This design comes from an exercise in tuning for small area, a short achievable clock period and few clock cycles on the open sky130 flow, not from production work. Function was checked by simulation only, so behaviour that the tests miss may differ from the original. Power and IR drop assume default switching activity.

Fig. 1: pin map
Bar = 200 µm. Pins as bars across the die edge, other pins in gray.
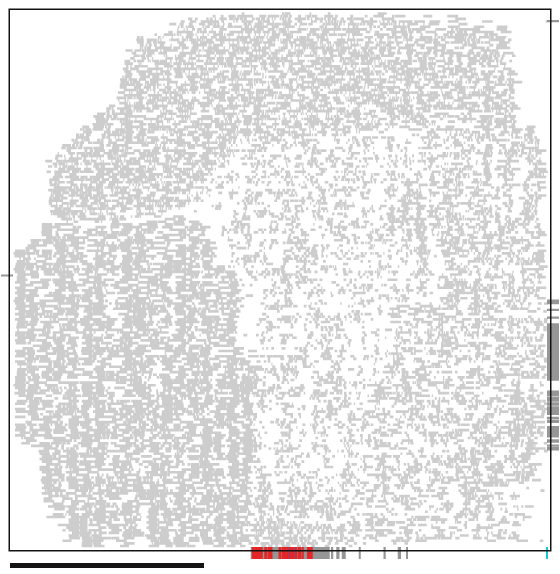
Fig. 2: cell outlines without signal wires
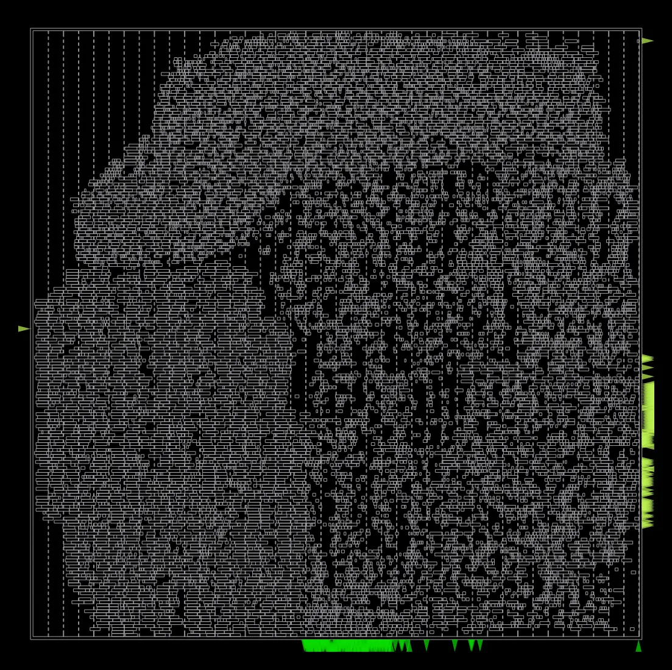
Fig. 3: a small window of the routed layout
Region (259, 259) to (299, 299) µm. Cells in gray, sequential cells in the stronger gray; small squares are vias.
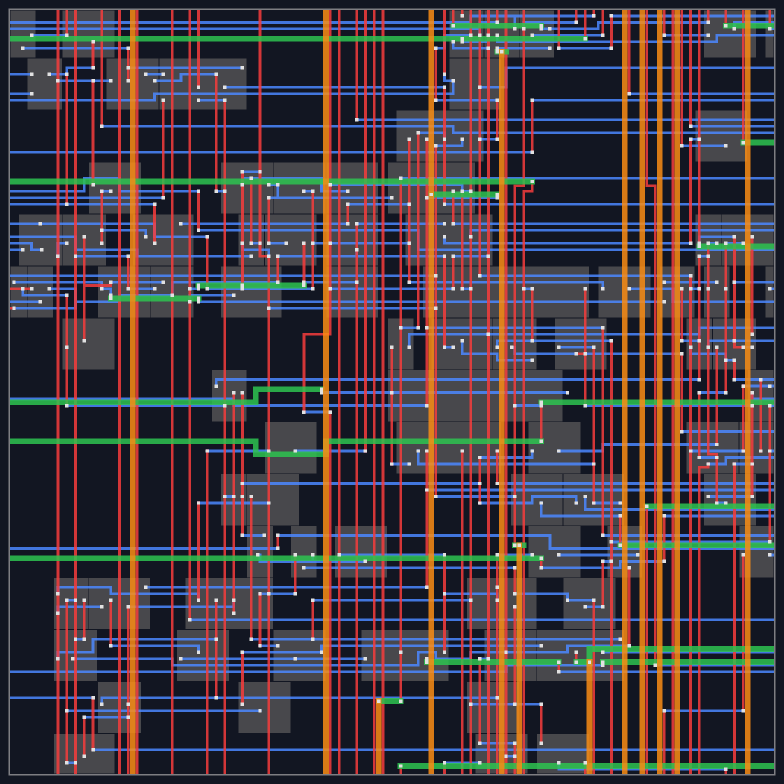
**design/flow/design.v**
```verilog
package dm;
  localparam logic [63:0] HaltAddress      = 64'h800;
  localparam logic [63:0] ResumeAddress    = HaltAddress + 4;
  localparam logic [63:0] ExceptionAddress = HaltAddress + 8;
  typedef enum logic [1:0] {
    PRIV_LVL_M = 2'b11,
    PRIV_LVL_S = 2'b01,
    PRIV_LVL_U = 2'b00
  } priv_lvl_t;
  localparam logic [2:0] CauseBreakpoint = 3'h1;
  localparam logic [2:0] CauseTrigger    = 3'h2;
  localparam logic [2:0] CauseRequest    = 3'h3;
  localparam logic [2:0] CauseSingleStep = 3'h4;
  typedef struct packed {
    logic [31:28] xdebugver;
    logic [27:16] zero2;
    logic         ebreakm;
    logic         zero1;
    logic         ebreaks;
    logic         ebreaku;
    logic         stepie;
    logic         stopcount;
    logic         stoptime;
    logic [8:6]   cause;
    logic         zero0;
    logic         mprven;
    logic         nmip;
    logic         step;
    priv_lvl_t    prv;
  } dcsr_t;
endpackage
package fpnew_pkg;
  typedef enum logic [2:0] {
    RNE = 3'b000,
    RTZ = 3'b001,
    RDN = 3'b010,
    RUP = 3'b011,
    RMM = 3'b100,
    ROD = 3'b101,
    DYN = 3'b111
  } roundmode_e;
  typedef struct packed {
    logic src;
    logic dst;
  } fmt_mode_t;
  typedef struct packed {
    logic NV;
    logic DZ;
    logic OF;
    logic UF;
    logic NX;
  } status_t;
endpackage
package reqrsp_pkg;
  typedef logic [2:0] size_t;
  typedef enum logic [3:0] {
      AMONone = 4'h0,
      AMOSwap = 4'h1,
      AMOAdd  = 4'h2,
      AMOAnd  = 4'h3,
      AMOOr   = 4'h4,
      AMOXor  = 4'h5,
      AMOMax  = 4'h6,
      AMOMaxu = 4'h7,
      AMOMin  = 4'h8,
      AMOMinu = 4'h9,
      AMOLR   = 4'hA,
      AMOSC   = 4'hB
  } amo_op_e;
endpackage
package riscv_instr;
  localparam logic [31:0] SLLI_RV32          = 32'b0000000??????????001?????0010011;
  localparam logic [31:0] SRLI_RV32          = 32'b0000000??????????101?????0010011;
  localparam logic [31:0] SRAI_RV32          = 32'b0100000??????????101?????0010011;
  localparam logic [31:0] FRFLAGS            = 32'b00000000000100000010?????1110011;
  localparam logic [31:0] FSFLAGS            = 32'b000000000001?????001?????1110011;
  localparam logic [31:0] FSFLAGSI           = 32'b000000000001?????101?????1110011;
  localparam logic [31:0] FRRM               = 32'b00000000001000000010?????1110011;
  localparam logic [31:0] FSRM               = 32'b000000000010?????001?????1110011;
  localparam logic [31:0] FSRMI              = 32'b000000000010?????101?????1110011;
  localparam logic [31:0] FSCSR              = 32'b000000000011?????001?????1110011;
  localparam logic [31:0] FRCSR              = 32'b00000000001100000010?????1110011;
  localparam logic [31:0] RDCYCLE            = 32'b11000000000000000010?????1110011;
  localparam logic [31:0] RDTIME             = 32'b11000000000100000010?????1110011;
  localparam logic [31:0] RDINSTRET          = 32'b11000000001000000010?????1110011;
  localparam logic [31:0] RDCYCLEH           = 32'b11001000000000000010?????1110011;
  localparam logic [31:0] RDTIMEH            = 32'b11001000000100000010?????1110011;
  localparam logic [31:0] RDINSTRETH         = 32'b11001000001000000010?????1110011;
  localparam logic [31:0] SCALL              = 32'b00000000000000000000000001110011;
  localparam logic [31:0] SBREAK             = 32'b00000000000100000000000001110011;
  localparam logic [31:0] FMV_X_S            = 32'b111000000000?????000?????1010011;
  localparam logic [31:0] FMV_S_X            = 32'b111100000000?????000?????1010011;
  localparam logic [31:0] FENCE_TSO          = 32'b100000110011?????000?????0001111;
  localparam logic [31:0] PAUSE              = 32'b00000001000000000000000000001111;
  localparam logic [31:0] BEQ                = 32'b?????????????????000?????1100011;
  localparam logic [31:0] BNE                = 32'b?????????????????001?????1100011;
  localparam logic [31:0] BLT                = 32'b?????????????????100?????1100011;
  localparam logic [31:0] BGE                = 32'b?????????????????101?????1100011;
  localparam logic [31:0] BLTU               = 32'b?????????????????110?????1100011;
  localparam logic [31:0] BGEU               = 32'b?????????????????111?????1100011;
  localparam logic [31:0] JALR               = 32'b?????????????????000?????1100111;
  localparam logic [31:0] JAL                = 32'b?????????????????????????1101111;
  localparam logic [31:0] LUI                = 32'b?????????????????????????0110111;
  localparam logic [31:0] AUIPC              = 32'b?????????????????????????0010111;
  localparam logic [31:0] ADDI               = 32'b?????????????????000?????0010011;
  localparam logic [31:0] SLLI               = 32'b000000???????????001?????0010011;
  localparam logic [31:0] SLTI               = 32'b?????????????????010?????0010011;
  localparam logic [31:0] SLTIU              = 32'b?????????????????011?????0010011;
  localparam logic [31:0] XORI               = 32'b?????????????????100?????0010011;
  localparam logic [31:0] SRLI               = 32'b000000???????????101?????0010011;
  localparam logic [31:0] SRAI               = 32'b010000???????????101?????0010011;
  localparam logic [31:0] ORI                = 32'b?????????????????110?????0010011;
  localparam logic [31:0] ANDI               = 32'b?????????????????111?????0010011;
  localparam logic [31:0] ADD                = 32'b0000000??????????000?????0110011;
  localparam logic [31:0] SUB                = 32'b0100000??????????000?????0110011;
  localparam logic [31:0] SLL                = 32'b0000000??????????001?????0110011;
  localparam logic [31:0] SLT                = 32'b0000000??????????010?????0110011;
  localparam logic [31:0] SLTU               = 32'b0000000??????????011?????0110011;
  localparam logic [31:0] XOR                = 32'b0000000??????????100?????0110011;
  localparam logic [31:0] SRL                = 32'b0000000??????????101?????0110011;
  localparam logic [31:0] SRA                = 32'b0100000??????????101?????0110011;
  localparam logic [31:0] OR                 = 32'b0000000??????????110?????0110011;
  localparam logic [31:0] AND                = 32'b0000000??????????111?????0110011;
  localparam logic [31:0] LB                 = 32'b?????????????????000?????0000011;
  localparam logic [31:0] LH                 = 32'b?????????????????001?????0000011;
  localparam logic [31:0] LW                 = 32'b?????????????????010?????0000011;
  localparam logic [31:0] LBU                = 32'b?????????????????100?????0000011;
  localparam logic [31:0] LHU                = 32'b?????????????????101?????0000011;
  localparam logic [31:0] SB                 = 32'b?????????????????000?????0100011;
  localparam logic [31:0] SH                 = 32'b?????????????????001?????0100011;
  localparam logic [31:0] SW                 = 32'b?????????????????010?????0100011;
  localparam logic [31:0] FENCE              = 32'b?????????????????000?????0001111;
  localparam logic [31:0] FENCE_I            = 32'b?????????????????001?????0001111;
  localparam logic [31:0] ADDIW              = 32'b?????????????????000?????0011011;
  localparam logic [31:0] SLLIW              = 32'b0000000??????????001?????0011011;
  localparam logic [31:0] SRLIW              = 32'b0000000??????????101?????0011011;
  localparam logic [31:0] SRAIW              = 32'b0100000??????????101?????0011011;
  localparam logic [31:0] ADDW               = 32'b0000000??????????000?????0111011;
  localparam logic [31:0] SUBW               = 32'b0100000??????????000?????0111011;
  localparam logic [31:0] SLLW               = 32'b0000000??????????001?????0111011;
  localparam logic [31:0] SRLW               = 32'b0000000??????????101?????0111011;
  localparam logic [31:0] SRAW               = 32'b0100000??????????101?????0111011;
  localparam logic [31:0] LD                 = 32'b?????????????????011?????0000011;
  localparam logic [31:0] LWU                = 32'b?????????????????110?????0000011;
  localparam logic [31:0] SD                 = 32'b?????????????????011?????0100011;
  localparam logic [31:0] MUL                = 32'b0000001??????????000?????0110011;
  localparam logic [31:0] MULH               = 32'b0000001??????????001?????0110011;
  localparam logic [31:0] MULHSU             = 32'b0000001??????????010?????0110011;
  localparam logic [31:0] MULHU              = 32'b0000001??????????011?????0110011;
  localparam logic [31:0] DIV                = 32'b0000001??????????100?????0110011;
  localparam logic [31:0] DIVU               = 32'b0000001??????????101?????0110011;
  localparam logic [31:0] REM                = 32'b0000001??????????110?????0110011;
  localparam logic [31:0] REMU               = 32'b0000001??????????111?????0110011;
  localparam logic [31:0] MULW               = 32'b0000001??????????000?????0111011;
  localparam logic [31:0] DIVW               = 32'b0000001??????????100?????0111011;
  localparam logic [31:0] DIVUW              = 32'b0000001??????????101?????0111011;
  localparam logic [31:0] REMW               = 32'b0000001??????????110?????0111011;
  localparam logic [31:0] REMUW              = 32'b0000001??????????111?????0111011;
  localparam logic [31:0] AMOADD_W           = 32'b00000????????????010?????0101111;
  localparam logic [31:0] AMOXOR_W           = 32'b00100????????????010?????0101111;
  localparam logic [31:0] AMOOR_W            = 32'b01000????????????010?????0101111;
  localparam logic [31:0] AMOAND_W           = 32'b01100????????????010?????0101111;
  localparam logic [31:0] AMOMIN_W           = 32'b10000????????????010?????0101111;
  localparam logic [31:0] AMOMAX_W           = 32'b10100????????????010?????0101111;
  localparam logic [31:0] AMOMINU_W          = 32'b11000????????????010?????0101111;
  localparam logic [31:0] AMOMAXU_W          = 32'b11100????????????010?????0101111;
  localparam logic [31:0] AMOSWAP_W          = 32'b00001????????????010?????0101111;
  localparam logic [31:0] LR_W               = 32'b00010??00000?????010?????0101111;
  localparam logic [31:0] SC_W               = 32'b00011????????????010?????0101111;
  localparam logic [31:0] AMOADD_D           = 32'b00000????????????011?????0101111;
  localparam logic [31:0] AMOXOR_D           = 32'b00100????????????011?????0101111;
  localparam logic [31:0] AMOOR_D            = 32'b01000????????????011?????0101111;
  localparam logic [31:0] AMOAND_D           = 32'b01100????????????011?????0101111;
  localparam logic [31:0] AMOMIN_D           = 32'b10000????????????011?????0101111;
  localparam logic [31:0] AMOMAX_D           = 32'b10100????????????011?????0101111;
  localparam logic [31:0] AMOMINU_D          = 32'b11000????????????011?????0101111;
  localparam logic [31:0] AMOMAXU_D          = 32'b11100????????????011?????0101111;
  localparam logic [31:0] AMOSWAP_D          = 32'b00001????????????011?????0101111;
  localparam logic [31:0] LR_D               = 32'b00010??00000?????011?????0101111;
  localparam logic [31:0] SC_D               = 32'b00011????????????011?????0101111;
  localparam logic [31:0] HFENCE_VVMA        = 32'b0010001??????????000000001110011;
  localparam logic [31:0] HFENCE_GVMA        = 32'b0110001??????????000000001110011;
  localparam logic [31:0] HLV_B              = 32'b011000000000?????100?????1110011;
  localparam logic [31:0] HLV_BU             = 32'b011000000001?????100?????1110011;
  localparam logic [31:0] HLV_H              = 32'b011001000000?????100?????1110011;
  localparam logic [31:0] HLV_HU             = 32'b011001000001?????100?????1110011;
  localparam logic [31:0] HLVX_HU            = 32'b011001000011?????100?????1110011;
  localparam logic [31:0] HLV_W              = 32'b011010000000?????100?????1110011;
  localparam logic [31:0] HLVX_WU            = 32'b011010000011?????100?????1110011;
  localparam logic [31:0] HSV_B              = 32'b0110001??????????100000001110011;
  localparam logic [31:0] HSV_H              = 32'b0110011??????????100000001110011;
  localparam logic [31:0] HSV_W              = 32'b0110101??????????100000001110011;
  localparam logic [31:0] HLV_WU             = 32'b011010000001?????100?????1110011;
  localparam logic [31:0] HLV_D              = 32'b011011000000?????100?????1110011;
  localparam logic [31:0] HSV_D              = 32'b0110111??????????100000001110011;
  localparam logic [31:0] FADD_S             = 32'b0000000??????????????????1010011;
  localparam logic [31:0] FSUB_S             = 32'b0000100??????????????????1010011;
  localparam logic [31:0] FMUL_S             = 32'b0001000??????????????????1010011;
  localparam logic [31:0] FDIV_S             = 32'b0001100??????????????????1010011;
  localparam logic [31:0] FSGNJ_S            = 32'b0010000??????????000?????1010011;
  localparam logic [31:0] FSGNJN_S           = 32'b0010000??????????001?????1010011;
  localparam logic [31:0] FSGNJX_S           = 32'b0010000??????????010?????1010011;
  localparam logic [31:0] FMIN_S             = 32'b0010100??????????000?????1010011;
  localparam logic [31:0] FMAX_S             = 32'b0010100??????????001?????1010011;
  localparam logic [31:0] FSQRT_S            = 32'b010110000000?????????????1010011;
  localparam logic [31:0] FLE_S              = 32'b1010000??????????000?????1010011;
  localparam logic [31:0] FLT_S              = 32'b1010000??????????001?????1010011;
  localparam logic [31:0] FEQ_S              = 32'b1010000??????????010?????1010011;
  localparam logic [31:0] FCVT_W_S           = 32'b110000000000?????????????1010011;
  localparam logic [31:0] FCVT_WU_S          = 32'b110000000001?????????????1010011;
  localparam logic [31:0] FMV_X_W            = 32'b111000000000?????000?????1010011;
  localparam logic [31:0] FCLASS_S           = 32'b111000000000?????001?????1010011;
  localparam logic [31:0] FCVT_S_W           = 32'b110100000000?????????????1010011;
  localparam logic [31:0] FCVT_S_WU          = 32'b110100000001?????????????1010011;
  localparam logic [31:0] FMV_W_X            = 32'b111100000000?????000?????1010011;
  localparam logic [31:0] FLW                = 32'b?????????????????010?????0000111;
  localparam logic [31:0] FSW                = 32'b?????????????????010?????0100111;
  localparam logic [31:0] FMADD_S            = 32'b?????00??????????????????1000011;
  localparam logic [31:0] FMSUB_S            = 32'b?????00??????????????????1000111;
  localparam logic [31:0] FNMSUB_S           = 32'b?????00??????????????????1001011;
  localparam logic [31:0] FNMADD_S           = 32'b?????00??????????????????1001111;
  localparam logic [31:0] FCVT_L_S           = 32'b110000000010?????????????1010011;
  localparam logic [31:0] FCVT_LU_S          = 32'b110000000011?????????????1010011;
  localparam logic [31:0] FCVT_S_L           = 32'b110100000010?????????????1010011;
  localparam logic [31:0] FCVT_S_LU          = 32'b110100000011?????????????1010011;
  localparam logic [31:0] FADD_D             = 32'b0000001??????????????????1010011;
  localparam logic [31:0] FSUB_D             = 32'b0000101??????????????????1010011;
  localparam logic [31:0] FMUL_D             = 32'b0001001??????????????????1010011;
  localparam logic [31:0] FDIV_D             = 32'b0001101??????????????????1010011;
  localparam logic [31:0] FSGNJ_D            = 32'b0010001??????????000?????1010011;
  localparam logic [31:0] FSGNJN_D           = 32'b0010001??????????001?????1010011;
  localparam logic [31:0] FSGNJX_D           = 32'b0010001??????????010?????1010011;
  localparam logic [31:0] FMIN_D             = 32'b0010101??????????000?????1010011;
  localparam logic [31:0] FMAX_D             = 32'b0010101??????????001?????1010011;
  localparam logic [31:0] FCVT_S_D           = 32'b010000000001?????????????1010011;
  localparam logic [31:0] FCVT_D_S           = 32'b010000100000?????????????1010011;
  localparam logic [31:0] FSQRT_D            = 32'b010110100000?????????????1010011;
  localparam logic [31:0] FLE_D              = 32'b1010001??????????000?????1010011;
  localparam logic [31:0] FLT_D              = 32'b1010001??????????001?????1010011;
  localparam logic [31:0] FEQ_D              = 32'b1010001??????????010?????1010011;
  localparam logic [31:0] FCVT_W_D           = 32'b110000100000?????????????1010011;
  localparam logic [31:0] FCVT_WU_D          = 32'b110000100001?????????????1010011;
  localparam logic [31:0] FCLASS_D           = 32'b111000100000?????001?????1010011;
  localparam logic [31:0] FCVT_D_W           = 32'b110100100000?????????????1010011;
  localparam logic [31:0] FCVT_D_WU          = 32'b110100100001?????????????1010011;
  localparam logic [31:0] FLD                = 32'b?????????????????011?????0000111;
  localparam logic [31:0] FSD                = 32'b?????????????????011?????0100111;
  localparam logic [31:0] FMADD_D            = 32'b?????01??????????????????1000011;
  localparam logic [31:0] FMSUB_D            = 32'b?????01??????????????????1000111;
  localparam logic [31:0] FNMSUB_D           = 32'b?????01??????????????????1001011;
  localparam logic [31:0] FNMADD_D           = 32'b?????01??????????????????1001111;
  localparam logic [31:0] FCVT_L_D           = 32'b110000100010?????????????1010011;
  localparam logic [31:0] FCVT_LU_D          = 32'b110000100011?????????????1010011;
  localparam logic [31:0] FMV_X_D            = 32'b111000100000?????000?????1010011;
  localparam logic [31:0] FCVT_D_L           = 32'b110100100010?????????????1010011;
  localparam logic [31:0] FCVT_D_LU          = 32'b110100100011?????????????1010011;
  localparam logic [31:0] FMV_D_X            = 32'b111100100000?????000?????1010011;
  localparam logic [31:0] FADD_Q             = 32'b0000011??????????????????1010011;
  localparam logic [31:0] FSUB_Q             = 32'b0000111??????????????????1010011;
  localparam logic [31:0] FMUL_Q             = 32'b0001011??????????????????1010011;
  localparam logic [31:0] FDIV_Q             = 32'b0001111??????????????????1010011;
  localparam logic [31:0] FSGNJ_Q            = 32'b0010011??????????000?????1010011;
  localparam logic [31:0] FSGNJN_Q           = 32'b0010011??????????001?????1010011;
  localparam logic [31:0] FSGNJX_Q           = 32'b0010011??????????010?????1010011;
  localparam logic [31:0] FMIN_Q             = 32'b0010111??????????000?????1010011;
  localparam logic [31:0] FMAX_Q             = 32'b0010111??????????001?????1010011;
  localparam logic [31:0] FCVT_S_Q           = 32'b010000000011?????????????1010011;
  localparam logic [31:0] FCVT_Q_S           = 32'b010001100000?????????????1010011;
  localparam logic [31:0] FCVT_D_Q           = 32'b010000100011?????????????1010011;
  localparam logic [31:0] FCVT_Q_D           = 32'b010001100001?????????????1010011;
  localparam logic [31:0] FSQRT_Q            = 32'b010111100000?????????????1010011;
  localparam logic [31:0] FLE_Q              = 32'b1010011??????????000?????1010011;
  localparam logic [31:0] FLT_Q              = 32'b1010011??????????001?????1010011;
  localparam logic [31:0] FEQ_Q              = 32'b1010011??????????010?????1010011;
  localparam logic [31:0] FCVT_W_Q           = 32'b110001100000?????????????1010011;
  localparam logic [31:0] FCVT_WU_Q          = 32'b110001100001?????????????1010011;
  localparam logic [31:0] FCLASS_Q           = 32'b111001100000?????001?????1010011;
  localparam logic [31:0] FCVT_Q_W           = 32'b110101100000?????????????1010011;
  localparam logic [31:0] FCVT_Q_WU          = 32'b110101100001?????????????1010011;
  localparam logic [31:0] FLQ                = 32'b?????????????????100?????0000111;
  localparam logic [31:0] FSQ                = 32'b?????????????????100?????0100111;
  localparam logic [31:0] FMADD_Q            = 32'b?????11??????????????????1000011;
  localparam logic [31:0] FMSUB_Q            = 32'b?????11??????????????????1000111;
  localparam logic [31:0] FNMSUB_Q           = 32'b?????11??????????????????1001011;
  localparam logic [31:0] FNMADD_Q           = 32'b?????11??????????????????1001111;
  localparam logic [31:0] FCVT_L_Q           = 32'b110001100010?????????????1010011;
  localparam logic [31:0] FCVT_LU_Q          = 32'b110001100011?????????????1010011;
  localparam logic [31:0] FCVT_Q_L           = 32'b110101100010?????????????1010011;
  localparam logic [31:0] FCVT_Q_LU          = 32'b110101100011?????????????1010011;
  localparam logic [31:0] ECALL              = 32'b00000000000000000000000001110011;
  localparam logic [31:0] EBREAK             = 32'b00000000000100000000000001110011;
  localparam logic [31:0] URET               = 32'b00000000001000000000000001110011;
  localparam logic [31:0] SRET               = 32'b00010000001000000000000001110011;
  localparam logic [31:0] MRET               = 32'b00110000001000000000000001110011;
  localparam logic [31:0] DRET               = 32'b01111011001000000000000001110011;
  localparam logic [31:0] SFENCE_VMA         = 32'b0001001??????????000000001110011;
  localparam logic [31:0] WFI                = 32'b00010000010100000000000001110011;
  localparam logic [31:0] CSRRW              = 32'b?????????????????001?????1110011;
  localparam logic [31:0] CSRRS              = 32'b?????????????????010?????1110011;
  localparam logic [31:0] CSRRC              = 32'b?????????????????011?????1110011;
  localparam logic [31:0] CSRRWI             = 32'b?????????????????101?????1110011;
  localparam logic [31:0] CSRRSI             = 32'b?????????????????110?????1110011;
  localparam logic [31:0] CSRRCI             = 32'b?????????????????111?????1110011;
  localparam logic [31:0] CUSTOM0            = 32'b?????????????????000?????0001011;
  localparam logic [31:0] CUSTOM0_RS1        = 32'b?????????????????010?????0001011;
  localparam logic [31:0] CUSTOM0_RS1_RS2    = 32'b?????????????????011?????0001011;
  localparam logic [31:0] CUSTOM0_RD         = 32'b?????????????????100?????0001011;
  localparam logic [31:0] CUSTOM0_RD_RS1     = 32'b?????????????????110?????0001011;
  localparam logic [31:0] CUSTOM0_RD_RS1_RS2 = 32'b?????????????????111?????0001011;
  localparam logic [31:0] CUSTOM1            = 32'b?????????????????000?????0101011;
  localparam logic [31:0] CUSTOM1_RS1        = 32'b?????????????????010?????0101011;
  localparam logic [31:0] CUSTOM1_RS1_RS2    = 32'b?????????????????011?????0101011;
  localparam logic [31:0] CUSTOM1_RD         = 32'b?????????????????100?????0101011;
  localparam logic [31:0] CUSTOM1_RD_RS1     = 32'b?????????????????110?????0101011;
  localparam logic [31:0] CUSTOM1_RD_RS1_RS2 = 32'b?????????????????111?????0101011;
  localparam logic [31:0] CUSTOM2            = 32'b?????????????????000?????1011011;
  localparam logic [31:0] CUSTOM2_RS1        = 32'b?????????????????010?????1011011;
  localparam logic [31:0] CUSTOM2_RS1_RS2    = 32'b?????????????????011?????1011011;
  localparam logic [31:0] CUSTOM2_RD         = 32'b?????????????????100?????1011011;
  localparam logic [31:0] CUSTOM2_RD_RS1     = 32'b?????????????????110?????1011011;
  localparam logic [31:0] CUSTOM2_RD_RS1_RS2 = 32'b?????????????????111?????1011011;
  localparam logic [31:0] CUSTOM3            = 32'b?????????????????000?????1111011;
  localparam logic [31:0] CUSTOM3_RS1        = 32'b?????????????????010?????1111011;
  localparam logic [31:0] CUSTOM3_RS1_RS2    = 32'b?????????????????011?????1111011;
  localparam logic [31:0] CUSTOM3_RD         = 32'b?????????????????100?????1111011;
  localparam logic [31:0] CUSTOM3_RD_RS1     = 32'b?????????????????110?????1111011;
  localparam logic [31:0] CUSTOM3_RD_RS1_RS2 = 32'b?????????????????111?????1111011;
  localparam logic [31:0] ANDN               = 32'b0100000??????????111?????0110011;
  localparam logic [31:0] ORN                = 32'b0100000??????????110?????0110011;
  localparam logic [31:0] XNOR               = 32'b0100000??????????100?????0110011;
  localparam logic [31:0] SLO                = 32'b0010000??????????001?????0110011;
  localparam logic [31:0] SRO                = 32'b0010000??????????101?????0110011;
  localparam logic [31:0] ROL                = 32'b0110000??????????001?????0110011;
  localparam logic [31:0] ROR                = 32'b0110000??????????101?????0110011;
  localparam logic [31:0] SBCLR              = 32'b0100100??????????001?????0110011;
  localparam logic [31:0] SBSET              = 32'b0010100??????????001?????0110011;
  localparam logic [31:0] SBINV              = 32'b0110100??????????001?????0110011;
  localparam logic [31:0] SBEXT              = 32'b0100100??????????101?????0110011;
  localparam logic [31:0] GORC               = 32'b0010100??????????101?????0110011;
  localparam logic [31:0] GREV               = 32'b0110100??????????101?????0110011;
  localparam logic [31:0] SLOI               = 32'b001000???????????001?????0010011;
  localparam logic [31:0] SROI               = 32'b001000???????????101?????0010011;
  localparam logic [31:0] RORI               = 32'b011000???????????101?????0010011;
  localparam logic [31:0] SBCLRI             = 32'b010010???????????001?????0010011;
  localparam logic [31:0] SBSETI             = 32'b001010???????????001?????0010011;
  localparam logic [31:0] SBINVI             = 32'b011010???????????001?????0010011;
  localparam logic [31:0] SBEXTI             = 32'b010010???????????101?????0010011;
  localparam logic [31:0] GORCI              = 32'b001010???????????101?????0010011;
  localparam logic [31:0] GREVI              = 32'b011010???????????101?????0010011;
  localparam logic [31:0] CMIX               = 32'b?????11??????????001?????0110011;
  localparam logic [31:0] CMOV               = 32'b?????11??????????101?????0110011;
  localparam logic [31:0] FSL                = 32'b?????10??????????001?????0110011;
  localparam logic [31:0] FSR                = 32'b?????10??????????101?????0110011;
  localparam logic [31:0] FSRI               = 32'b?????1???????????101?????0010011;
  localparam logic [31:0] CLZ                = 32'b011000000000?????001?????0010011;
  localparam logic [31:0] CTZ                = 32'b011000000001?????001?????0010011;
  localparam logic [31:0] PCNT               = 32'b011000000010?????001?????0010011;
  localparam logic [31:0] SEXT_B             = 32'b011000000100?????001?????0010011;
  localparam logic [31:0] SEXT_H             = 32'b011000000101?????001?????0010011;
  localparam logic [31:0] CRC32_B            = 32'b011000010000?????001?????0010011;
  localparam logic [31:0] CRC32_H            = 32'b011000010001?????001?????0010011;
  localparam logic [31:0] CRC32_W            = 32'b011000010010?????001?????0010011;
  localparam logic [31:0] CRC32C_B           = 32'b011000011000?????001?????0010011;
  localparam logic [31:0] CRC32C_H           = 32'b011000011001?????001?????0010011;
  localparam logic [31:0] CRC32C_W           = 32'b011000011010?????001?????0010011;
  localparam logic [31:0] SH1ADD             = 32'b0010000??????????010?????0110011;
  localparam logic [31:0] SH2ADD             = 32'b0010000??????????100?????0110011;
  localparam logic [31:0] SH3ADD             = 32'b0010000??????????110?????0110011;
  localparam logic [31:0] CLMUL              = 32'b0000101??????????001?????0110011;
  localparam logic [31:0] CLMULR             = 32'b0000101??????????010?????0110011;
  localparam logic [31:0] CLMULH             = 32'b0000101??????????011?????0110011;
  localparam logic [31:0] MIN                = 32'b0000101??????????100?????0110011;
  localparam logic [31:0] MAX                = 32'b0000101??????????101?????0110011;
  localparam logic [31:0] MINU               = 32'b0000101??????????110?????0110011;
  localparam logic [31:0] MAXU               = 32'b0000101??????????111?????0110011;
  localparam logic [31:0] SHFL               = 32'b0000100??????????001?????0110011;
  localparam logic [31:0] UNSHFL             = 32'b0000100??????????101?????0110011;
  localparam logic [31:0] BEXT               = 32'b0000100??????????110?????0110011;
  localparam logic [31:0] BDEP               = 32'b0100100??????????110?????0110011;
  localparam logic [31:0] PACK               = 32'b0000100??????????100?????0110011;
  localparam logic [31:0] PACKU              = 32'b0100100??????????100?????0110011;
  localparam logic [31:0] PACKH              = 32'b0000100??????????111?????0110011;
  localparam logic [31:0] BFP                = 32'b0100100??????????111?????0110011;
  localparam logic [31:0] SHFLI              = 32'b0000100??????????001?????0010011;
  localparam logic [31:0] UNSHFLI            = 32'b0000100??????????101?????0010011;
  localparam logic [31:0] DMSRC              = 32'b0000000??????????000000000101011;
  localparam logic [31:0] DMDST              = 32'b0000001??????????000000000101011;
  localparam logic [31:0] DMCPYI             = 32'b0000010??????????000?????0101011;
  localparam logic [31:0] DMCPY              = 32'b0000011??????????000?????0101011;
  localparam logic [31:0] DMSTATI            = 32'b0000100?????00000000?????0101011;
  localparam logic [31:0] DMSTAT             = 32'b0000101?????00000000?????0101011;
  localparam logic [31:0] DMSTR              = 32'b0000110??????????000000000101011;
  localparam logic [31:0] DMREP              = 32'b000011100000?????000000000101011;
  localparam logic [31:0] FREP_O             = 32'b????????????????????????10001011;
  localparam logic [31:0] FREP_I             = 32'b????????????????????????00001011;
  localparam logic [31:0] IREP               = 32'b?????????????????????????0111111;
  localparam logic [31:0] SCFGRI             = 32'b????????????00000001?????0101011;
  localparam logic [31:0] SCFGWI             = 32'b?????????????????010000000101011;
  localparam logic [31:0] SCFGR              = 32'b0000000?????00001001?????0101011;
  localparam logic [31:0] SCFGW              = 32'b0000000??????????010000010101011;
  localparam logic [31:0] FLH                = 32'b?????????????????001?????0000111;
  localparam logic [31:0] FSH                = 32'b?????????????????001?????0100111;
  localparam logic [31:0] FMADD_H            = 32'b?????10??????????????????1000011;
  localparam logic [31:0] FMSUB_H            = 32'b?????10??????????????????1000111;
  localparam logic [31:0] FNMSUB_H           = 32'b?????10??????????????????1001011;
  localparam logic [31:0] FNMADD_H           = 32'b?????10??????????????????1001111;
  localparam logic [31:0] FADD_H             = 32'b0000010??????????????????1010011;
  localparam logic [31:0] FSUB_H             = 32'b0000110??????????????????1010011;
  localparam logic [31:0] FMUL_H             = 32'b0001010??????????????????1010011;
  localparam logic [31:0] FDIV_H             = 32'b0001110??????????????????1010011;
  localparam logic [31:0] FSQRT_H            = 32'b010111000000?????????????1010011;
  localparam logic [31:0] FSGNJ_H            = 32'b0010010??????????000?????1010011;
  localparam logic [31:0] FSGNJN_H           = 32'b0010010??????????001?????1010011;
  localparam logic [31:0] FSGNJX_H           = 32'b0010010??????????010?????1010011;
  localparam logic [31:0] FMIN_H             = 32'b0010110??????????000?????1010011;
  localparam logic [31:0] FMAX_H             = 32'b0010110??????????001?????1010011;
  localparam logic [31:0] FEQ_H              = 32'b1010010??????????010?????1010011;
  localparam logic [31:0] FLT_H              = 32'b1010010??????????001?????1010011;
  localparam logic [31:0] FLE_H              = 32'b1010010??????????000?????1010011;
  localparam logic [31:0] FCVT_W_H           = 32'b110001000000?????????????1010011;
  localparam logic [31:0] FCVT_WU_H          = 32'b110001000001?????????????1010011;
  localparam logic [31:0] FCVT_H_W           = 32'b110101000000?????????????1010011;
  localparam logic [31:0] FCVT_H_WU          = 32'b110101000001?????????????1010011;
  localparam logic [31:0] FMV_X_H            = 32'b111001000000?????000?????1010011;
  localparam logic [31:0] FCLASS_H           = 32'b111001000000?????001?????1010011;
  localparam logic [31:0] FMV_H_X            = 32'b111101000000?????000?????1010011;
  localparam logic [31:0] FCVT_L_H           = 32'b110001000010?????????????1010011;
  localparam logic [31:0] FCVT_LU_H          = 32'b110001000011?????????????1010011;
  localparam logic [31:0] FCVT_H_L           = 32'b110101000010?????????????1010011;
  localparam logic [31:0] FCVT_H_LU          = 32'b110101000011?????????????1010011;
  localparam logic [31:0] FCVT_S_H           = 32'b010000000010?????000?????1010011;
  localparam logic [31:0] FCVT_H_S           = 32'b010001000000?????????????1010011;
  localparam logic [31:0] FCVT_D_H           = 32'b010000100010?????000?????1010011;
  localparam logic [31:0] FCVT_H_D           = 32'b010001000001?????????????1010011;
  localparam logic [31:0] FLAH               = 32'b?????????????????001?????0000111;
  localparam logic [31:0] FSAH               = 32'b?????????????????001?????0100111;
  localparam logic [31:0] FMADD_AH           = 32'b?????10??????????????????1000011;
  localparam logic [31:0] FMSUB_AH           = 32'b?????10??????????????????1000111;
  localparam logic [31:0] FNMSUB_AH          = 32'b?????10??????????????????1001011;
  localparam logic [31:0] FNMADD_AH          = 32'b?????10??????????????????1001111;
  localparam logic [31:0] FADD_AH            = 32'b0000010??????????????????1010011;
  localparam logic [31:0] FSUB_AH            = 32'b0000110??????????????????1010011;
  localparam logic [31:0] FMUL_AH            = 32'b0001010??????????????????1010011;
  localparam logic [31:0] FDIV_AH            = 32'b0001110??????????????????1010011;
  localparam logic [31:0] FSQRT_AH           = 32'b010111000000?????????????1010011;
  localparam logic [31:0] FSGNJ_AH           = 32'b0010010??????????000?????1010011;
  localparam logic [31:0] FSGNJN_AH          = 32'b0010010??????????001?????1010011;
  localparam logic [31:0] FSGNJX_AH          = 32'b0010010??????????010?????1010011;
  localparam logic [31:0] FMIN_AH            = 32'b0010110??????????000?????1010011;
  localparam logic [31:0] FMAX_AH            = 32'b0010110??????????001?????1010011;
  localparam logic [31:0] FEQ_AH             = 32'b1010010??????????010?????1010011;
  localparam logic [31:0] FLT_AH             = 32'b1010010??????????001?????1010011;
  localparam logic [31:0] FLE_AH             = 32'b1010010??????????000?????1010011;
  localparam logic [31:0] FCVT_W_AH          = 32'b110001000000?????????????1010011;
  localparam logic [31:0] FCVT_WU_AH         = 32'b110001000001?????????????1010011;
  localparam logic [31:0] FCVT_AH_W          = 32'b110101000000?????????????1010011;
  localparam logic [31:0] FCVT_AH_WU         = 32'b110101000001?????????????1010011;
  localparam logic [31:0] FMV_X_AH           = 32'b111001000000?????000?????1010011;
  localparam logic [31:0] FCLASS_AH          = 32'b111001000000?????001?????1010011;
  localparam logic [31:0] FMV_AH_X           = 32'b111101000000?????000?????1010011;
  localparam logic [31:0] FCVT_L_AH          = 32'b110001000010?????????????1010011;
  localparam logic [31:0] FCVT_LU_AH         = 32'b110001000011?????????????1010011;
  localparam logic [31:0] FCVT_AH_L          = 32'b110101000010?????????????1010011;
  localparam logic [31:0] FCVT_AH_LU         = 32'b110101000011?????????????1010011;
  localparam logic [31:0] FCVT_S_AH          = 32'b010000000010?????000?????1010011;
  localparam logic [31:0] FCVT_AH_S          = 32'b010001000000?????????????1010011;
  localparam logic [31:0] FCVT_D_AH          = 32'b010000100010?????000?????1010011;
  localparam logic [31:0] FCVT_AH_D          = 32'b010001000001?????????????1010011;
  localparam logic [31:0] FCVT_H_H           = 32'b010001000010?????????????1010011;
  localparam logic [31:0] FCVT_AH_H          = 32'b010001000010?????????????1010011;
  localparam logic [31:0] FCVT_H_AH          = 32'b010001000010?????????????1010011;
  localparam logic [31:0] FCVT_AH_AH         = 32'b010001000010?????????????1010011;
  localparam logic [31:0] FLB                = 32'b?????????????????000?????0000111;
  localparam logic [31:0] FSB                = 32'b?????????????????000?????0100111;
  localparam logic [31:0] FMADD_B            = 32'b?????11??????????????????1000011;
  localparam logic [31:0] FMSUB_B            = 32'b?????11??????????????????1000111;
  localparam logic [31:0] FNMSUB_B           = 32'b?????11??????????????????1001011;
  localparam logic [31:0] FNMADD_B           = 32'b?????11??????????????????1001111;
  localparam logic [31:0] FADD_B             = 32'b0000011??????????????????1010011;
  localparam logic [31:0] FSUB_B             = 32'b0000111??????????????????1010011;
  localparam logic [31:0] FMUL_B             = 32'b0001011??????????????????1010011;
  localparam logic [31:0] FDIV_B             = 32'b0001111??????????????????1010011;
  localparam logic [31:0] FSQRT_B            = 32'b010111100000?????????????1010011;
  localparam logic [31:0] FSGNJ_B            = 32'b0010011??????????000?????1010011;
  localparam logic [31:0] FSGNJN_B           = 32'b0010011??????????001?????1010011;
  localparam logic [31:0] FSGNJX_B           = 32'b0010011??????????010?????1010011;
  localparam logic [31:0] FMIN_B             = 32'b0010111??????????000?????1010011;
  localparam logic [31:0] FMAX_B             = 32'b0010111??????????001?????1010011;
  localparam logic [31:0] FEQ_B              = 32'b1010011??????????010?????1010011;
  localparam logic [31:0] FLT_B              = 32'b1010011??????????001?????1010011;
  localparam logic [31:0] FLE_B              = 32'b1010011??????????000?????1010011;
  localparam logic [31:0] FCVT_W_B           = 32'b110001100000?????????????1010011;
  localparam logic [31:0] FCVT_WU_B          = 32'b110001100001?????????????1010011;
  localparam logic [31:0] FCVT_B_W           = 32'b110101100000?????????????1010011;
  localparam logic [31:0] FCVT_B_WU          = 32'b110101100001?????????????1010011;
  localparam logic [31:0] FMV_X_B            = 32'b111001100000?????000?????1010011;
  localparam logic [31:0] FCLASS_B           = 32'b111001100000?????001?????1010011;
  localparam logic [31:0] FMV_B_X            = 32'b111101100000?????000?????1010011;
  localparam logic [31:0] FCVT_L_B           = 32'b110001100010?????????????1010011;
  localparam logic [31:0] FCVT_LU_B          = 32'b110001100011?????????????1010011;
  localparam logic [31:0] FCVT_B_L           = 32'b110101100010?????????????1010011;
  localparam logic [31:0] FCVT_B_LU          = 32'b110101100011?????????????1010011;
  localparam logic [31:0] FCVT_S_B           = 32'b010000000011?????000?????1010011;
  localparam logic [31:0] FCVT_B_S           = 32'b010001100000?????????????1010011;
  localparam logic [31:0] FCVT_D_B           = 32'b010000100011?????000?????1010011;
  localparam logic [31:0] FCVT_B_D           = 32'b010001100001?????????????1010011;
  localparam logic [31:0] FCVT_H_B           = 32'b010001000011?????000?????1010011;
  localparam logic [31:0] FCVT_B_H           = 32'b010001100010?????????????1010011;
  localparam logic [31:0] FCVT_AH_B          = 32'b010001000011?????000?????1010011;
  localparam logic [31:0] FCVT_B_AH          = 32'b010001100010?????????????1010011;
  localparam logic [31:0] FLAB               = 32'b?????????????????000?????0000111;
  localparam logic [31:0] FSAB               = 32'b?????????????????000?????0100111;
  localparam logic [31:0] FMADD_AB           = 32'b?????11??????????????????1000011;
  localparam logic [31:0] FMSUB_AB           = 32'b?????11??????????????????1000111;
  localparam logic [31:0] FNMSUB_AB          = 32'b?????11??????????????????1001011;
  localparam logic [31:0] FNMADD_AB          = 32'b?????11??????????????????1001111;
  localparam logic [31:0] FADD_AB            = 32'b0000011??????????????????1010011;
  localparam logic [31:0] FSUB_AB            = 32'b0000111??????????????????1010011;
  localparam logic [31:0] FMUL_AB            = 32'b0001011??????????????????1010011;
  localparam logic [31:0] FDIV_AB            = 32'b0001111??????????????????1010011;
  localparam logic [31:0] FSQRT_AB           = 32'b010111100000?????????????1010011;
  localparam logic [31:0] FSGNJ_AB           = 32'b0010011??????????000?????1010011;
  localparam logic [31:0] FSGNJN_AB          = 32'b0010011??????????001?????1010011;
  localparam logic [31:0] FSGNJX_AB          = 32'b0010011??????????010?????1010011;
  localparam logic [31:0] FMIN_AB            = 32'b0010111??????????000?????1010011;
  localparam logic [31:0] FMAX_AB            = 32'b0010111??????????001?????1010011;
  localparam logic [31:0] FEQ_AB             = 32'b1010011??????????010?????1010011;
  localparam logic [31:0] FLT_AB             = 32'b1010011??????????001?????1010011;
  localparam logic [31:0] FLE_AB             = 32'b1010011??????????000?????1010011;
  localparam logic [31:0] FCVT_W_AB          = 32'b110001100000?????????????1010011;
  localparam logic [31:0] FCVT_WU_AB         = 32'b110001100001?????????????1010011;
  localparam logic [31:0] FCVT_AB_W          = 32'b110101100000?????????????1010011;
  localparam logic [31:0] FCVT_AB_WU         = 32'b110101100001?????????????1010011;
  localparam logic [31:0] FMV_X_AB           = 32'b111001100000?????000?????1010011;
  localparam logic [31:0] FCLASS_AB          = 32'b111001100000?????001?????1010011;
  localparam logic [31:0] FMV_AB_X           = 32'b111101100000?????000?????1010011;
  localparam logic [31:0] FCVT_L_AB          = 32'b110001100010?????????????1010011;
  localparam logic [31:0] FCVT_LU_AB         = 32'b110001100011?????????????1010011;
  localparam logic [31:0] FCVT_AB_L          = 32'b110101100010?????????????1010011;
  localparam logic [31:0] FCVT_AB_LU         = 32'b110101100011?????????????1010011;
  localparam logic [31:0] FCVT_S_AB          = 32'b010000000011?????000?????1010011;
  localparam logic [31:0] FCVT_AB_S          = 32'b010001100000?????????????1010011;
  localparam logic [31:0] FCVT_D_AB          = 32'b010000100011?????000?????1010011;
  localparam logic [31:0] FCVT_AB_D          = 32'b010001100001?????????????1010011;
  localparam logic [31:0] FCVT_H_AB          = 32'b010001000011?????000?????1010011;
  localparam logic [31:0] FCVT_AB_H          = 32'b010001100010?????????????1010011;
  localparam logic [31:0] FCVT_AH_AB         = 32'b010001000011?????000?????1010011;
  localparam logic [31:0] FCVT_AB_AH         = 32'b010001100010?????????????1010011;
  localparam logic [31:0] FCVT_B_B           = 32'b010001100011?????000?????1010011;
  localparam logic [31:0] FCVT_AB_B          = 32'b010001100011?????000?????1010011;
  localparam logic [31:0] FCVT_B_AB          = 32'b010001100011?????000?????1010011;
  localparam logic [31:0] FCVT_AB_AB         = 32'b010001100011?????000?????1010011;
  localparam logic [31:0] VFADD_S            = 32'b1000001??????????000?????0110011;
  localparam logic [31:0] VFADD_R_S          = 32'b1000001??????????100?????0110011;
  localparam logic [31:0] VFSUB_S            = 32'b1000010??????????000?????0110011;
  localparam logic [31:0] VFSUB_R_S          = 32'b1000010??????????100?????0110011;
  localparam logic [31:0] VFMUL_S            = 32'b1000011??????????000?????0110011;
  localparam logic [31:0] VFMUL_R_S          = 32'b1000011??????????100?????0110011;
  localparam logic [31:0] VFDIV_S            = 32'b1000100??????????000?????0110011;
  localparam logic [31:0] VFDIV_R_S          = 32'b1000100??????????100?????0110011;
  localparam logic [31:0] VFMIN_S            = 32'b1000101??????????000?????0110011;
  localparam logic [31:0] VFMIN_R_S          = 32'b1000101??????????100?????0110011;
  localparam logic [31:0] VFMAX_S            = 32'b1000110??????????000?????0110011;
  localparam logic [31:0] VFMAX_R_S          = 32'b1000110??????????100?????0110011;
  localparam logic [31:0] VFSQRT_S           = 32'b100011100000?????000?????0110011;
  localparam logic [31:0] VFMAC_S            = 32'b1001000??????????000?????0110011;
  localparam logic [31:0] VFMAC_R_S          = 32'b1001000??????????100?????0110011;
  localparam logic [31:0] VFMRE_S            = 32'b1001001??????????000?????0110011;
  localparam logic [31:0] VFMRE_R_S          = 32'b1001001??????????100?????0110011;
  localparam logic [31:0] VFCLASS_S          = 32'b100110000001?????000?????0110011;
  localparam logic [31:0] VFSGNJ_S           = 32'b1001101??????????000?????0110011;
  localparam logic [31:0] VFSGNJ_R_S         = 32'b1001101??????????100?????0110011;
  localparam logic [31:0] VFSGNJN_S          = 32'b1001110??????????000?????0110011;
  localparam logic [31:0] VFSGNJN_R_S        = 32'b1001110??????????100?????0110011;
  localparam logic [31:0] VFSGNJX_S          = 32'b1001111??????????000?????0110011;
  localparam logic [31:0] VFSGNJX_R_S        = 32'b1001111??????????100?????0110011;
  localparam logic [31:0] VFEQ_S             = 32'b1010000??????????000?????0110011;
  localparam logic [31:0] VFEQ_R_S           = 32'b1010000??????????100?????0110011;
  localparam logic [31:0] VFNE_S             = 32'b1010001??????????000?????0110011;
  localparam logic [31:0] VFNE_R_S           = 32'b1010001??????????100?????0110011;
  localparam logic [31:0] VFLT_S             = 32'b1010010??????????000?????0110011;
  localparam logic [31:0] VFLT_R_S           = 32'b1010010??????????100?????0110011;
  localparam logic [31:0] VFGE_S             = 32'b1010011??????????000?????0110011;
  localparam logic [31:0] VFGE_R_S           = 32'b1010011??????????100?????0110011;
  localparam logic [31:0] VFLE_S             = 32'b1010100??????????000?????0110011;
  localparam logic [31:0] VFLE_R_S           = 32'b1010100??????????100?????0110011;
  localparam logic [31:0] VFGT_S             = 32'b1010101??????????000?????0110011;
  localparam logic [31:0] VFGT_R_S           = 32'b1010101??????????100?????0110011;
  localparam logic [31:0] VFMV_X_S           = 32'b100110000000?????000?????0110011;
  localparam logic [31:0] VFMV_S_X           = 32'b100110000000?????100?????0110011;
  localparam logic [31:0] VFCVT_X_S          = 32'b100110000010?????000?????0110011;
  localparam logic [31:0] VFCVT_XU_S         = 32'b100110000010?????100?????0110011;
  localparam logic [31:0] VFCVT_S_X          = 32'b100110000011?????000?????0110011;
  localparam logic [31:0] VFCVT_S_XU         = 32'b100110000011?????100?????0110011;
  localparam logic [31:0] VFCPKA_S_S         = 32'b1011000??????????000?????0110011;
  localparam logic [31:0] VFCPKB_S_S         = 32'b1011000??????????100?????0110011;
  localparam logic [31:0] VFCPKC_S_S         = 32'b1011001??????????000?????0110011;
  localparam logic [31:0] VFCPKD_S_S         = 32'b1011001??????????100?????0110011;
  localparam logic [31:0] VFCPKA_S_D         = 32'b1011010??????????000?????0110011;
  localparam logic [31:0] VFCPKB_S_D         = 32'b1011010??????????100?????0110011;
  localparam logic [31:0] VFCPKC_S_D         = 32'b1011011??????????000?????0110011;
  localparam logic [31:0] VFCPKD_S_D         = 32'b1011011??????????100?????0110011;
  localparam logic [31:0] VFCVT_H_H          = 32'b100110000101?????010?????0110011;
  localparam logic [31:0] VFCVT_H_AH         = 32'b100110000101?????010?????0110011;
  localparam logic [31:0] VFCVT_AH_H         = 32'b100110000101?????010?????0110011;
  localparam logic [31:0] VFCVTU_H_H         = 32'b100110000101?????110?????0110011;
  localparam logic [31:0] VFCVTU_H_AH        = 32'b100110000101?????110?????0110011;
  localparam logic [31:0] VFCVTU_AH_H        = 32'b100110000101?????110?????0110011;
  localparam logic [31:0] VFADD_H            = 32'b1000001??????????010?????0110011;
  localparam logic [31:0] VFADD_R_H          = 32'b1000001??????????110?????0110011;
  localparam logic [31:0] VFSUB_H            = 32'b1000010??????????010?????0110011;
  localparam logic [31:0] VFSUB_R_H          = 32'b1000010??????????110?????0110011;
  localparam logic [31:0] VFMUL_H            = 32'b1000011??????????010?????0110011;
  localparam logic [31:0] VFMUL_R_H          = 32'b1000011??????????110?????0110011;
  localparam logic [31:0] VFDIV_H            = 32'b1000100??????????010?????0110011;
  localparam logic [31:0] VFDIV_R_H          = 32'b1000100??????????110?????0110011;
  localparam logic [31:0] VFMIN_H            = 32'b1000101??????????010?????0110011;
  localparam logic [31:0] VFMIN_R_H          = 32'b1000101??????????110?????0110011;
  localparam logic [31:0] VFMAX_H            = 32'b1000110??????????010?????0110011;
  localparam logic [31:0] VFMAX_R_H          = 32'b1000110??????????110?????0110011;
  localparam logic [31:0] VFSQRT_H           = 32'b100011100000?????010?????0110011;
  localparam logic [31:0] VFMAC_H            = 32'b1001000??????????010?????0110011;
  localparam logic [31:0] VFMAC_R_H          = 32'b1001000??????????110?????0110011;
  localparam logic [31:0] VFMRE_H            = 32'b1001001??????????010?????0110011;
  localparam logic [31:0] VFMRE_R_H          = 32'b1001001??????????110?????0110011;
  localparam logic [31:0] VFCLASS_H          = 32'b100110000001?????010?????0110011;
  localparam logic [31:0] VFSGNJ_H           = 32'b1001101??????????010?????0110011;
  localparam logic [31:0] VFSGNJ_R_H         = 32'b1001101??????????110?????0110011;
  localparam logic [31:0] VFSGNJN_H          = 32'b1001110??????????010?????0110011;
  localparam logic [31:0] VFSGNJN_R_H        = 32'b1001110??????????110?????0110011;
  localparam logic [31:0] VFSGNJX_H          = 32'b1001111??????????010?????0110011;
  localparam logic [31:0] VFSGNJX_R_H        = 32'b1001111??????????110?????0110011;
  localparam logic [31:0] VFEQ_H             = 32'b1010000??????????010?????0110011;
  localparam logic [31:0] VFEQ_R_H           = 32'b1010000??????????110?????0110011;
  localparam logic [31:0] VFNE_H             = 32'b1010001??????????010?????0110011;
  localparam logic [31:0] VFNE_R_H           = 32'b1010001??????????110?????0110011;
  localparam logic [31:0] VFLT_H             = 32'b1010010??????????010?????0110011;
  localparam logic [31:0] VFLT_R_H           = 32'b1010010??????????110?????0110011;
  localparam logic [31:0] VFGE_H             = 32'b1010011??????????010?????0110011;
  localparam logic [31:0] VFGE_R_H           = 32'b1010011??????????110?????0110011;
  localparam logic [31:0] VFLE_H             = 32'b1010100??????????010?????0110011;
  localparam logic [31:0] VFLE_R_H           = 32'b1010100??????????110?????0110011;
  localparam logic [31:0] VFGT_H             = 32'b1010101??????????010?????0110011;
  localparam logic [31:0] VFGT_R_H           = 32'b1010101??????????110?????0110011;
  localparam logic [31:0] VFMV_X_H           = 32'b100110000000?????010?????0110011;
  localparam logic [31:0] VFMV_H_X           = 32'b100110000000?????110?????0110011;
  localparam logic [31:0] VFCVT_X_H          = 32'b100110000010?????010?????0110011;
  localparam logic [31:0] VFCVT_XU_H         = 32'b100110000010?????110?????0110011;
  localparam logic [31:0] VFCVT_H_X          = 32'b100110000011?????010?????0110011;
  localparam logic [31:0] VFCVT_H_XU         = 32'b100110000011?????110?????0110011;
  localparam logic [31:0] VFCPKA_H_S         = 32'b1011000??????????010?????0110011;
  localparam logic [31:0] VFCPKB_H_S         = 32'b1011000??????????110?????0110011;
  localparam logic [31:0] VFCPKC_H_S         = 32'b1011001??????????010?????0110011;
  localparam logic [31:0] VFCPKD_H_S         = 32'b1011001??????????110?????0110011;
  localparam logic [31:0] VFCPKA_H_D         = 32'b1011010??????????010?????0110011;
  localparam logic [31:0] VFCPKB_H_D         = 32'b1011010??????????110?????0110011;
  localparam logic [31:0] VFCPKC_H_D         = 32'b1011011??????????010?????0110011;
  localparam logic [31:0] VFCPKD_H_D         = 32'b1011011??????????110?????0110011;
  localparam logic [31:0] VFCVT_S_H          = 32'b100110000110?????000?????0110011;
  localparam logic [31:0] VFCVTU_S_H         = 32'b100110000110?????100?????0110011;
  localparam logic [31:0] VFCVT_H_S          = 32'b100110000100?????010?????0110011;
  localparam logic [31:0] VFCVTU_H_S         = 32'b100110000100?????110?????0110011;
  localparam logic [31:0] VFADD_AH           = 32'b1000001??????????010?????0110011;
  localparam logic [31:0] VFADD_R_AH         = 32'b1000001??????????110?????0110011;
  localparam logic [31:0] VFSUB_AH           = 32'b1000010??????????010?????0110011;
  localparam logic [31:0] VFSUB_R_AH         = 32'b1000010??????????110?????0110011;
  localparam logic [31:0] VFMUL_AH           = 32'b1000011??????????010?????0110011;
  localparam logic [31:0] VFMUL_R_AH         = 32'b1000011??????????110?????0110011;
  localparam logic [31:0] VFDIV_AH           = 32'b1000100??????????010?????0110011;
  localparam logic [31:0] VFDIV_R_AH         = 32'b1000100??????????110?????0110011;
  localparam logic [31:0] VFMIN_AH           = 32'b1000101??????????010?????0110011;
  localparam logic [31:0] VFMIN_R_AH         = 32'b1000101??????????110?????0110011;
  localparam logic [31:0] VFMAX_AH           = 32'b1000110??????????010?????0110011;
  localparam logic [31:0] VFMAX_R_AH         = 32'b1000110??????????110?????0110011;
  localparam logic [31:0] VFSQRT_AH          = 32'b100011100000?????010?????0110011;
  localparam logic [31:0] VFMAC_AH           = 32'b1001000??????????010?????0110011;
  localparam logic [31:0] VFMAC_R_AH         = 32'b1001000??????????110?????0110011;
  localparam logic [31:0] VFMRE_AH           = 32'b1001001??????????010?????0110011;
  localparam logic [31:0] VFMRE_R_AH         = 32'b1001001??????????110?????0110011;
  localparam logic [31:0] VFCLASS_AH         = 32'b100110000001?????010?????0110011;
  localparam logic [31:0] VFSGNJ_AH          = 32'b1001101??????????010?????0110011;
  localparam logic [31:0] VFSGNJ_R_AH        = 32'b1001101??????????110?????0110011;
  localparam logic [31:0] VFSGNJN_AH         = 32'b1001110??????????010?????0110011;
  localparam logic [31:0] VFSGNJN_R_AH       = 32'b1001110??????????110?????0110011;
  localparam logic [31:0] VFSGNJX_AH         = 32'b1001111??????????010?????0110011;
  localparam logic [31:0] VFSGNJX_R_AH       = 32'b1001111??????????110?????0110011;
  localparam logic [31:0] VFEQ_AH            = 32'b1010000??????????010?????0110011;
  localparam logic [31:0] VFEQ_R_AH          = 32'b1010000??????????110?????0110011;
  localparam logic [31:0] VFNE_AH            = 32'b1010001??????????010?????0110011;
  localparam logic [31:0] VFNE_R_AH          = 32'b1010001??????????110?????0110011;
  localparam logic [31:0] VFLT_AH            = 32'b1010010??????????010?????0110011;
  localparam logic [31:0] VFLT_R_AH          = 32'b1010010??????????110?????0110011;
  localparam logic [31:0] VFGE_AH            = 32'b1010011??????????010?????0110011;
  localparam logic [31:0] VFGE_R_AH          = 32'b1010011??????????110?????0110011;
  localparam logic [31:0] VFLE_AH            = 32'b1010100??????????010?????0110011;
  localparam logic [31:0] VFLE_R_AH          = 32'b1010100??????????110?????0110011;
  localparam logic [31:0] VFGT_AH            = 32'b1010101??????????010?????0110011;
  localparam logic [31:0] VFGT_R_AH          = 32'b1010101??????????110?????0110011;
  localparam logic [31:0] VFMV_X_AH          = 32'b100110000000?????010?????0110011;
  localparam logic [31:0] VFMV_AH_X          = 32'b100110000000?????110?????0110011;
  localparam logic [31:0] VFCVT_X_AH         = 32'b100110000010?????010?????0110011;
  localparam logic [31:0] VFCVT_XU_AH        = 32'b100110000010?????110?????0110011;
  localparam logic [31:0] VFCVT_AH_X         = 32'b100110000011?????010?????0110011;
  localparam logic [31:0] VFCVT_AH_XU        = 32'b100110000011?????110?????0110011;
  localparam logic [31:0] VFCPKA_AH_S        = 32'b1011000??????????010?????0110011;
  localparam logic [31:0] VFCPKB_AH_S        = 32'b1011000??????????110?????0110011;
  localparam logic [31:0] VFCPKC_AH_S        = 32'b1011001??????????010?????0110011;
  localparam logic [31:0] VFCPKD_AH_S        = 32'b1011001??????????110?????0110011;
  localparam logic [31:0] VFCPKA_AH_D        = 32'b1011010??????????010?????0110011;
  localparam logic [31:0] VFCPKB_AH_D        = 32'b1011010??????????110?????0110011;
  localparam logic [31:0] VFCPKC_AH_D        = 32'b1011011??????????010?????0110011;
  localparam logic [31:0] VFCPKD_AH_D        = 32'b1011011??????????110?????0110011;
  localparam logic [31:0] VFCVT_S_AH         = 32'b100110000110?????000?????0110011;
  localparam logic [31:0] VFCVTU_S_AH        = 32'b100110000110?????100?????0110011;
  localparam logic [31:0] VFCVT_AH_S         = 32'b100110000100?????010?????0110011;
  localparam logic [31:0] VFCVTU_AH_S        = 32'b100110000100?????110?????0110011;
  localparam logic [31:0] VFADD_B            = 32'b1000001??????????011?????0110011;
  localparam logic [31:0] VFADD_R_B          = 32'b1000001??????????111?????0110011;
  localparam logic [31:0] VFSUB_B            = 32'b1000010??????????011?????0110011;
  localparam logic [31:0] VFSUB_R_B          = 32'b1000010??????????111?????0110011;
  localparam logic [31:0] VFMUL_B            = 32'b1000011??????????011?????0110011;
  localparam logic [31:0] VFMUL_R_B          = 32'b1000011??????????111?????0110011;
  localparam logic [31:0] VFDIV_B            = 32'b1000100??????????011?????0110011;
  localparam logic [31:0] VFDIV_R_B          = 32'b1000100??????????111?????0110011;
  localparam logic [31:0] VFMIN_B            = 32'b1000101??????????011?????0110011;
  localparam logic [31:0] VFMIN_R_B          = 32'b1000101??????????111?????0110011;
  localparam logic [31:0] VFMAX_B            = 32'b1000110??????????011?????0110011;
  localparam logic [31:0] VFMAX_R_B          = 32'b1000110??????????111?????0110011;
  localparam logic [31:0] VFSQRT_B           = 32'b100011100000?????011?????0110011;
  localparam logic [31:0] VFMAC_B            = 32'b1001000??????????011?????0110011;
  localparam logic [31:0] VFMAC_R_B          = 32'b1001000??????????111?????0110011;
  localparam logic [31:0] VFMRE_B            = 32'b1001001??????????011?????0110011;
  localparam logic [31:0] VFMRE_R_B          = 32'b1001001??????????111?????0110011;
  localparam logic [31:0] VFSGNJ_B           = 32'b1001101??????????011?????0110011;
  localparam logic [31:0] VFSGNJ_R_B         = 32'b1001101??????????111?????0110011;
  localparam logic [31:0] VFSGNJN_B          = 32'b1001110??????????011?????0110011;
  localparam logic [31:0] VFSGNJN_R_B        = 32'b1001110??????????111?????0110011;
  localparam logic [31:0] VFSGNJX_B          = 32'b1001111??????????011?????0110011;
  localparam logic [31:0] VFSGNJX_R_B        = 32'b1001111??????????111?????0110011;
  localparam logic [31:0] VFEQ_B             = 32'b1010000??????????011?????0110011;
  localparam logic [31:0] VFEQ_R_B           = 32'b1010000??????????111?????0110011;
  localparam logic [31:0] VFNE_B             = 32'b1010001??????????011?????0110011;
  localparam logic [31:0] VFNE_R_B           = 32'b1010001??????????111?????0110011;
  localparam logic [31:0] VFLT_B             = 32'b1010010??????????011?????0110011;
  localparam logic [31:0] VFLT_R_B           = 32'b1010010??????????111?????0110011;
  localparam logic [31:0] VFGE_B             = 32'b1010011??????????011?????0110011;
  localparam logic [31:0] VFGE_R_B           = 32'b1010011??????????111?????0110011;
  localparam logic [31:0] VFLE_B             = 32'b1010100??????????011?????0110011;
  localparam logic [31:0] VFLE_R_B           = 32'b1010100??????????111?????0110011;
  localparam logic [31:0] VFGT_B             = 32'b1010101??????????011?????0110011;
  localparam logic [31:0] VFGT_R_B           = 32'b1010101??????????111?????0110011;
  localparam logic [31:0] VFMV_X_B           = 32'b100110000000?????011?????0110011;
  localparam logic [31:0] VFMV_B_X           = 32'b100110000000?????111?????0110011;
  localparam logic [31:0] VFCLASS_B          = 32'b100110000001?????011?????0110011;
  localparam logic [31:0] VFCVT_X_B          = 32'b100110000010?????011?????0110011;
  localparam logic [31:0] VFCVT_XU_B         = 32'b100110000010?????111?????0110011;
  localparam logic [31:0] VFCVT_B_X          = 32'b100110000011?????011?????0110011;
  localparam logic [31:0] VFCVT_B_XU         = 32'b100110000011?????111?????0110011;
  localparam logic [31:0] VFCPKA_B_S         = 32'b1011000??????????011?????0110011;
  localparam logic [31:0] VFCPKB_B_S         = 32'b1011000??????????111?????0110011;
  localparam logic [31:0] VFCPKC_B_S         = 32'b1011001??????????011?????0110011;
  localparam logic [31:0] VFCPKD_B_S         = 32'b1011001??????????111?????0110011;
  localparam logic [31:0] VFCPKA_B_D         = 32'b1011010??????????011?????0110011;
  localparam logic [31:0] VFCPKB_B_D         = 32'b1011010??????????111?????0110011;
  localparam logic [31:0] VFCPKC_B_D         = 32'b1011011??????????011?????0110011;
  localparam logic [31:0] VFCPKD_B_D         = 32'b1011011??????????111?????0110011;
  localparam logic [31:0] VFCVT_S_B          = 32'b100110000111?????000?????0110011;
  localparam logic [31:0] VFCVTU_S_B         = 32'b100110000111?????100?????0110011;
  localparam logic [31:0] VFCVT_B_S          = 32'b100110000100?????011?????0110011;
  localparam logic [31:0] VFCVTU_B_S         = 32'b100110000100?????111?????0110011;
  localparam logic [31:0] VFCVT_H_B          = 32'b100110000111?????010?????0110011;
  localparam logic [31:0] VFCVTU_H_B         = 32'b100110000111?????110?????0110011;
  localparam logic [31:0] VFCVT_B_H          = 32'b100110000110?????011?????0110011;
  localparam logic [31:0] VFCVTU_B_H         = 32'b100110000110?????111?????0110011;
  localparam logic [31:0] VFCVT_AH_B         = 32'b100110000111?????010?????0110011;
  localparam logic [31:0] VFCVTU_AH_B        = 32'b100110000111?????110?????0110011;
  localparam logic [31:0] VFCVT_B_AH         = 32'b100110000110?????011?????0110011;
  localparam logic [31:0] VFCVTU_B_AH        = 32'b100110000110?????111?????0110011;
  localparam logic [31:0] VFCVT_B_B          = 32'b100110000111?????011?????0110011;
  localparam logic [31:0] VFCVT_AB_B         = 32'b100110000111?????011?????0110011;
  localparam logic [31:0] VFCVT_B_AB         = 32'b100110000111?????011?????0110011;
  localparam logic [31:0] VFCVTU_B_B         = 32'b100110000111?????111?????0110011;
  localparam logic [31:0] VFCVTU_AB_B        = 32'b100110000111?????111?????0110011;
  localparam logic [31:0] VFCVTU_B_AB        = 32'b100110000111?????111?????0110011;
  localparam logic [31:0] VFADD_AB           = 32'b1000001??????????011?????0110011;
  localparam logic [31:0] VFADD_R_AB         = 32'b1000001??????????111?????0110011;
  localparam logic [31:0] VFSUB_AB           = 32'b1000010??????????011?????0110011;
  localparam logic [31:0] VFSUB_R_AB         = 32'b1000010??????????111?????0110011;
  localparam logic [31:0] VFMUL_AB           = 32'b1000011??????????011?????0110011;
  localparam logic [31:0] VFMUL_R_AB         = 32'b1000011??????????111?????0110011;
  localparam logic [31:0] VFDIV_AB           = 32'b1000100??????????011?????0110011;
  localparam logic [31:0] VFDIV_R_AB         = 32'b1000100??????????111?????0110011;
  localparam logic [31:0] VFMIN_AB           = 32'b1000101??????????011?????0110011;
  localparam logic [31:0] VFMIN_R_AB         = 32'b1000101??????????111?????0110011;
  localparam logic [31:0] VFMAX_AB           = 32'b1000110??????????011?????0110011;
  localparam logic [31:0] VFMAX_R_AB         = 32'b1000110??????????111?????0110011;
  localparam logic [31:0] VFSQRT_AB          = 32'b100011100000?????011?????0110011;
  localparam logic [31:0] VFMAC_AB           = 32'b1001000??????????011?????0110011;
  localparam logic [31:0] VFMAC_R_AB         = 32'b1001000??????????111?????0110011;
  localparam logic [31:0] VFMRE_AB           = 32'b1001001??????????011?????0110011;
  localparam logic [31:0] VFMRE_R_AB         = 32'b1001001??????????111?????0110011;
  localparam logic [31:0] VFSGNJ_AB          = 32'b1001101??????????011?????0110011;
  localparam logic [31:0] VFSGNJ_R_AB        = 32'b1001101??????????111?????0110011;
  localparam logic [31:0] VFSGNJN_AB         = 32'b1001110??????????011?????0110011;
  localparam logic [31:0] VFSGNJN_R_AB       = 32'b1001110??????????111?????0110011;
  localparam logic [31:0] VFSGNJX_AB         = 32'b1001111??????????011?????0110011;
  localparam logic [31:0] VFSGNJX_R_AB       = 32'b1001111??????????111?????0110011;
  localparam logic [31:0] VFEQ_AB            = 32'b1010000??????????011?????0110011;
  localparam logic [31:0] VFEQ_R_AB          = 32'b1010000??????????111?????0110011;
  localparam logic [31:0] VFNE_AB            = 32'b1010001??????????011?????0110011;
  localparam logic [31:0] VFNE_R_AB          = 32'b1010001??????????111?????0110011;
  localparam logic [31:0] VFLT_AB            = 32'b1010010??????????011?????0110011;
  localparam logic [31:0] VFLT_R_AB          = 32'b1010010??????????111?????0110011;
  localparam logic [31:0] VFGE_AB            = 32'b1010011??????????011?????0110011;
  localparam logic [31:0] VFGE_R_AB          = 32'b1010011??????????111?????0110011;
  localparam logic [31:0] VFLE_AB            = 32'b1010100??????????011?????0110011;
  localparam logic [31:0] VFLE_R_AB          = 32'b1010100??????????111?????0110011;
  localparam logic [31:0] VFGT_AB            = 32'b1010101??????????011?????0110011;
  localparam logic [31:0] VFGT_R_AB          = 32'b1010101??????????111?????0110011;
  localparam logic [31:0] VFMV_X_AB          = 32'b100110000000?????011?????0110011;
  localparam logic [31:0] VFMV_AB_X          = 32'b100110000000?????111?????0110011;
  localparam logic [31:0] VFCLASS_AB         = 32'b100110000001?????011?????0110011;
  localparam logic [31:0] VFCVT_X_AB         = 32'b100110000010?????011?????0110011;
  localparam logic [31:0] VFCVT_XU_AB        = 32'b100110000010?????111?????0110011;
  localparam logic [31:0] VFCVT_AB_X         = 32'b100110000011?????011?????0110011;
  localparam logic [31:0] VFCVT_AB_XU        = 32'b100110000011?????111?????0110011;
  localparam logic [31:0] VFCPKA_AB_S        = 32'b1011000??????????011?????0110011;
  localparam logic [31:0] VFCPKB_AB_S        = 32'b1011000??????????111?????0110011;
  localparam logic [31:0] VFCPKC_AB_S        = 32'b1011001??????????011?????0110011;
  localparam logic [31:0] VFCPKD_AB_S        = 32'b1011001??????????111?????0110011;
  localparam logic [31:0] VFCPKA_AB_D        = 32'b1011010??????????011?????0110011;
  localparam logic [31:0] VFCPKB_AB_D        = 32'b1011010??????????111?????0110011;
  localparam logic [31:0] VFCPKC_AB_D        = 32'b1011011??????????011?????0110011;
  localparam logic [31:0] VFCPKD_AB_D        = 32'b1011011??????????111?????0110011;
  localparam logic [31:0] VFCVT_S_AB         = 32'b100110000111?????000?????0110011;
  localparam logic [31:0] VFCVTU_S_AB        = 32'b100110000111?????100?????0110011;
  localparam logic [31:0] VFCVT_AB_S         = 32'b100110000100?????011?????0110011;
  localparam logic [31:0] VFCVTU_AB_S        = 32'b100110000100?????111?????0110011;
  localparam logic [31:0] VFCVT_H_AB         = 32'b100110000111?????010?????0110011;
  localparam logic [31:0] VFCVTU_H_AB        = 32'b100110000111?????110?????0110011;
  localparam logic [31:0] VFCVT_AB_H         = 32'b100110000110?????011?????0110011;
  localparam logic [31:0] VFCVTU_AB_H        = 32'b100110000110?????111?????0110011;
  localparam logic [31:0] VFCVT_AH_AB        = 32'b100110000111?????010?????0110011;
  localparam logic [31:0] VFCVTU_AH_AB       = 32'b100110000111?????110?????0110011;
  localparam logic [31:0] VFCVT_AB_AH        = 32'b100110000110?????011?????0110011;
  localparam logic [31:0] VFCVTU_AB_AH       = 32'b100110000110?????111?????0110011;
  localparam logic [31:0] FMULEX_S_H         = 32'b0100110??????????????????1010011;
  localparam logic [31:0] FMACEX_S_H         = 32'b0101010??????????????????1010011;
  localparam logic [31:0] FMULEX_S_AH        = 32'b0100110??????????????????1010011;
  localparam logic [31:0] FMACEX_S_AH        = 32'b0101010??????????????????1010011;
  localparam logic [31:0] FMULEX_S_B         = 32'b0100111??????????????????1010011;
  localparam logic [31:0] FMACEX_S_B         = 32'b0101011??????????????????1010011;
  localparam logic [31:0] FMULEX_S_AB        = 32'b0100111??????????????????1010011;
  localparam logic [31:0] FMACEX_S_AB        = 32'b0101011??????????????????1010011;
  localparam logic [31:0] VFSUM_S            = 32'b100011111100?????000?????0110011;
  localparam logic [31:0] VFNSUM_S           = 32'b101011111100?????000?????0110011;
  localparam logic [31:0] VFSUM_H            = 32'b100011111110?????010?????0110011;
  localparam logic [31:0] VFNSUM_H           = 32'b101011111110?????010?????0110011;
  localparam logic [31:0] VFSUM_AH           = 32'b100011111110?????010?????0110011;
  localparam logic [31:0] VFNSUM_AH          = 32'b101011111110?????010?????0110011;
  localparam logic [31:0] VFSUM_B            = 32'b100011100111?????011?????0110011;
  localparam logic [31:0] VFNSUM_B           = 32'b101011100111?????011?????0110011;
  localparam logic [31:0] VFSUM_AB           = 32'b100011100111?????011?????0110011;
  localparam logic [31:0] VFNSUM_AB          = 32'b101011100111?????011?????0110011;
  localparam logic [31:0] VFSUMEX_S_H        = 32'b100011110110?????000?????0110011;
  localparam logic [31:0] VFNSUMEX_S_H       = 32'b101011110110?????000?????0110011;
  localparam logic [31:0] VFDOTPEX_S_H       = 32'b1001011??????????000?????0110011;
  localparam logic [31:0] VFDOTPEX_S_R_H     = 32'b1001011??????????100?????0110011;
  localparam logic [31:0] VFNDOTPEX_S_H      = 32'b1011101??????????000?????0110011;
  localparam logic [31:0] VFNDOTPEX_S_R_H    = 32'b1011101??????????100?????0110011;
  localparam logic [31:0] VFSUMEX_S_AH       = 32'b100011110110?????000?????0110011;
  localparam logic [31:0] VFNSUMEX_S_AH      = 32'b101011110110?????000?????0110011;
  localparam logic [31:0] VFDOTPEX_S_AH      = 32'b1001011??????????000?????0110011;
  localparam logic [31:0] VFDOTPEX_S_R_AH    = 32'b1001011??????????100?????0110011;
  localparam logic [31:0] VFNDOTPEX_S_AH     = 32'b1011101??????????000?????0110011;
  localparam logic [31:0] VFNDOTPEX_S_R_AH   = 32'b1011101??????????100?????0110011;
  localparam logic [31:0] VFSUMEX_H_B        = 32'b100011110111?????010?????0110011;
  localparam logic [31:0] VFNSUMEX_H_B       = 32'b101011110111?????010?????0110011;
  localparam logic [31:0] VFDOTPEX_H_B       = 32'b1001011??????????010?????0110011;
  localparam logic [31:0] VFDOTPEX_H_R_B     = 32'b1001011??????????110?????0110011;
  localparam logic [31:0] VFNDOTPEX_H_B      = 32'b1011101??????????010?????0110011;
  localparam logic [31:0] VFNDOTPEX_H_R_B    = 32'b1011101??????????110?????0110011;
  localparam logic [31:0] VFSUMEX_AH_B       = 32'b100011110111?????010?????0110011;
  localparam logic [31:0] VFNSUMEX_AH_B      = 32'b101011110111?????010?????0110011;
  localparam logic [31:0] VFDOTPEX_AH_B      = 32'b1001011??????????010?????0110011;
  localparam logic [31:0] VFDOTPEX_AH_R_B    = 32'b1001011??????????110?????0110011;
  localparam logic [31:0] VFNDOTPEX_AH_B     = 32'b1011101??????????010?????0110011;
  localparam logic [31:0] VFNDOTPEX_AH_R_B   = 32'b1011101??????????110?????0110011;
  localparam logic [31:0] VFSUMEX_H_AB       = 32'b100011110111?????010?????0110011;
  localparam logic [31:0] VFNSUMEX_H_AB      = 32'b101011110111?????010?????0110011;
  localparam logic [31:0] VFDOTPEX_H_AB      = 32'b1001011??????????010?????0110011;
  localparam logic [31:0] VFDOTPEX_H_R_AB    = 32'b1001011??????????110?????0110011;
  localparam logic [31:0] VFNDOTPEX_H_AB     = 32'b1011101??????????010?????0110011;
  localparam logic [31:0] VFNDOTPEX_H_R_AB   = 32'b1011101??????????110?????0110011;
  localparam logic [31:0] VFSUMEX_AH_AB      = 32'b100011110111?????010?????0110011;
  localparam logic [31:0] VFNSUMEX_AH_AB     = 32'b101011110111?????010?????0110011;
  localparam logic [31:0] VFDOTPEX_AH_AB     = 32'b1001011??????????010?????0110011;
  localparam logic [31:0] VFDOTPEX_AH_R_AB   = 32'b1001011??????????110?????0110011;
  localparam logic [31:0] VFNDOTPEX_AH_AB    = 32'b1011101??????????010?????0110011;
  localparam logic [31:0] VFNDOTPEX_AH_R_AB  = 32'b1011101??????????110?????0110011;
  localparam logic [31:0] VMVNFR_V           = 32'b1001111??????????011?????1010111;
  localparam logic [31:0] VL1R_V             = 32'b000000101000?????000?????0000111;
  localparam logic [31:0] VL2R_V             = 32'b000001101000?????101?????0000111;
  localparam logic [31:0] VL4R_V             = 32'b000011101000?????110?????0000111;
  localparam logic [31:0] VL8R_V             = 32'b000111101000?????111?????0000111;
  localparam logic [31:0] IMV_X_W            = 32'b111000000000?????000?????1011011;
  localparam logic [31:0] IMV_W_X            = 32'b111100000000?????000?????1011011;
  localparam logic [31:0] IADDI              = 32'b?????????????????000?????1111011;
  localparam logic [31:0] ISLLI              = 32'b000000???????????001?????1111011;
  localparam logic [31:0] ISLTI              = 32'b?????????????????010?????1111011;
  localparam logic [31:0] ISLTIU             = 32'b?????????????????011?????1111011;
  localparam logic [31:0] IXORI              = 32'b?????????????????100?????1111011;
  localparam logic [31:0] ISRLI              = 32'b000000???????????101?????1111011;
  localparam logic [31:0] ISRAI              = 32'b010000???????????101?????1111011;
  localparam logic [31:0] IORI               = 32'b?????????????????110?????1111011;
  localparam logic [31:0] IANDI              = 32'b?????????????????111?????1111011;
  localparam logic [31:0] IADD               = 32'b0000000??????????000?????1011011;
  localparam logic [31:0] ISUB               = 32'b0100000??????????000?????1011011;
  localparam logic [31:0] ISLL               = 32'b0000000??????????001?????1011011;
  localparam logic [31:0] ISLT               = 32'b0000000??????????010?????1011011;
  localparam logic [31:0] ISLTU              = 32'b0000000??????????011?????1011011;
  localparam logic [31:0] IXOR               = 32'b0000000??????????100?????1011011;
  localparam logic [31:0] ISRL               = 32'b0000000??????????101?????1011011;
  localparam logic [31:0] ISRA               = 32'b0100000??????????101?????1011011;
  localparam logic [31:0] IOR                = 32'b0000000??????????110?????1011011;
  localparam logic [31:0] IAND               = 32'b0000000??????????111?????1011011;
  localparam logic [31:0] IMADD              = 32'b?????01??????????000?????1011011;
  localparam logic [31:0] IMSUB              = 32'b?????01??????????001?????1011011;
  localparam logic [31:0] INMSUB             = 32'b?????01??????????010?????1011011;
  localparam logic [31:0] INMADD             = 32'b?????01??????????011?????1011011;
  localparam logic [31:0] IMUL               = 32'b0000010??????????000?????1011011;
  localparam logic [31:0] IMULH              = 32'b0000010??????????001?????1011011;
  localparam logic [31:0] IMULHSU            = 32'b0000010??????????010?????1011011;
  localparam logic [31:0] IMULHU             = 32'b0000010??????????011?????1011011;
  localparam logic [31:0] IANDN              = 32'b0100000??????????111?????1011011;
  localparam logic [31:0] IORN               = 32'b0100000??????????110?????1011011;
  localparam logic [31:0] IXNOR              = 32'b0100000??????????100?????1011011;
  localparam logic [31:0] ISLO               = 32'b0010000??????????001?????1011011;
  localparam logic [31:0] ISRO               = 32'b0010000??????????101?????1011011;
  localparam logic [31:0] IROL               = 32'b0110000??????????001?????1011011;
  localparam logic [31:0] IROR               = 32'b0110000??????????101?????1011011;
  localparam logic [31:0] ISBCLR             = 32'b0100100??????????001?????1011011;
  localparam logic [31:0] ISBSET             = 32'b0010100??????????001?????1011011;
  localparam logic [31:0] ISBINV             = 32'b0110100??????????001?????1011011;
  localparam logic [31:0] ISBEXT             = 32'b0100100??????????101?????1011011;
  localparam logic [31:0] IGORC              = 32'b0010100??????????101?????1011011;
  localparam logic [31:0] IGREV              = 32'b0110100??????????101?????1011011;
  localparam logic [31:0] ISLOI              = 32'b001000???????????001?????1111011;
  localparam logic [31:0] ISROI              = 32'b001000???????????101?????1111011;
  localparam logic [31:0] IRORI              = 32'b011000???????????101?????1111011;
  localparam logic [31:0] ISBCLRI            = 32'b010010???????????001?????1111011;
  localparam logic [31:0] ISBSETI            = 32'b001010???????????001?????1111011;
  localparam logic [31:0] ISBINVI            = 32'b011010???????????001?????1111011;
  localparam logic [31:0] ISBEXTI            = 32'b010010???????????101?????1111011;
  localparam logic [31:0] IGORCI             = 32'b001010???????????101?????1111011;
  localparam logic [31:0] IGREVI             = 32'b011010???????????101?????1111011;
  localparam logic [31:0] ICLZ               = 32'b011000000000?????010?????1011011;
  localparam logic [31:0] ICTZ               = 32'b011000000001?????010?????1011011;
  localparam logic [31:0] IPCNT              = 32'b011000000010?????010?????1011011;
  localparam logic [31:0] ISEXT_B            = 32'b011000000100?????010?????1011011;
  localparam logic [31:0] ISEXT_H            = 32'b011000000101?????010?????1011011;
  localparam logic [31:0] ICRC32_B           = 32'b011000010000?????001?????1011011;
  localparam logic [31:0] ICRC32_H           = 32'b011000010001?????001?????1011011;
  localparam logic [31:0] ICRC32_W           = 32'b011000010010?????001?????1011011;
  localparam logic [31:0] ICRC32C_B          = 32'b011000011000?????001?????1011011;
  localparam logic [31:0] ICRC32C_H          = 32'b011000011001?????001?????1011011;
  localparam logic [31:0] ICRC32C_W          = 32'b011000011010?????001?????1011011;
  localparam logic [31:0] ISH1ADD            = 32'b0010000??????????010?????1011011;
  localparam logic [31:0] ISH2ADD            = 32'b0010000??????????100?????1011011;
  localparam logic [31:0] ISH3ADD            = 32'b0010000??????????110?????1011011;
  localparam logic [31:0] ICLMUL             = 32'b0000101??????????001?????1011011;
  localparam logic [31:0] ICLMULR            = 32'b0000101??????????010?????1011011;
  localparam logic [31:0] ICLMULH            = 32'b0000101??????????011?????1011011;
  localparam logic [31:0] IMIN               = 32'b0000101??????????100?????1011011;
  localparam logic [31:0] IMAX               = 32'b0000101??????????101?????1011011;
  localparam logic [31:0] IMINU              = 32'b0000101??????????110?????1011011;
  localparam logic [31:0] IMAXU              = 32'b0000101??????????111?????1011011;
  localparam logic [31:0] ISHFL              = 32'b0000100??????????001?????1011011;
  localparam logic [31:0] IUNSHFL            = 32'b0000100??????????101?????1011011;
  localparam logic [31:0] IBEXT              = 32'b0000100??????????110?????1011011;
  localparam logic [31:0] IBDEP              = 32'b0100100??????????110?????1011011;
  localparam logic [31:0] IPACK              = 32'b0000100??????????100?????1011011;
  localparam logic [31:0] IPACKU             = 32'b0100100??????????100?????1011011;
  localparam logic [31:0] IPACKH             = 32'b0000100??????????111?????1011011;
  localparam logic [31:0] IBFP               = 32'b0100100??????????111?????1011011;
  localparam logic [31:0] ISHFLI             = 32'b0000100??????????001?????1111011;
  localparam logic [31:0] IUNSHFLI           = 32'b0000100??????????101?????1111011;
  localparam logic [11:0] CSR_FFLAGS = 12'h1;
  localparam logic [11:0] CSR_FRM = 12'h2;
  localparam logic [11:0] CSR_FCSR = 12'h3;
  localparam logic [11:0] CSR_USTATUS = 12'h0;
  localparam logic [11:0] CSR_UIE = 12'h4;
  localparam logic [11:0] CSR_UTVEC = 12'h5;
  localparam logic [11:0] CSR_VSTART = 12'h8;
  localparam logic [11:0] CSR_VXSAT = 12'h9;
  localparam logic [11:0] CSR_VXRM = 12'ha;
  localparam logic [11:0] CSR_VCSR = 12'hf;
  localparam logic [11:0] CSR_USCRATCH = 12'h40;
  localparam logic [11:0] CSR_UEPC = 12'h41;
  localparam logic [11:0] CSR_UCAUSE = 12'h42;
  localparam logic [11:0] CSR_UTVAL = 12'h43;
  localparam logic [11:0] CSR_UIP = 12'h44;
  localparam logic [11:0] CSR_FMODE = 12'h800;
  localparam logic [11:0] CSR_CYCLE = 12'hc00;
  localparam logic [11:0] CSR_TIME = 12'hc01;
  localparam logic [11:0] CSR_INSTRET = 12'hc02;
  localparam logic [11:0] CSR_HPMCOUNTER3 = 12'hc03;
  localparam logic [11:0] CSR_HPMCOUNTER4 = 12'hc04;
  localparam logic [11:0] CSR_HPMCOUNTER5 = 12'hc05;
  localparam logic [11:0] CSR_HPMCOUNTER6 = 12'hc06;
  localparam logic [11:0] CSR_HPMCOUNTER7 = 12'hc07;
  localparam logic [11:0] CSR_HPMCOUNTER8 = 12'hc08;
  localparam logic [11:0] CSR_HPMCOUNTER9 = 12'hc09;
  localparam logic [11:0] CSR_HPMCOUNTER10 = 12'hc0a;
  localparam logic [11:0] CSR_HPMCOUNTER11 = 12'hc0b;
  localparam logic [11:0] CSR_HPMCOUNTER12 = 12'hc0c;
  localparam logic [11:0] CSR_HPMCOUNTER13 = 12'hc0d;
  localparam logic [11:0] CSR_HPMCOUNTER14 = 12'hc0e;
  localparam logic [11:0] CSR_HPMCOUNTER15 = 12'hc0f;
  localparam logic [11:0] CSR_HPMCOUNTER16 = 12'hc10;
  localparam logic [11:0] CSR_HPMCOUNTER17 = 12'hc11;
  localparam logic [11:0] CSR_HPMCOUNTER18 = 12'hc12;
  localparam logic [11:0] CSR_HPMCOUNTER19 = 12'hc13;
  localparam logic [11:0] CSR_HPMCOUNTER20 = 12'hc14;
  localparam logic [11:0] CSR_HPMCOUNTER21 = 12'hc15;
  localparam logic [11:0] CSR_HPMCOUNTER22 = 12'hc16;
  localparam logic [11:0] CSR_HPMCOUNTER23 = 12'hc17;
  localparam logic [11:0] CSR_HPMCOUNTER24 = 12'hc18;
  localparam logic [11:0] CSR_HPMCOUNTER25 = 12'hc19;
  localparam logic [11:0] CSR_HPMCOUNTER26 = 12'hc1a;
  localparam logic [11:0] CSR_HPMCOUNTER27 = 12'hc1b;
  localparam logic [11:0] CSR_HPMCOUNTER28 = 12'hc1c;
  localparam logic [11:0] CSR_HPMCOUNTER29 = 12'hc1d;
  localparam logic [11:0] CSR_HPMCOUNTER30 = 12'hc1e;
  localparam logic [11:0] CSR_HPMCOUNTER31 = 12'hc1f;
  localparam logic [11:0] CSR_VL = 12'hc20;
  localparam logic [11:0] CSR_VTYPE = 12'hc21;
  localparam logic [11:0] CSR_VLENB = 12'hc22;
  localparam logic [11:0] CSR_SSTATUS = 12'h100;
  localparam logic [11:0] CSR_SEDELEG = 12'h102;
  localparam logic [11:0] CSR_SIDELEG = 12'h103;
  localparam logic [11:0] CSR_SIE = 12'h104;
  localparam logic [11:0] CSR_STVEC = 12'h105;
  localparam logic [11:0] CSR_SCOUNTEREN = 12'h106;
  localparam logic [11:0] CSR_SSCRATCH = 12'h140;
  localparam logic [11:0] CSR_SEPC = 12'h141;
  localparam logic [11:0] CSR_SCAUSE = 12'h142;
  localparam logic [11:0] CSR_STVAL = 12'h143;
  localparam logic [11:0] CSR_SIP = 12'h144;
  localparam logic [11:0] CSR_SATP = 12'h180;
  localparam logic [11:0] CSR_VSSTATUS = 12'h200;
  localparam logic [11:0] CSR_VSIE = 12'h204;
  localparam logic [11:0] CSR_VSTVEC = 12'h205;
  localparam logic [11:0] CSR_VSSCRATCH = 12'h240;
  localparam logic [11:0] CSR_VSEPC = 12'h241;
  localparam logic [11:0] CSR_VSCAUSE = 12'h242;
  localparam logic [11:0] CSR_VSTVAL = 12'h243;
  localparam logic [11:0] CSR_VSIP = 12'h244;
  localparam logic [11:0] CSR_VSATP = 12'h280;
  localparam logic [11:0] CSR_HSTATUS = 12'h600;
  localparam logic [11:0] CSR_HEDELEG = 12'h602;
  localparam logic [11:0] CSR_HIDELEG = 12'h603;
  localparam logic [11:0] CSR_HIE = 12'h604;
  localparam logic [11:0] CSR_HTIMEDELTA = 12'h605;
  localparam logic [11:0] CSR_HCOUNTEREN = 12'h606;
  localparam logic [11:0] CSR_HGEIE = 12'h607;
  localparam logic [11:0] CSR_HTVAL = 12'h643;
  localparam logic [11:0] CSR_HIP = 12'h644;
  localparam logic [11:0] CSR_HVIP = 12'h645;
  localparam logic [11:0] CSR_HTINST = 12'h64a;
  localparam logic [11:0] CSR_HGATP = 12'h680;
  localparam logic [11:0] CSR_HGEIP = 12'he12;
  localparam logic [11:0] CSR_UTVT = 12'h7;
  localparam logic [11:0] CSR_UNXTI = 12'h45;
  localparam logic [11:0] CSR_UINTSTATUS = 12'h46;
  localparam logic [11:0] CSR_USCRATCHCSW = 12'h48;
  localparam logic [11:0] CSR_USCRATCHCSWL = 12'h49;
  localparam logic [11:0] CSR_STVT = 12'h107;
  localparam logic [11:0] CSR_SNXTI = 12'h145;
  localparam logic [11:0] CSR_SINTSTATUS = 12'h146;
  localparam logic [11:0] CSR_SSCRATCHCSW = 12'h148;
  localparam logic [11:0] CSR_SSCRATCHCSWL = 12'h149;
  localparam logic [11:0] CSR_MTVT = 12'h307;
  localparam logic [11:0] CSR_MNXTI = 12'h345;
  localparam logic [11:0] CSR_MINTSTATUS = 12'h346;
  localparam logic [11:0] CSR_MSCRATCHCSW = 12'h348;
  localparam logic [11:0] CSR_MSCRATCHCSWL = 12'h349;
  localparam logic [11:0] CSR_MSTATUS = 12'h300;
  localparam logic [11:0] CSR_MISA = 12'h301;
  localparam logic [11:0] CSR_MEDELEG = 12'h302;
  localparam logic [11:0] CSR_MIDELEG = 12'h303;
  localparam logic [11:0] CSR_MIE = 12'h304;
  localparam logic [11:0] CSR_MTVEC = 12'h305;
  localparam logic [11:0] CSR_MCOUNTEREN = 12'h306;
  localparam logic [11:0] CSR_MCOUNTINHIBIT = 12'h320;
  localparam logic [11:0] CSR_MSCRATCH = 12'h340;
  localparam logic [11:0] CSR_MEPC = 12'h341;
  localparam logic [11:0] CSR_MCAUSE = 12'h342;
  localparam logic [11:0] CSR_MTVAL = 12'h343;
  localparam logic [11:0] CSR_MIP = 12'h344;
  localparam logic [11:0] CSR_MTINST = 12'h34a;
  localparam logic [11:0] CSR_MTVAL2 = 12'h34b;
  localparam logic [11:0] CSR_PMPCFG0 = 12'h3a0;
  localparam logic [11:0] CSR_PMPCFG1 = 12'h3a1;
  localparam logic [11:0] CSR_PMPCFG2 = 12'h3a2;
  localparam logic [11:0] CSR_PMPCFG3 = 12'h3a3;
  localparam logic [11:0] CSR_PMPADDR0 = 12'h3b0;
  localparam logic [11:0] CSR_PMPADDR1 = 12'h3b1;
  localparam logic [11:0] CSR_PMPADDR2 = 12'h3b2;
  localparam logic [11:0] CSR_PMPADDR3 = 12'h3b3;
  localparam logic [11:0] CSR_PMPADDR4 = 12'h3b4;
  localparam logic [11:0] CSR_PMPADDR5 = 12'h3b5;
  localparam logic [11:0] CSR_PMPADDR6 = 12'h3b6;
  localparam logic [11:0] CSR_PMPADDR7 = 12'h3b7;
  localparam logic [11:0] CSR_PMPADDR8 = 12'h3b8;
  localparam logic [11:0] CSR_PMPADDR9 = 12'h3b9;
  localparam logic [11:0] CSR_PMPADDR10 = 12'h3ba;
  localparam logic [11:0] CSR_PMPADDR11 = 12'h3bb;
  localparam logic [11:0] CSR_PMPADDR12 = 12'h3bc;
  localparam logic [11:0] CSR_PMPADDR13 = 12'h3bd;
  localparam logic [11:0] CSR_PMPADDR14 = 12'h3be;
  localparam logic [11:0] CSR_PMPADDR15 = 12'h3bf;
  localparam logic [11:0] CSR_TSELECT = 12'h7a0;
  localparam logic [11:0] CSR_TDATA1 = 12'h7a1;
  localparam logic [11:0] CSR_TDATA2 = 12'h7a2;
  localparam logic [11:0] CSR_TDATA3 = 12'h7a3;
  localparam logic [11:0] CSR_DCSR = 12'h7b0;
  localparam logic [11:0] CSR_DPC = 12'h7b1;
  localparam logic [11:0] CSR_DSCRATCH0 = 12'h7b2;
  localparam logic [11:0] CSR_DSCRATCH1 = 12'h7b3;
  localparam logic [11:0] CSR_MCYCLE = 12'hb00;
  localparam logic [11:0] CSR_MINSTRET = 12'hb02;
  localparam logic [11:0] CSR_MHPMCOUNTER3 = 12'hb03;
  localparam logic [11:0] CSR_MHPMCOUNTER4 = 12'hb04;
  localparam logic [11:0] CSR_MHPMCOUNTER5 = 12'hb05;
  localparam logic [11:0] CSR_MHPMCOUNTER6 = 12'hb06;
  localparam logic [11:0] CSR_MHPMCOUNTER7 = 12'hb07;
  localparam logic [11:0] CSR_MHPMCOUNTER8 = 12'hb08;
  localparam logic [11:0] CSR_MHPMCOUNTER9 = 12'hb09;
  localparam logic [11:0] CSR_MHPMCOUNTER10 = 12'hb0a;
  localparam logic [11:0] CSR_MHPMCOUNTER11 = 12'hb0b;
  localparam logic [11:0] CSR_MHPMCOUNTER12 = 12'hb0c;
  localparam logic [11:0] CSR_MHPMCOUNTER13 = 12'hb0d;
  localparam logic [11:0] CSR_MHPMCOUNTER14 = 12'hb0e;
  localparam logic [11:0] CSR_MHPMCOUNTER15 = 12'hb0f;
  localparam logic [11:0] CSR_MHPMCOUNTER16 = 12'hb10;
  localparam logic [11:0] CSR_MHPMCOUNTER17 = 12'hb11;
  localparam logic [11:0] CSR_MHPMCOUNTER18 = 12'hb12;
  localparam logic [11:0] CSR_MHPMCOUNTER19 = 12'hb13;
  localparam logic [11:0] CSR_MHPMCOUNTER20 = 12'hb14;
  localparam logic [11:0] CSR_MHPMCOUNTER21 = 12'hb15;
  localparam logic [11:0] CSR_MHPMCOUNTER22 = 12'hb16;
  localparam logic [11:0] CSR_MHPMCOUNTER23 = 12'hb17;
  localparam logic [11:0] CSR_MHPMCOUNTER24 = 12'hb18;
  localparam logic [11:0] CSR_MHPMCOUNTER25 = 12'hb19;
  localparam logic [11:0] CSR_MHPMCOUNTER26 = 12'hb1a;
  localparam logic [11:0] CSR_MHPMCOUNTER27 = 12'hb1b;
  localparam logic [11:0] CSR_MHPMCOUNTER28 = 12'hb1c;
  localparam logic [11:0] CSR_MHPMCOUNTER29 = 12'hb1d;
  localparam logic [11:0] CSR_MHPMCOUNTER30 = 12'hb1e;
  localparam logic [11:0] CSR_MHPMCOUNTER31 = 12'hb1f;
  localparam logic [11:0] CSR_MHPMEVENT3 = 12'h323;
  localparam logic [11:0] CSR_MHPMEVENT4 = 12'h324;
  localparam logic [11:0] CSR_MHPMEVENT5 = 12'h325;
  localparam logic [11:0] CSR_MHPMEVENT6 = 12'h326;
  localparam logic [11:0] CSR_MHPMEVENT7 = 12'h327;
  localparam logic [11:0] CSR_MHPMEVENT8 = 12'h328;
  localparam logic [11:0] CSR_MHPMEVENT9 = 12'h329;
  localparam logic [11:0] CSR_MHPMEVENT10 = 12'h32a;
  localparam logic [11:0] CSR_MHPMEVENT11 = 12'h32b;
  localparam logic [11:0] CSR_MHPMEVENT12 = 12'h32c;
  localparam logic [11:0] CSR_MHPMEVENT13 = 12'h32d;
  localparam logic [11:0] CSR_MHPMEVENT14 = 12'h32e;
  localparam logic [11:0] CSR_MHPMEVENT15 = 12'h32f;
  localparam logic [11:0] CSR_MHPMEVENT16 = 12'h330;
  localparam logic [11:0] CSR_MHPMEVENT17 = 12'h331;
  localparam logic [11:0] CSR_MHPMEVENT18 = 12'h332;
  localparam logic [11:0] CSR_MHPMEVENT19 = 12'h333;
  localparam logic [11:0] CSR_MHPMEVENT20 = 12'h334;
  localparam logic [11:0] CSR_MHPMEVENT21 = 12'h335;
  localparam logic [11:0] CSR_MHPMEVENT22 = 12'h336;
  localparam logic [11:0] CSR_MHPMEVENT23 = 12'h337;
  localparam logic [11:0] CSR_MHPMEVENT24 = 12'h338;
  localparam logic [11:0] CSR_MHPMEVENT25 = 12'h339;
  localparam logic [11:0] CSR_MHPMEVENT26 = 12'h33a;
  localparam logic [11:0] CSR_MHPMEVENT27 = 12'h33b;
  localparam logic [11:0] CSR_MHPMEVENT28 = 12'h33c;
  localparam logic [11:0] CSR_MHPMEVENT29 = 12'h33d;
  localparam logic [11:0] CSR_MHPMEVENT30 = 12'h33e;
  localparam logic [11:0] CSR_MHPMEVENT31 = 12'h33f;
  localparam logic [11:0] CSR_TRACE = 12'h7d0;
  localparam logic [11:0] CSR_STACKLIMIT = 12'h7d1;
  localparam logic [11:0] CSR_MVENDORID = 12'hf11;
  localparam logic [11:0] CSR_MARCHID = 12'hf12;
  localparam logic [11:0] CSR_MIMPID = 12'hf13;
  localparam logic [11:0] CSR_MHARTID = 12'hf14;
  localparam logic [11:0] CSR_SSR = 12'h7c0;
  localparam logic [11:0] CSR_FPMODE = 12'h7c1;
  localparam logic [11:0] CSR_BARRIER = 12'h7c2;
  localparam logic [11:0] CSR_HTIMEDELTAH = 12'h615;
  localparam logic [11:0] CSR_CYCLEH = 12'hc80;
  localparam logic [11:0] CSR_TIMEH = 12'hc81;
  localparam logic [11:0] CSR_INSTRETH = 12'hc82;
  localparam logic [11:0] CSR_HPMCOUNTER3H = 12'hc83;
  localparam logic [11:0] CSR_HPMCOUNTER4H = 12'hc84;
  localparam logic [11:0] CSR_HPMCOUNTER5H = 12'hc85;
  localparam logic [11:0] CSR_HPMCOUNTER6H = 12'hc86;
  localparam logic [11:0] CSR_HPMCOUNTER7H = 12'hc87;
  localparam logic [11:0] CSR_HPMCOUNTER8H = 12'hc88;
  localparam logic [11:0] CSR_HPMCOUNTER9H = 12'hc89;
  localparam logic [11:0] CSR_HPMCOUNTER10H = 12'hc8a;
  localparam logic [11:0] CSR_HPMCOUNTER11H = 12'hc8b;
  localparam logic [11:0] CSR_HPMCOUNTER12H = 12'hc8c;
  localparam logic [11:0] CSR_HPMCOUNTER13H = 12'hc8d;
  localparam logic [11:0] CSR_HPMCOUNTER14H = 12'hc8e;
  localparam logic [11:0] CSR_HPMCOUNTER15H = 12'hc8f;
  localparam logic [11:0] CSR_HPMCOUNTER16H = 12'hc90;
  localparam logic [11:0] CSR_HPMCOUNTER17H = 12'hc91;
  localparam logic [11:0] CSR_HPMCOUNTER18H = 12'hc92;
  localparam logic [11:0] CSR_HPMCOUNTER19H = 12'hc93;
  localparam logic [11:0] CSR_HPMCOUNTER20H = 12'hc94;
  localparam logic [11:0] CSR_HPMCOUNTER21H = 12'hc95;
  localparam logic [11:0] CSR_HPMCOUNTER22H = 12'hc96;
  localparam logic [11:0] CSR_HPMCOUNTER23H = 12'hc97;
  localparam logic [11:0] CSR_HPMCOUNTER24H = 12'hc98;
  localparam logic [11:0] CSR_HPMCOUNTER25H = 12'hc99;
  localparam logic [11:0] CSR_HPMCOUNTER26H = 12'hc9a;
  localparam logic [11:0] CSR_HPMCOUNTER27H = 12'hc9b;
  localparam logic [11:0] CSR_HPMCOUNTER28H = 12'hc9c;
  localparam logic [11:0] CSR_HPMCOUNTER29H = 12'hc9d;
  localparam logic [11:0] CSR_HPMCOUNTER30H = 12'hc9e;
  localparam logic [11:0] CSR_HPMCOUNTER31H = 12'hc9f;
  localparam logic [11:0] CSR_MSTATUSH = 12'h310;
  localparam logic [11:0] CSR_MCYCLEH = 12'hb80;
  localparam logic [11:0] CSR_MINSTRETH = 12'hb82;
  localparam logic [11:0] CSR_MHPMCOUNTER3H = 12'hb83;
  localparam logic [11:0] CSR_MHPMCOUNTER4H = 12'hb84;
  localparam logic [11:0] CSR_MHPMCOUNTER5H = 12'hb85;
  localparam logic [11:0] CSR_MHPMCOUNTER6H = 12'hb86;
  localparam logic [11:0] CSR_MHPMCOUNTER7H = 12'hb87;
  localparam logic [11:0] CSR_MHPMCOUNTER8H = 12'hb88;
  localparam logic [11:0] CSR_MHPMCOUNTER9H = 12'hb89;
  localparam logic [11:0] CSR_MHPMCOUNTER10H = 12'hb8a;
  localparam logic [11:0] CSR_MHPMCOUNTER11H = 12'hb8b;
  localparam logic [11:0] CSR_MHPMCOUNTER12H = 12'hb8c;
  localparam logic [11:0] CSR_MHPMCOUNTER13H = 12'hb8d;
  localparam logic [11:0] CSR_MHPMCOUNTER14H = 12'hb8e;
  localparam logic [11:0] CSR_MHPMCOUNTER15H = 12'hb8f;
  localparam logic [11:0] CSR_MHPMCOUNTER16H = 12'hb90;
  localparam logic [11:0] CSR_MHPMCOUNTER17H = 12'hb91;
  localparam logic [11:0] CSR_MHPMCOUNTER18H = 12'hb92;
  localparam logic [11:0] CSR_MHPMCOUNTER19H = 12'hb93;
  localparam logic [11:0] CSR_MHPMCOUNTER20H = 12'hb94;
  localparam logic [11:0] CSR_MHPMCOUNTER21H = 12'hb95;
  localparam logic [11:0] CSR_MHPMCOUNTER22H = 12'hb96;
  localparam logic [11:0] CSR_MHPMCOUNTER23H = 12'hb97;
  localparam logic [11:0] CSR_MHPMCOUNTER24H = 12'hb98;
  localparam logic [11:0] CSR_MHPMCOUNTER25H = 12'hb99;
  localparam logic [11:0] CSR_MHPMCOUNTER26H = 12'hb9a;
  localparam logic [11:0] CSR_MHPMCOUNTER27H = 12'hb9b;
  localparam logic [11:0] CSR_MHPMCOUNTER28H = 12'hb9c;
  localparam logic [11:0] CSR_MHPMCOUNTER29H = 12'hb9d;
  localparam logic [11:0] CSR_MHPMCOUNTER30H = 12'hb9e;
  localparam logic [11:0] CSR_MHPMCOUNTER31H = 12'hb9f;
endpackage
package csr_snax_def;
localparam logic [11:0] CSR_SNAX_BEGIN = 12'h3c0;
localparam logic [11:0] CSR_SNAX_END = 12'h5ff;
localparam logic [11:0] SNAX_CSR_BARRIER_EN = 12'h7c3;
localparam logic [11:0] SNAX_CSR_BARRIER = 12'h7c4;
endpackage
package snitch_pkg;
  typedef struct packed {
    logic debug;
    logic meip;
    logic mtip;
    logic msip;
    logic mcip;
  } interrupts_t;
  typedef enum logic [31:0] {
    FP_SS = 0,
    SHARED_MULDIV = 1,
    DMA_SS = 2,
    INT_SS = 3,
    SSR_CFG = 4,
    SNAX_CSR = 5
  } acc_addr_e;
  typedef enum logic [1:0] {
    PrivLvlM = 2'b11,
    PrivLvlS = 2'b01,
    PrivLvlU = 2'b00
  } priv_lvl_t;
  typedef enum logic [1:0] {
    XOff = 2'b00,
    XInitial = 2'b01,
    XClean = 2'b10,
    XDirty = 2'b11
  } x_state_e;
  typedef struct packed {
    logic         sd;      
    logic [7:0]   wpri3;   
    logic         tsr;     
    logic         tw;      
    logic         tvm;     
    logic         mxr;     
    logic         sum;     
    logic         mprv;    
    x_state_e     xs;      
    x_state_e     fs;      
    priv_lvl_t    mpp;     
    logic [1:0]   wpri2;   
    logic         spp;     
    logic         mpie;    
    logic         wpri1;   
    logic         spie;    
    logic         upie;    
    logic         mie;     
    logic         wpri0;   
    logic         sie;     
    logic         uie;     
  } status_rv32_t;
  localparam int unsigned PageShift = 12;
  localparam int unsigned VpnSize = 10;
  typedef struct packed {
    logic [31:32-VpnSize] vpn1;
    logic [PageShift+VpnSize-1:PageShift] vpn0;
  } va_t;
  typedef struct packed {
    logic               d;
    logic               a;
    logic               u;
    logic               x;
    logic               w;
    logic               r;
  } pte_flags_t;
  localparam logic [3:0] InstrAddrMisaligned  = 0;
  localparam logic [3:0] InstrAccessFault     = 1;
  localparam logic [3:0] IllegalInstr         = 2;
  localparam logic [3:0] Breakpoint           = 3;
  localparam logic [3:0] LoadAddrMisaligned   = 4;
  localparam logic [3:0] LoadAccessFault      = 5;
  localparam logic [3:0] StoreAddrMisaligned  = 6;
  localparam logic [3:0] StoreAccessFault     = 7;
  localparam logic [3:0] EnvCallUMode         = 8;   
  localparam logic [3:0] EnvCallSMode         = 9;   
  localparam logic [3:0] EnvCallMMode         = 11;  
  localparam logic [3:0] InstrPageFault       = 12;  
  localparam logic [3:0] LoadPageFault        = 13;  
  localparam logic [3:0] StorePageFault       = 15;  
  localparam logic [3:0] MSI = 3;
  localparam logic [3:0] MTI = 7;
  localparam logic [3:0] MEI = 11;
  localparam logic [4:0] MCI = 19;
  localparam logic [3:0] SSI = 1;
  localparam logic [3:0] STI = 5;
  localparam logic [3:0] SEI = 9;
  localparam logic [4:0] SCI = 17;
  typedef enum integer {
    TCDM               = 0,
    ClusterPeripherals = 1,
    SoC                = 2
  } cluster_slave_e;
  typedef enum integer {
    CoreReq = 0,
    AXISoC  = 1,
    PTW     = 2
  } cluster_master_e;
  typedef enum int unsigned {
    TCDMDMA    = 0,
    SoCDMAOut  = 1,
    ZeroMemory = 2
  } cluster_slave_dma_e;
  typedef enum int unsigned {
    SDMAMst  = 32'd0,
    SoCDMAIn = 32'd1,
    ICache   = 32'd2
  } cluster_master_dma_e;
  typedef enum bit {
    LogarithmicInterconnect,
    OmegaNet
  } topo_e;
  typedef struct packed {
    logic issue_fpu;           
    logic issue_fpu_seq;       
    logic issue_core_to_fpu;   
    logic retired_instr;       
    logic retired_load;        
    logic retired_i;           
    logic retired_acc;         
  } core_events_t;
  localparam logic [11:0] CsrMseg = 12'hBC0;
endpackage
package snitch_types_pkg;
  typedef logic [31:0] addr_t;
  typedef logic [31:0] data_t;
  typedef logic [3:0]  strb_t;
  typedef logic [4:0]  tag_t;
  typedef struct packed {
    addr_t               addr;
    logic                write;
    logic [3:0]          amo;
    data_t               data;
    strb_t               strb;
    logic [2:0]          size;
  } dreq_chan_t;
  typedef struct packed {
    data_t data;
    logic  error;
  } drsp_chan_t;
  typedef struct packed {
    dreq_chan_t q;
    logic       q_valid;
    logic       p_ready;
  } dreq_t;
  typedef struct packed {
    drsp_chan_t p;
    logic       p_valid;
    logic       q_ready;
  } drsp_t;
  typedef struct packed {
    logic [31:0]           addr;
    logic [4:0]            id;
    logic [31:0]           data_op;
    data_t                 data_arga;
    data_t                 data_argb;
    addr_t                 data_argc;
  } acc_req_t;
  typedef struct packed {
    logic [4:0] id;
    logic       error;
    data_t      data;
  } acc_resp_t;
  typedef logic [19:0] pa_t;
  typedef struct packed {
    pa_t                    pa;
    logic [5:0]             flags;
  } l0_pte_t;
endpackage
module fifo_v3 #(
  parameter bit          FALL_THROUGH = 1'b0,
  parameter int unsigned DATA_WIDTH   = 32,
  parameter int unsigned DEPTH        = 8,
  parameter int unsigned ADDR_DEPTH   = (DEPTH > 1) ? $clog2(DEPTH) : 1
) (
  input  logic                  clk_i,
  input  logic                  rst_ni,
  input  logic                  flush_i,
  input  logic                  testmode_i,
  output logic                  full_o,
  output logic                  empty_o,
  output logic [ADDR_DEPTH-1:0] usage_o,
  input  logic [DATA_WIDTH-1:0] data_i,
  input  logic                  push_i,
  output logic [DATA_WIDTH-1:0] data_o,
  input  logic                  pop_i
);
  localparam int unsigned FifoDepth = (DEPTH > 0) ? DEPTH : 1;
  logic                  gate_clock;
  logic [ADDR_DEPTH-1:0] read_pointer_n, read_pointer_q, write_pointer_n, write_pointer_q;
  logic [ADDR_DEPTH:0]   status_cnt_n, status_cnt_q;
  logic [FifoDepth-1:0][DATA_WIDTH-1:0] mem_n, mem_q;
  assign usage_o = status_cnt_q[ADDR_DEPTH-1:0];
  assign full_o  = (status_cnt_q == FifoDepth[ADDR_DEPTH:0]);
  assign empty_o = (status_cnt_q == 0) & ~(FALL_THROUGH & push_i);
  always_comb begin : read_write_comb
    read_pointer_n  = read_pointer_q;
    write_pointer_n = write_pointer_q;
    status_cnt_n    = status_cnt_q;
    data_o          = mem_q[read_pointer_q];
    mem_n           = mem_q;
    gate_clock      = 1'b1;
    if (push_i && ~full_o) begin
      mem_n[write_pointer_q] = data_i;
      gate_clock = 1'b0;
      if (write_pointer_q == ADDR_DEPTH'(FifoDepth - 1)) write_pointer_n = '0;
      else write_pointer_n = write_pointer_q + 1;
      status_cnt_n = status_cnt_q + 1;
    end
    if (pop_i && ~empty_o) begin
      if (read_pointer_n == ADDR_DEPTH'(FifoDepth - 1)) read_pointer_n = '0;
      else read_pointer_n = read_pointer_q + 1;
      status_cnt_n = status_cnt_q - 1;
    end
    if (push_i && pop_i && ~full_o && ~empty_o) status_cnt_n = status_cnt_q;
    if (FALL_THROUGH && (status_cnt_q == 0) && push_i) begin
      data_o = data_i;
      if (pop_i) begin
        status_cnt_n    = status_cnt_q;
        read_pointer_n  = read_pointer_q;
        write_pointer_n = write_pointer_q;
      end
    end
  end
  always_ff @(posedge clk_i or negedge rst_ni) begin
    if (~rst_ni) begin
      read_pointer_q  <= '0;
      write_pointer_q <= '0;
      status_cnt_q    <= '0;
    end else if (flush_i) begin
      read_pointer_q  <= '0;
      write_pointer_q <= '0;
      status_cnt_q    <= '0;
    end else begin
      read_pointer_q  <= read_pointer_n;
      write_pointer_q <= write_pointer_n;
      status_cnt_q    <= status_cnt_n;
    end
  end
  always_ff @(posedge clk_i or negedge rst_ni) begin
    if (~rst_ni) mem_q <= '0;
    else if (!gate_clock) mem_q <= mem_n;
  end
endmodule
module lzc #(
  parameter int unsigned WIDTH     = 2,
  parameter bit          MODE      = 1'b0,
  parameter int unsigned CNT_WIDTH = (WIDTH > 1) ? $clog2(WIDTH) : 1
) (
  input  logic [WIDTH-1:0]     in_i,
  output logic [CNT_WIDTH-1:0] cnt_o,
  output logic                 empty_o
);
  always_comb begin
    cnt_o = '0;
    for (int i = WIDTH - 1; i >= 0; i--) begin
      if (MODE) begin
        if (in_i[WIDTH-1-i]) cnt_o = CNT_WIDTH'(i);
      end else begin
        if (in_i[i]) cnt_o = CNT_WIDTH'(i);
      end
    end
  end
  assign empty_o = ~|in_i;
endmodule
module stream_arbiter #(
  parameter int unsigned DATA_WIDTH = 1,
  parameter int unsigned N_INP   = -1,
  parameter              ARBITER = "rr"
) (
  input  logic              clk_i,
  input  logic              rst_ni,
  input  logic  [N_INP-1:0][DATA_WIDTH-1:0] inp_data_i,
  input  logic  [N_INP-1:0] inp_valid_i,
  output logic  [N_INP-1:0] inp_ready_o,
  output logic  [DATA_WIDTH-1:0] oup_data_o,
  output logic              oup_valid_o,
  input  logic              oup_ready_i
);
  localparam int unsigned IdxW = (N_INP > 1) ? $clog2(N_INP) : 1;
  logic [IdxW-1:0] rr_q, rr_d;       
  logic            lock_q, lock_d;   
  logic [IdxW-1:0] sel_q, sel_d;     
  logic [IdxW-1:0] pick;
  logic            any;
  always_comb begin
    pick = rr_q;
    any  = 1'b0;
    for (int k = N_INP - 1; k >= 0; k--) begin
      if (inp_valid_i[(32'(rr_q) + k) % N_INP]) begin
        pick = IdxW'((32'(rr_q) + k) % N_INP);
        any  = 1'b1;
      end
    end
    sel_d = lock_q ? sel_q : pick;
    oup_valid_o = lock_q ? 1'b1 : any;
    oup_data_o  = inp_data_i[sel_d];
    inp_ready_o = '0;
    inp_ready_o[sel_d] = oup_ready_i & oup_valid_o;
    lock_d = oup_valid_o & ~oup_ready_i;
    rr_d = rr_q;
    if (oup_valid_o & oup_ready_i) begin
      rr_d = (sel_d == IdxW'(N_INP - 1)) ? '0 : sel_d + 1;
    end
  end
  always_ff @(posedge clk_i or negedge rst_ni) begin
    if (!rst_ni) begin
      rr_q   <= '0;
      lock_q <= 1'b0;
      sel_q  <= '0;
    end else begin
      rr_q   <= rr_d;
      lock_q <= lock_d;
      sel_q  <= sel_d;
    end
  end
endmodule
module snitch_regfile #(
  parameter int unsigned DATA_WIDTH     = 32,
  parameter int unsigned NR_READ_PORTS  = 2,
  parameter int unsigned NR_WRITE_PORTS = 1,
  parameter bit          ZERO_REG_ZERO  = 0,
  parameter int unsigned ADDR_WIDTH     = 4
) (
  input  logic                                      clk_i,
  input  logic [NR_READ_PORTS-1:0][ADDR_WIDTH-1:0]  raddr_i,
  output logic [NR_READ_PORTS-1:0][DATA_WIDTH-1:0]  rdata_o,
  input  logic [NR_WRITE_PORTS-1:0][ADDR_WIDTH-1:0] waddr_i,
  input  logic [NR_WRITE_PORTS-1:0][DATA_WIDTH-1:0] wdata_i,
  input  logic [NR_WRITE_PORTS-1:0]                 we_i
);
  localparam int unsigned NumWords  = 2**ADDR_WIDTH;
  logic [NumWords-1:0][DATA_WIDTH-1:0]     mem;
  logic [NR_WRITE_PORTS-1:0][NumWords-1:0] we_dec;
    always_comb begin : we_decoder
      for (int unsigned j = 0; j < NR_WRITE_PORTS; j++) begin
        for (int unsigned i = 0; i < NumWords; i++) begin
          if (waddr_i[j] == i) we_dec[j][i] = we_i[j];
          else we_dec[j][i] = 1'b0;
        end
      end
    end
    always_ff @(posedge clk_i) begin : register_write_behavioral
      for (int unsigned j = 0; j < NR_WRITE_PORTS; j++) begin
        for (int unsigned i = 0; i < NumWords; i++) begin
          if (we_dec[j][i]) begin
            mem[i] <= wdata_i[j];
          end
        end
        if (ZERO_REG_ZERO) begin
          mem[0] <= '0;
        end
      end
    end
  for (genvar i = 0; i < NR_READ_PORTS; i++) begin : gen_read_port
    assign rdata_o[i] = mem[raddr_i[i]];
  end
endmodule
module snitch_lsu #(
  parameter int unsigned AddrWidth           = 32,
  parameter int unsigned DataWidth           = 32,
  parameter int unsigned NumOutstandingMem   = 1,
  parameter int unsigned NumOutstandingLoads = 1,
  parameter bit          NaNBox              = 0
) (
  input  logic                 clk_i,
  input  logic                 rst_i,
  input  snitch_types_pkg::tag_t                 lsu_qtag_i,
  input  logic                 lsu_qwrite_i,
  input  logic                 lsu_qsigned_i,
  input  snitch_types_pkg::addr_t                lsu_qaddr_i,
  input  snitch_types_pkg::data_t                lsu_qdata_i,
  input  logic [1:0]           lsu_qsize_i,
  input  reqrsp_pkg::amo_op_e  lsu_qamo_i,
  input  logic                 lsu_qvalid_i,
  output logic                 lsu_qready_o,
  output snitch_types_pkg::data_t                lsu_pdata_o,
  output snitch_types_pkg::tag_t                 lsu_ptag_o,
  output logic                 lsu_perror_o,
  output logic                 lsu_pvalid_o,
  input  logic                 lsu_pready_i,
  output logic                 lsu_empty_o,
  output snitch_types_pkg::dreq_t                data_req_o,
  input  snitch_types_pkg::drsp_t                data_rsp_i
);
  localparam int unsigned DataAlign = $clog2(DataWidth/8);
  logic [63:0] ld_result;
  logic [63:0] lsu_qdata, data_qdata;
  typedef struct packed {
    snitch_types_pkg::tag_t                  tag;
    logic                  sign_ext;
    logic [DataAlign-1:0] offset;
    logic [1:0]            size;
  } laq_t;
  localparam int unsigned LaqWidth = 5 + 1 + DataAlign + 2;
  laq_t laq_in, laq_out;
  logic mem_out;
  logic laq_full, mem_full;
  logic laq_push;
  fifo_v3 #(
    .FALL_THROUGH ( 1'b0                ),
    .DEPTH        ( NumOutstandingLoads ),
    .DATA_WIDTH   ( LaqWidth            )
  ) i_fifo_laq (
    .clk_i,
    .rst_ni (~rst_i),
    .flush_i (1'b0),
    .testmode_i(1'b0),
    .full_o (laq_full),
    .empty_o ( ),
    .usage_o ( ),
    .data_i (laq_in),
    .push_i (laq_push),
    .data_o (laq_out),
    .pop_i (data_rsp_i.p_valid & data_req_o.p_ready & ~mem_out)
  );
  fifo_v3 #(
    .FALL_THROUGH (1'b0),
    .DEPTH (NumOutstandingMem),
    .DATA_WIDTH (1)
  ) i_fifo_mem (
    .clk_i,
    .rst_ni (~rst_i),
    .flush_i (1'b0),
    .testmode_i (1'b0),
    .full_o (mem_full),
    .empty_o (lsu_empty_o),
    .usage_o (   ),
    .data_i (lsu_qwrite_i),
    .push_i (data_req_o.q_valid & data_rsp_i.q_ready),
    .data_o (mem_out),
    .pop_i (data_rsp_i.p_valid & data_req_o.p_ready)
  );
  assign laq_in = {
    lsu_qtag_i,                  
    lsu_qsigned_i,               
    lsu_qaddr_i[DataAlign-1:0],  
    lsu_qsize_i                  
  };
  assign data_req_o.q_valid = lsu_qvalid_i & (lsu_qwrite_i | ~laq_full) & ~mem_full;
  assign data_req_o.q.write = lsu_qwrite_i;
  assign data_req_o.q.addr = lsu_qaddr_i;
  assign data_req_o.q.amo  = lsu_qamo_i;
  assign data_req_o.q.size = lsu_qsize_i;
  snitch_types_pkg::strb_t qstrb;
  always_comb begin
    unique case (lsu_qsize_i)
      2'b00: qstrb = ('b1 << lsu_qaddr_i[DataAlign-1:0]);
      2'b01: qstrb = ('b11 << lsu_qaddr_i[DataAlign-1:0]);
      2'b10: qstrb = ('b1111 << lsu_qaddr_i[DataAlign-1:0]);
      2'b11: qstrb = '1;
      default: qstrb = '0;
    endcase
  end
  assign data_req_o.q.strb = qstrb;
  /*verilator lint_off WIDTH*/
  assign lsu_qdata = $unsigned(lsu_qdata_i);
  always_comb begin
    unique case (lsu_qaddr_i[DataAlign-1:0])
      3'b000: data_qdata = lsu_qdata;
      3'b001: data_qdata = {lsu_qdata[55:0], lsu_qdata[63:56]};
      3'b010: data_qdata = {lsu_qdata[47:0], lsu_qdata[63:48]};
      3'b011: data_qdata = {lsu_qdata[39:0], lsu_qdata[63:40]};
      3'b100: data_qdata = {lsu_qdata[31:0], lsu_qdata[63:32]};
      3'b101: data_qdata = {lsu_qdata[23:0], lsu_qdata[63:24]};
      3'b110: data_qdata = {lsu_qdata[15:0], lsu_qdata[63:16]};
      3'b111: data_qdata = {lsu_qdata[7:0],  lsu_qdata[63:8]};
      default: data_qdata = lsu_qdata;
    endcase
  end
  assign data_req_o.q.data = data_qdata[DataWidth-1:0];
  /*verilator lint_on WIDTH*/
  assign lsu_qready_o = ~(data_req_o.q_valid & ~data_rsp_i.q_ready)
                      & (lsu_qwrite_i | ~laq_full) & ~mem_full;
  assign laq_push = ~lsu_qwrite_i & data_rsp_i.q_ready & data_req_o.q_valid & ~laq_full;
  logic [63:0] shifted_data;
  assign shifted_data = data_rsp_i.p.data >> {laq_out.offset, 3'b000};
  always_comb begin
    unique case (laq_out.size)
      2'b00: ld_result = {{56{(shifted_data[7] | NaNBox) & laq_out.sign_ext}}, shifted_data[7:0]};
      2'b01: ld_result = {{48{(shifted_data[15] | NaNBox) & laq_out.sign_ext}}, shifted_data[15:0]};
      2'b10: ld_result = {{32{(shifted_data[31] | NaNBox) & laq_out.sign_ext}}, shifted_data[31:0]};
      2'b11: ld_result = shifted_data;
      default: ld_result = shifted_data;
    endcase
  end
  assign lsu_perror_o = data_rsp_i.p.error;
  assign lsu_pdata_o = ld_result[DataWidth-1:0];
  assign lsu_ptag_o = laq_out.tag;
  assign lsu_pvalid_o = data_rsp_i.p_valid & ~mem_out;
  assign data_req_o.p_ready = lsu_pready_i | mem_out;
endmodule
module snitch_shared_muldiv #(
  parameter int unsigned IdWidth = 5,
  parameter int unsigned DataWidth = 32
) (
  input  logic                clk_i,
  input  logic                rst_ni,
  input  logic  [31:0]        acc_qaddr_i,   
  input  logic  [IdWidth-1:0] acc_qid_i,
  input  logic  [31:0]        acc_qdata_op_i,   
  input  logic [DataWidth-1:0]               acc_qdata_arga_i,
  input  logic [DataWidth-1:0]               acc_qdata_argb_i,
  input  logic [DataWidth-1:0]               acc_qdata_argc_i,
  input  logic                acc_qvalid_i,
  output logic                acc_qready_o,
  output logic [DataWidth-1:0]               acc_pdata_o,
  output logic [IdWidth-1:0]  acc_pid_o,
  output logic                acc_perror_o,
  output logic                acc_pvalid_o,
  input  logic                acc_pready_i
);
  typedef struct packed {
    logic [31:0] result;
    logic [IdWidth-1:0] id;
  } result_t;
  logic div_valid_op, div_ready_op;
  logic mul_valid_op, mul_ready_op;
  logic mul_valid, mul_ready;
  logic div_valid, div_ready;
  result_t div, mul, oup;
  logic illegal_instruction;
  always_comb begin
    mul_valid_op = 1'b0;
    div_valid_op = 1'b0;
    acc_qready_o = 1'b0;
    acc_perror_o = 1'b0;
    illegal_instruction = 1'b0;
    unique casez (acc_qdata_op_i)
      riscv_instr::MUL: begin
        mul_valid_op = acc_qvalid_i;
        acc_qready_o = mul_ready_op;
      end
      riscv_instr::MULH: begin
        mul_valid_op = acc_qvalid_i;
        acc_qready_o = mul_ready_op;
      end
      riscv_instr::MULHSU: begin
        mul_valid_op = acc_qvalid_i;
        acc_qready_o = mul_ready_op;
      end
      riscv_instr::MULHU: begin
        mul_valid_op = acc_qvalid_i;
        acc_qready_o = mul_ready_op;
      end
      riscv_instr::DIV: begin
        div_valid_op = acc_qvalid_i;
        acc_qready_o = div_ready_op;
      end
      riscv_instr::DIVU: begin
        div_valid_op = acc_qvalid_i;
        acc_qready_o = div_ready_op;
      end
      riscv_instr::REM: begin
        div_valid_op = acc_qvalid_i;
        acc_qready_o = div_ready_op;
      end
      riscv_instr::REMU: begin
        div_valid_op = acc_qvalid_i;
        acc_qready_o = div_ready_op;
      end
      default: illegal_instruction = 1'b1;
    endcase
  end
  snitch_shared_muldiv_multiplier #(
    .Width     (32),
    .IdWidth   (IdWidth)
  ) i_multiplier (
    .clk_i,
    .rst_ni,
    .id_i       (acc_qid_i),
    .operator_i (acc_qdata_op_i),
    .operand_a_i(acc_qdata_arga_i[31:0]),
    .operand_b_i(acc_qdata_argb_i[31:0]),
    .valid_i    (mul_valid_op),
    .ready_o    (mul_ready_op),
    .result_o   (mul.result),
    .valid_o    (mul_valid),
    .ready_i    (mul_ready),
    .id_o       (mul.id)
  );
  snitch_shared_muldiv_serdiv #(
    .WIDTH     (32),
    .IdWidth   (IdWidth)
  ) i_div (
    .clk_i     (clk_i),
    .rst_ni    (rst_ni),
    .id_i      (acc_qid_i),
    .operator_i(acc_qdata_op_i),
    .op_a_i    (acc_qdata_arga_i[31:0]),
    .op_b_i    (acc_qdata_argb_i[31:0]),
    .in_vld_i  (div_valid_op),
    .in_rdy_o  (div_ready_op),
    .out_vld_o (div_valid),
    .out_rdy_i (div_ready),
    .id_o      (div.id),
    .res_o     (div.result)
  );
  stream_arbiter #(
    .DATA_WIDTH(32 + IdWidth),
    .N_INP (2)
  ) i_stream_arbiter (
    .clk_i,
    .rst_ni     (rst_ni),
    .inp_data_i ({div, mul}),
    .inp_valid_i({div_valid, mul_valid}),
    .inp_ready_o({div_ready, mul_ready}),
    .oup_data_o (oup),
    .oup_valid_o(acc_pvalid_o),
    .oup_ready_i(acc_pready_i)
  );
  assign acc_pdata_o = {32'b0, oup.result};
  assign acc_pid_o   = oup.id;
endmodule
module snitch_shared_muldiv_multiplier #(
  parameter int unsigned Width   = 64,
  parameter int unsigned IdWidth = 5
) (
  input  logic               clk_i,
  input  logic               rst_ni,
  input  logic [IdWidth-1:0] id_i,
  input  logic [       31:0] operator_i,
  input  logic [  Width-1:0] operand_a_i,
  input  logic [  Width-1:0] operand_b_i,
  input  logic               valid_i,
  output logic               ready_o,
  output logic [  Width-1:0] result_o,
  output logic               valid_o,
  input  logic               ready_i,
  output logic [IdWidth-1:0] id_o
);
  logic [IdWidth-1:0] id_q;
  logic valid_d, valid_q;
  logic select_upper_q, select_upper_d;
  logic [2*Width-1:0] result_d, result_q;
  logic sign_a, sign_b;
  assign ready_o = ~valid_o | ready_i;
  logic [2*Width-1:0] mult_result;
  assign mult_result = $signed(
      {operand_a_i[Width-1] & sign_a, operand_a_i}
  ) * $signed(
      {operand_b_i[Width-1] & sign_b, operand_b_i}
  );
  always_comb begin
    sign_a = 1'b0;
    sign_b = 1'b0;
    unique casez (operator_i)
      riscv_instr::MULH: begin
        sign_a = 1'b1;
        sign_b = 1'b1;
        select_upper_d = 1'b1;
      end
      riscv_instr::MULHU: begin
        select_upper_d = 1'b1;
      end
      riscv_instr::MULHSU: begin
        sign_a = 1'b1;
        select_upper_d = 1'b1;
      end
      default: begin   
        select_upper_d = 1'b0;
      end
    endcase
  end
  assign result_d = $signed(
      {operand_a_i[Width-1] & sign_a, operand_a_i}
  ) * $signed(
      {operand_b_i[Width-1] & sign_b, operand_b_i}
  );
  always_comb begin
    result_o = result_q[Width-1:0];
    if (select_upper_q) begin
      result_o = result_q[2*Width-1:Width];
    end
  end
  always_comb begin
    valid_d = valid_q;
    if (valid_q & ready_i) valid_d = 0;
    if (valid_i & ready_o) valid_d = 1;
  end
  always_ff @(posedge ( clk_i) or negedge ( rst_ni)) begin                        
    if (! rst_ni) begin                                                           
      valid_q <= ('0);                                                      
    end else begin                                                                 
      valid_q <= (valid_d);                                                                
    end                                                                            
  end
  always_ff @(posedge (clk_i)) begin   
    id_q <= ((valid_i & ready_o)) ? (id_i) : (id_q);   
  end
  always_ff @(posedge (clk_i)) begin   
    result_q <= ((valid_i & ready_o)) ? (result_d) : (result_q);   
  end
  always_ff @(posedge (clk_i)) begin   
    select_upper_q <= ((valid_i & ready_o)) ? (select_upper_d) : (select_upper_q);   
  end
  assign id_o = id_q;
  assign valid_o = valid_q;
endmodule
module snitch_shared_muldiv_serdiv #(
  parameter int unsigned WIDTH   = 64,
  parameter int unsigned IdWidth = 5
) (
  input  logic               clk_i,
  input  logic               rst_ni,
  input  logic [IdWidth-1:0] id_i,
  input  logic [       31:0] operator_i,
  input  logic [  WIDTH-1:0] op_a_i,
  input  logic [  WIDTH-1:0] op_b_i,
  input  logic               in_vld_i,
  output logic               in_rdy_o,
  output logic               out_vld_o,
  input  logic               out_rdy_i,
  output logic [IdWidth-1:0] id_o,
  output logic [  WIDTH-1:0] res_o
);
  logic signed_op;
  logic rem;
  always_comb begin
    signed_op = 1'b0;
    rem = 1'b0;
    unique casez (operator_i)
      riscv_instr::DIV: begin
        signed_op = 1'b1;
      end
      riscv_instr::DIVU: begin
      end
      riscv_instr::REM: begin
        signed_op = 1'b1;
        rem = 1'b1;
      end
      riscv_instr::REMU: begin
        rem = 1'b1;
      end
      default: ;
    endcase
  end
  typedef enum logic [1:0] {
    IDLE,
    DIVIDE,
    FINISH
  } state_e;
  state_e state_d, state_q;
  logic [WIDTH-1:0] res_q, res_d;
  logic [WIDTH-1:0] op_a_q, op_a_d;
  logic [WIDTH-1:0] op_b_q, op_b_d;
  logic op_a_sign, op_b_sign;
  logic op_b_zero, op_b_zero_q, op_b_zero_d;
  logic [IdWidth-1:0] id_q, id_d;
  logic rem_sel_d, rem_sel_q;
  logic comp_inv_d, comp_inv_q;
  logic res_inv_d, res_inv_q;
  logic [WIDTH-1:0] add_mux;
  logic [WIDTH-1:0] add_out;
  logic [WIDTH-1:0] add_tmp;
  logic [WIDTH-1:0] b_mux;
  logic [WIDTH-1:0] out_mux;
  logic [$clog2(WIDTH+1)-1:0] cnt_q, cnt_d;
  logic cnt_zero;
  logic [WIDTH-1:0] lzc_a_input, lzc_b_input, op_b;
  logic [$clog2(WIDTH)-1:0] lzc_a_result, lzc_b_result;
  logic [$clog2(WIDTH+1)-1:0] shift_a;
  logic [  $clog2(WIDTH+1):0] div_shift;
  logic a_reg_en, b_reg_en, res_reg_en, ab_comp, pm_sel, load_en;
  logic lzc_a_no_one, lzc_b_no_one;
  logic div_res_zero_d, div_res_zero_q;
  assign op_b_zero   = (op_b_i == 0);
  assign op_a_sign   = op_a_i[$high(op_a_i)];
  assign op_b_sign   = op_b_i[$high(op_b_i)];
  assign lzc_a_input = (signed_op & op_a_sign) ? {~op_a_i, 1'b0} : op_a_i;
  assign lzc_b_input = (signed_op & op_b_sign) ? ~op_b_i : op_b_i;
  lzc #(
    .MODE (1),   
    .WIDTH(WIDTH)
  ) i_lzc_a (
    .in_i   (lzc_a_input),
    .cnt_o  (lzc_a_result),
    .empty_o(lzc_a_no_one)
  );
  lzc #(
    .MODE (1),   
    .WIDTH(WIDTH)
  ) i_lzc_b (
    .in_i   (lzc_b_input),
    .cnt_o  (lzc_b_result),
    .empty_o(lzc_b_no_one)
  );
  assign shift_a = (lzc_a_no_one) ? WIDTH : lzc_a_result;
  assign div_shift = (lzc_b_no_one) ? WIDTH : lzc_b_result - shift_a;
  assign op_b = op_b_i <<< $unsigned(div_shift);
  assign div_res_zero_d = (load_en) ? ($signed(div_shift) < 0) : div_res_zero_q;
  assign pm_sel = load_en & ~(signed_op & (op_a_sign ^ op_b_sign));
  assign add_mux = (load_en) ? op_a_i : op_b_q;
  assign b_mux = (load_en) ? op_b : {comp_inv_q, (op_b_q[$high(op_b_q):1])};
  assign out_mux = (rem_sel_q) ? op_a_q : res_q;
  assign res_o = (res_inv_q) ? -$signed(out_mux) : out_mux;
  assign ab_comp = ((op_a_q == op_b_q)
          | ((op_a_q > op_b_q) ^ comp_inv_q)) & ((|op_a_q) | op_b_zero_q);
  assign add_tmp = (load_en) ? 0 : op_a_q;
  assign add_out = (pm_sel) ? add_tmp + add_mux : add_tmp - $signed(add_mux);
  assign cnt_zero = (cnt_q == 0);
  assign cnt_d = (load_en) ? div_shift : (~cnt_zero) ? cnt_q - 1 : cnt_q;
  always_comb begin : p_fsm
    state_d    = state_q;
    in_rdy_o   = 1'b0;
    out_vld_o  = 1'b0;
    load_en    = 1'b0;
    a_reg_en   = 1'b0;
    b_reg_en   = 1'b0;
    res_reg_en = 1'b0;
    unique case (state_q)
      IDLE: begin
        in_rdy_o = 1'b1;
        if (in_vld_i) begin
          a_reg_en = 1'b1;
          b_reg_en = 1'b1;
          load_en  = 1'b1;
          state_d  = DIVIDE;
        end
      end
      DIVIDE: begin
        if (!div_res_zero_q) begin
          a_reg_en   = ab_comp;
          b_reg_en   = 1'b1;
          res_reg_en = 1'b1;
        end
        if (div_res_zero_q) begin
          out_vld_o = 1'b1;
          state_d   = FINISH;
          if (out_rdy_i) begin
            state_d = IDLE;
          end
        end else if (cnt_zero) begin
          state_d = FINISH;
        end
      end
      FINISH: begin
        out_vld_o = 1'b1;
        if (out_rdy_i) begin
          state_d = IDLE;
        end
      end
      default: state_d = IDLE;
    endcase
  end
  assign rem_sel_d = (load_en) ? rem : rem_sel_q;
  assign comp_inv_d = (load_en) ? signed_op & op_b_sign : comp_inv_q;
  assign op_b_zero_d = (load_en) ? op_b_zero : op_b_zero_q;
  assign res_inv_d = (load_en) ?
          (~op_b_zero | rem) & signed_op & (op_a_sign ^ op_b_sign) : res_inv_q;
  assign id_d = (load_en) ? id_i : id_q;
  assign id_o = id_q;
  assign op_a_d = (a_reg_en) ? add_out : op_a_q;
  assign op_b_d = (b_reg_en) ? b_mux : op_b_q;
  assign res_d = (load_en) ? '0 : (res_reg_en) ? {res_q[$high(res_q)-1:0], ab_comp} : res_q;
  always_ff @(posedge clk_i or negedge rst_ni) begin : p_regs
    if (!rst_ni) begin
      state_q        <= IDLE;
      op_a_q         <= '0;
      op_b_q         <= '0;
      res_q          <= '0;
      cnt_q          <= '0;
      id_q           <= '0;
      rem_sel_q      <= 1'b0;
      comp_inv_q     <= 1'b0;
      res_inv_q      <= 1'b0;
      op_b_zero_q    <= 1'b0;
      div_res_zero_q <= 1'b0;
    end else begin
      state_q        <= state_d;
      op_a_q         <= op_a_d;
      op_b_q         <= op_b_d;
      res_q          <= res_d;
      cnt_q          <= cnt_d;
      id_q           <= id_d;
      rem_sel_q      <= rem_sel_d;
      comp_inv_q     <= comp_inv_d;
      res_inv_q      <= res_inv_d;
      op_b_zero_q    <= op_b_zero_d;
      div_res_zero_q <= div_res_zero_d;
    end
  end
endmodule
module snitch #(
  parameter int unsigned AddrWidth = 32,
  parameter int unsigned DataWidth = 32,
  parameter bit          RVE       = 0,
  parameter bit          Xdma      = 0,
  parameter bit          Xssr      = 0,
  parameter bit          FP_EN     = 0,
  parameter bit          RVF       = 0,
  parameter bit          RVD       = 0,
  parameter bit          XF16      = 0,
  parameter bit          XF16ALT   = 0,
  parameter bit          XF8       = 0,
  parameter bit          XF8ALT    = 0,
  parameter bit          XDivSqrt  = 0,
  parameter bit          XFVEC     = 0,
  parameter bit          XFDOTP    = 0,
  parameter bit          XFAUX     = 0,
  parameter int unsigned FLEN      = DataWidth,
  parameter bit          VMSupport = 0,
  parameter bit          Xipu      = 0,
  parameter int unsigned NumIntOutstandingLoads = 1,
  parameter int unsigned NumIntOutstandingMem = 4,
  parameter int unsigned NumDTLBEntries = 0,
  parameter int unsigned NumITLBEntries = 0,
  parameter bit         DebugSupport = 0,
  parameter logic [31:0] BootAddr    = 32'h0
) (
  input  logic          clk_i,
  input  logic          rst_i,
  input  logic [31:0]   hart_id_i,
  input  snitch_pkg::interrupts_t   irq_i,
  output logic          flush_i_valid_o,
  input  logic          flush_i_ready_i,
  output snitch_types_pkg::addr_t         inst_addr_o,
  output logic          inst_cacheable_o,
  input  logic [31:0]   inst_data_i,
  output logic          inst_valid_o,
  input  logic          inst_ready_i,
  output snitch_types_pkg::acc_req_t      acc_qreq_o,
  output logic          acc_qvalid_o,
  input  logic          acc_qready_i,
  input  snitch_types_pkg::acc_resp_t     acc_prsp_i,
  input  logic          acc_pvalid_i,
  output logic          acc_pready_o,
  output snitch_types_pkg::dreq_t         data_req_o,
  input  snitch_types_pkg::drsp_t         data_rsp_i,
  output logic    [1:0] ptw_valid_o,
  input  logic    [1:0] ptw_ready_i,
  output snitch_pkg::va_t     [1:0] ptw_va_o,
  output snitch_types_pkg::pa_t     [1:0] ptw_ppn_o,
  input  snitch_types_pkg::l0_pte_t [1:0] ptw_pte_i,
  input  logic    [1:0] ptw_is_4mega_i,
  output fpnew_pkg::roundmode_e     fpu_rnd_mode_o,
  output fpnew_pkg::fmt_mode_t      fpu_fmt_mode_o,
  input  fpnew_pkg::status_t        fpu_status_i,
  output snitch_pkg::core_events_t  core_events_o,
  input  logic          snax_barrier_i,
  output logic          barrier_o,
  input  logic          barrier_i
);
  localparam logic [31:0] DmBaseAddress = 0;
  localparam int RegWidth = RVE ? 4 : 5;
  localparam int unsigned PPNSize = AddrWidth - snitch_pkg::PageShift;
  localparam bit NSX = XF16 | XF16ALT | XF8 | XFVEC;
  logic illegal_inst, illegal_csr;
  logic interrupt, ecall, ebreak;
  logic zero_lsb;
  logic meip, mtip, msip, mcip;
  logic seip, stip, ssip, scip;
  logic interrupts_enabled;
  logic any_interrupt_pending;
  logic [31:0] pc_d, pc_q;
  logic wfi_d, wfi_q;
  logic [31:0] consec_pc;
  logic [31:0] iimm, uimm, jimm, bimm, simm, csrimm;
  /*verilator lint_off WIDTH*/
  assign iimm = $signed({inst_data_i[31:20]});
  assign csrimm = {inst_data_i[31:20]};
  assign uimm = {inst_data_i[31:12], 12'b0};
  assign jimm = $signed({inst_data_i[31],
                                  inst_data_i[19:12], inst_data_i[20], inst_data_i[30:21], 1'b0});
  assign bimm = $signed({inst_data_i[31],
                                    inst_data_i[7], inst_data_i[30:25], inst_data_i[11:8], 1'b0});
  assign simm = $signed({inst_data_i[31:25], inst_data_i[11:7]});
  /*verilator lint_on WIDTH*/
  logic [31:0] opa, opb;
  logic [32:0] adder_result;
  logic [31:0] alu_result;
  logic [RegWidth-1:0] rd, rs1, rs2;
  logic stall, lsu_stall;
  logic [1:0][RegWidth-1:0] gpr_raddr;
  logic [1:0][31:0]         gpr_rdata;
  logic [0:0][RegWidth-1:0] gpr_waddr;
  logic [0:0][31:0]         gpr_wdata;
  logic [0:0]               gpr_we;
  logic [2**RegWidth-1:0]   sb_d, sb_q;
  logic is_load, is_store, is_signed;
  logic is_fp_load, is_fp_store;
  logic ls_misaligned;
  logic ld_addr_misaligned;
  logic st_addr_misaligned;
  logic inst_addr_misaligned;
  logic  itlb_valid, itlb_ready;
  snitch_pkg::va_t   itlb_va;
  logic  itlb_page_fault;
  snitch_types_pkg::pa_t   itlb_pa;
  logic  dtlb_valid, dtlb_ready;
  snitch_pkg::va_t   dtlb_va;
  logic  dtlb_page_fault;
  snitch_types_pkg::pa_t   dtlb_pa;
  logic  trans_ready;
  logic  trans_active;
  logic  itlb_trans_valid, dtlb_trans_valid;
  logic [PPNSize-1:0] trans_active_exp;
  logic  tlb_flush;
  typedef enum logic [1:0] {
    Byte = 2'b00,
    HalfWord = 2'b01,
    Word = 2'b10,
    Double = 2'b11
  } ls_size_e;
  ls_size_e ls_size;
  reqrsp_pkg::amo_op_e ls_amo;
  snitch_types_pkg::data_t ld_result;
  logic  lsu_qready, lsu_qvalid;
  logic  lsu_tlb_qready, lsu_tlb_qvalid;  
  logic  lsu_pvalid, lsu_pready;
  logic  lsu_empty;
  snitch_types_pkg::addr_t ls_paddr;
  logic [RegWidth-1:0] lsu_rd;
  logic retire_load;  
  logic retire_i;  
  logic retire_acc;  
  logic acc_stall;
  logic valid_instr;
  logic exception;
  typedef enum logic [3:0]  {
    Add, Sub,
    Slt, Sltu,
    Sll, Srl, Sra,
    LXor, LOr, LAnd, LNAnd,
    Eq, Neq, Ge, Geu,
    BypassA
  } alu_op_e;
  alu_op_e alu_op;
  typedef enum logic [3:0] {
    None, Reg, IImmediate, UImmediate, JImmediate,
    SImmediate, SFImmediate, PC,
    CSR, CSRImmmediate, CSRAddrImmediate
  } op_select_e;
  op_select_e opa_select, opb_select;
  logic write_rd;  
  logic uses_rd;
  typedef enum logic [2:0] {Consec, Alu, Exception, MRet, SRet, DRet} next_pc_e;
  next_pc_e next_pc;
  typedef enum logic [1:0] {RdAlu, RdConsecPC, RdBypass} rd_select_e;
  rd_select_e rd_select;
  logic [31:0] rd_bypass;
  logic is_branch;
  logic [31:0] csr_rvalue;
  logic csr_en;
  logic csr_dump;
  logic csr_stall_d, csr_stall_q;
  logic snax_csr_stall_d, snax_csr_stall_q;
  logic snax_csr_barr_en_d, snax_csr_barr_en_q;
  localparam logic M = 0;
  localparam logic S = 1;
  logic [1:0][31:0] scratch_d, scratch_q;
  logic [1:0][31:0] epc_d, epc_q;
  logic [0:0][31:2] tvec_d, tvec_q;
  logic [0:0][4:0] cause_d, cause_q;
  logic [0:0] cause_irq_d, cause_irq_q;
  logic spp_d, spp_q;
  snitch_pkg::priv_lvl_t mpp_d, mpp_q;
  logic [0:0] ie_d, ie_q;
  logic [0:0] pie_d, pie_q;
  logic [1:0] eie_d, eie_q;
  logic [1:0] tie_d, tie_q;
  logic [1:0] sie_d, sie_q;
  logic [1:0] cie_d, cie_q;
  logic       seip_d, seip_q;
  logic       stip_d, stip_q;
  logic       ssip_d, ssip_q;
  logic       scip_d, scip_q;
  snitch_pkg::priv_lvl_t priv_lvl_d, priv_lvl_q;
  typedef struct packed {
    logic mode;
    logic [21:0] ppn;
  } satp_t;
  satp_t satp_d, satp_q;
  dm::dcsr_t dcsr_d, dcsr_q;
  logic [31:0] dpc_d, dpc_q;
  logic [31:0] dscratch_d, dscratch_q;
  logic debug_d, debug_q;
  logic [31:0] mscratch_q, mepc_q;
  always_ff @(posedge (clk_i)) begin 
    mscratch_q <= (scratch_d[M]);                    
  end
  assign scratch_q = {32'b0, mscratch_q};
  always_ff @(posedge (clk_i)) begin 
    tvec_q <= (tvec_d);                    
  end
  always_ff @(posedge (clk_i)) begin 
    mepc_q <= (epc_d[M]);                    
  end
  assign epc_q = {32'b0, mepc_q};
  assign satp_q = '0;
  always_ff @(posedge (clk_i) or posedge (rst_i)) begin 
    if (rst_i) begin                                    
      cause_q <= ('0);                            
    end else begin                                       
      cause_q <= (cause_d);                                      
    end                                                  
  end
  always_ff @(posedge (clk_i) or posedge (rst_i)) begin 
    if (rst_i) begin                                    
      cause_irq_q <= ('0);                            
    end else begin                                       
      cause_irq_q <= (cause_irq_d);                                      
    end                                                  
  end
  always_ff @(posedge (clk_i) or posedge (rst_i)) begin 
    if (rst_i) begin                                    
      priv_lvl_q <= (snitch_pkg::PrivLvlM);                            
    end else begin                                       
      priv_lvl_q <= (priv_lvl_d);                                      
    end                                                  
  end
  always_ff @(posedge (clk_i) or posedge (rst_i)) begin 
    if (rst_i) begin                                    
      mpp_q <= (snitch_pkg::PrivLvlU);                            
    end else begin                                       
      mpp_q <= (mpp_d);                                      
    end                                                  
  end
  assign spp_q = 1'b0;
  always_ff @(posedge (clk_i) or posedge (rst_i)) begin 
    if (rst_i) begin                                    
      ie_q <= ('0);                            
    end else begin                                       
      ie_q <= (ie_d);                                      
    end                                                  
  end
  always_ff @(posedge (clk_i) or posedge (rst_i)) begin 
    if (rst_i) begin                                    
      pie_q <= ('0);                            
    end else begin                                       
      pie_q <= (pie_d);                                      
    end                                                  
  end
  assign eie_q = '0;
  assign tie_q = '0;
  assign sie_q = '0;
  assign cie_q = '0;
  assign seip_q = '0;
  assign stip_q = '0;
  assign ssip_q = '0;
  assign scip_q = '0;
  if (DebugSupport) begin : gen_debug
  always_ff @(posedge (clk_i) or posedge (rst_i)) begin 
    if (rst_i) begin                                    
      dcsr_q <= ('0);                            
    end else begin                                       
      dcsr_q <= (dcsr_d);                                      
    end                                                  
  end
  always_ff @(posedge (clk_i)) begin 
    dpc_q <= (dpc_d);                    
  end
  always_ff @(posedge (clk_i)) begin 
    dscratch_q <= (dscratch_d);                    
  end
  always_ff @(posedge (clk_i) or posedge (rst_i)) begin 
    if (rst_i) begin                                    
      debug_q <= ('0);                            
    end else begin                                       
      debug_q <= (debug_d);                                      
    end                                                  
  end  
  end else begin : gen_no_debug
    assign dcsr_q = '0;
    assign dpc_q  = '0;
    assign dscratch_q = '0;
    assign debug_q = '0;
  end
  assign csr_stall_q = 1'b0;
  assign snax_csr_stall_q = 1'b0;
  assign snax_csr_barr_en_q = 1'b0;
  typedef struct packed {
    fpnew_pkg::fmt_mode_t  fmode;
    fpnew_pkg::roundmode_e frm;
    fpnew_pkg::status_t    fflags;
  } fcsr_t;
  fcsr_t fcsr_d, fcsr_q;
  assign fpu_rnd_mode_o = fcsr_q.frm;
  assign fpu_fmt_mode_o = fcsr_q.fmode;
  always_ff @(posedge (clk_i) or posedge (rst_i)) begin 
    if (rst_i) begin                                    
      pc_q <= (BootAddr);                            
    end else begin                                       
      pc_q <= (pc_d);                                      
    end                                                  
  end
  assign wfi_q = 1'b0;
  always_ff @(posedge (clk_i) or posedge (rst_i)) begin 
    if (rst_i) begin                                    
      sb_q <= ('0);                            
    end else begin                                       
      sb_q <= (sb_d);                                      
    end                                                  
  end
  always_ff @(posedge (clk_i) or posedge (rst_i)) begin 
    if (rst_i) begin                                    
      fcsr_q <= ('0);                            
    end else begin                                       
      fcsr_q <= (fcsr_d);                                      
    end                                                  
  end
  assign core_events_o = '0;
  logic [AddrWidth-32-1:0] mseg_q, mseg_d;
  assign mseg_q = '0;
  logic  acc_register_rd;
  assign acc_qreq_o.id = rd;
  assign acc_qreq_o.data_op = inst_data_i;
  assign acc_qreq_o.data_arga = {{32{opa[31]}}, opa};
  assign acc_qreq_o.data_argb = {{32{opb[31]}}, opb};
  assign acc_qreq_o.data_argc = ls_paddr;
  assign itlb_va = snitch_pkg::va_t'(pc_q[31:snitch_pkg::PageShift]);
  if (VMSupport) begin : gen_itlb
    snitch_l0_tlb #(
      .NrEntries ( NumITLBEntries )
    ) i_snitch_l0_tlb_inst (
      .clk_i,
      .rst_i,
      .flush_i ( tlb_flush ),
      .priv_lvl_i ( priv_lvl_q ),
      .valid_i ( itlb_valid ),
      .ready_o ( itlb_ready ),
      .va_i ( itlb_va ),
      .write_i ( 1'b0 ),
      .read_i  ( 1'b0 ),
      .execute_i ( 1'b1 ),
      .page_fault_o ( itlb_page_fault ),
      .pa_o ( itlb_pa ),
      .valid_o ( ptw_valid_o[0] ),
      .ready_i ( ptw_ready_i[0] ),
      .va_o ( ptw_va_o[0] ),
      .pte_i ( ptw_pte_i[0] ),
      .is_4mega_i ( ptw_is_4mega_i[0] )
    );
  end else begin : gen_no_itlb
    assign itlb_pa          = '0;
    assign itlb_ready       = 1'b0;
    assign itlb_page_fault  = 1'b0;
    assign ptw_valid_o[0] = 1'b0;
    assign ptw_va_o[0]    = '0;
  end
  assign itlb_valid = trans_active & inst_valid_o;
  assign itlb_trans_valid = trans_active & itlb_valid & itlb_ready;
  assign inst_addr_o[PPNSize+snitch_pkg::PageShift-1:snitch_pkg::PageShift] =
      ({(PPNSize){trans_active}} & itlb_pa)
    | (~{(PPNSize){trans_active}} & {{{AddrWidth-32}{1'b0}}, pc_q[31:snitch_pkg::PageShift]});
  assign inst_addr_o[snitch_pkg::PageShift-1:0] = pc_q[snitch_pkg::PageShift-1:0];
  assign inst_cacheable_o = 1'b0;
  assign inst_valid_o = ~wfi_q && ~csr_stall_q;
  logic inst_is_jal_jalr_beq_bne_blt_bltu_bge_bgeu;
  always_comb begin
    inst_is_jal_jalr_beq_bne_blt_bltu_bge_bgeu = 1'b0;
    casez (inst_data_i)
      riscv_instr::JAL: inst_is_jal_jalr_beq_bne_blt_bltu_bge_bgeu = 1'b1;
      riscv_instr::JALR: inst_is_jal_jalr_beq_bne_blt_bltu_bge_bgeu = 1'b1;
      riscv_instr::BEQ: inst_is_jal_jalr_beq_bne_blt_bltu_bge_bgeu = 1'b1;
      riscv_instr::BNE: inst_is_jal_jalr_beq_bne_blt_bltu_bge_bgeu = 1'b1;
      riscv_instr::BLT: inst_is_jal_jalr_beq_bne_blt_bltu_bge_bgeu = 1'b1;
      riscv_instr::BLTU: inst_is_jal_jalr_beq_bne_blt_bltu_bge_bgeu = 1'b1;
      riscv_instr::BGE: inst_is_jal_jalr_beq_bne_blt_bltu_bge_bgeu = 1'b1;
      riscv_instr::BGEU: inst_is_jal_jalr_beq_bne_blt_bltu_bge_bgeu = 1'b1;
      default: ;
    endcase
  end
  logic inst_is_fence;
  always_comb begin
    inst_is_fence = 1'b0;
    casez (inst_data_i)
      riscv_instr::FENCE: inst_is_fence = 1'b1;
      default: ;
    endcase
  end
  logic operands_ready;
  logic dst_ready;
  logic opa_ready, opb_ready;
  always_comb begin
    sb_d = sb_q;
    if (retire_load) sb_d[lsu_rd] = 1'b0;
    if ((is_load | acc_register_rd) && !stall && !exception) sb_d[rd] = 1'b1;
    if (retire_acc) sb_d[acc_prsp_i.id[RegWidth-1:0]] = 1'b0;
    sb_d[0] = 1'b0;
  end
  assign opa_ready = (opa_select != Reg) | ~sb_q[rs1];
  assign opb_ready = (opb_select != Reg & opb_select != SImmediate) | ~sb_q[rs2];
  assign operands_ready = opa_ready & opb_ready;
  assign dst_ready = ~uses_rd | (uses_rd & ~sb_q[rd]);
  assign valid_instr = inst_ready_i
                      & inst_valid_o
                      & operands_ready
                      & dst_ready
                      & ((itlb_valid & itlb_ready) | ~trans_active);
  assign acc_stall = acc_qvalid_o & ~acc_qready_i;
  assign lsu_stall = lsu_tlb_qvalid & ~lsu_tlb_qready;
  assign stall = ~valid_instr
                | lsu_stall
                | acc_stall
                | (flush_i_valid_o & ~flush_i_ready_i)
                | (valid_instr & inst_is_fence & ~lsu_empty);
  assign consec_pc = pc_q + ((is_branch & alu_result[0]) ? bimm : 'd4);
  logic [31:0] npc;
  always_comb begin
    pc_d = pc_q;
    npc = pc_q;  
    if (!stall && !wfi_q && !csr_stall_q && !(snax_csr_stall_q && snax_csr_barr_en_q)) begin
      casez (next_pc)
        Consec: npc = consec_pc;
        Alu: npc = alu_result & {{31{1'b1}}, ~zero_lsb};
        Exception: npc = {tvec_q[M], 2'b0};
        MRet: npc = epc_q[M];
        SRet: npc = epc_q[S];
        DRet: npc = dpc_q;
        default:;
      endcase
      pc_d = npc;
      if (debug_q && next_pc == Exception) begin
        pc_d = (inst_data_i == riscv_instr::EBREAK) ?
          DmBaseAddress + dm::HaltAddress : DmBaseAddress + dm::ExceptionAddress;
      end else begin
      end
      if (!debug_q && ((DebugSupport && irq_i.debug) || dcsr_q.step))
        pc_d = DmBaseAddress + dm::HaltAddress;
    end
  end
  assign rd = inst_data_i[7 + RegWidth - 1:7];
  assign rs1 = inst_data_i[15 + RegWidth - 1:15];
  assign rs2 = inst_data_i[20 + RegWidth - 1:20];
  always_comb begin
    illegal_inst = 1'b0;
    ecall = 1'b0;
    ebreak = 1'b0;
    alu_op = Add;
    opa_select = None;
    opb_select = None;
    flush_i_valid_o = 1'b0;
    tlb_flush = 1'b0;
    next_pc = Consec;
    rd_select = RdAlu;
    write_rd = 1'b1;
    uses_rd = write_rd;
    rd_bypass = '0;
    zero_lsb = 1'b0;
    is_branch = 1'b0;
    is_load = 1'b0;
    is_store = 1'b0;
    is_fp_load = 1'b0;
    is_fp_store = 1'b0;
    is_signed = 1'b0;
    ls_size = Byte;
    ls_amo = reqrsp_pkg::AMONone;
    acc_qvalid_o = 1'b0;
    acc_qreq_o.addr = snitch_pkg::FP_SS;
    acc_register_rd = 1'b0;
    debug_d = (!debug_q && (
          (DebugSupport && irq_i.debug) ||
          (dcsr_q.ebreakm && inst_data_i == riscv_instr::EBREAK) ||
          dcsr_q.step)
        ) ? valid_instr : debug_q;
    csr_en = 1'b0;
    wfi_d = ((DebugSupport && irq_i.debug) || debug_q || any_interrupt_pending) ? 1'b0 : wfi_q;
    unique casez (inst_data_i)
      riscv_instr::ADD: begin
        opa_select = Reg;
        opb_select = Reg;
      end
      riscv_instr::ADDI: begin
        opa_select = Reg;
        opb_select = IImmediate;
      end
      riscv_instr::SUB: begin
        alu_op = Sub;
        opa_select = Reg;
        opb_select = Reg;
      end
      riscv_instr::XOR: begin
        opa_select = Reg;
        opb_select = Reg;
        alu_op = LXor;
      end
      riscv_instr::XORI: begin
        alu_op = LXor;
        opa_select = Reg;
        opb_select = IImmediate;
      end
      riscv_instr::OR: begin
        opa_select = Reg;
        opb_select = Reg;
        alu_op = LOr;
      end
      riscv_instr::ORI: begin
        alu_op = LOr;
        opa_select = Reg;
        opb_select = IImmediate;
      end
      riscv_instr::AND: begin
        alu_op = LAnd;
        opa_select = Reg;
        opb_select = Reg;
      end
      riscv_instr::ANDI: begin
        alu_op = LAnd;
        opa_select = Reg;
        opb_select = IImmediate;
      end
      riscv_instr::SLT: begin
        alu_op = Slt;
        opa_select = Reg;
        opb_select = Reg;
      end
      riscv_instr::SLTI: begin
        alu_op = Slt;
        opa_select = Reg;
        opb_select = IImmediate;
      end
      riscv_instr::SLTU: begin
        alu_op = Sltu;
        opa_select = Reg;
        opb_select = Reg;
      end
      riscv_instr::SLTIU: begin
        alu_op = Sltu;
        opa_select = Reg;
        opb_select = IImmediate;
      end
      riscv_instr::SLL: begin
        alu_op = Sll;
        opa_select = Reg;
        opb_select = Reg;
      end
      riscv_instr::SRL: begin
        alu_op = Srl;
        opa_select = Reg;
        opb_select = Reg;
      end
      riscv_instr::SRA: begin
        alu_op = Sra;
        opa_select = Reg;
        opb_select = Reg;
      end
      riscv_instr::SLLI: begin
        alu_op = Sll;
        opa_select = Reg;
        opb_select = IImmediate;
      end
      riscv_instr::SRLI: begin
        alu_op = Srl;
        opa_select = Reg;
        opb_select = IImmediate;
      end
      riscv_instr::SRAI: begin
        alu_op = Sra;
        opa_select = Reg;
        opb_select = IImmediate;
      end
      riscv_instr::LUI: begin
        opa_select = None;
        opb_select = None;
        rd_select = RdBypass;
        rd_bypass = uimm;
      end
      riscv_instr::AUIPC: begin
        opa_select = UImmediate;
        opb_select = PC;
      end
      riscv_instr::JAL: begin
        rd_select = RdConsecPC;
        opa_select = JImmediate;
        opb_select = PC;
        next_pc = Alu;
      end
      riscv_instr::JALR: begin
        rd_select = RdConsecPC;
        opa_select = Reg;
        opb_select = IImmediate;
        next_pc = Alu;
        zero_lsb = 1'b1;
      end
      riscv_instr::BEQ: begin
        is_branch = 1'b1;
        write_rd = 1'b0;
        alu_op = Eq;
        opa_select = Reg;
        opb_select = Reg;
      end
      riscv_instr::BNE: begin
        is_branch = 1'b1;
        write_rd = 1'b0;
        alu_op = Neq;
        opa_select = Reg;
        opb_select = Reg;
      end
      riscv_instr::BLT: begin
        is_branch = 1'b1;
        write_rd = 1'b0;
        alu_op = Slt;
        opa_select = Reg;
        opb_select = Reg;
      end
      riscv_instr::BLTU: begin
        is_branch = 1'b1;
        write_rd = 1'b0;
        alu_op = Sltu;
        opa_select = Reg;
        opb_select = Reg;
      end
      riscv_instr::BGE: begin
        is_branch = 1'b1;
        write_rd = 1'b0;
        alu_op = Ge;
        opa_select = Reg;
        opb_select = Reg;
      end
      riscv_instr::BGEU: begin
        is_branch = 1'b1;
        write_rd = 1'b0;
        alu_op = Geu;
        opa_select = Reg;
        opb_select = Reg;
      end
      riscv_instr::SB: begin
        write_rd = 1'b0;
        is_store = 1'b1;
        opa_select = Reg;
        opb_select = SImmediate;
      end
      riscv_instr::SH: begin
        write_rd = 1'b0;
        is_store = 1'b1;
        ls_size = HalfWord;
        opa_select = Reg;
        opb_select = SImmediate;
      end
      riscv_instr::SW: begin
        write_rd = 1'b0;
        is_store = 1'b1;
        ls_size = Word;
        opa_select = Reg;
        opb_select = SImmediate;
      end
      riscv_instr::LB: begin
        write_rd = 1'b0;
        uses_rd = 1'b1;
        is_load = 1'b1;
        is_signed = 1'b1;
        opa_select = Reg;
        opb_select = IImmediate;
      end
      riscv_instr::LH: begin
        write_rd = 1'b0;
        uses_rd = 1'b1;
        is_load = 1'b1;
        is_signed = 1'b1;
        ls_size = HalfWord;
        opa_select = Reg;
        opb_select = IImmediate;
      end
      riscv_instr::LW: begin
        write_rd = 1'b0;
        uses_rd = 1'b1;
        is_load = 1'b1;
        is_signed = 1'b1;
        ls_size = Word;
        opa_select = Reg;
        opb_select = IImmediate;
      end
      riscv_instr::LBU: begin
        write_rd = 1'b0;
        uses_rd = 1'b1;
        is_load = 1'b1;
        opa_select = Reg;
        opb_select = IImmediate;
      end
      riscv_instr::LHU: begin
        write_rd = 1'b0;
        uses_rd = 1'b1;
        is_load = 1'b1;
        ls_size = HalfWord;
        opa_select = Reg;
        opb_select = IImmediate;
      end
      riscv_instr::CSRRW: begin  
        opa_select      = Reg;
        opb_select      = None;
        rd_select       = RdBypass;
        rd_bypass       = csr_rvalue;
        csr_en          = valid_instr;
      end
      riscv_instr::CSRRWI: begin
        opa_select      = CSRImmmediate;
        opb_select      = None;
        rd_select       = RdBypass;
        rd_bypass       = csr_rvalue;
        csr_en          = valid_instr;
      end
      riscv_instr::CSRRS: begin   
        alu_op          = LOr;
        opa_select      = Reg;
        opb_select      = CSR;
        rd_select       = RdBypass;
        rd_bypass       = csr_rvalue;
        csr_en          = valid_instr;
      end
      riscv_instr::CSRRSI: begin
        alu_op          = LOr;
        opa_select      = CSRImmmediate;
        opb_select      = CSR;
        rd_select       = RdBypass;
        rd_bypass       = csr_rvalue;
        csr_en          = valid_instr;
      end
      riscv_instr::CSRRC: begin  
        alu_op          = LNAnd;
        opa_select      = Reg;
        opb_select      = CSR;
        rd_select       = RdBypass;
        rd_bypass       = csr_rvalue;
        csr_en          = valid_instr;
      end
      riscv_instr::CSRRCI: begin
        alu_op          = LNAnd;
        opa_select      = CSRImmmediate;
        opb_select      = CSR;
        rd_select       = RdBypass;
        rd_bypass       = csr_rvalue;
        csr_en          = valid_instr;
      end
      riscv_instr::ECALL: ecall = 1'b1;
      riscv_instr::EBREAK: ebreak = 1'b1;
      riscv_instr::MRET: begin
        write_rd = 1'b0;
        if (priv_lvl_q == snitch_pkg::PrivLvlM) next_pc = MRet;
        else illegal_inst = 1'b1;
      end
      riscv_instr::FENCE: begin
        write_rd = 1'b0;
      end
      riscv_instr::FENCE_I: begin
        flush_i_valid_o = valid_instr;
      end
      riscv_instr::AMOADD_W: begin
        alu_op = BypassA;
        write_rd = 1'b0;
        uses_rd = 1'b1;
        is_load = 1'b1;
        is_signed = 1'b1;
        ls_size = Word;
        ls_amo = reqrsp_pkg::AMOAdd;
        opa_select = Reg;
        opb_select = Reg;
      end
      riscv_instr::AMOXOR_W: begin
        alu_op = BypassA;
        write_rd = 1'b0;
        uses_rd = 1'b1;
        is_load = 1'b1;
        is_signed = 1'b1;
        ls_size = Word;
        ls_amo = reqrsp_pkg::AMOXor;
        opa_select = Reg;
        opb_select = Reg;
      end
      riscv_instr::AMOOR_W: begin
        alu_op = BypassA;
        write_rd = 1'b0;
        uses_rd = 1'b1;
        is_load = 1'b1;
        is_signed = 1'b1;
        ls_size = Word;
        ls_amo = reqrsp_pkg::AMOOr;
        opa_select = Reg;
        opb_select = Reg;
      end
      riscv_instr::AMOAND_W: begin
        alu_op = BypassA;
        write_rd = 1'b0;
        uses_rd = 1'b1;
        is_load = 1'b1;
        is_signed = 1'b1;
        ls_size = Word;
        ls_amo = reqrsp_pkg::AMOAnd;
        opa_select = Reg;
        opb_select = Reg;
      end
      riscv_instr::AMOMIN_W: begin
        alu_op = BypassA;
        write_rd = 1'b0;
        uses_rd = 1'b1;
        is_load = 1'b1;
        is_signed = 1'b1;
        ls_size = Word;
        ls_amo = reqrsp_pkg::AMOMin;
        opa_select = Reg;
        opb_select = Reg;
      end
      riscv_instr::AMOMAX_W: begin
        alu_op = BypassA;
        write_rd = 1'b0;
        uses_rd = 1'b1;
        is_load = 1'b1;
        is_signed = 1'b1;
        ls_size = Word;
        ls_amo = reqrsp_pkg::AMOMax;
        opa_select = Reg;
        opb_select = Reg;
      end
      riscv_instr::AMOMINU_W: begin
        alu_op = BypassA;
        write_rd = 1'b0;
        uses_rd = 1'b1;
        is_load = 1'b1;
        is_signed = 1'b1;
        ls_size = Word;
        ls_amo = reqrsp_pkg::AMOMinu;
        opa_select = Reg;
        opb_select = Reg;
      end
      riscv_instr::AMOMAXU_W: begin
        alu_op = BypassA;
        write_rd = 1'b0;
        uses_rd = 1'b1;
        is_load = 1'b1;
        is_signed = 1'b1;
        ls_size = Word;
        ls_amo = reqrsp_pkg::AMOMaxu;
        opa_select = Reg;
        opb_select = Reg;
      end
      riscv_instr::AMOSWAP_W: begin
        alu_op = BypassA;
        write_rd = 1'b0;
        uses_rd = 1'b1;
        is_load = 1'b1;
        is_signed = 1'b1;
        ls_size = Word;
        ls_amo = reqrsp_pkg::AMOSwap;
        opa_select = Reg;
        opb_select = Reg;
      end
      riscv_instr::LR_W: begin
        alu_op = BypassA;
        write_rd = 1'b0;
        uses_rd = 1'b1;
        is_load = 1'b1;
        is_signed = 1'b1;
        ls_size = Word;
        ls_amo = reqrsp_pkg::AMOLR;
        opa_select = Reg;
        opb_select = Reg;
      end
      riscv_instr::SC_W: begin
        alu_op = BypassA;
        write_rd = 1'b0;
        uses_rd = 1'b1;
        is_load = 1'b1;
        is_signed = 1'b1;
        ls_size = Word;
        ls_amo = reqrsp_pkg::AMOSC;
        opa_select = Reg;
        opb_select = Reg;
      end
      riscv_instr::MUL: begin
        write_rd = 1'b0;
        uses_rd = 1'b1;
        acc_qvalid_o = valid_instr;
        opa_select = Reg;
        opb_select = Reg;
        acc_register_rd = 1'b1;
        acc_qreq_o.addr = snitch_pkg::SHARED_MULDIV;
      end
      riscv_instr::MULH: begin
        write_rd = 1'b0;
        uses_rd = 1'b1;
        acc_qvalid_o = valid_instr;
        opa_select = Reg;
        opb_select = Reg;
        acc_register_rd = 1'b1;
        acc_qreq_o.addr = snitch_pkg::SHARED_MULDIV;
      end
      riscv_instr::MULHSU: begin
        write_rd = 1'b0;
        uses_rd = 1'b1;
        acc_qvalid_o = valid_instr;
        opa_select = Reg;
        opb_select = Reg;
        acc_register_rd = 1'b1;
        acc_qreq_o.addr = snitch_pkg::SHARED_MULDIV;
      end
      riscv_instr::MULHU: begin
        write_rd = 1'b0;
        uses_rd = 1'b1;
        acc_qvalid_o = valid_instr;
        opa_select = Reg;
        opb_select = Reg;
        acc_register_rd = 1'b1;
        acc_qreq_o.addr = snitch_pkg::SHARED_MULDIV;
      end
      riscv_instr::DIV: begin
        write_rd = 1'b0;
        uses_rd = 1'b1;
        acc_qvalid_o = valid_instr;
        opa_select = Reg;
        opb_select = Reg;
        acc_register_rd = 1'b1;
        acc_qreq_o.addr = snitch_pkg::SHARED_MULDIV;
      end
      riscv_instr::DIVU: begin
        write_rd = 1'b0;
        uses_rd = 1'b1;
        acc_qvalid_o = valid_instr;
        opa_select = Reg;
        opb_select = Reg;
        acc_register_rd = 1'b1;
        acc_qreq_o.addr = snitch_pkg::SHARED_MULDIV;
      end
      riscv_instr::REM: begin
        write_rd = 1'b0;
        uses_rd = 1'b1;
        acc_qvalid_o = valid_instr;
        opa_select = Reg;
        opb_select = Reg;
        acc_register_rd = 1'b1;
        acc_qreq_o.addr = snitch_pkg::SHARED_MULDIV;
      end
      riscv_instr::REMU: begin
        write_rd = 1'b0;
        uses_rd = 1'b1;
        acc_qvalid_o = valid_instr;
        opa_select = Reg;
        opb_select = Reg;
        acc_register_rd = 1'b1;
        acc_qreq_o.addr = snitch_pkg::SHARED_MULDIV;
      end
      default: begin
        illegal_inst = 1'b1;
      end
    endcase
    if (exception) begin
     write_rd = 1'b0;
     acc_qvalid_o = 1'b0;
     next_pc = Exception;
    end
  end
  assign exception = illegal_inst
                   | ecall
                   | ebreak
                   | interrupt
                   | inst_addr_misaligned
                   | ld_addr_misaligned
                   | st_addr_misaligned
                   | illegal_csr
                   | (dtlb_page_fault & dtlb_trans_valid)
                   | (itlb_page_fault & itlb_trans_valid);
  assign meip = irq_i.meip & eie_q[M];
  assign mtip = irq_i.mtip & tie_q[M];
  assign msip = irq_i.msip & sie_q[M];
  assign mcip = irq_i.mcip & cie_q[M];
  assign seip = seip_q & eie_q[S];
  assign stip = stip_q & tie_q[S];
  assign ssip = ssip_q & sie_q[S];
  assign scip = scip_q & cie_q[S];
  assign interrupts_enabled = ((priv_lvl_q == snitch_pkg::PrivLvlM) & ie_q[M]) || (priv_lvl_q != snitch_pkg::PrivLvlM);
  assign any_interrupt_pending = meip | mtip | msip | mcip | seip | stip | ssip | scip;
  assign interrupt = interrupts_enabled & any_interrupt_pending;
  snitch_pkg::status_rv32_t mstatus_rd, mstatus_wr, sstatus_rd;
  always_comb begin
    csr_rvalue = '0;
    mstatus_rd = '0;
    mstatus_wr = '0;
    sstatus_rd = '0;
    csr_dump = 1'b0;
    illegal_csr = '0;
    priv_lvl_d = priv_lvl_q;
    fcsr_d = fcsr_q;
    fcsr_d.fflags = fcsr_q.fflags | fpu_status_i;
    fcsr_d.fmode.src = fcsr_q.fmode.src;
    fcsr_d.fmode.dst = fcsr_q.fmode.dst;
    scratch_d = scratch_q;
    epc_d = epc_q;
    cause_d = cause_q;
    cause_irq_d = cause_irq_q;
    satp_d = satp_q;
    mseg_d = mseg_q;
    mpp_d = mpp_q;
    ie_d = ie_q;
    pie_d = pie_q;
    spp_d = spp_q;
    eie_d = eie_q;
    tie_d = tie_q;
    sie_d = sie_q;
    cie_d = cie_q;
    seip_d = seip_q;
    stip_d = stip_q;
    ssip_d = ssip_q;
    scip_d = scip_q;
    tvec_d = tvec_q;
    dcsr_d = dcsr_q;
    dpc_d = dpc_q;
    dscratch_d = dscratch_q;
    csr_stall_d = csr_stall_q;
    snax_csr_stall_d = snax_csr_stall_q;
    snax_csr_barr_en_d = snax_csr_barr_en_q;
    if (barrier_i) csr_stall_d = 1'b0;
    barrier_o = 1'b0;
    if (snax_barrier_i) snax_csr_stall_d = 1'b0;
    if (!debug_q) begin
      if (valid_instr && inst_data_i == riscv_instr::EBREAK) begin
        dpc_d = pc_q;
        dcsr_d.cause = dm::CauseBreakpoint;
      end else if (DebugSupport && irq_i.debug) begin
        dpc_d = npc;
        dcsr_d.cause = dm::CauseRequest;
      end else if (valid_instr && dcsr_q.step) begin
        dpc_d = npc;
        dcsr_d.cause = dm::CauseSingleStep;
      end
    end
    if (csr_en) begin
      if ((priv_lvl_q & inst_data_i[29:28]) == inst_data_i[29:28]) begin
        unique case (inst_data_i[31:20])
          riscv_instr::CSR_MISA: csr_rvalue =
                                (1   <<  0)
                              | (0   <<  2)
                              | ((FP_EN & RVD) <<  3)
                              | ((FP_EN & RVE) <<  4)
                              | ((FP_EN & RVF) <<  5)
                              | (1   <<  8)
                              | (1   << 12)
                              | (0   << 13)
                              | (0   << 18)
                              | (0   << 20)
                              | (((NSX & FP_EN) | Xdma | Xssr) << 23)
                              | (1   << 30);
          riscv_instr::CSR_MHARTID: begin
            csr_rvalue = hart_id_i;
          end
          riscv_instr::CSR_DCSR: begin
            if (DebugSupport) begin
              csr_rvalue = dcsr_q;
              dcsr_d.ebreakm = alu_result[15];
              dcsr_d.step = alu_result[2];
            end else illegal_csr = 1'b1;
          end
          riscv_instr::CSR_DPC: begin
            if (DebugSupport) begin
              csr_rvalue = dpc_q;
              dpc_d = alu_result;
            end else illegal_csr = 1'b1;
          end
          riscv_instr::CSR_DSCRATCH0: begin
            if (DebugSupport) begin
              csr_rvalue = dscratch_q;
              dscratch_d = alu_result;
            end else illegal_csr = 1'b1;
          end
          riscv_instr::CSR_MSTATUS: begin
            mstatus_rd = '0;
            if (FP_EN) begin
              mstatus_rd.fs = snitch_pkg::XDirty;
              mstatus_rd.sd = 1'b1;
            end
            mstatus_rd.mpp = mpp_q;
            mstatus_rd.spp = spp_q;
            mstatus_rd.mie = ie_q[M];
            mstatus_rd.mpie = pie_q[M];
            csr_rvalue = mstatus_rd;
            if (!exception) begin
              mstatus_wr = snitch_pkg::status_rv32_t'(alu_result);
              mpp_d = mstatus_wr.mpp;
              spp_d = mstatus_wr.spp;
              ie_d[M] = mstatus_wr.mie;
              pie_d[M] = mstatus_wr.mpie;
            end
          end
          riscv_instr::CSR_MEPC: begin
            csr_rvalue = epc_q[M];
            if (!exception) epc_d[M] = alu_result[31:0];
          end
          riscv_instr::CSR_MCAUSE: begin
            csr_rvalue = cause_q[M];
            csr_rvalue[31] = cause_irq_q[M];
            if (!exception) begin
              cause_d[M] = alu_result[4:0];
              cause_irq_d[M] = alu_result[31];
            end
          end
          riscv_instr::CSR_MTVAL:;  
          riscv_instr::CSR_MTVEC: begin
            csr_rvalue = {tvec_q[M], 2'b0};
            if (!exception) tvec_d[M] = alu_result[31:2];
          end
          riscv_instr::CSR_MSCRATCH: begin
            csr_rvalue = scratch_q[M];
            if (!exception) scratch_d[M] = alu_result[31:0];
          end
          riscv_instr::CSR_FFLAGS: begin
            if (FP_EN) begin
              csr_rvalue = {27'b0, fcsr_q.fflags};
              if (!exception) fcsr_d.fflags = fpnew_pkg::status_t'(alu_result[4:0]);
            end else illegal_csr = 1'b1;
          end
          riscv_instr::CSR_FRM: begin
            if (FP_EN) begin
              csr_rvalue = {29'b0, fcsr_q.frm};
              if (!exception) fcsr_d.frm = fpnew_pkg::roundmode_e'(alu_result[2:0]);
            end else illegal_csr = 1'b1;
          end
          riscv_instr::CSR_FMODE: begin
            if (FP_EN) begin
              csr_rvalue = {30'b0, fcsr_q.fmode};
              if (!exception) fcsr_d.fmode = fpnew_pkg::fmt_mode_t'(alu_result[1:0]);
            end else illegal_csr = 1'b1;
          end
          riscv_instr::CSR_FCSR: begin
            if (FP_EN) begin
              csr_rvalue = {22'b0, fcsr_q};
              if (!exception) fcsr_d = fcsr_t'(alu_result[9:0]);
            end else illegal_csr = 1'b1;
          end
          default: begin
            csr_rvalue = '0;
            csr_dump = 1'b1;
          end
        endcase
      end else illegal_csr = 1'b1;
    end
    if (valid_instr) begin
      if (illegal_inst || illegal_csr) cause_d[M] = snitch_pkg::IllegalInstr;
      if (ecall) begin
        unique case (priv_lvl_q)
          snitch_pkg::PrivLvlM: cause_d[M] = snitch_pkg::EnvCallMMode;
          snitch_pkg::PrivLvlS: cause_d[M] = snitch_pkg::EnvCallSMode;
          snitch_pkg::PrivLvlU: cause_d[M] = snitch_pkg::EnvCallUMode;
          default: cause_d[M] = snitch_pkg::EnvCallMMode;
        endcase
      end
      if (ebreak) cause_d[M] = snitch_pkg::Breakpoint;
      if (dtlb_trans_valid && dtlb_page_fault) begin
        if (is_store) cause_d[M] = snitch_pkg::StorePageFault;
        if (is_load)  cause_d[M] = snitch_pkg::LoadPageFault;
      end
      if (itlb_trans_valid && itlb_page_fault) cause_d[M] = snitch_pkg::InstrPageFault;
      if (inst_addr_misaligned) cause_d[M] = snitch_pkg::InstrAddrMisaligned;
      if (ld_addr_misaligned) cause_d[M] = snitch_pkg::LoadAddrMisaligned;
      if (st_addr_misaligned) cause_d[M] = snitch_pkg::StoreAddrMisaligned;
      if (interrupt) begin
        if (meip)      cause_d[M] = snitch_pkg::MEI;
        else if (mtip) cause_d[M] = snitch_pkg::MTI;
        else if (msip) cause_d[M] = snitch_pkg::MSI;
        else if (mcip) cause_d[M] = snitch_pkg::MCI;
        else if (seip) cause_d[M] = snitch_pkg::SEI;
        else if (stip) cause_d[M] = snitch_pkg::STI;
        else if (ssip) cause_d[M] = snitch_pkg::SSI;
        else if (scip) cause_d[M] = snitch_pkg::SCI;
      end
      if (exception) begin
        epc_d[M] = pc_q;
        cause_irq_d[M] = interrupt;
        priv_lvl_d = snitch_pkg::PrivLvlM;
        mpp_d = priv_lvl_q;
        pie_d[M] = ie_q[M];
        ie_d[M] = 1'b0;
      end
      if (inst_data_i == riscv_instr::MRET) begin
        priv_lvl_d = mpp_q;
        ie_d[M] = pie_q[M];
        pie_d[M] = 1'b1;
        mpp_d = snitch_pkg::PrivLvlU;  
      end
      if (inst_data_i == riscv_instr::SRET) begin
        priv_lvl_d = snitch_pkg::priv_lvl_t'({1'b0, spp_q});
        spp_d = 1'b0;
      end
    end
    dcsr_d.xdebugver = 4;
    dcsr_d.zero2 = 0;
    dcsr_d.zero1 = 0;
    dcsr_d.zero0 = 0;
    dcsr_d.ebreaks = 0;
    dcsr_d.ebreaku = 0;
    dcsr_d.stepie = 0;
    dcsr_d.stopcount = 0;
    dcsr_d.stoptime = 0;
    dcsr_d.mprven = 0;
    dcsr_d.nmip = 0;
    dcsr_d.prv = dm::priv_lvl_t'(dm::PRIV_LVL_M);
  end
  snitch_regfile #(
    .DATA_WIDTH     ( 32       ),
    .NR_READ_PORTS  ( 2        ),
    .NR_WRITE_PORTS ( 1        ),
    .ZERO_REG_ZERO  ( 1        ),
    .ADDR_WIDTH     ( RegWidth )
  ) i_snitch_regfile (
    .clk_i,
    .raddr_i   ( gpr_raddr ),
    .rdata_o   ( gpr_rdata ),
    .waddr_i   ( gpr_waddr ),
    .wdata_i   ( gpr_wdata ),
    .we_i      ( gpr_we    )
  );
  always_comb begin
    unique case (opa_select)
      None: opa = '0;
      Reg: opa = gpr_rdata[0];
      UImmediate: opa = uimm;
      JImmediate: opa = jimm;
      CSRImmmediate: opa = {{{32-RegWidth}{1'b0}}, rs1};
      default: opa = '0;
    endcase
  end
  always_comb begin
    unique case (opb_select)
      None: opb = '0;
      Reg: opb = gpr_rdata[1];
      IImmediate: opb = iimm;
      SFImmediate, SImmediate: opb = simm;
      PC: opb = pc_q;
      CSR: opb = csr_rvalue;
      CSRAddrImmediate: opb = csrimm;
      default: opb = '0;
    endcase
  end
  assign gpr_raddr[0] = rs1;
  assign gpr_raddr[1] = rs2;
  logic [31:0] shift_opa, shift_opa_reversed;
  logic [31:0] shift_right_result, shift_left_result;
  logic [32:0] shift_opa_ext, shift_right_result_ext;
  logic shift_left, shift_arithmetic;  
  for (genvar i = 0; i < 32; i++) begin : gen_reverse_opa
    assign shift_opa_reversed[i] = opa[31-i];
    assign shift_left_result[i] = shift_right_result[31-i];
  end
  assign shift_opa = shift_left ? shift_opa_reversed : opa;
  assign shift_opa_ext = {shift_opa[31] & shift_arithmetic, shift_opa};
  assign shift_right_result_ext = $unsigned($signed(shift_opa_ext) >>> opb[4:0]);
  assign shift_right_result = shift_right_result_ext[31:0];
  logic [32:0] alu_opa, alu_opb;
  assign adder_result = alu_opa + alu_opb;
  /*verilator lint_off WIDTH*/
  always_comb begin
    alu_opa = $signed(opa);
    alu_opb = $signed(opb);
    alu_result = adder_result[31:0];
    shift_left = 1'b0;
    shift_arithmetic = 1'b0;
    unique case (alu_op)
      Sub: alu_opb = -$signed(opb);
      Slt: begin
        alu_opb = -$signed(opb);
        alu_result = {30'b0, adder_result[32]};
      end
      Ge: begin
        alu_opb = -$signed(opb);
        alu_result = {30'b0, ~adder_result[32]};
      end
      Sltu: begin
        alu_opa = $unsigned(opa);
        alu_opb = -$unsigned(opb);
        alu_result = {30'b0, adder_result[32]};
      end
      Geu: begin
        alu_opa = $unsigned(opa);
        alu_opb = -$unsigned(opb);
        alu_result = {30'b0, ~adder_result[32]};
      end
      Sll: begin
        shift_left = 1'b1;
        alu_result = shift_left_result;
      end
      Srl: alu_result = shift_right_result;
      Sra: begin
        shift_arithmetic = 1'b1;
        alu_result = shift_right_result;
      end
      LXor: alu_result = opa ^ opb;
      LAnd: alu_result = opa & opb;
      LNAnd: alu_result = (~opa) & opb;
      LOr: alu_result = opa | opb;
      Eq: begin
        alu_opb = -$signed(opb);
        alu_result = ~|adder_result;
      end
      Neq: begin
        alu_opb = -$signed(opb);
        alu_result = |adder_result;
      end
      BypassA: begin
        alu_result = opa;
      end
      default: alu_result = adder_result[31:0];
    endcase
  end
  /*verilator lint_on WIDTH*/
  assign dtlb_va = snitch_pkg::va_t'(alu_result[31:snitch_pkg::PageShift]);
  if (VMSupport) begin : gen_dtlb
    snitch_l0_tlb #(
      .NrEntries ( NumDTLBEntries )
    ) i_snitch_l0_tlb_data (
      .clk_i,
      .rst_i,
      .flush_i ( tlb_flush ),
      .priv_lvl_i ( priv_lvl_q ),
      .valid_i ( dtlb_valid ),
      .ready_o ( dtlb_ready ),
      .va_i ( dtlb_va ),
      .write_i ( is_store ),
      .read_i ( is_load ),
      .execute_i ( 1'b0 ),
      .page_fault_o ( dtlb_page_fault ),
      .pa_o ( dtlb_pa ),
      .valid_o ( ptw_valid_o [1] ),
      .ready_i ( ptw_ready_i [1] ),
      .va_o ( ptw_va_o [1] ),
      .pte_i ( ptw_pte_i [1] ),
      .is_4mega_i ( ptw_is_4mega_i [1] )
    );
  end else begin : gen_no_dtlb
    assign dtlb_pa          = snitch_types_pkg::pa_t'(dtlb_va);
    assign dtlb_ready       = 1'b0;
    assign dtlb_page_fault  = 1'b0;
    assign ptw_valid_o[1] = 1'b0;
    assign ptw_va_o[1]    = '0;
  end
  assign ptw_ppn_o[0] = $unsigned(satp_q.ppn);
  assign ptw_ppn_o[1] = $unsigned(satp_q.ppn);
  assign trans_active = satp_q.mode & (priv_lvl_q != snitch_pkg::PrivLvlM) & ~debug_q;
  assign dtlb_trans_valid = trans_active & dtlb_valid & dtlb_ready;
  assign trans_active_exp = {{PPNSize}{trans_active}};
  assign trans_ready = ((trans_active & dtlb_ready) | ~trans_active);
  assign dtlb_valid = (lsu_tlb_qvalid & trans_active) | ((is_fp_load | is_fp_store) & trans_active);
  assign ls_paddr[PPNSize+snitch_pkg::PageShift-1:snitch_pkg::PageShift] =
          ({(PPNSize){trans_active}} & dtlb_pa) |
          (~{(PPNSize){trans_active}} & {mseg_q, alu_result[31:snitch_pkg::PageShift]});
  assign ls_paddr[snitch_pkg::PageShift-1:0] = alu_result[snitch_pkg::PageShift-1:0];
  assign lsu_qvalid = lsu_tlb_qvalid & trans_ready;
  assign lsu_tlb_qready = lsu_qready & trans_ready;
  snitch_types_pkg::data_t lsu_qdata;
  assign lsu_qdata = $unsigned(gpr_rdata[1]);
  snitch_lsu #(
    .AddrWidth (AddrWidth),
    .DataWidth (DataWidth),
    .NumOutstandingMem (NumIntOutstandingMem),
    .NumOutstandingLoads (NumIntOutstandingLoads)
  ) i_snitch_lsu (
    .clk_i (clk_i),
    .rst_i (rst_i),
    .lsu_qtag_i (rd),
    .lsu_qwrite_i (is_store),
    .lsu_qsigned_i (is_signed),
    .lsu_qaddr_i (ls_paddr),
    .lsu_qdata_i (lsu_qdata),
    .lsu_qsize_i (ls_size),
    .lsu_qamo_i (ls_amo),
    .lsu_qvalid_i (lsu_qvalid),
    .lsu_qready_o (lsu_qready),
    .lsu_pdata_o (ld_result),
    .lsu_ptag_o (lsu_rd),
    .lsu_perror_o ( ),
    .lsu_pvalid_o (lsu_pvalid),
    .lsu_pready_i (lsu_pready),
    .lsu_empty_o (lsu_empty),
    .data_req_o,
    .data_rsp_i
  );
  assign lsu_tlb_qvalid = valid_instr & (is_load | is_store)
                                      & ~(ld_addr_misaligned | st_addr_misaligned);
  assign retire_i = write_rd & valid_instr & (rd != 0);
  always_comb begin
    ls_misaligned = 1'b0;
    unique case (ls_size)
      HalfWord: if (alu_result[0] != 1'b0) ls_misaligned = 1'b1;
      Word: if (alu_result[1:0] != 2'b00) ls_misaligned = 1'b1;
      Double: if (alu_result[2:0] != 3'b000) ls_misaligned = 1'b1;
      default: ls_misaligned = 1'b0;
    endcase
  end
  assign st_addr_misaligned = ls_misaligned & (is_store | is_fp_store);
  assign ld_addr_misaligned = ls_misaligned & (is_load | is_fp_load);
  logic [31:0] alu_writeback;
  always_comb begin
    casez (rd_select)
      RdAlu: alu_writeback = alu_result;
      RdConsecPC: alu_writeback = consec_pc;
      RdBypass: alu_writeback = rd_bypass;
      default: alu_writeback = alu_result;
    endcase
  end
  always_comb begin
    gpr_we[0] = 1'b0;
    gpr_waddr[0] = rd;
    gpr_wdata[0] = alu_writeback;
    lsu_pready = 1'b0;
    acc_pready_o = 1'b0;
    retire_acc = 1'b0;
    retire_load = 1'b0;
    if (retire_i) begin
      gpr_we[0] = 1'b1;
    end else if (lsu_pvalid) begin
      retire_load = 1'b1;
      gpr_we[0] = 1'b1;
      gpr_waddr[0] = lsu_rd;
      gpr_wdata[0] = ld_result[31:0];
      lsu_pready = 1'b1;
    end else if (acc_pvalid_i) begin
      retire_acc = 1'b1;
      gpr_we[0] = 1'b1;
      gpr_waddr[0] = acc_prsp_i.id;
      gpr_wdata[0] = acc_prsp_i.data[31:0];
      acc_pready_o = 1'b1;
    end
  end
  assign inst_addr_misaligned = (inst_is_jal_jalr_beq_bne_blt_bltu_bge_bgeu) && (consec_pc[1:0] != 2'b0);
endmodule
module snitch_core (
  input  logic        clk_i,
  input  logic        rst_i,
  output logic [31:0] inst_addr_o,
  output logic        inst_valid_o,
  input  logic        inst_ready_i,
  input  logic [31:0] inst_data_i,
  output logic [31:0] data_qaddr_o,
  output logic        data_qwrite_o,
  output logic [3:0]  data_qamo_o,
  output logic [31:0] data_qdata_o,
  output logic [3:0]  data_qstrb_o,
  output logic [1:0]  data_qsize_o,
  output logic        data_qvalid_o,
  input  logic        data_qready_i,
  input  logic [31:0] data_pdata_i,
  input  logic        data_pvalid_i,
  output logic        data_pready_o
);
  localparam logic [31:0] BootAddr = 32'h8000_0000;
  snitch_types_pkg::dreq_t     data_req;
  snitch_types_pkg::drsp_t     data_rsp;
  snitch_types_pkg::acc_req_t  acc_req;
  logic      acc_qvalid, acc_qready;
  snitch_types_pkg::acc_resp_t acc_resp;
  logic      acc_pvalid, acc_pready;
  snitch #(
    .AddrWidth              ( 32         ),
    .DataWidth              ( 32         ),
    .RVE                    ( 1'b0       ),
    .Xdma                   ( 1'b0       ),
    .Xssr                   ( 1'b0       ),
    .FP_EN                  ( 1'b0       ),
    .RVF                    ( 1'b0       ),
    .RVD                    ( 1'b0       ),
    .VMSupport              ( 1'b0       ),
    .Xipu                   ( 1'b0       ),
    .NumIntOutstandingLoads ( 1          ),
    .NumIntOutstandingMem   ( 4          ),
    .DebugSupport           ( 1'b0       ),
    .BootAddr               ( BootAddr   )
  ) i_snitch (
    .clk_i,
    .rst_i,
    .hart_id_i        ( 32'd0      ),
    .irq_i            ( '0         ),
    .flush_i_valid_o  (            ),
    .flush_i_ready_i  ( 1'b1       ),
    .inst_addr_o,
    .inst_cacheable_o (            ),
    .inst_data_i,
    .inst_valid_o,
    .inst_ready_i,
    .acc_qreq_o       ( acc_req    ),
    .acc_qvalid_o     ( acc_qvalid ),
    .acc_qready_i     ( acc_qready ),
    .acc_prsp_i       ( acc_resp   ),
    .acc_pvalid_i     ( acc_pvalid ),
    .acc_pready_o     ( acc_pready ),
    .data_req_o       ( data_req   ),
    .data_rsp_i       ( data_rsp   ),
    .ptw_valid_o      (            ),
    .ptw_ready_i      ( '0         ),
    .ptw_va_o         (            ),
    .ptw_ppn_o        (            ),
    .ptw_pte_i        ( '0         ),
    .ptw_is_4mega_i   ( '0         ),
    .fpu_rnd_mode_o   (            ),
    .fpu_fmt_mode_o   (            ),
    .fpu_status_i     ( '0         ),
    .core_events_o    (            ),
    .snax_barrier_i   ( 1'b0       ),
    .barrier_o        (            ),
    .barrier_i        ( 1'b0       )
  );
  snitch_shared_muldiv #(
    .IdWidth   ( 5  ),
    .DataWidth ( 32 )
  ) i_muldiv (
    .clk_i,
    .rst_ni           ( ~rst_i            ),
    .acc_qaddr_i      ( acc_req.addr      ),
    .acc_qid_i        ( acc_req.id        ),
    .acc_qdata_op_i   ( acc_req.data_op   ),
    .acc_qdata_arga_i ( acc_req.data_arga ),
    .acc_qdata_argb_i ( acc_req.data_argb ),
    .acc_qdata_argc_i ( acc_req.data_argc ),
    .acc_qvalid_i     ( acc_qvalid        ),
    .acc_qready_o     ( acc_qready        ),
    .acc_pdata_o      ( acc_resp.data     ),
    .acc_pid_o        ( acc_resp.id       ),
    .acc_perror_o     ( acc_resp.error    ),
    .acc_pvalid_o     ( acc_pvalid        ),
    .acc_pready_i     ( acc_pready        )
  );
  assign data_qaddr_o  = data_req.q.addr;
  assign data_qwrite_o = data_req.q.write;
  assign data_qamo_o   = data_req.q.amo;
  assign data_qdata_o  = data_req.q.data;
  assign data_qstrb_o  = data_req.q.strb;
  assign data_qsize_o  = data_req.q.size[1:0];
  assign data_qvalid_o = data_req.q_valid;
  assign data_pready_o = data_req.p_ready;
  assign data_rsp.p.data  = data_pdata_i;
  assign data_rsp.p.error = 1'b0;
  assign data_rsp.p_valid = data_pvalid_i;
  assign data_rsp.q_ready = data_qready_i;
endmodule
```
**design/flow/run.sh**
```bash
#!/bin/bash
# synth_recipe.tcl (not shown) runs the flow's synth.tcl, then flattens the netlist and writes it again
# the make line also repeats each setting of config.mk as NAME=value (left out here)
make -C /OpenROAD-flow-scripts/flow DESIGN_CONFIG=/design/flow/config.mk WORK_HOME=/design/flow/orfs CLKGATE_MAP_FILE= SYNTH_SCRIPT=/design/flow/synth_recipe.tcl finish
```
**design/flow/config.mk**
```make
export PLATFORM = sky130hd
export DESIGN_NAME = snitch_core
export DESIGN_NICKNAME = snitch_core
export VERILOG_FILES = /design/flow/design.v
export SDC_FILE = /design/flow/constraint.sdc
export NUM_CORES = 8
export LEC_CHECK = 0
export CAP_MARGIN = 20
export CORE_MARGIN = 2
export CORE_UTILIZATION = 40
export SETUP_SLACK_MARGIN = 0.5
export SLEW_MARGIN = 20
```
**design/flow/constraint.sdc**
```tcl
create_clock -name core_clock -period 16.0 [get_ports {clk_i}]
set_input_delay 3.2000 -clock core_clock [delete_from_list [all_inputs] [get_ports {clk_i}]]
set_output_delay 3.2000 -clock core_clock [all_outputs]
set_load 0.01 [all_outputs]
```
==> reports/qor.yml <==
routing:
  drc: 0
  ant_nets: 0
  vias_per_cell: 6.19
  dr_wl_met2_um: 248000
  wl_per_cell_um: 33.9
  wl_met3_um: 70100
  dr.pass1.iters: 8
  met1_length_um: 223000
clock_tree:
  numCtsBuffers: 164
  hold_buffers: 0
  clk_pin_slew_ns: 0.05
  cts_tree: "yes"
  cts.path.max_buffers: 4
  cts.sink_count: 1372
  postCtsSetupBuffers: 24
  cts-root-buf: "clkbuf_16"
worst_setup_path:
  cp.required_ns: 12.80
  endpoint_kind: "output pin"
  slowest_stage: "or4b_4"
  crit_fanout: 9
  rrSetupSlack_ns: 2.66
  worstPathArrival_ns: 12.66
  worstRegToRegCells: 61
  path_class: "in -> out"
  r2r_end: "i_muldiv.i_div.op_a_q[31]"
  critPathCapture: "data_pready_o"
place:
  dp_hpwl_um: 444000
  routabilityCongestion: 1.05
  placed_area_um2: 140000
finish:
  top_register: "i_snitch.i_snitch_regfile.mem"
  fin_util_pct: 48.4
  stdcell_area_um2: 148000
  final_cell_count_no_fill: 17100
  nets: 14500
  largest_reg_flops: 992
  clock_cell_area_share_pct: 3.77
  final_common_cell: "nand2_1"
  signal_buffers: 1743
  antennaDiodeCount: 23
  design.seq.count: 1372
  area_growth_pct: 20.7
  final_cell_mix: "nand2_1 (1477), buf_4 (1368), inv_1 (1175)"
  layout-drive-gt1-share_pct: 21.2
  num-multi-input-gates: 8314
  top_regs: "i_snitch.i_snitch_regfile.mem x992, i_muldiv.i_multiplier.result_q x64"
  layout.nonclk_buf_share_pct: 10.7
  sh_seq_area_pct: 26.9
  register_area_um2: 39800
worst_hold_path:
  holdCritStartpoint: "i_muldiv.i_div.id_q[3]"
  hold_depth: 2
  min_to: "i_muldiv.i_div.id_q[3]"
logic_synthesis:
  async_flop_share_pct: 15.7
  yosysSeqAreaShare_pct: 32.5
  synthAdderAreaFrac_pct: 23.0
  synthMuxAreaShare_pct: 12.9
  synth_cell_types: 105
  syn_nets: 13400
  yosys.area_share.simple_pct: 11.2
  ys_ff_latch: 1372
  synth_enable_flop_cells: 1124
  synth_compound_area_share_pct: 11.9
  synthCells: 11700
  yosys_most_used_dff: "edfxtp_1"
  synth_xor_area_share_pct: 2.06
  ys.warnings.count: 916
  synth_area_per_cell_um2: 10.4
grt:
  top_usage_layer: "met2"
  use_met3_pct: 11.5
  grt_start_max_net_pins: 106
  grtUsageMet2_pct: 54.6
  grt_pass1_wl_um: 806000
  track_usage_pct: 36.8
  antenna_found_initial: 50
  use_met1_pct: 48.2
floorplanning:
  taps: 4100
  die_area_um2: 310000
  boundaryPins: 179
  start_util_pct: 40.1
timing:
  post-route-period-util_pct: 99.1
  clock.fmax_mhz: 63.1
  clock_skew_ns: 0.107
  setup_slack_ns: 0.141
  rsz0062_at_grt: "yes"
  finalCriticalPeriod_ns: 15.86
  maxSlewViolCount: 0
  hold_ws_ns: 0.471
  hold_viol: 0
  finalSetupViolations: 0
pwr:
  p_int_uw: 7180
  leakagePower_uw: 0.0589
  p_seq_uw: 4100
  power_uw: 10600
  pwr-share-comb_pct: 23.7
  p_sw_uw: 3380
  vdd_ir_drop_max_mv: 0.0893
  p_clk_share_pct: 37.5
  power_combinational_uw: 2500
  seqPwrFrac_pct: 38.8
  powerDensity_nw_per_um2: 71.5
  clk-power_uw: 3960
job:
  maxCapViolCount: 0
outcome:
  status: "no timing/DRC/antenna violations"
Testbench counts, summed over its fixed seeds: cycles 169,196.
-- Fig. 1 (at the start) --
blue -> data_qstrb_o  # pins 4, direction output, edge south
red -> data_qdata_o  # pins 32, direction output, edge south
cyan -> rst_i  # pins 1, direction input, edge south
Die H: 557 µm
input/output buffers: 177
Die Width: 557 µm

-- Fig. 2 (at the start) --
fillcell total: 27700
core area: 305000 µm²

-- Fig. 3 (at the start) --
orange -> M4
blue -> M1
red -> M2
green -> M3
most frequent = buf_4 (28), xnor2_1 (6)
sequential cells in the window = 0
cells with their middle in the window = 77

[synthesized netlist by cell type (72+ instances only)]
master / instances / area share, %
nand2_1: 1479 / 4.5
inv_1: 1185 / 3.6
fa_1: 1130 / 18
edfxtp_1: 1124 / 28
nor2_1: 850 / 2.6
clkbuf_1: 536 / 1.6
mux2i_1: 535 / 4.4
a21oi_1: 514 / 2.1
o21ai_0: 471 / 1.9
ha_1: 437 / 4.5
mux4_2: 397 / 7.3
buf_1: 214 / 0.66
xnor2_1: 214 / 1.5
dfrtp_1: 213 / 4.4
nand3_1: 198 / 0.81
a22oi_1: 175 / 1.1
nor3_1: 149 / 0.61
mux2_2: 132 / 1.2
a31oi_1: 99 / 0.51
o22ai_1: 98 / 0.50
o211ai_1: 86 / 0.53
a221oi_1: 85 / 0.61
a211oi_1: 81 / 0.50
buf_2: 72 / 0.29
xor2_1: 72 / 0.52
[critical path, delay by kind of cell]
| family | cells | cell delay (ns) |
|---|---|---|
| xor gates and xnor gates | 2 | 0.27 |
| AOI/OAI and AO/OA | 14 | 2.66 |
| muxes | 1 | 0.38 |
| adders and majority gates | 2 | 0.52 |
| buffers and inverters | 10 | 1.83 |
| and+or+nand+nor | 14 | 3.75 |

-- separate check: timing with driven ports --
How much do the figures lean on ideal ports? The routed layout below was timed once more, with nothing changed but the port constraints. Step 1 assumes that a clkbuf_16 drives the clock port and a buf_2 every other input. Step 2, shift: input delay + t, output delay - t, t = (earliest + latest rising clock arrival at the registers) / 2. This alone moves slack from input paths to output paths. Three values: no drivers, after step 1, after step 2; two values: the first two.
t, ns: 0.929
setup slack, ns: 0.141 / 0.103 / -0.528
slew at the worst register clock pin (ns): 0.08 / 0.08
Met with ideal ports but missed after step 2: setup timing in this run. For this run, drivers alone change the setup slack by -0.038 ns; drivers and shift together by -0.669 ns.
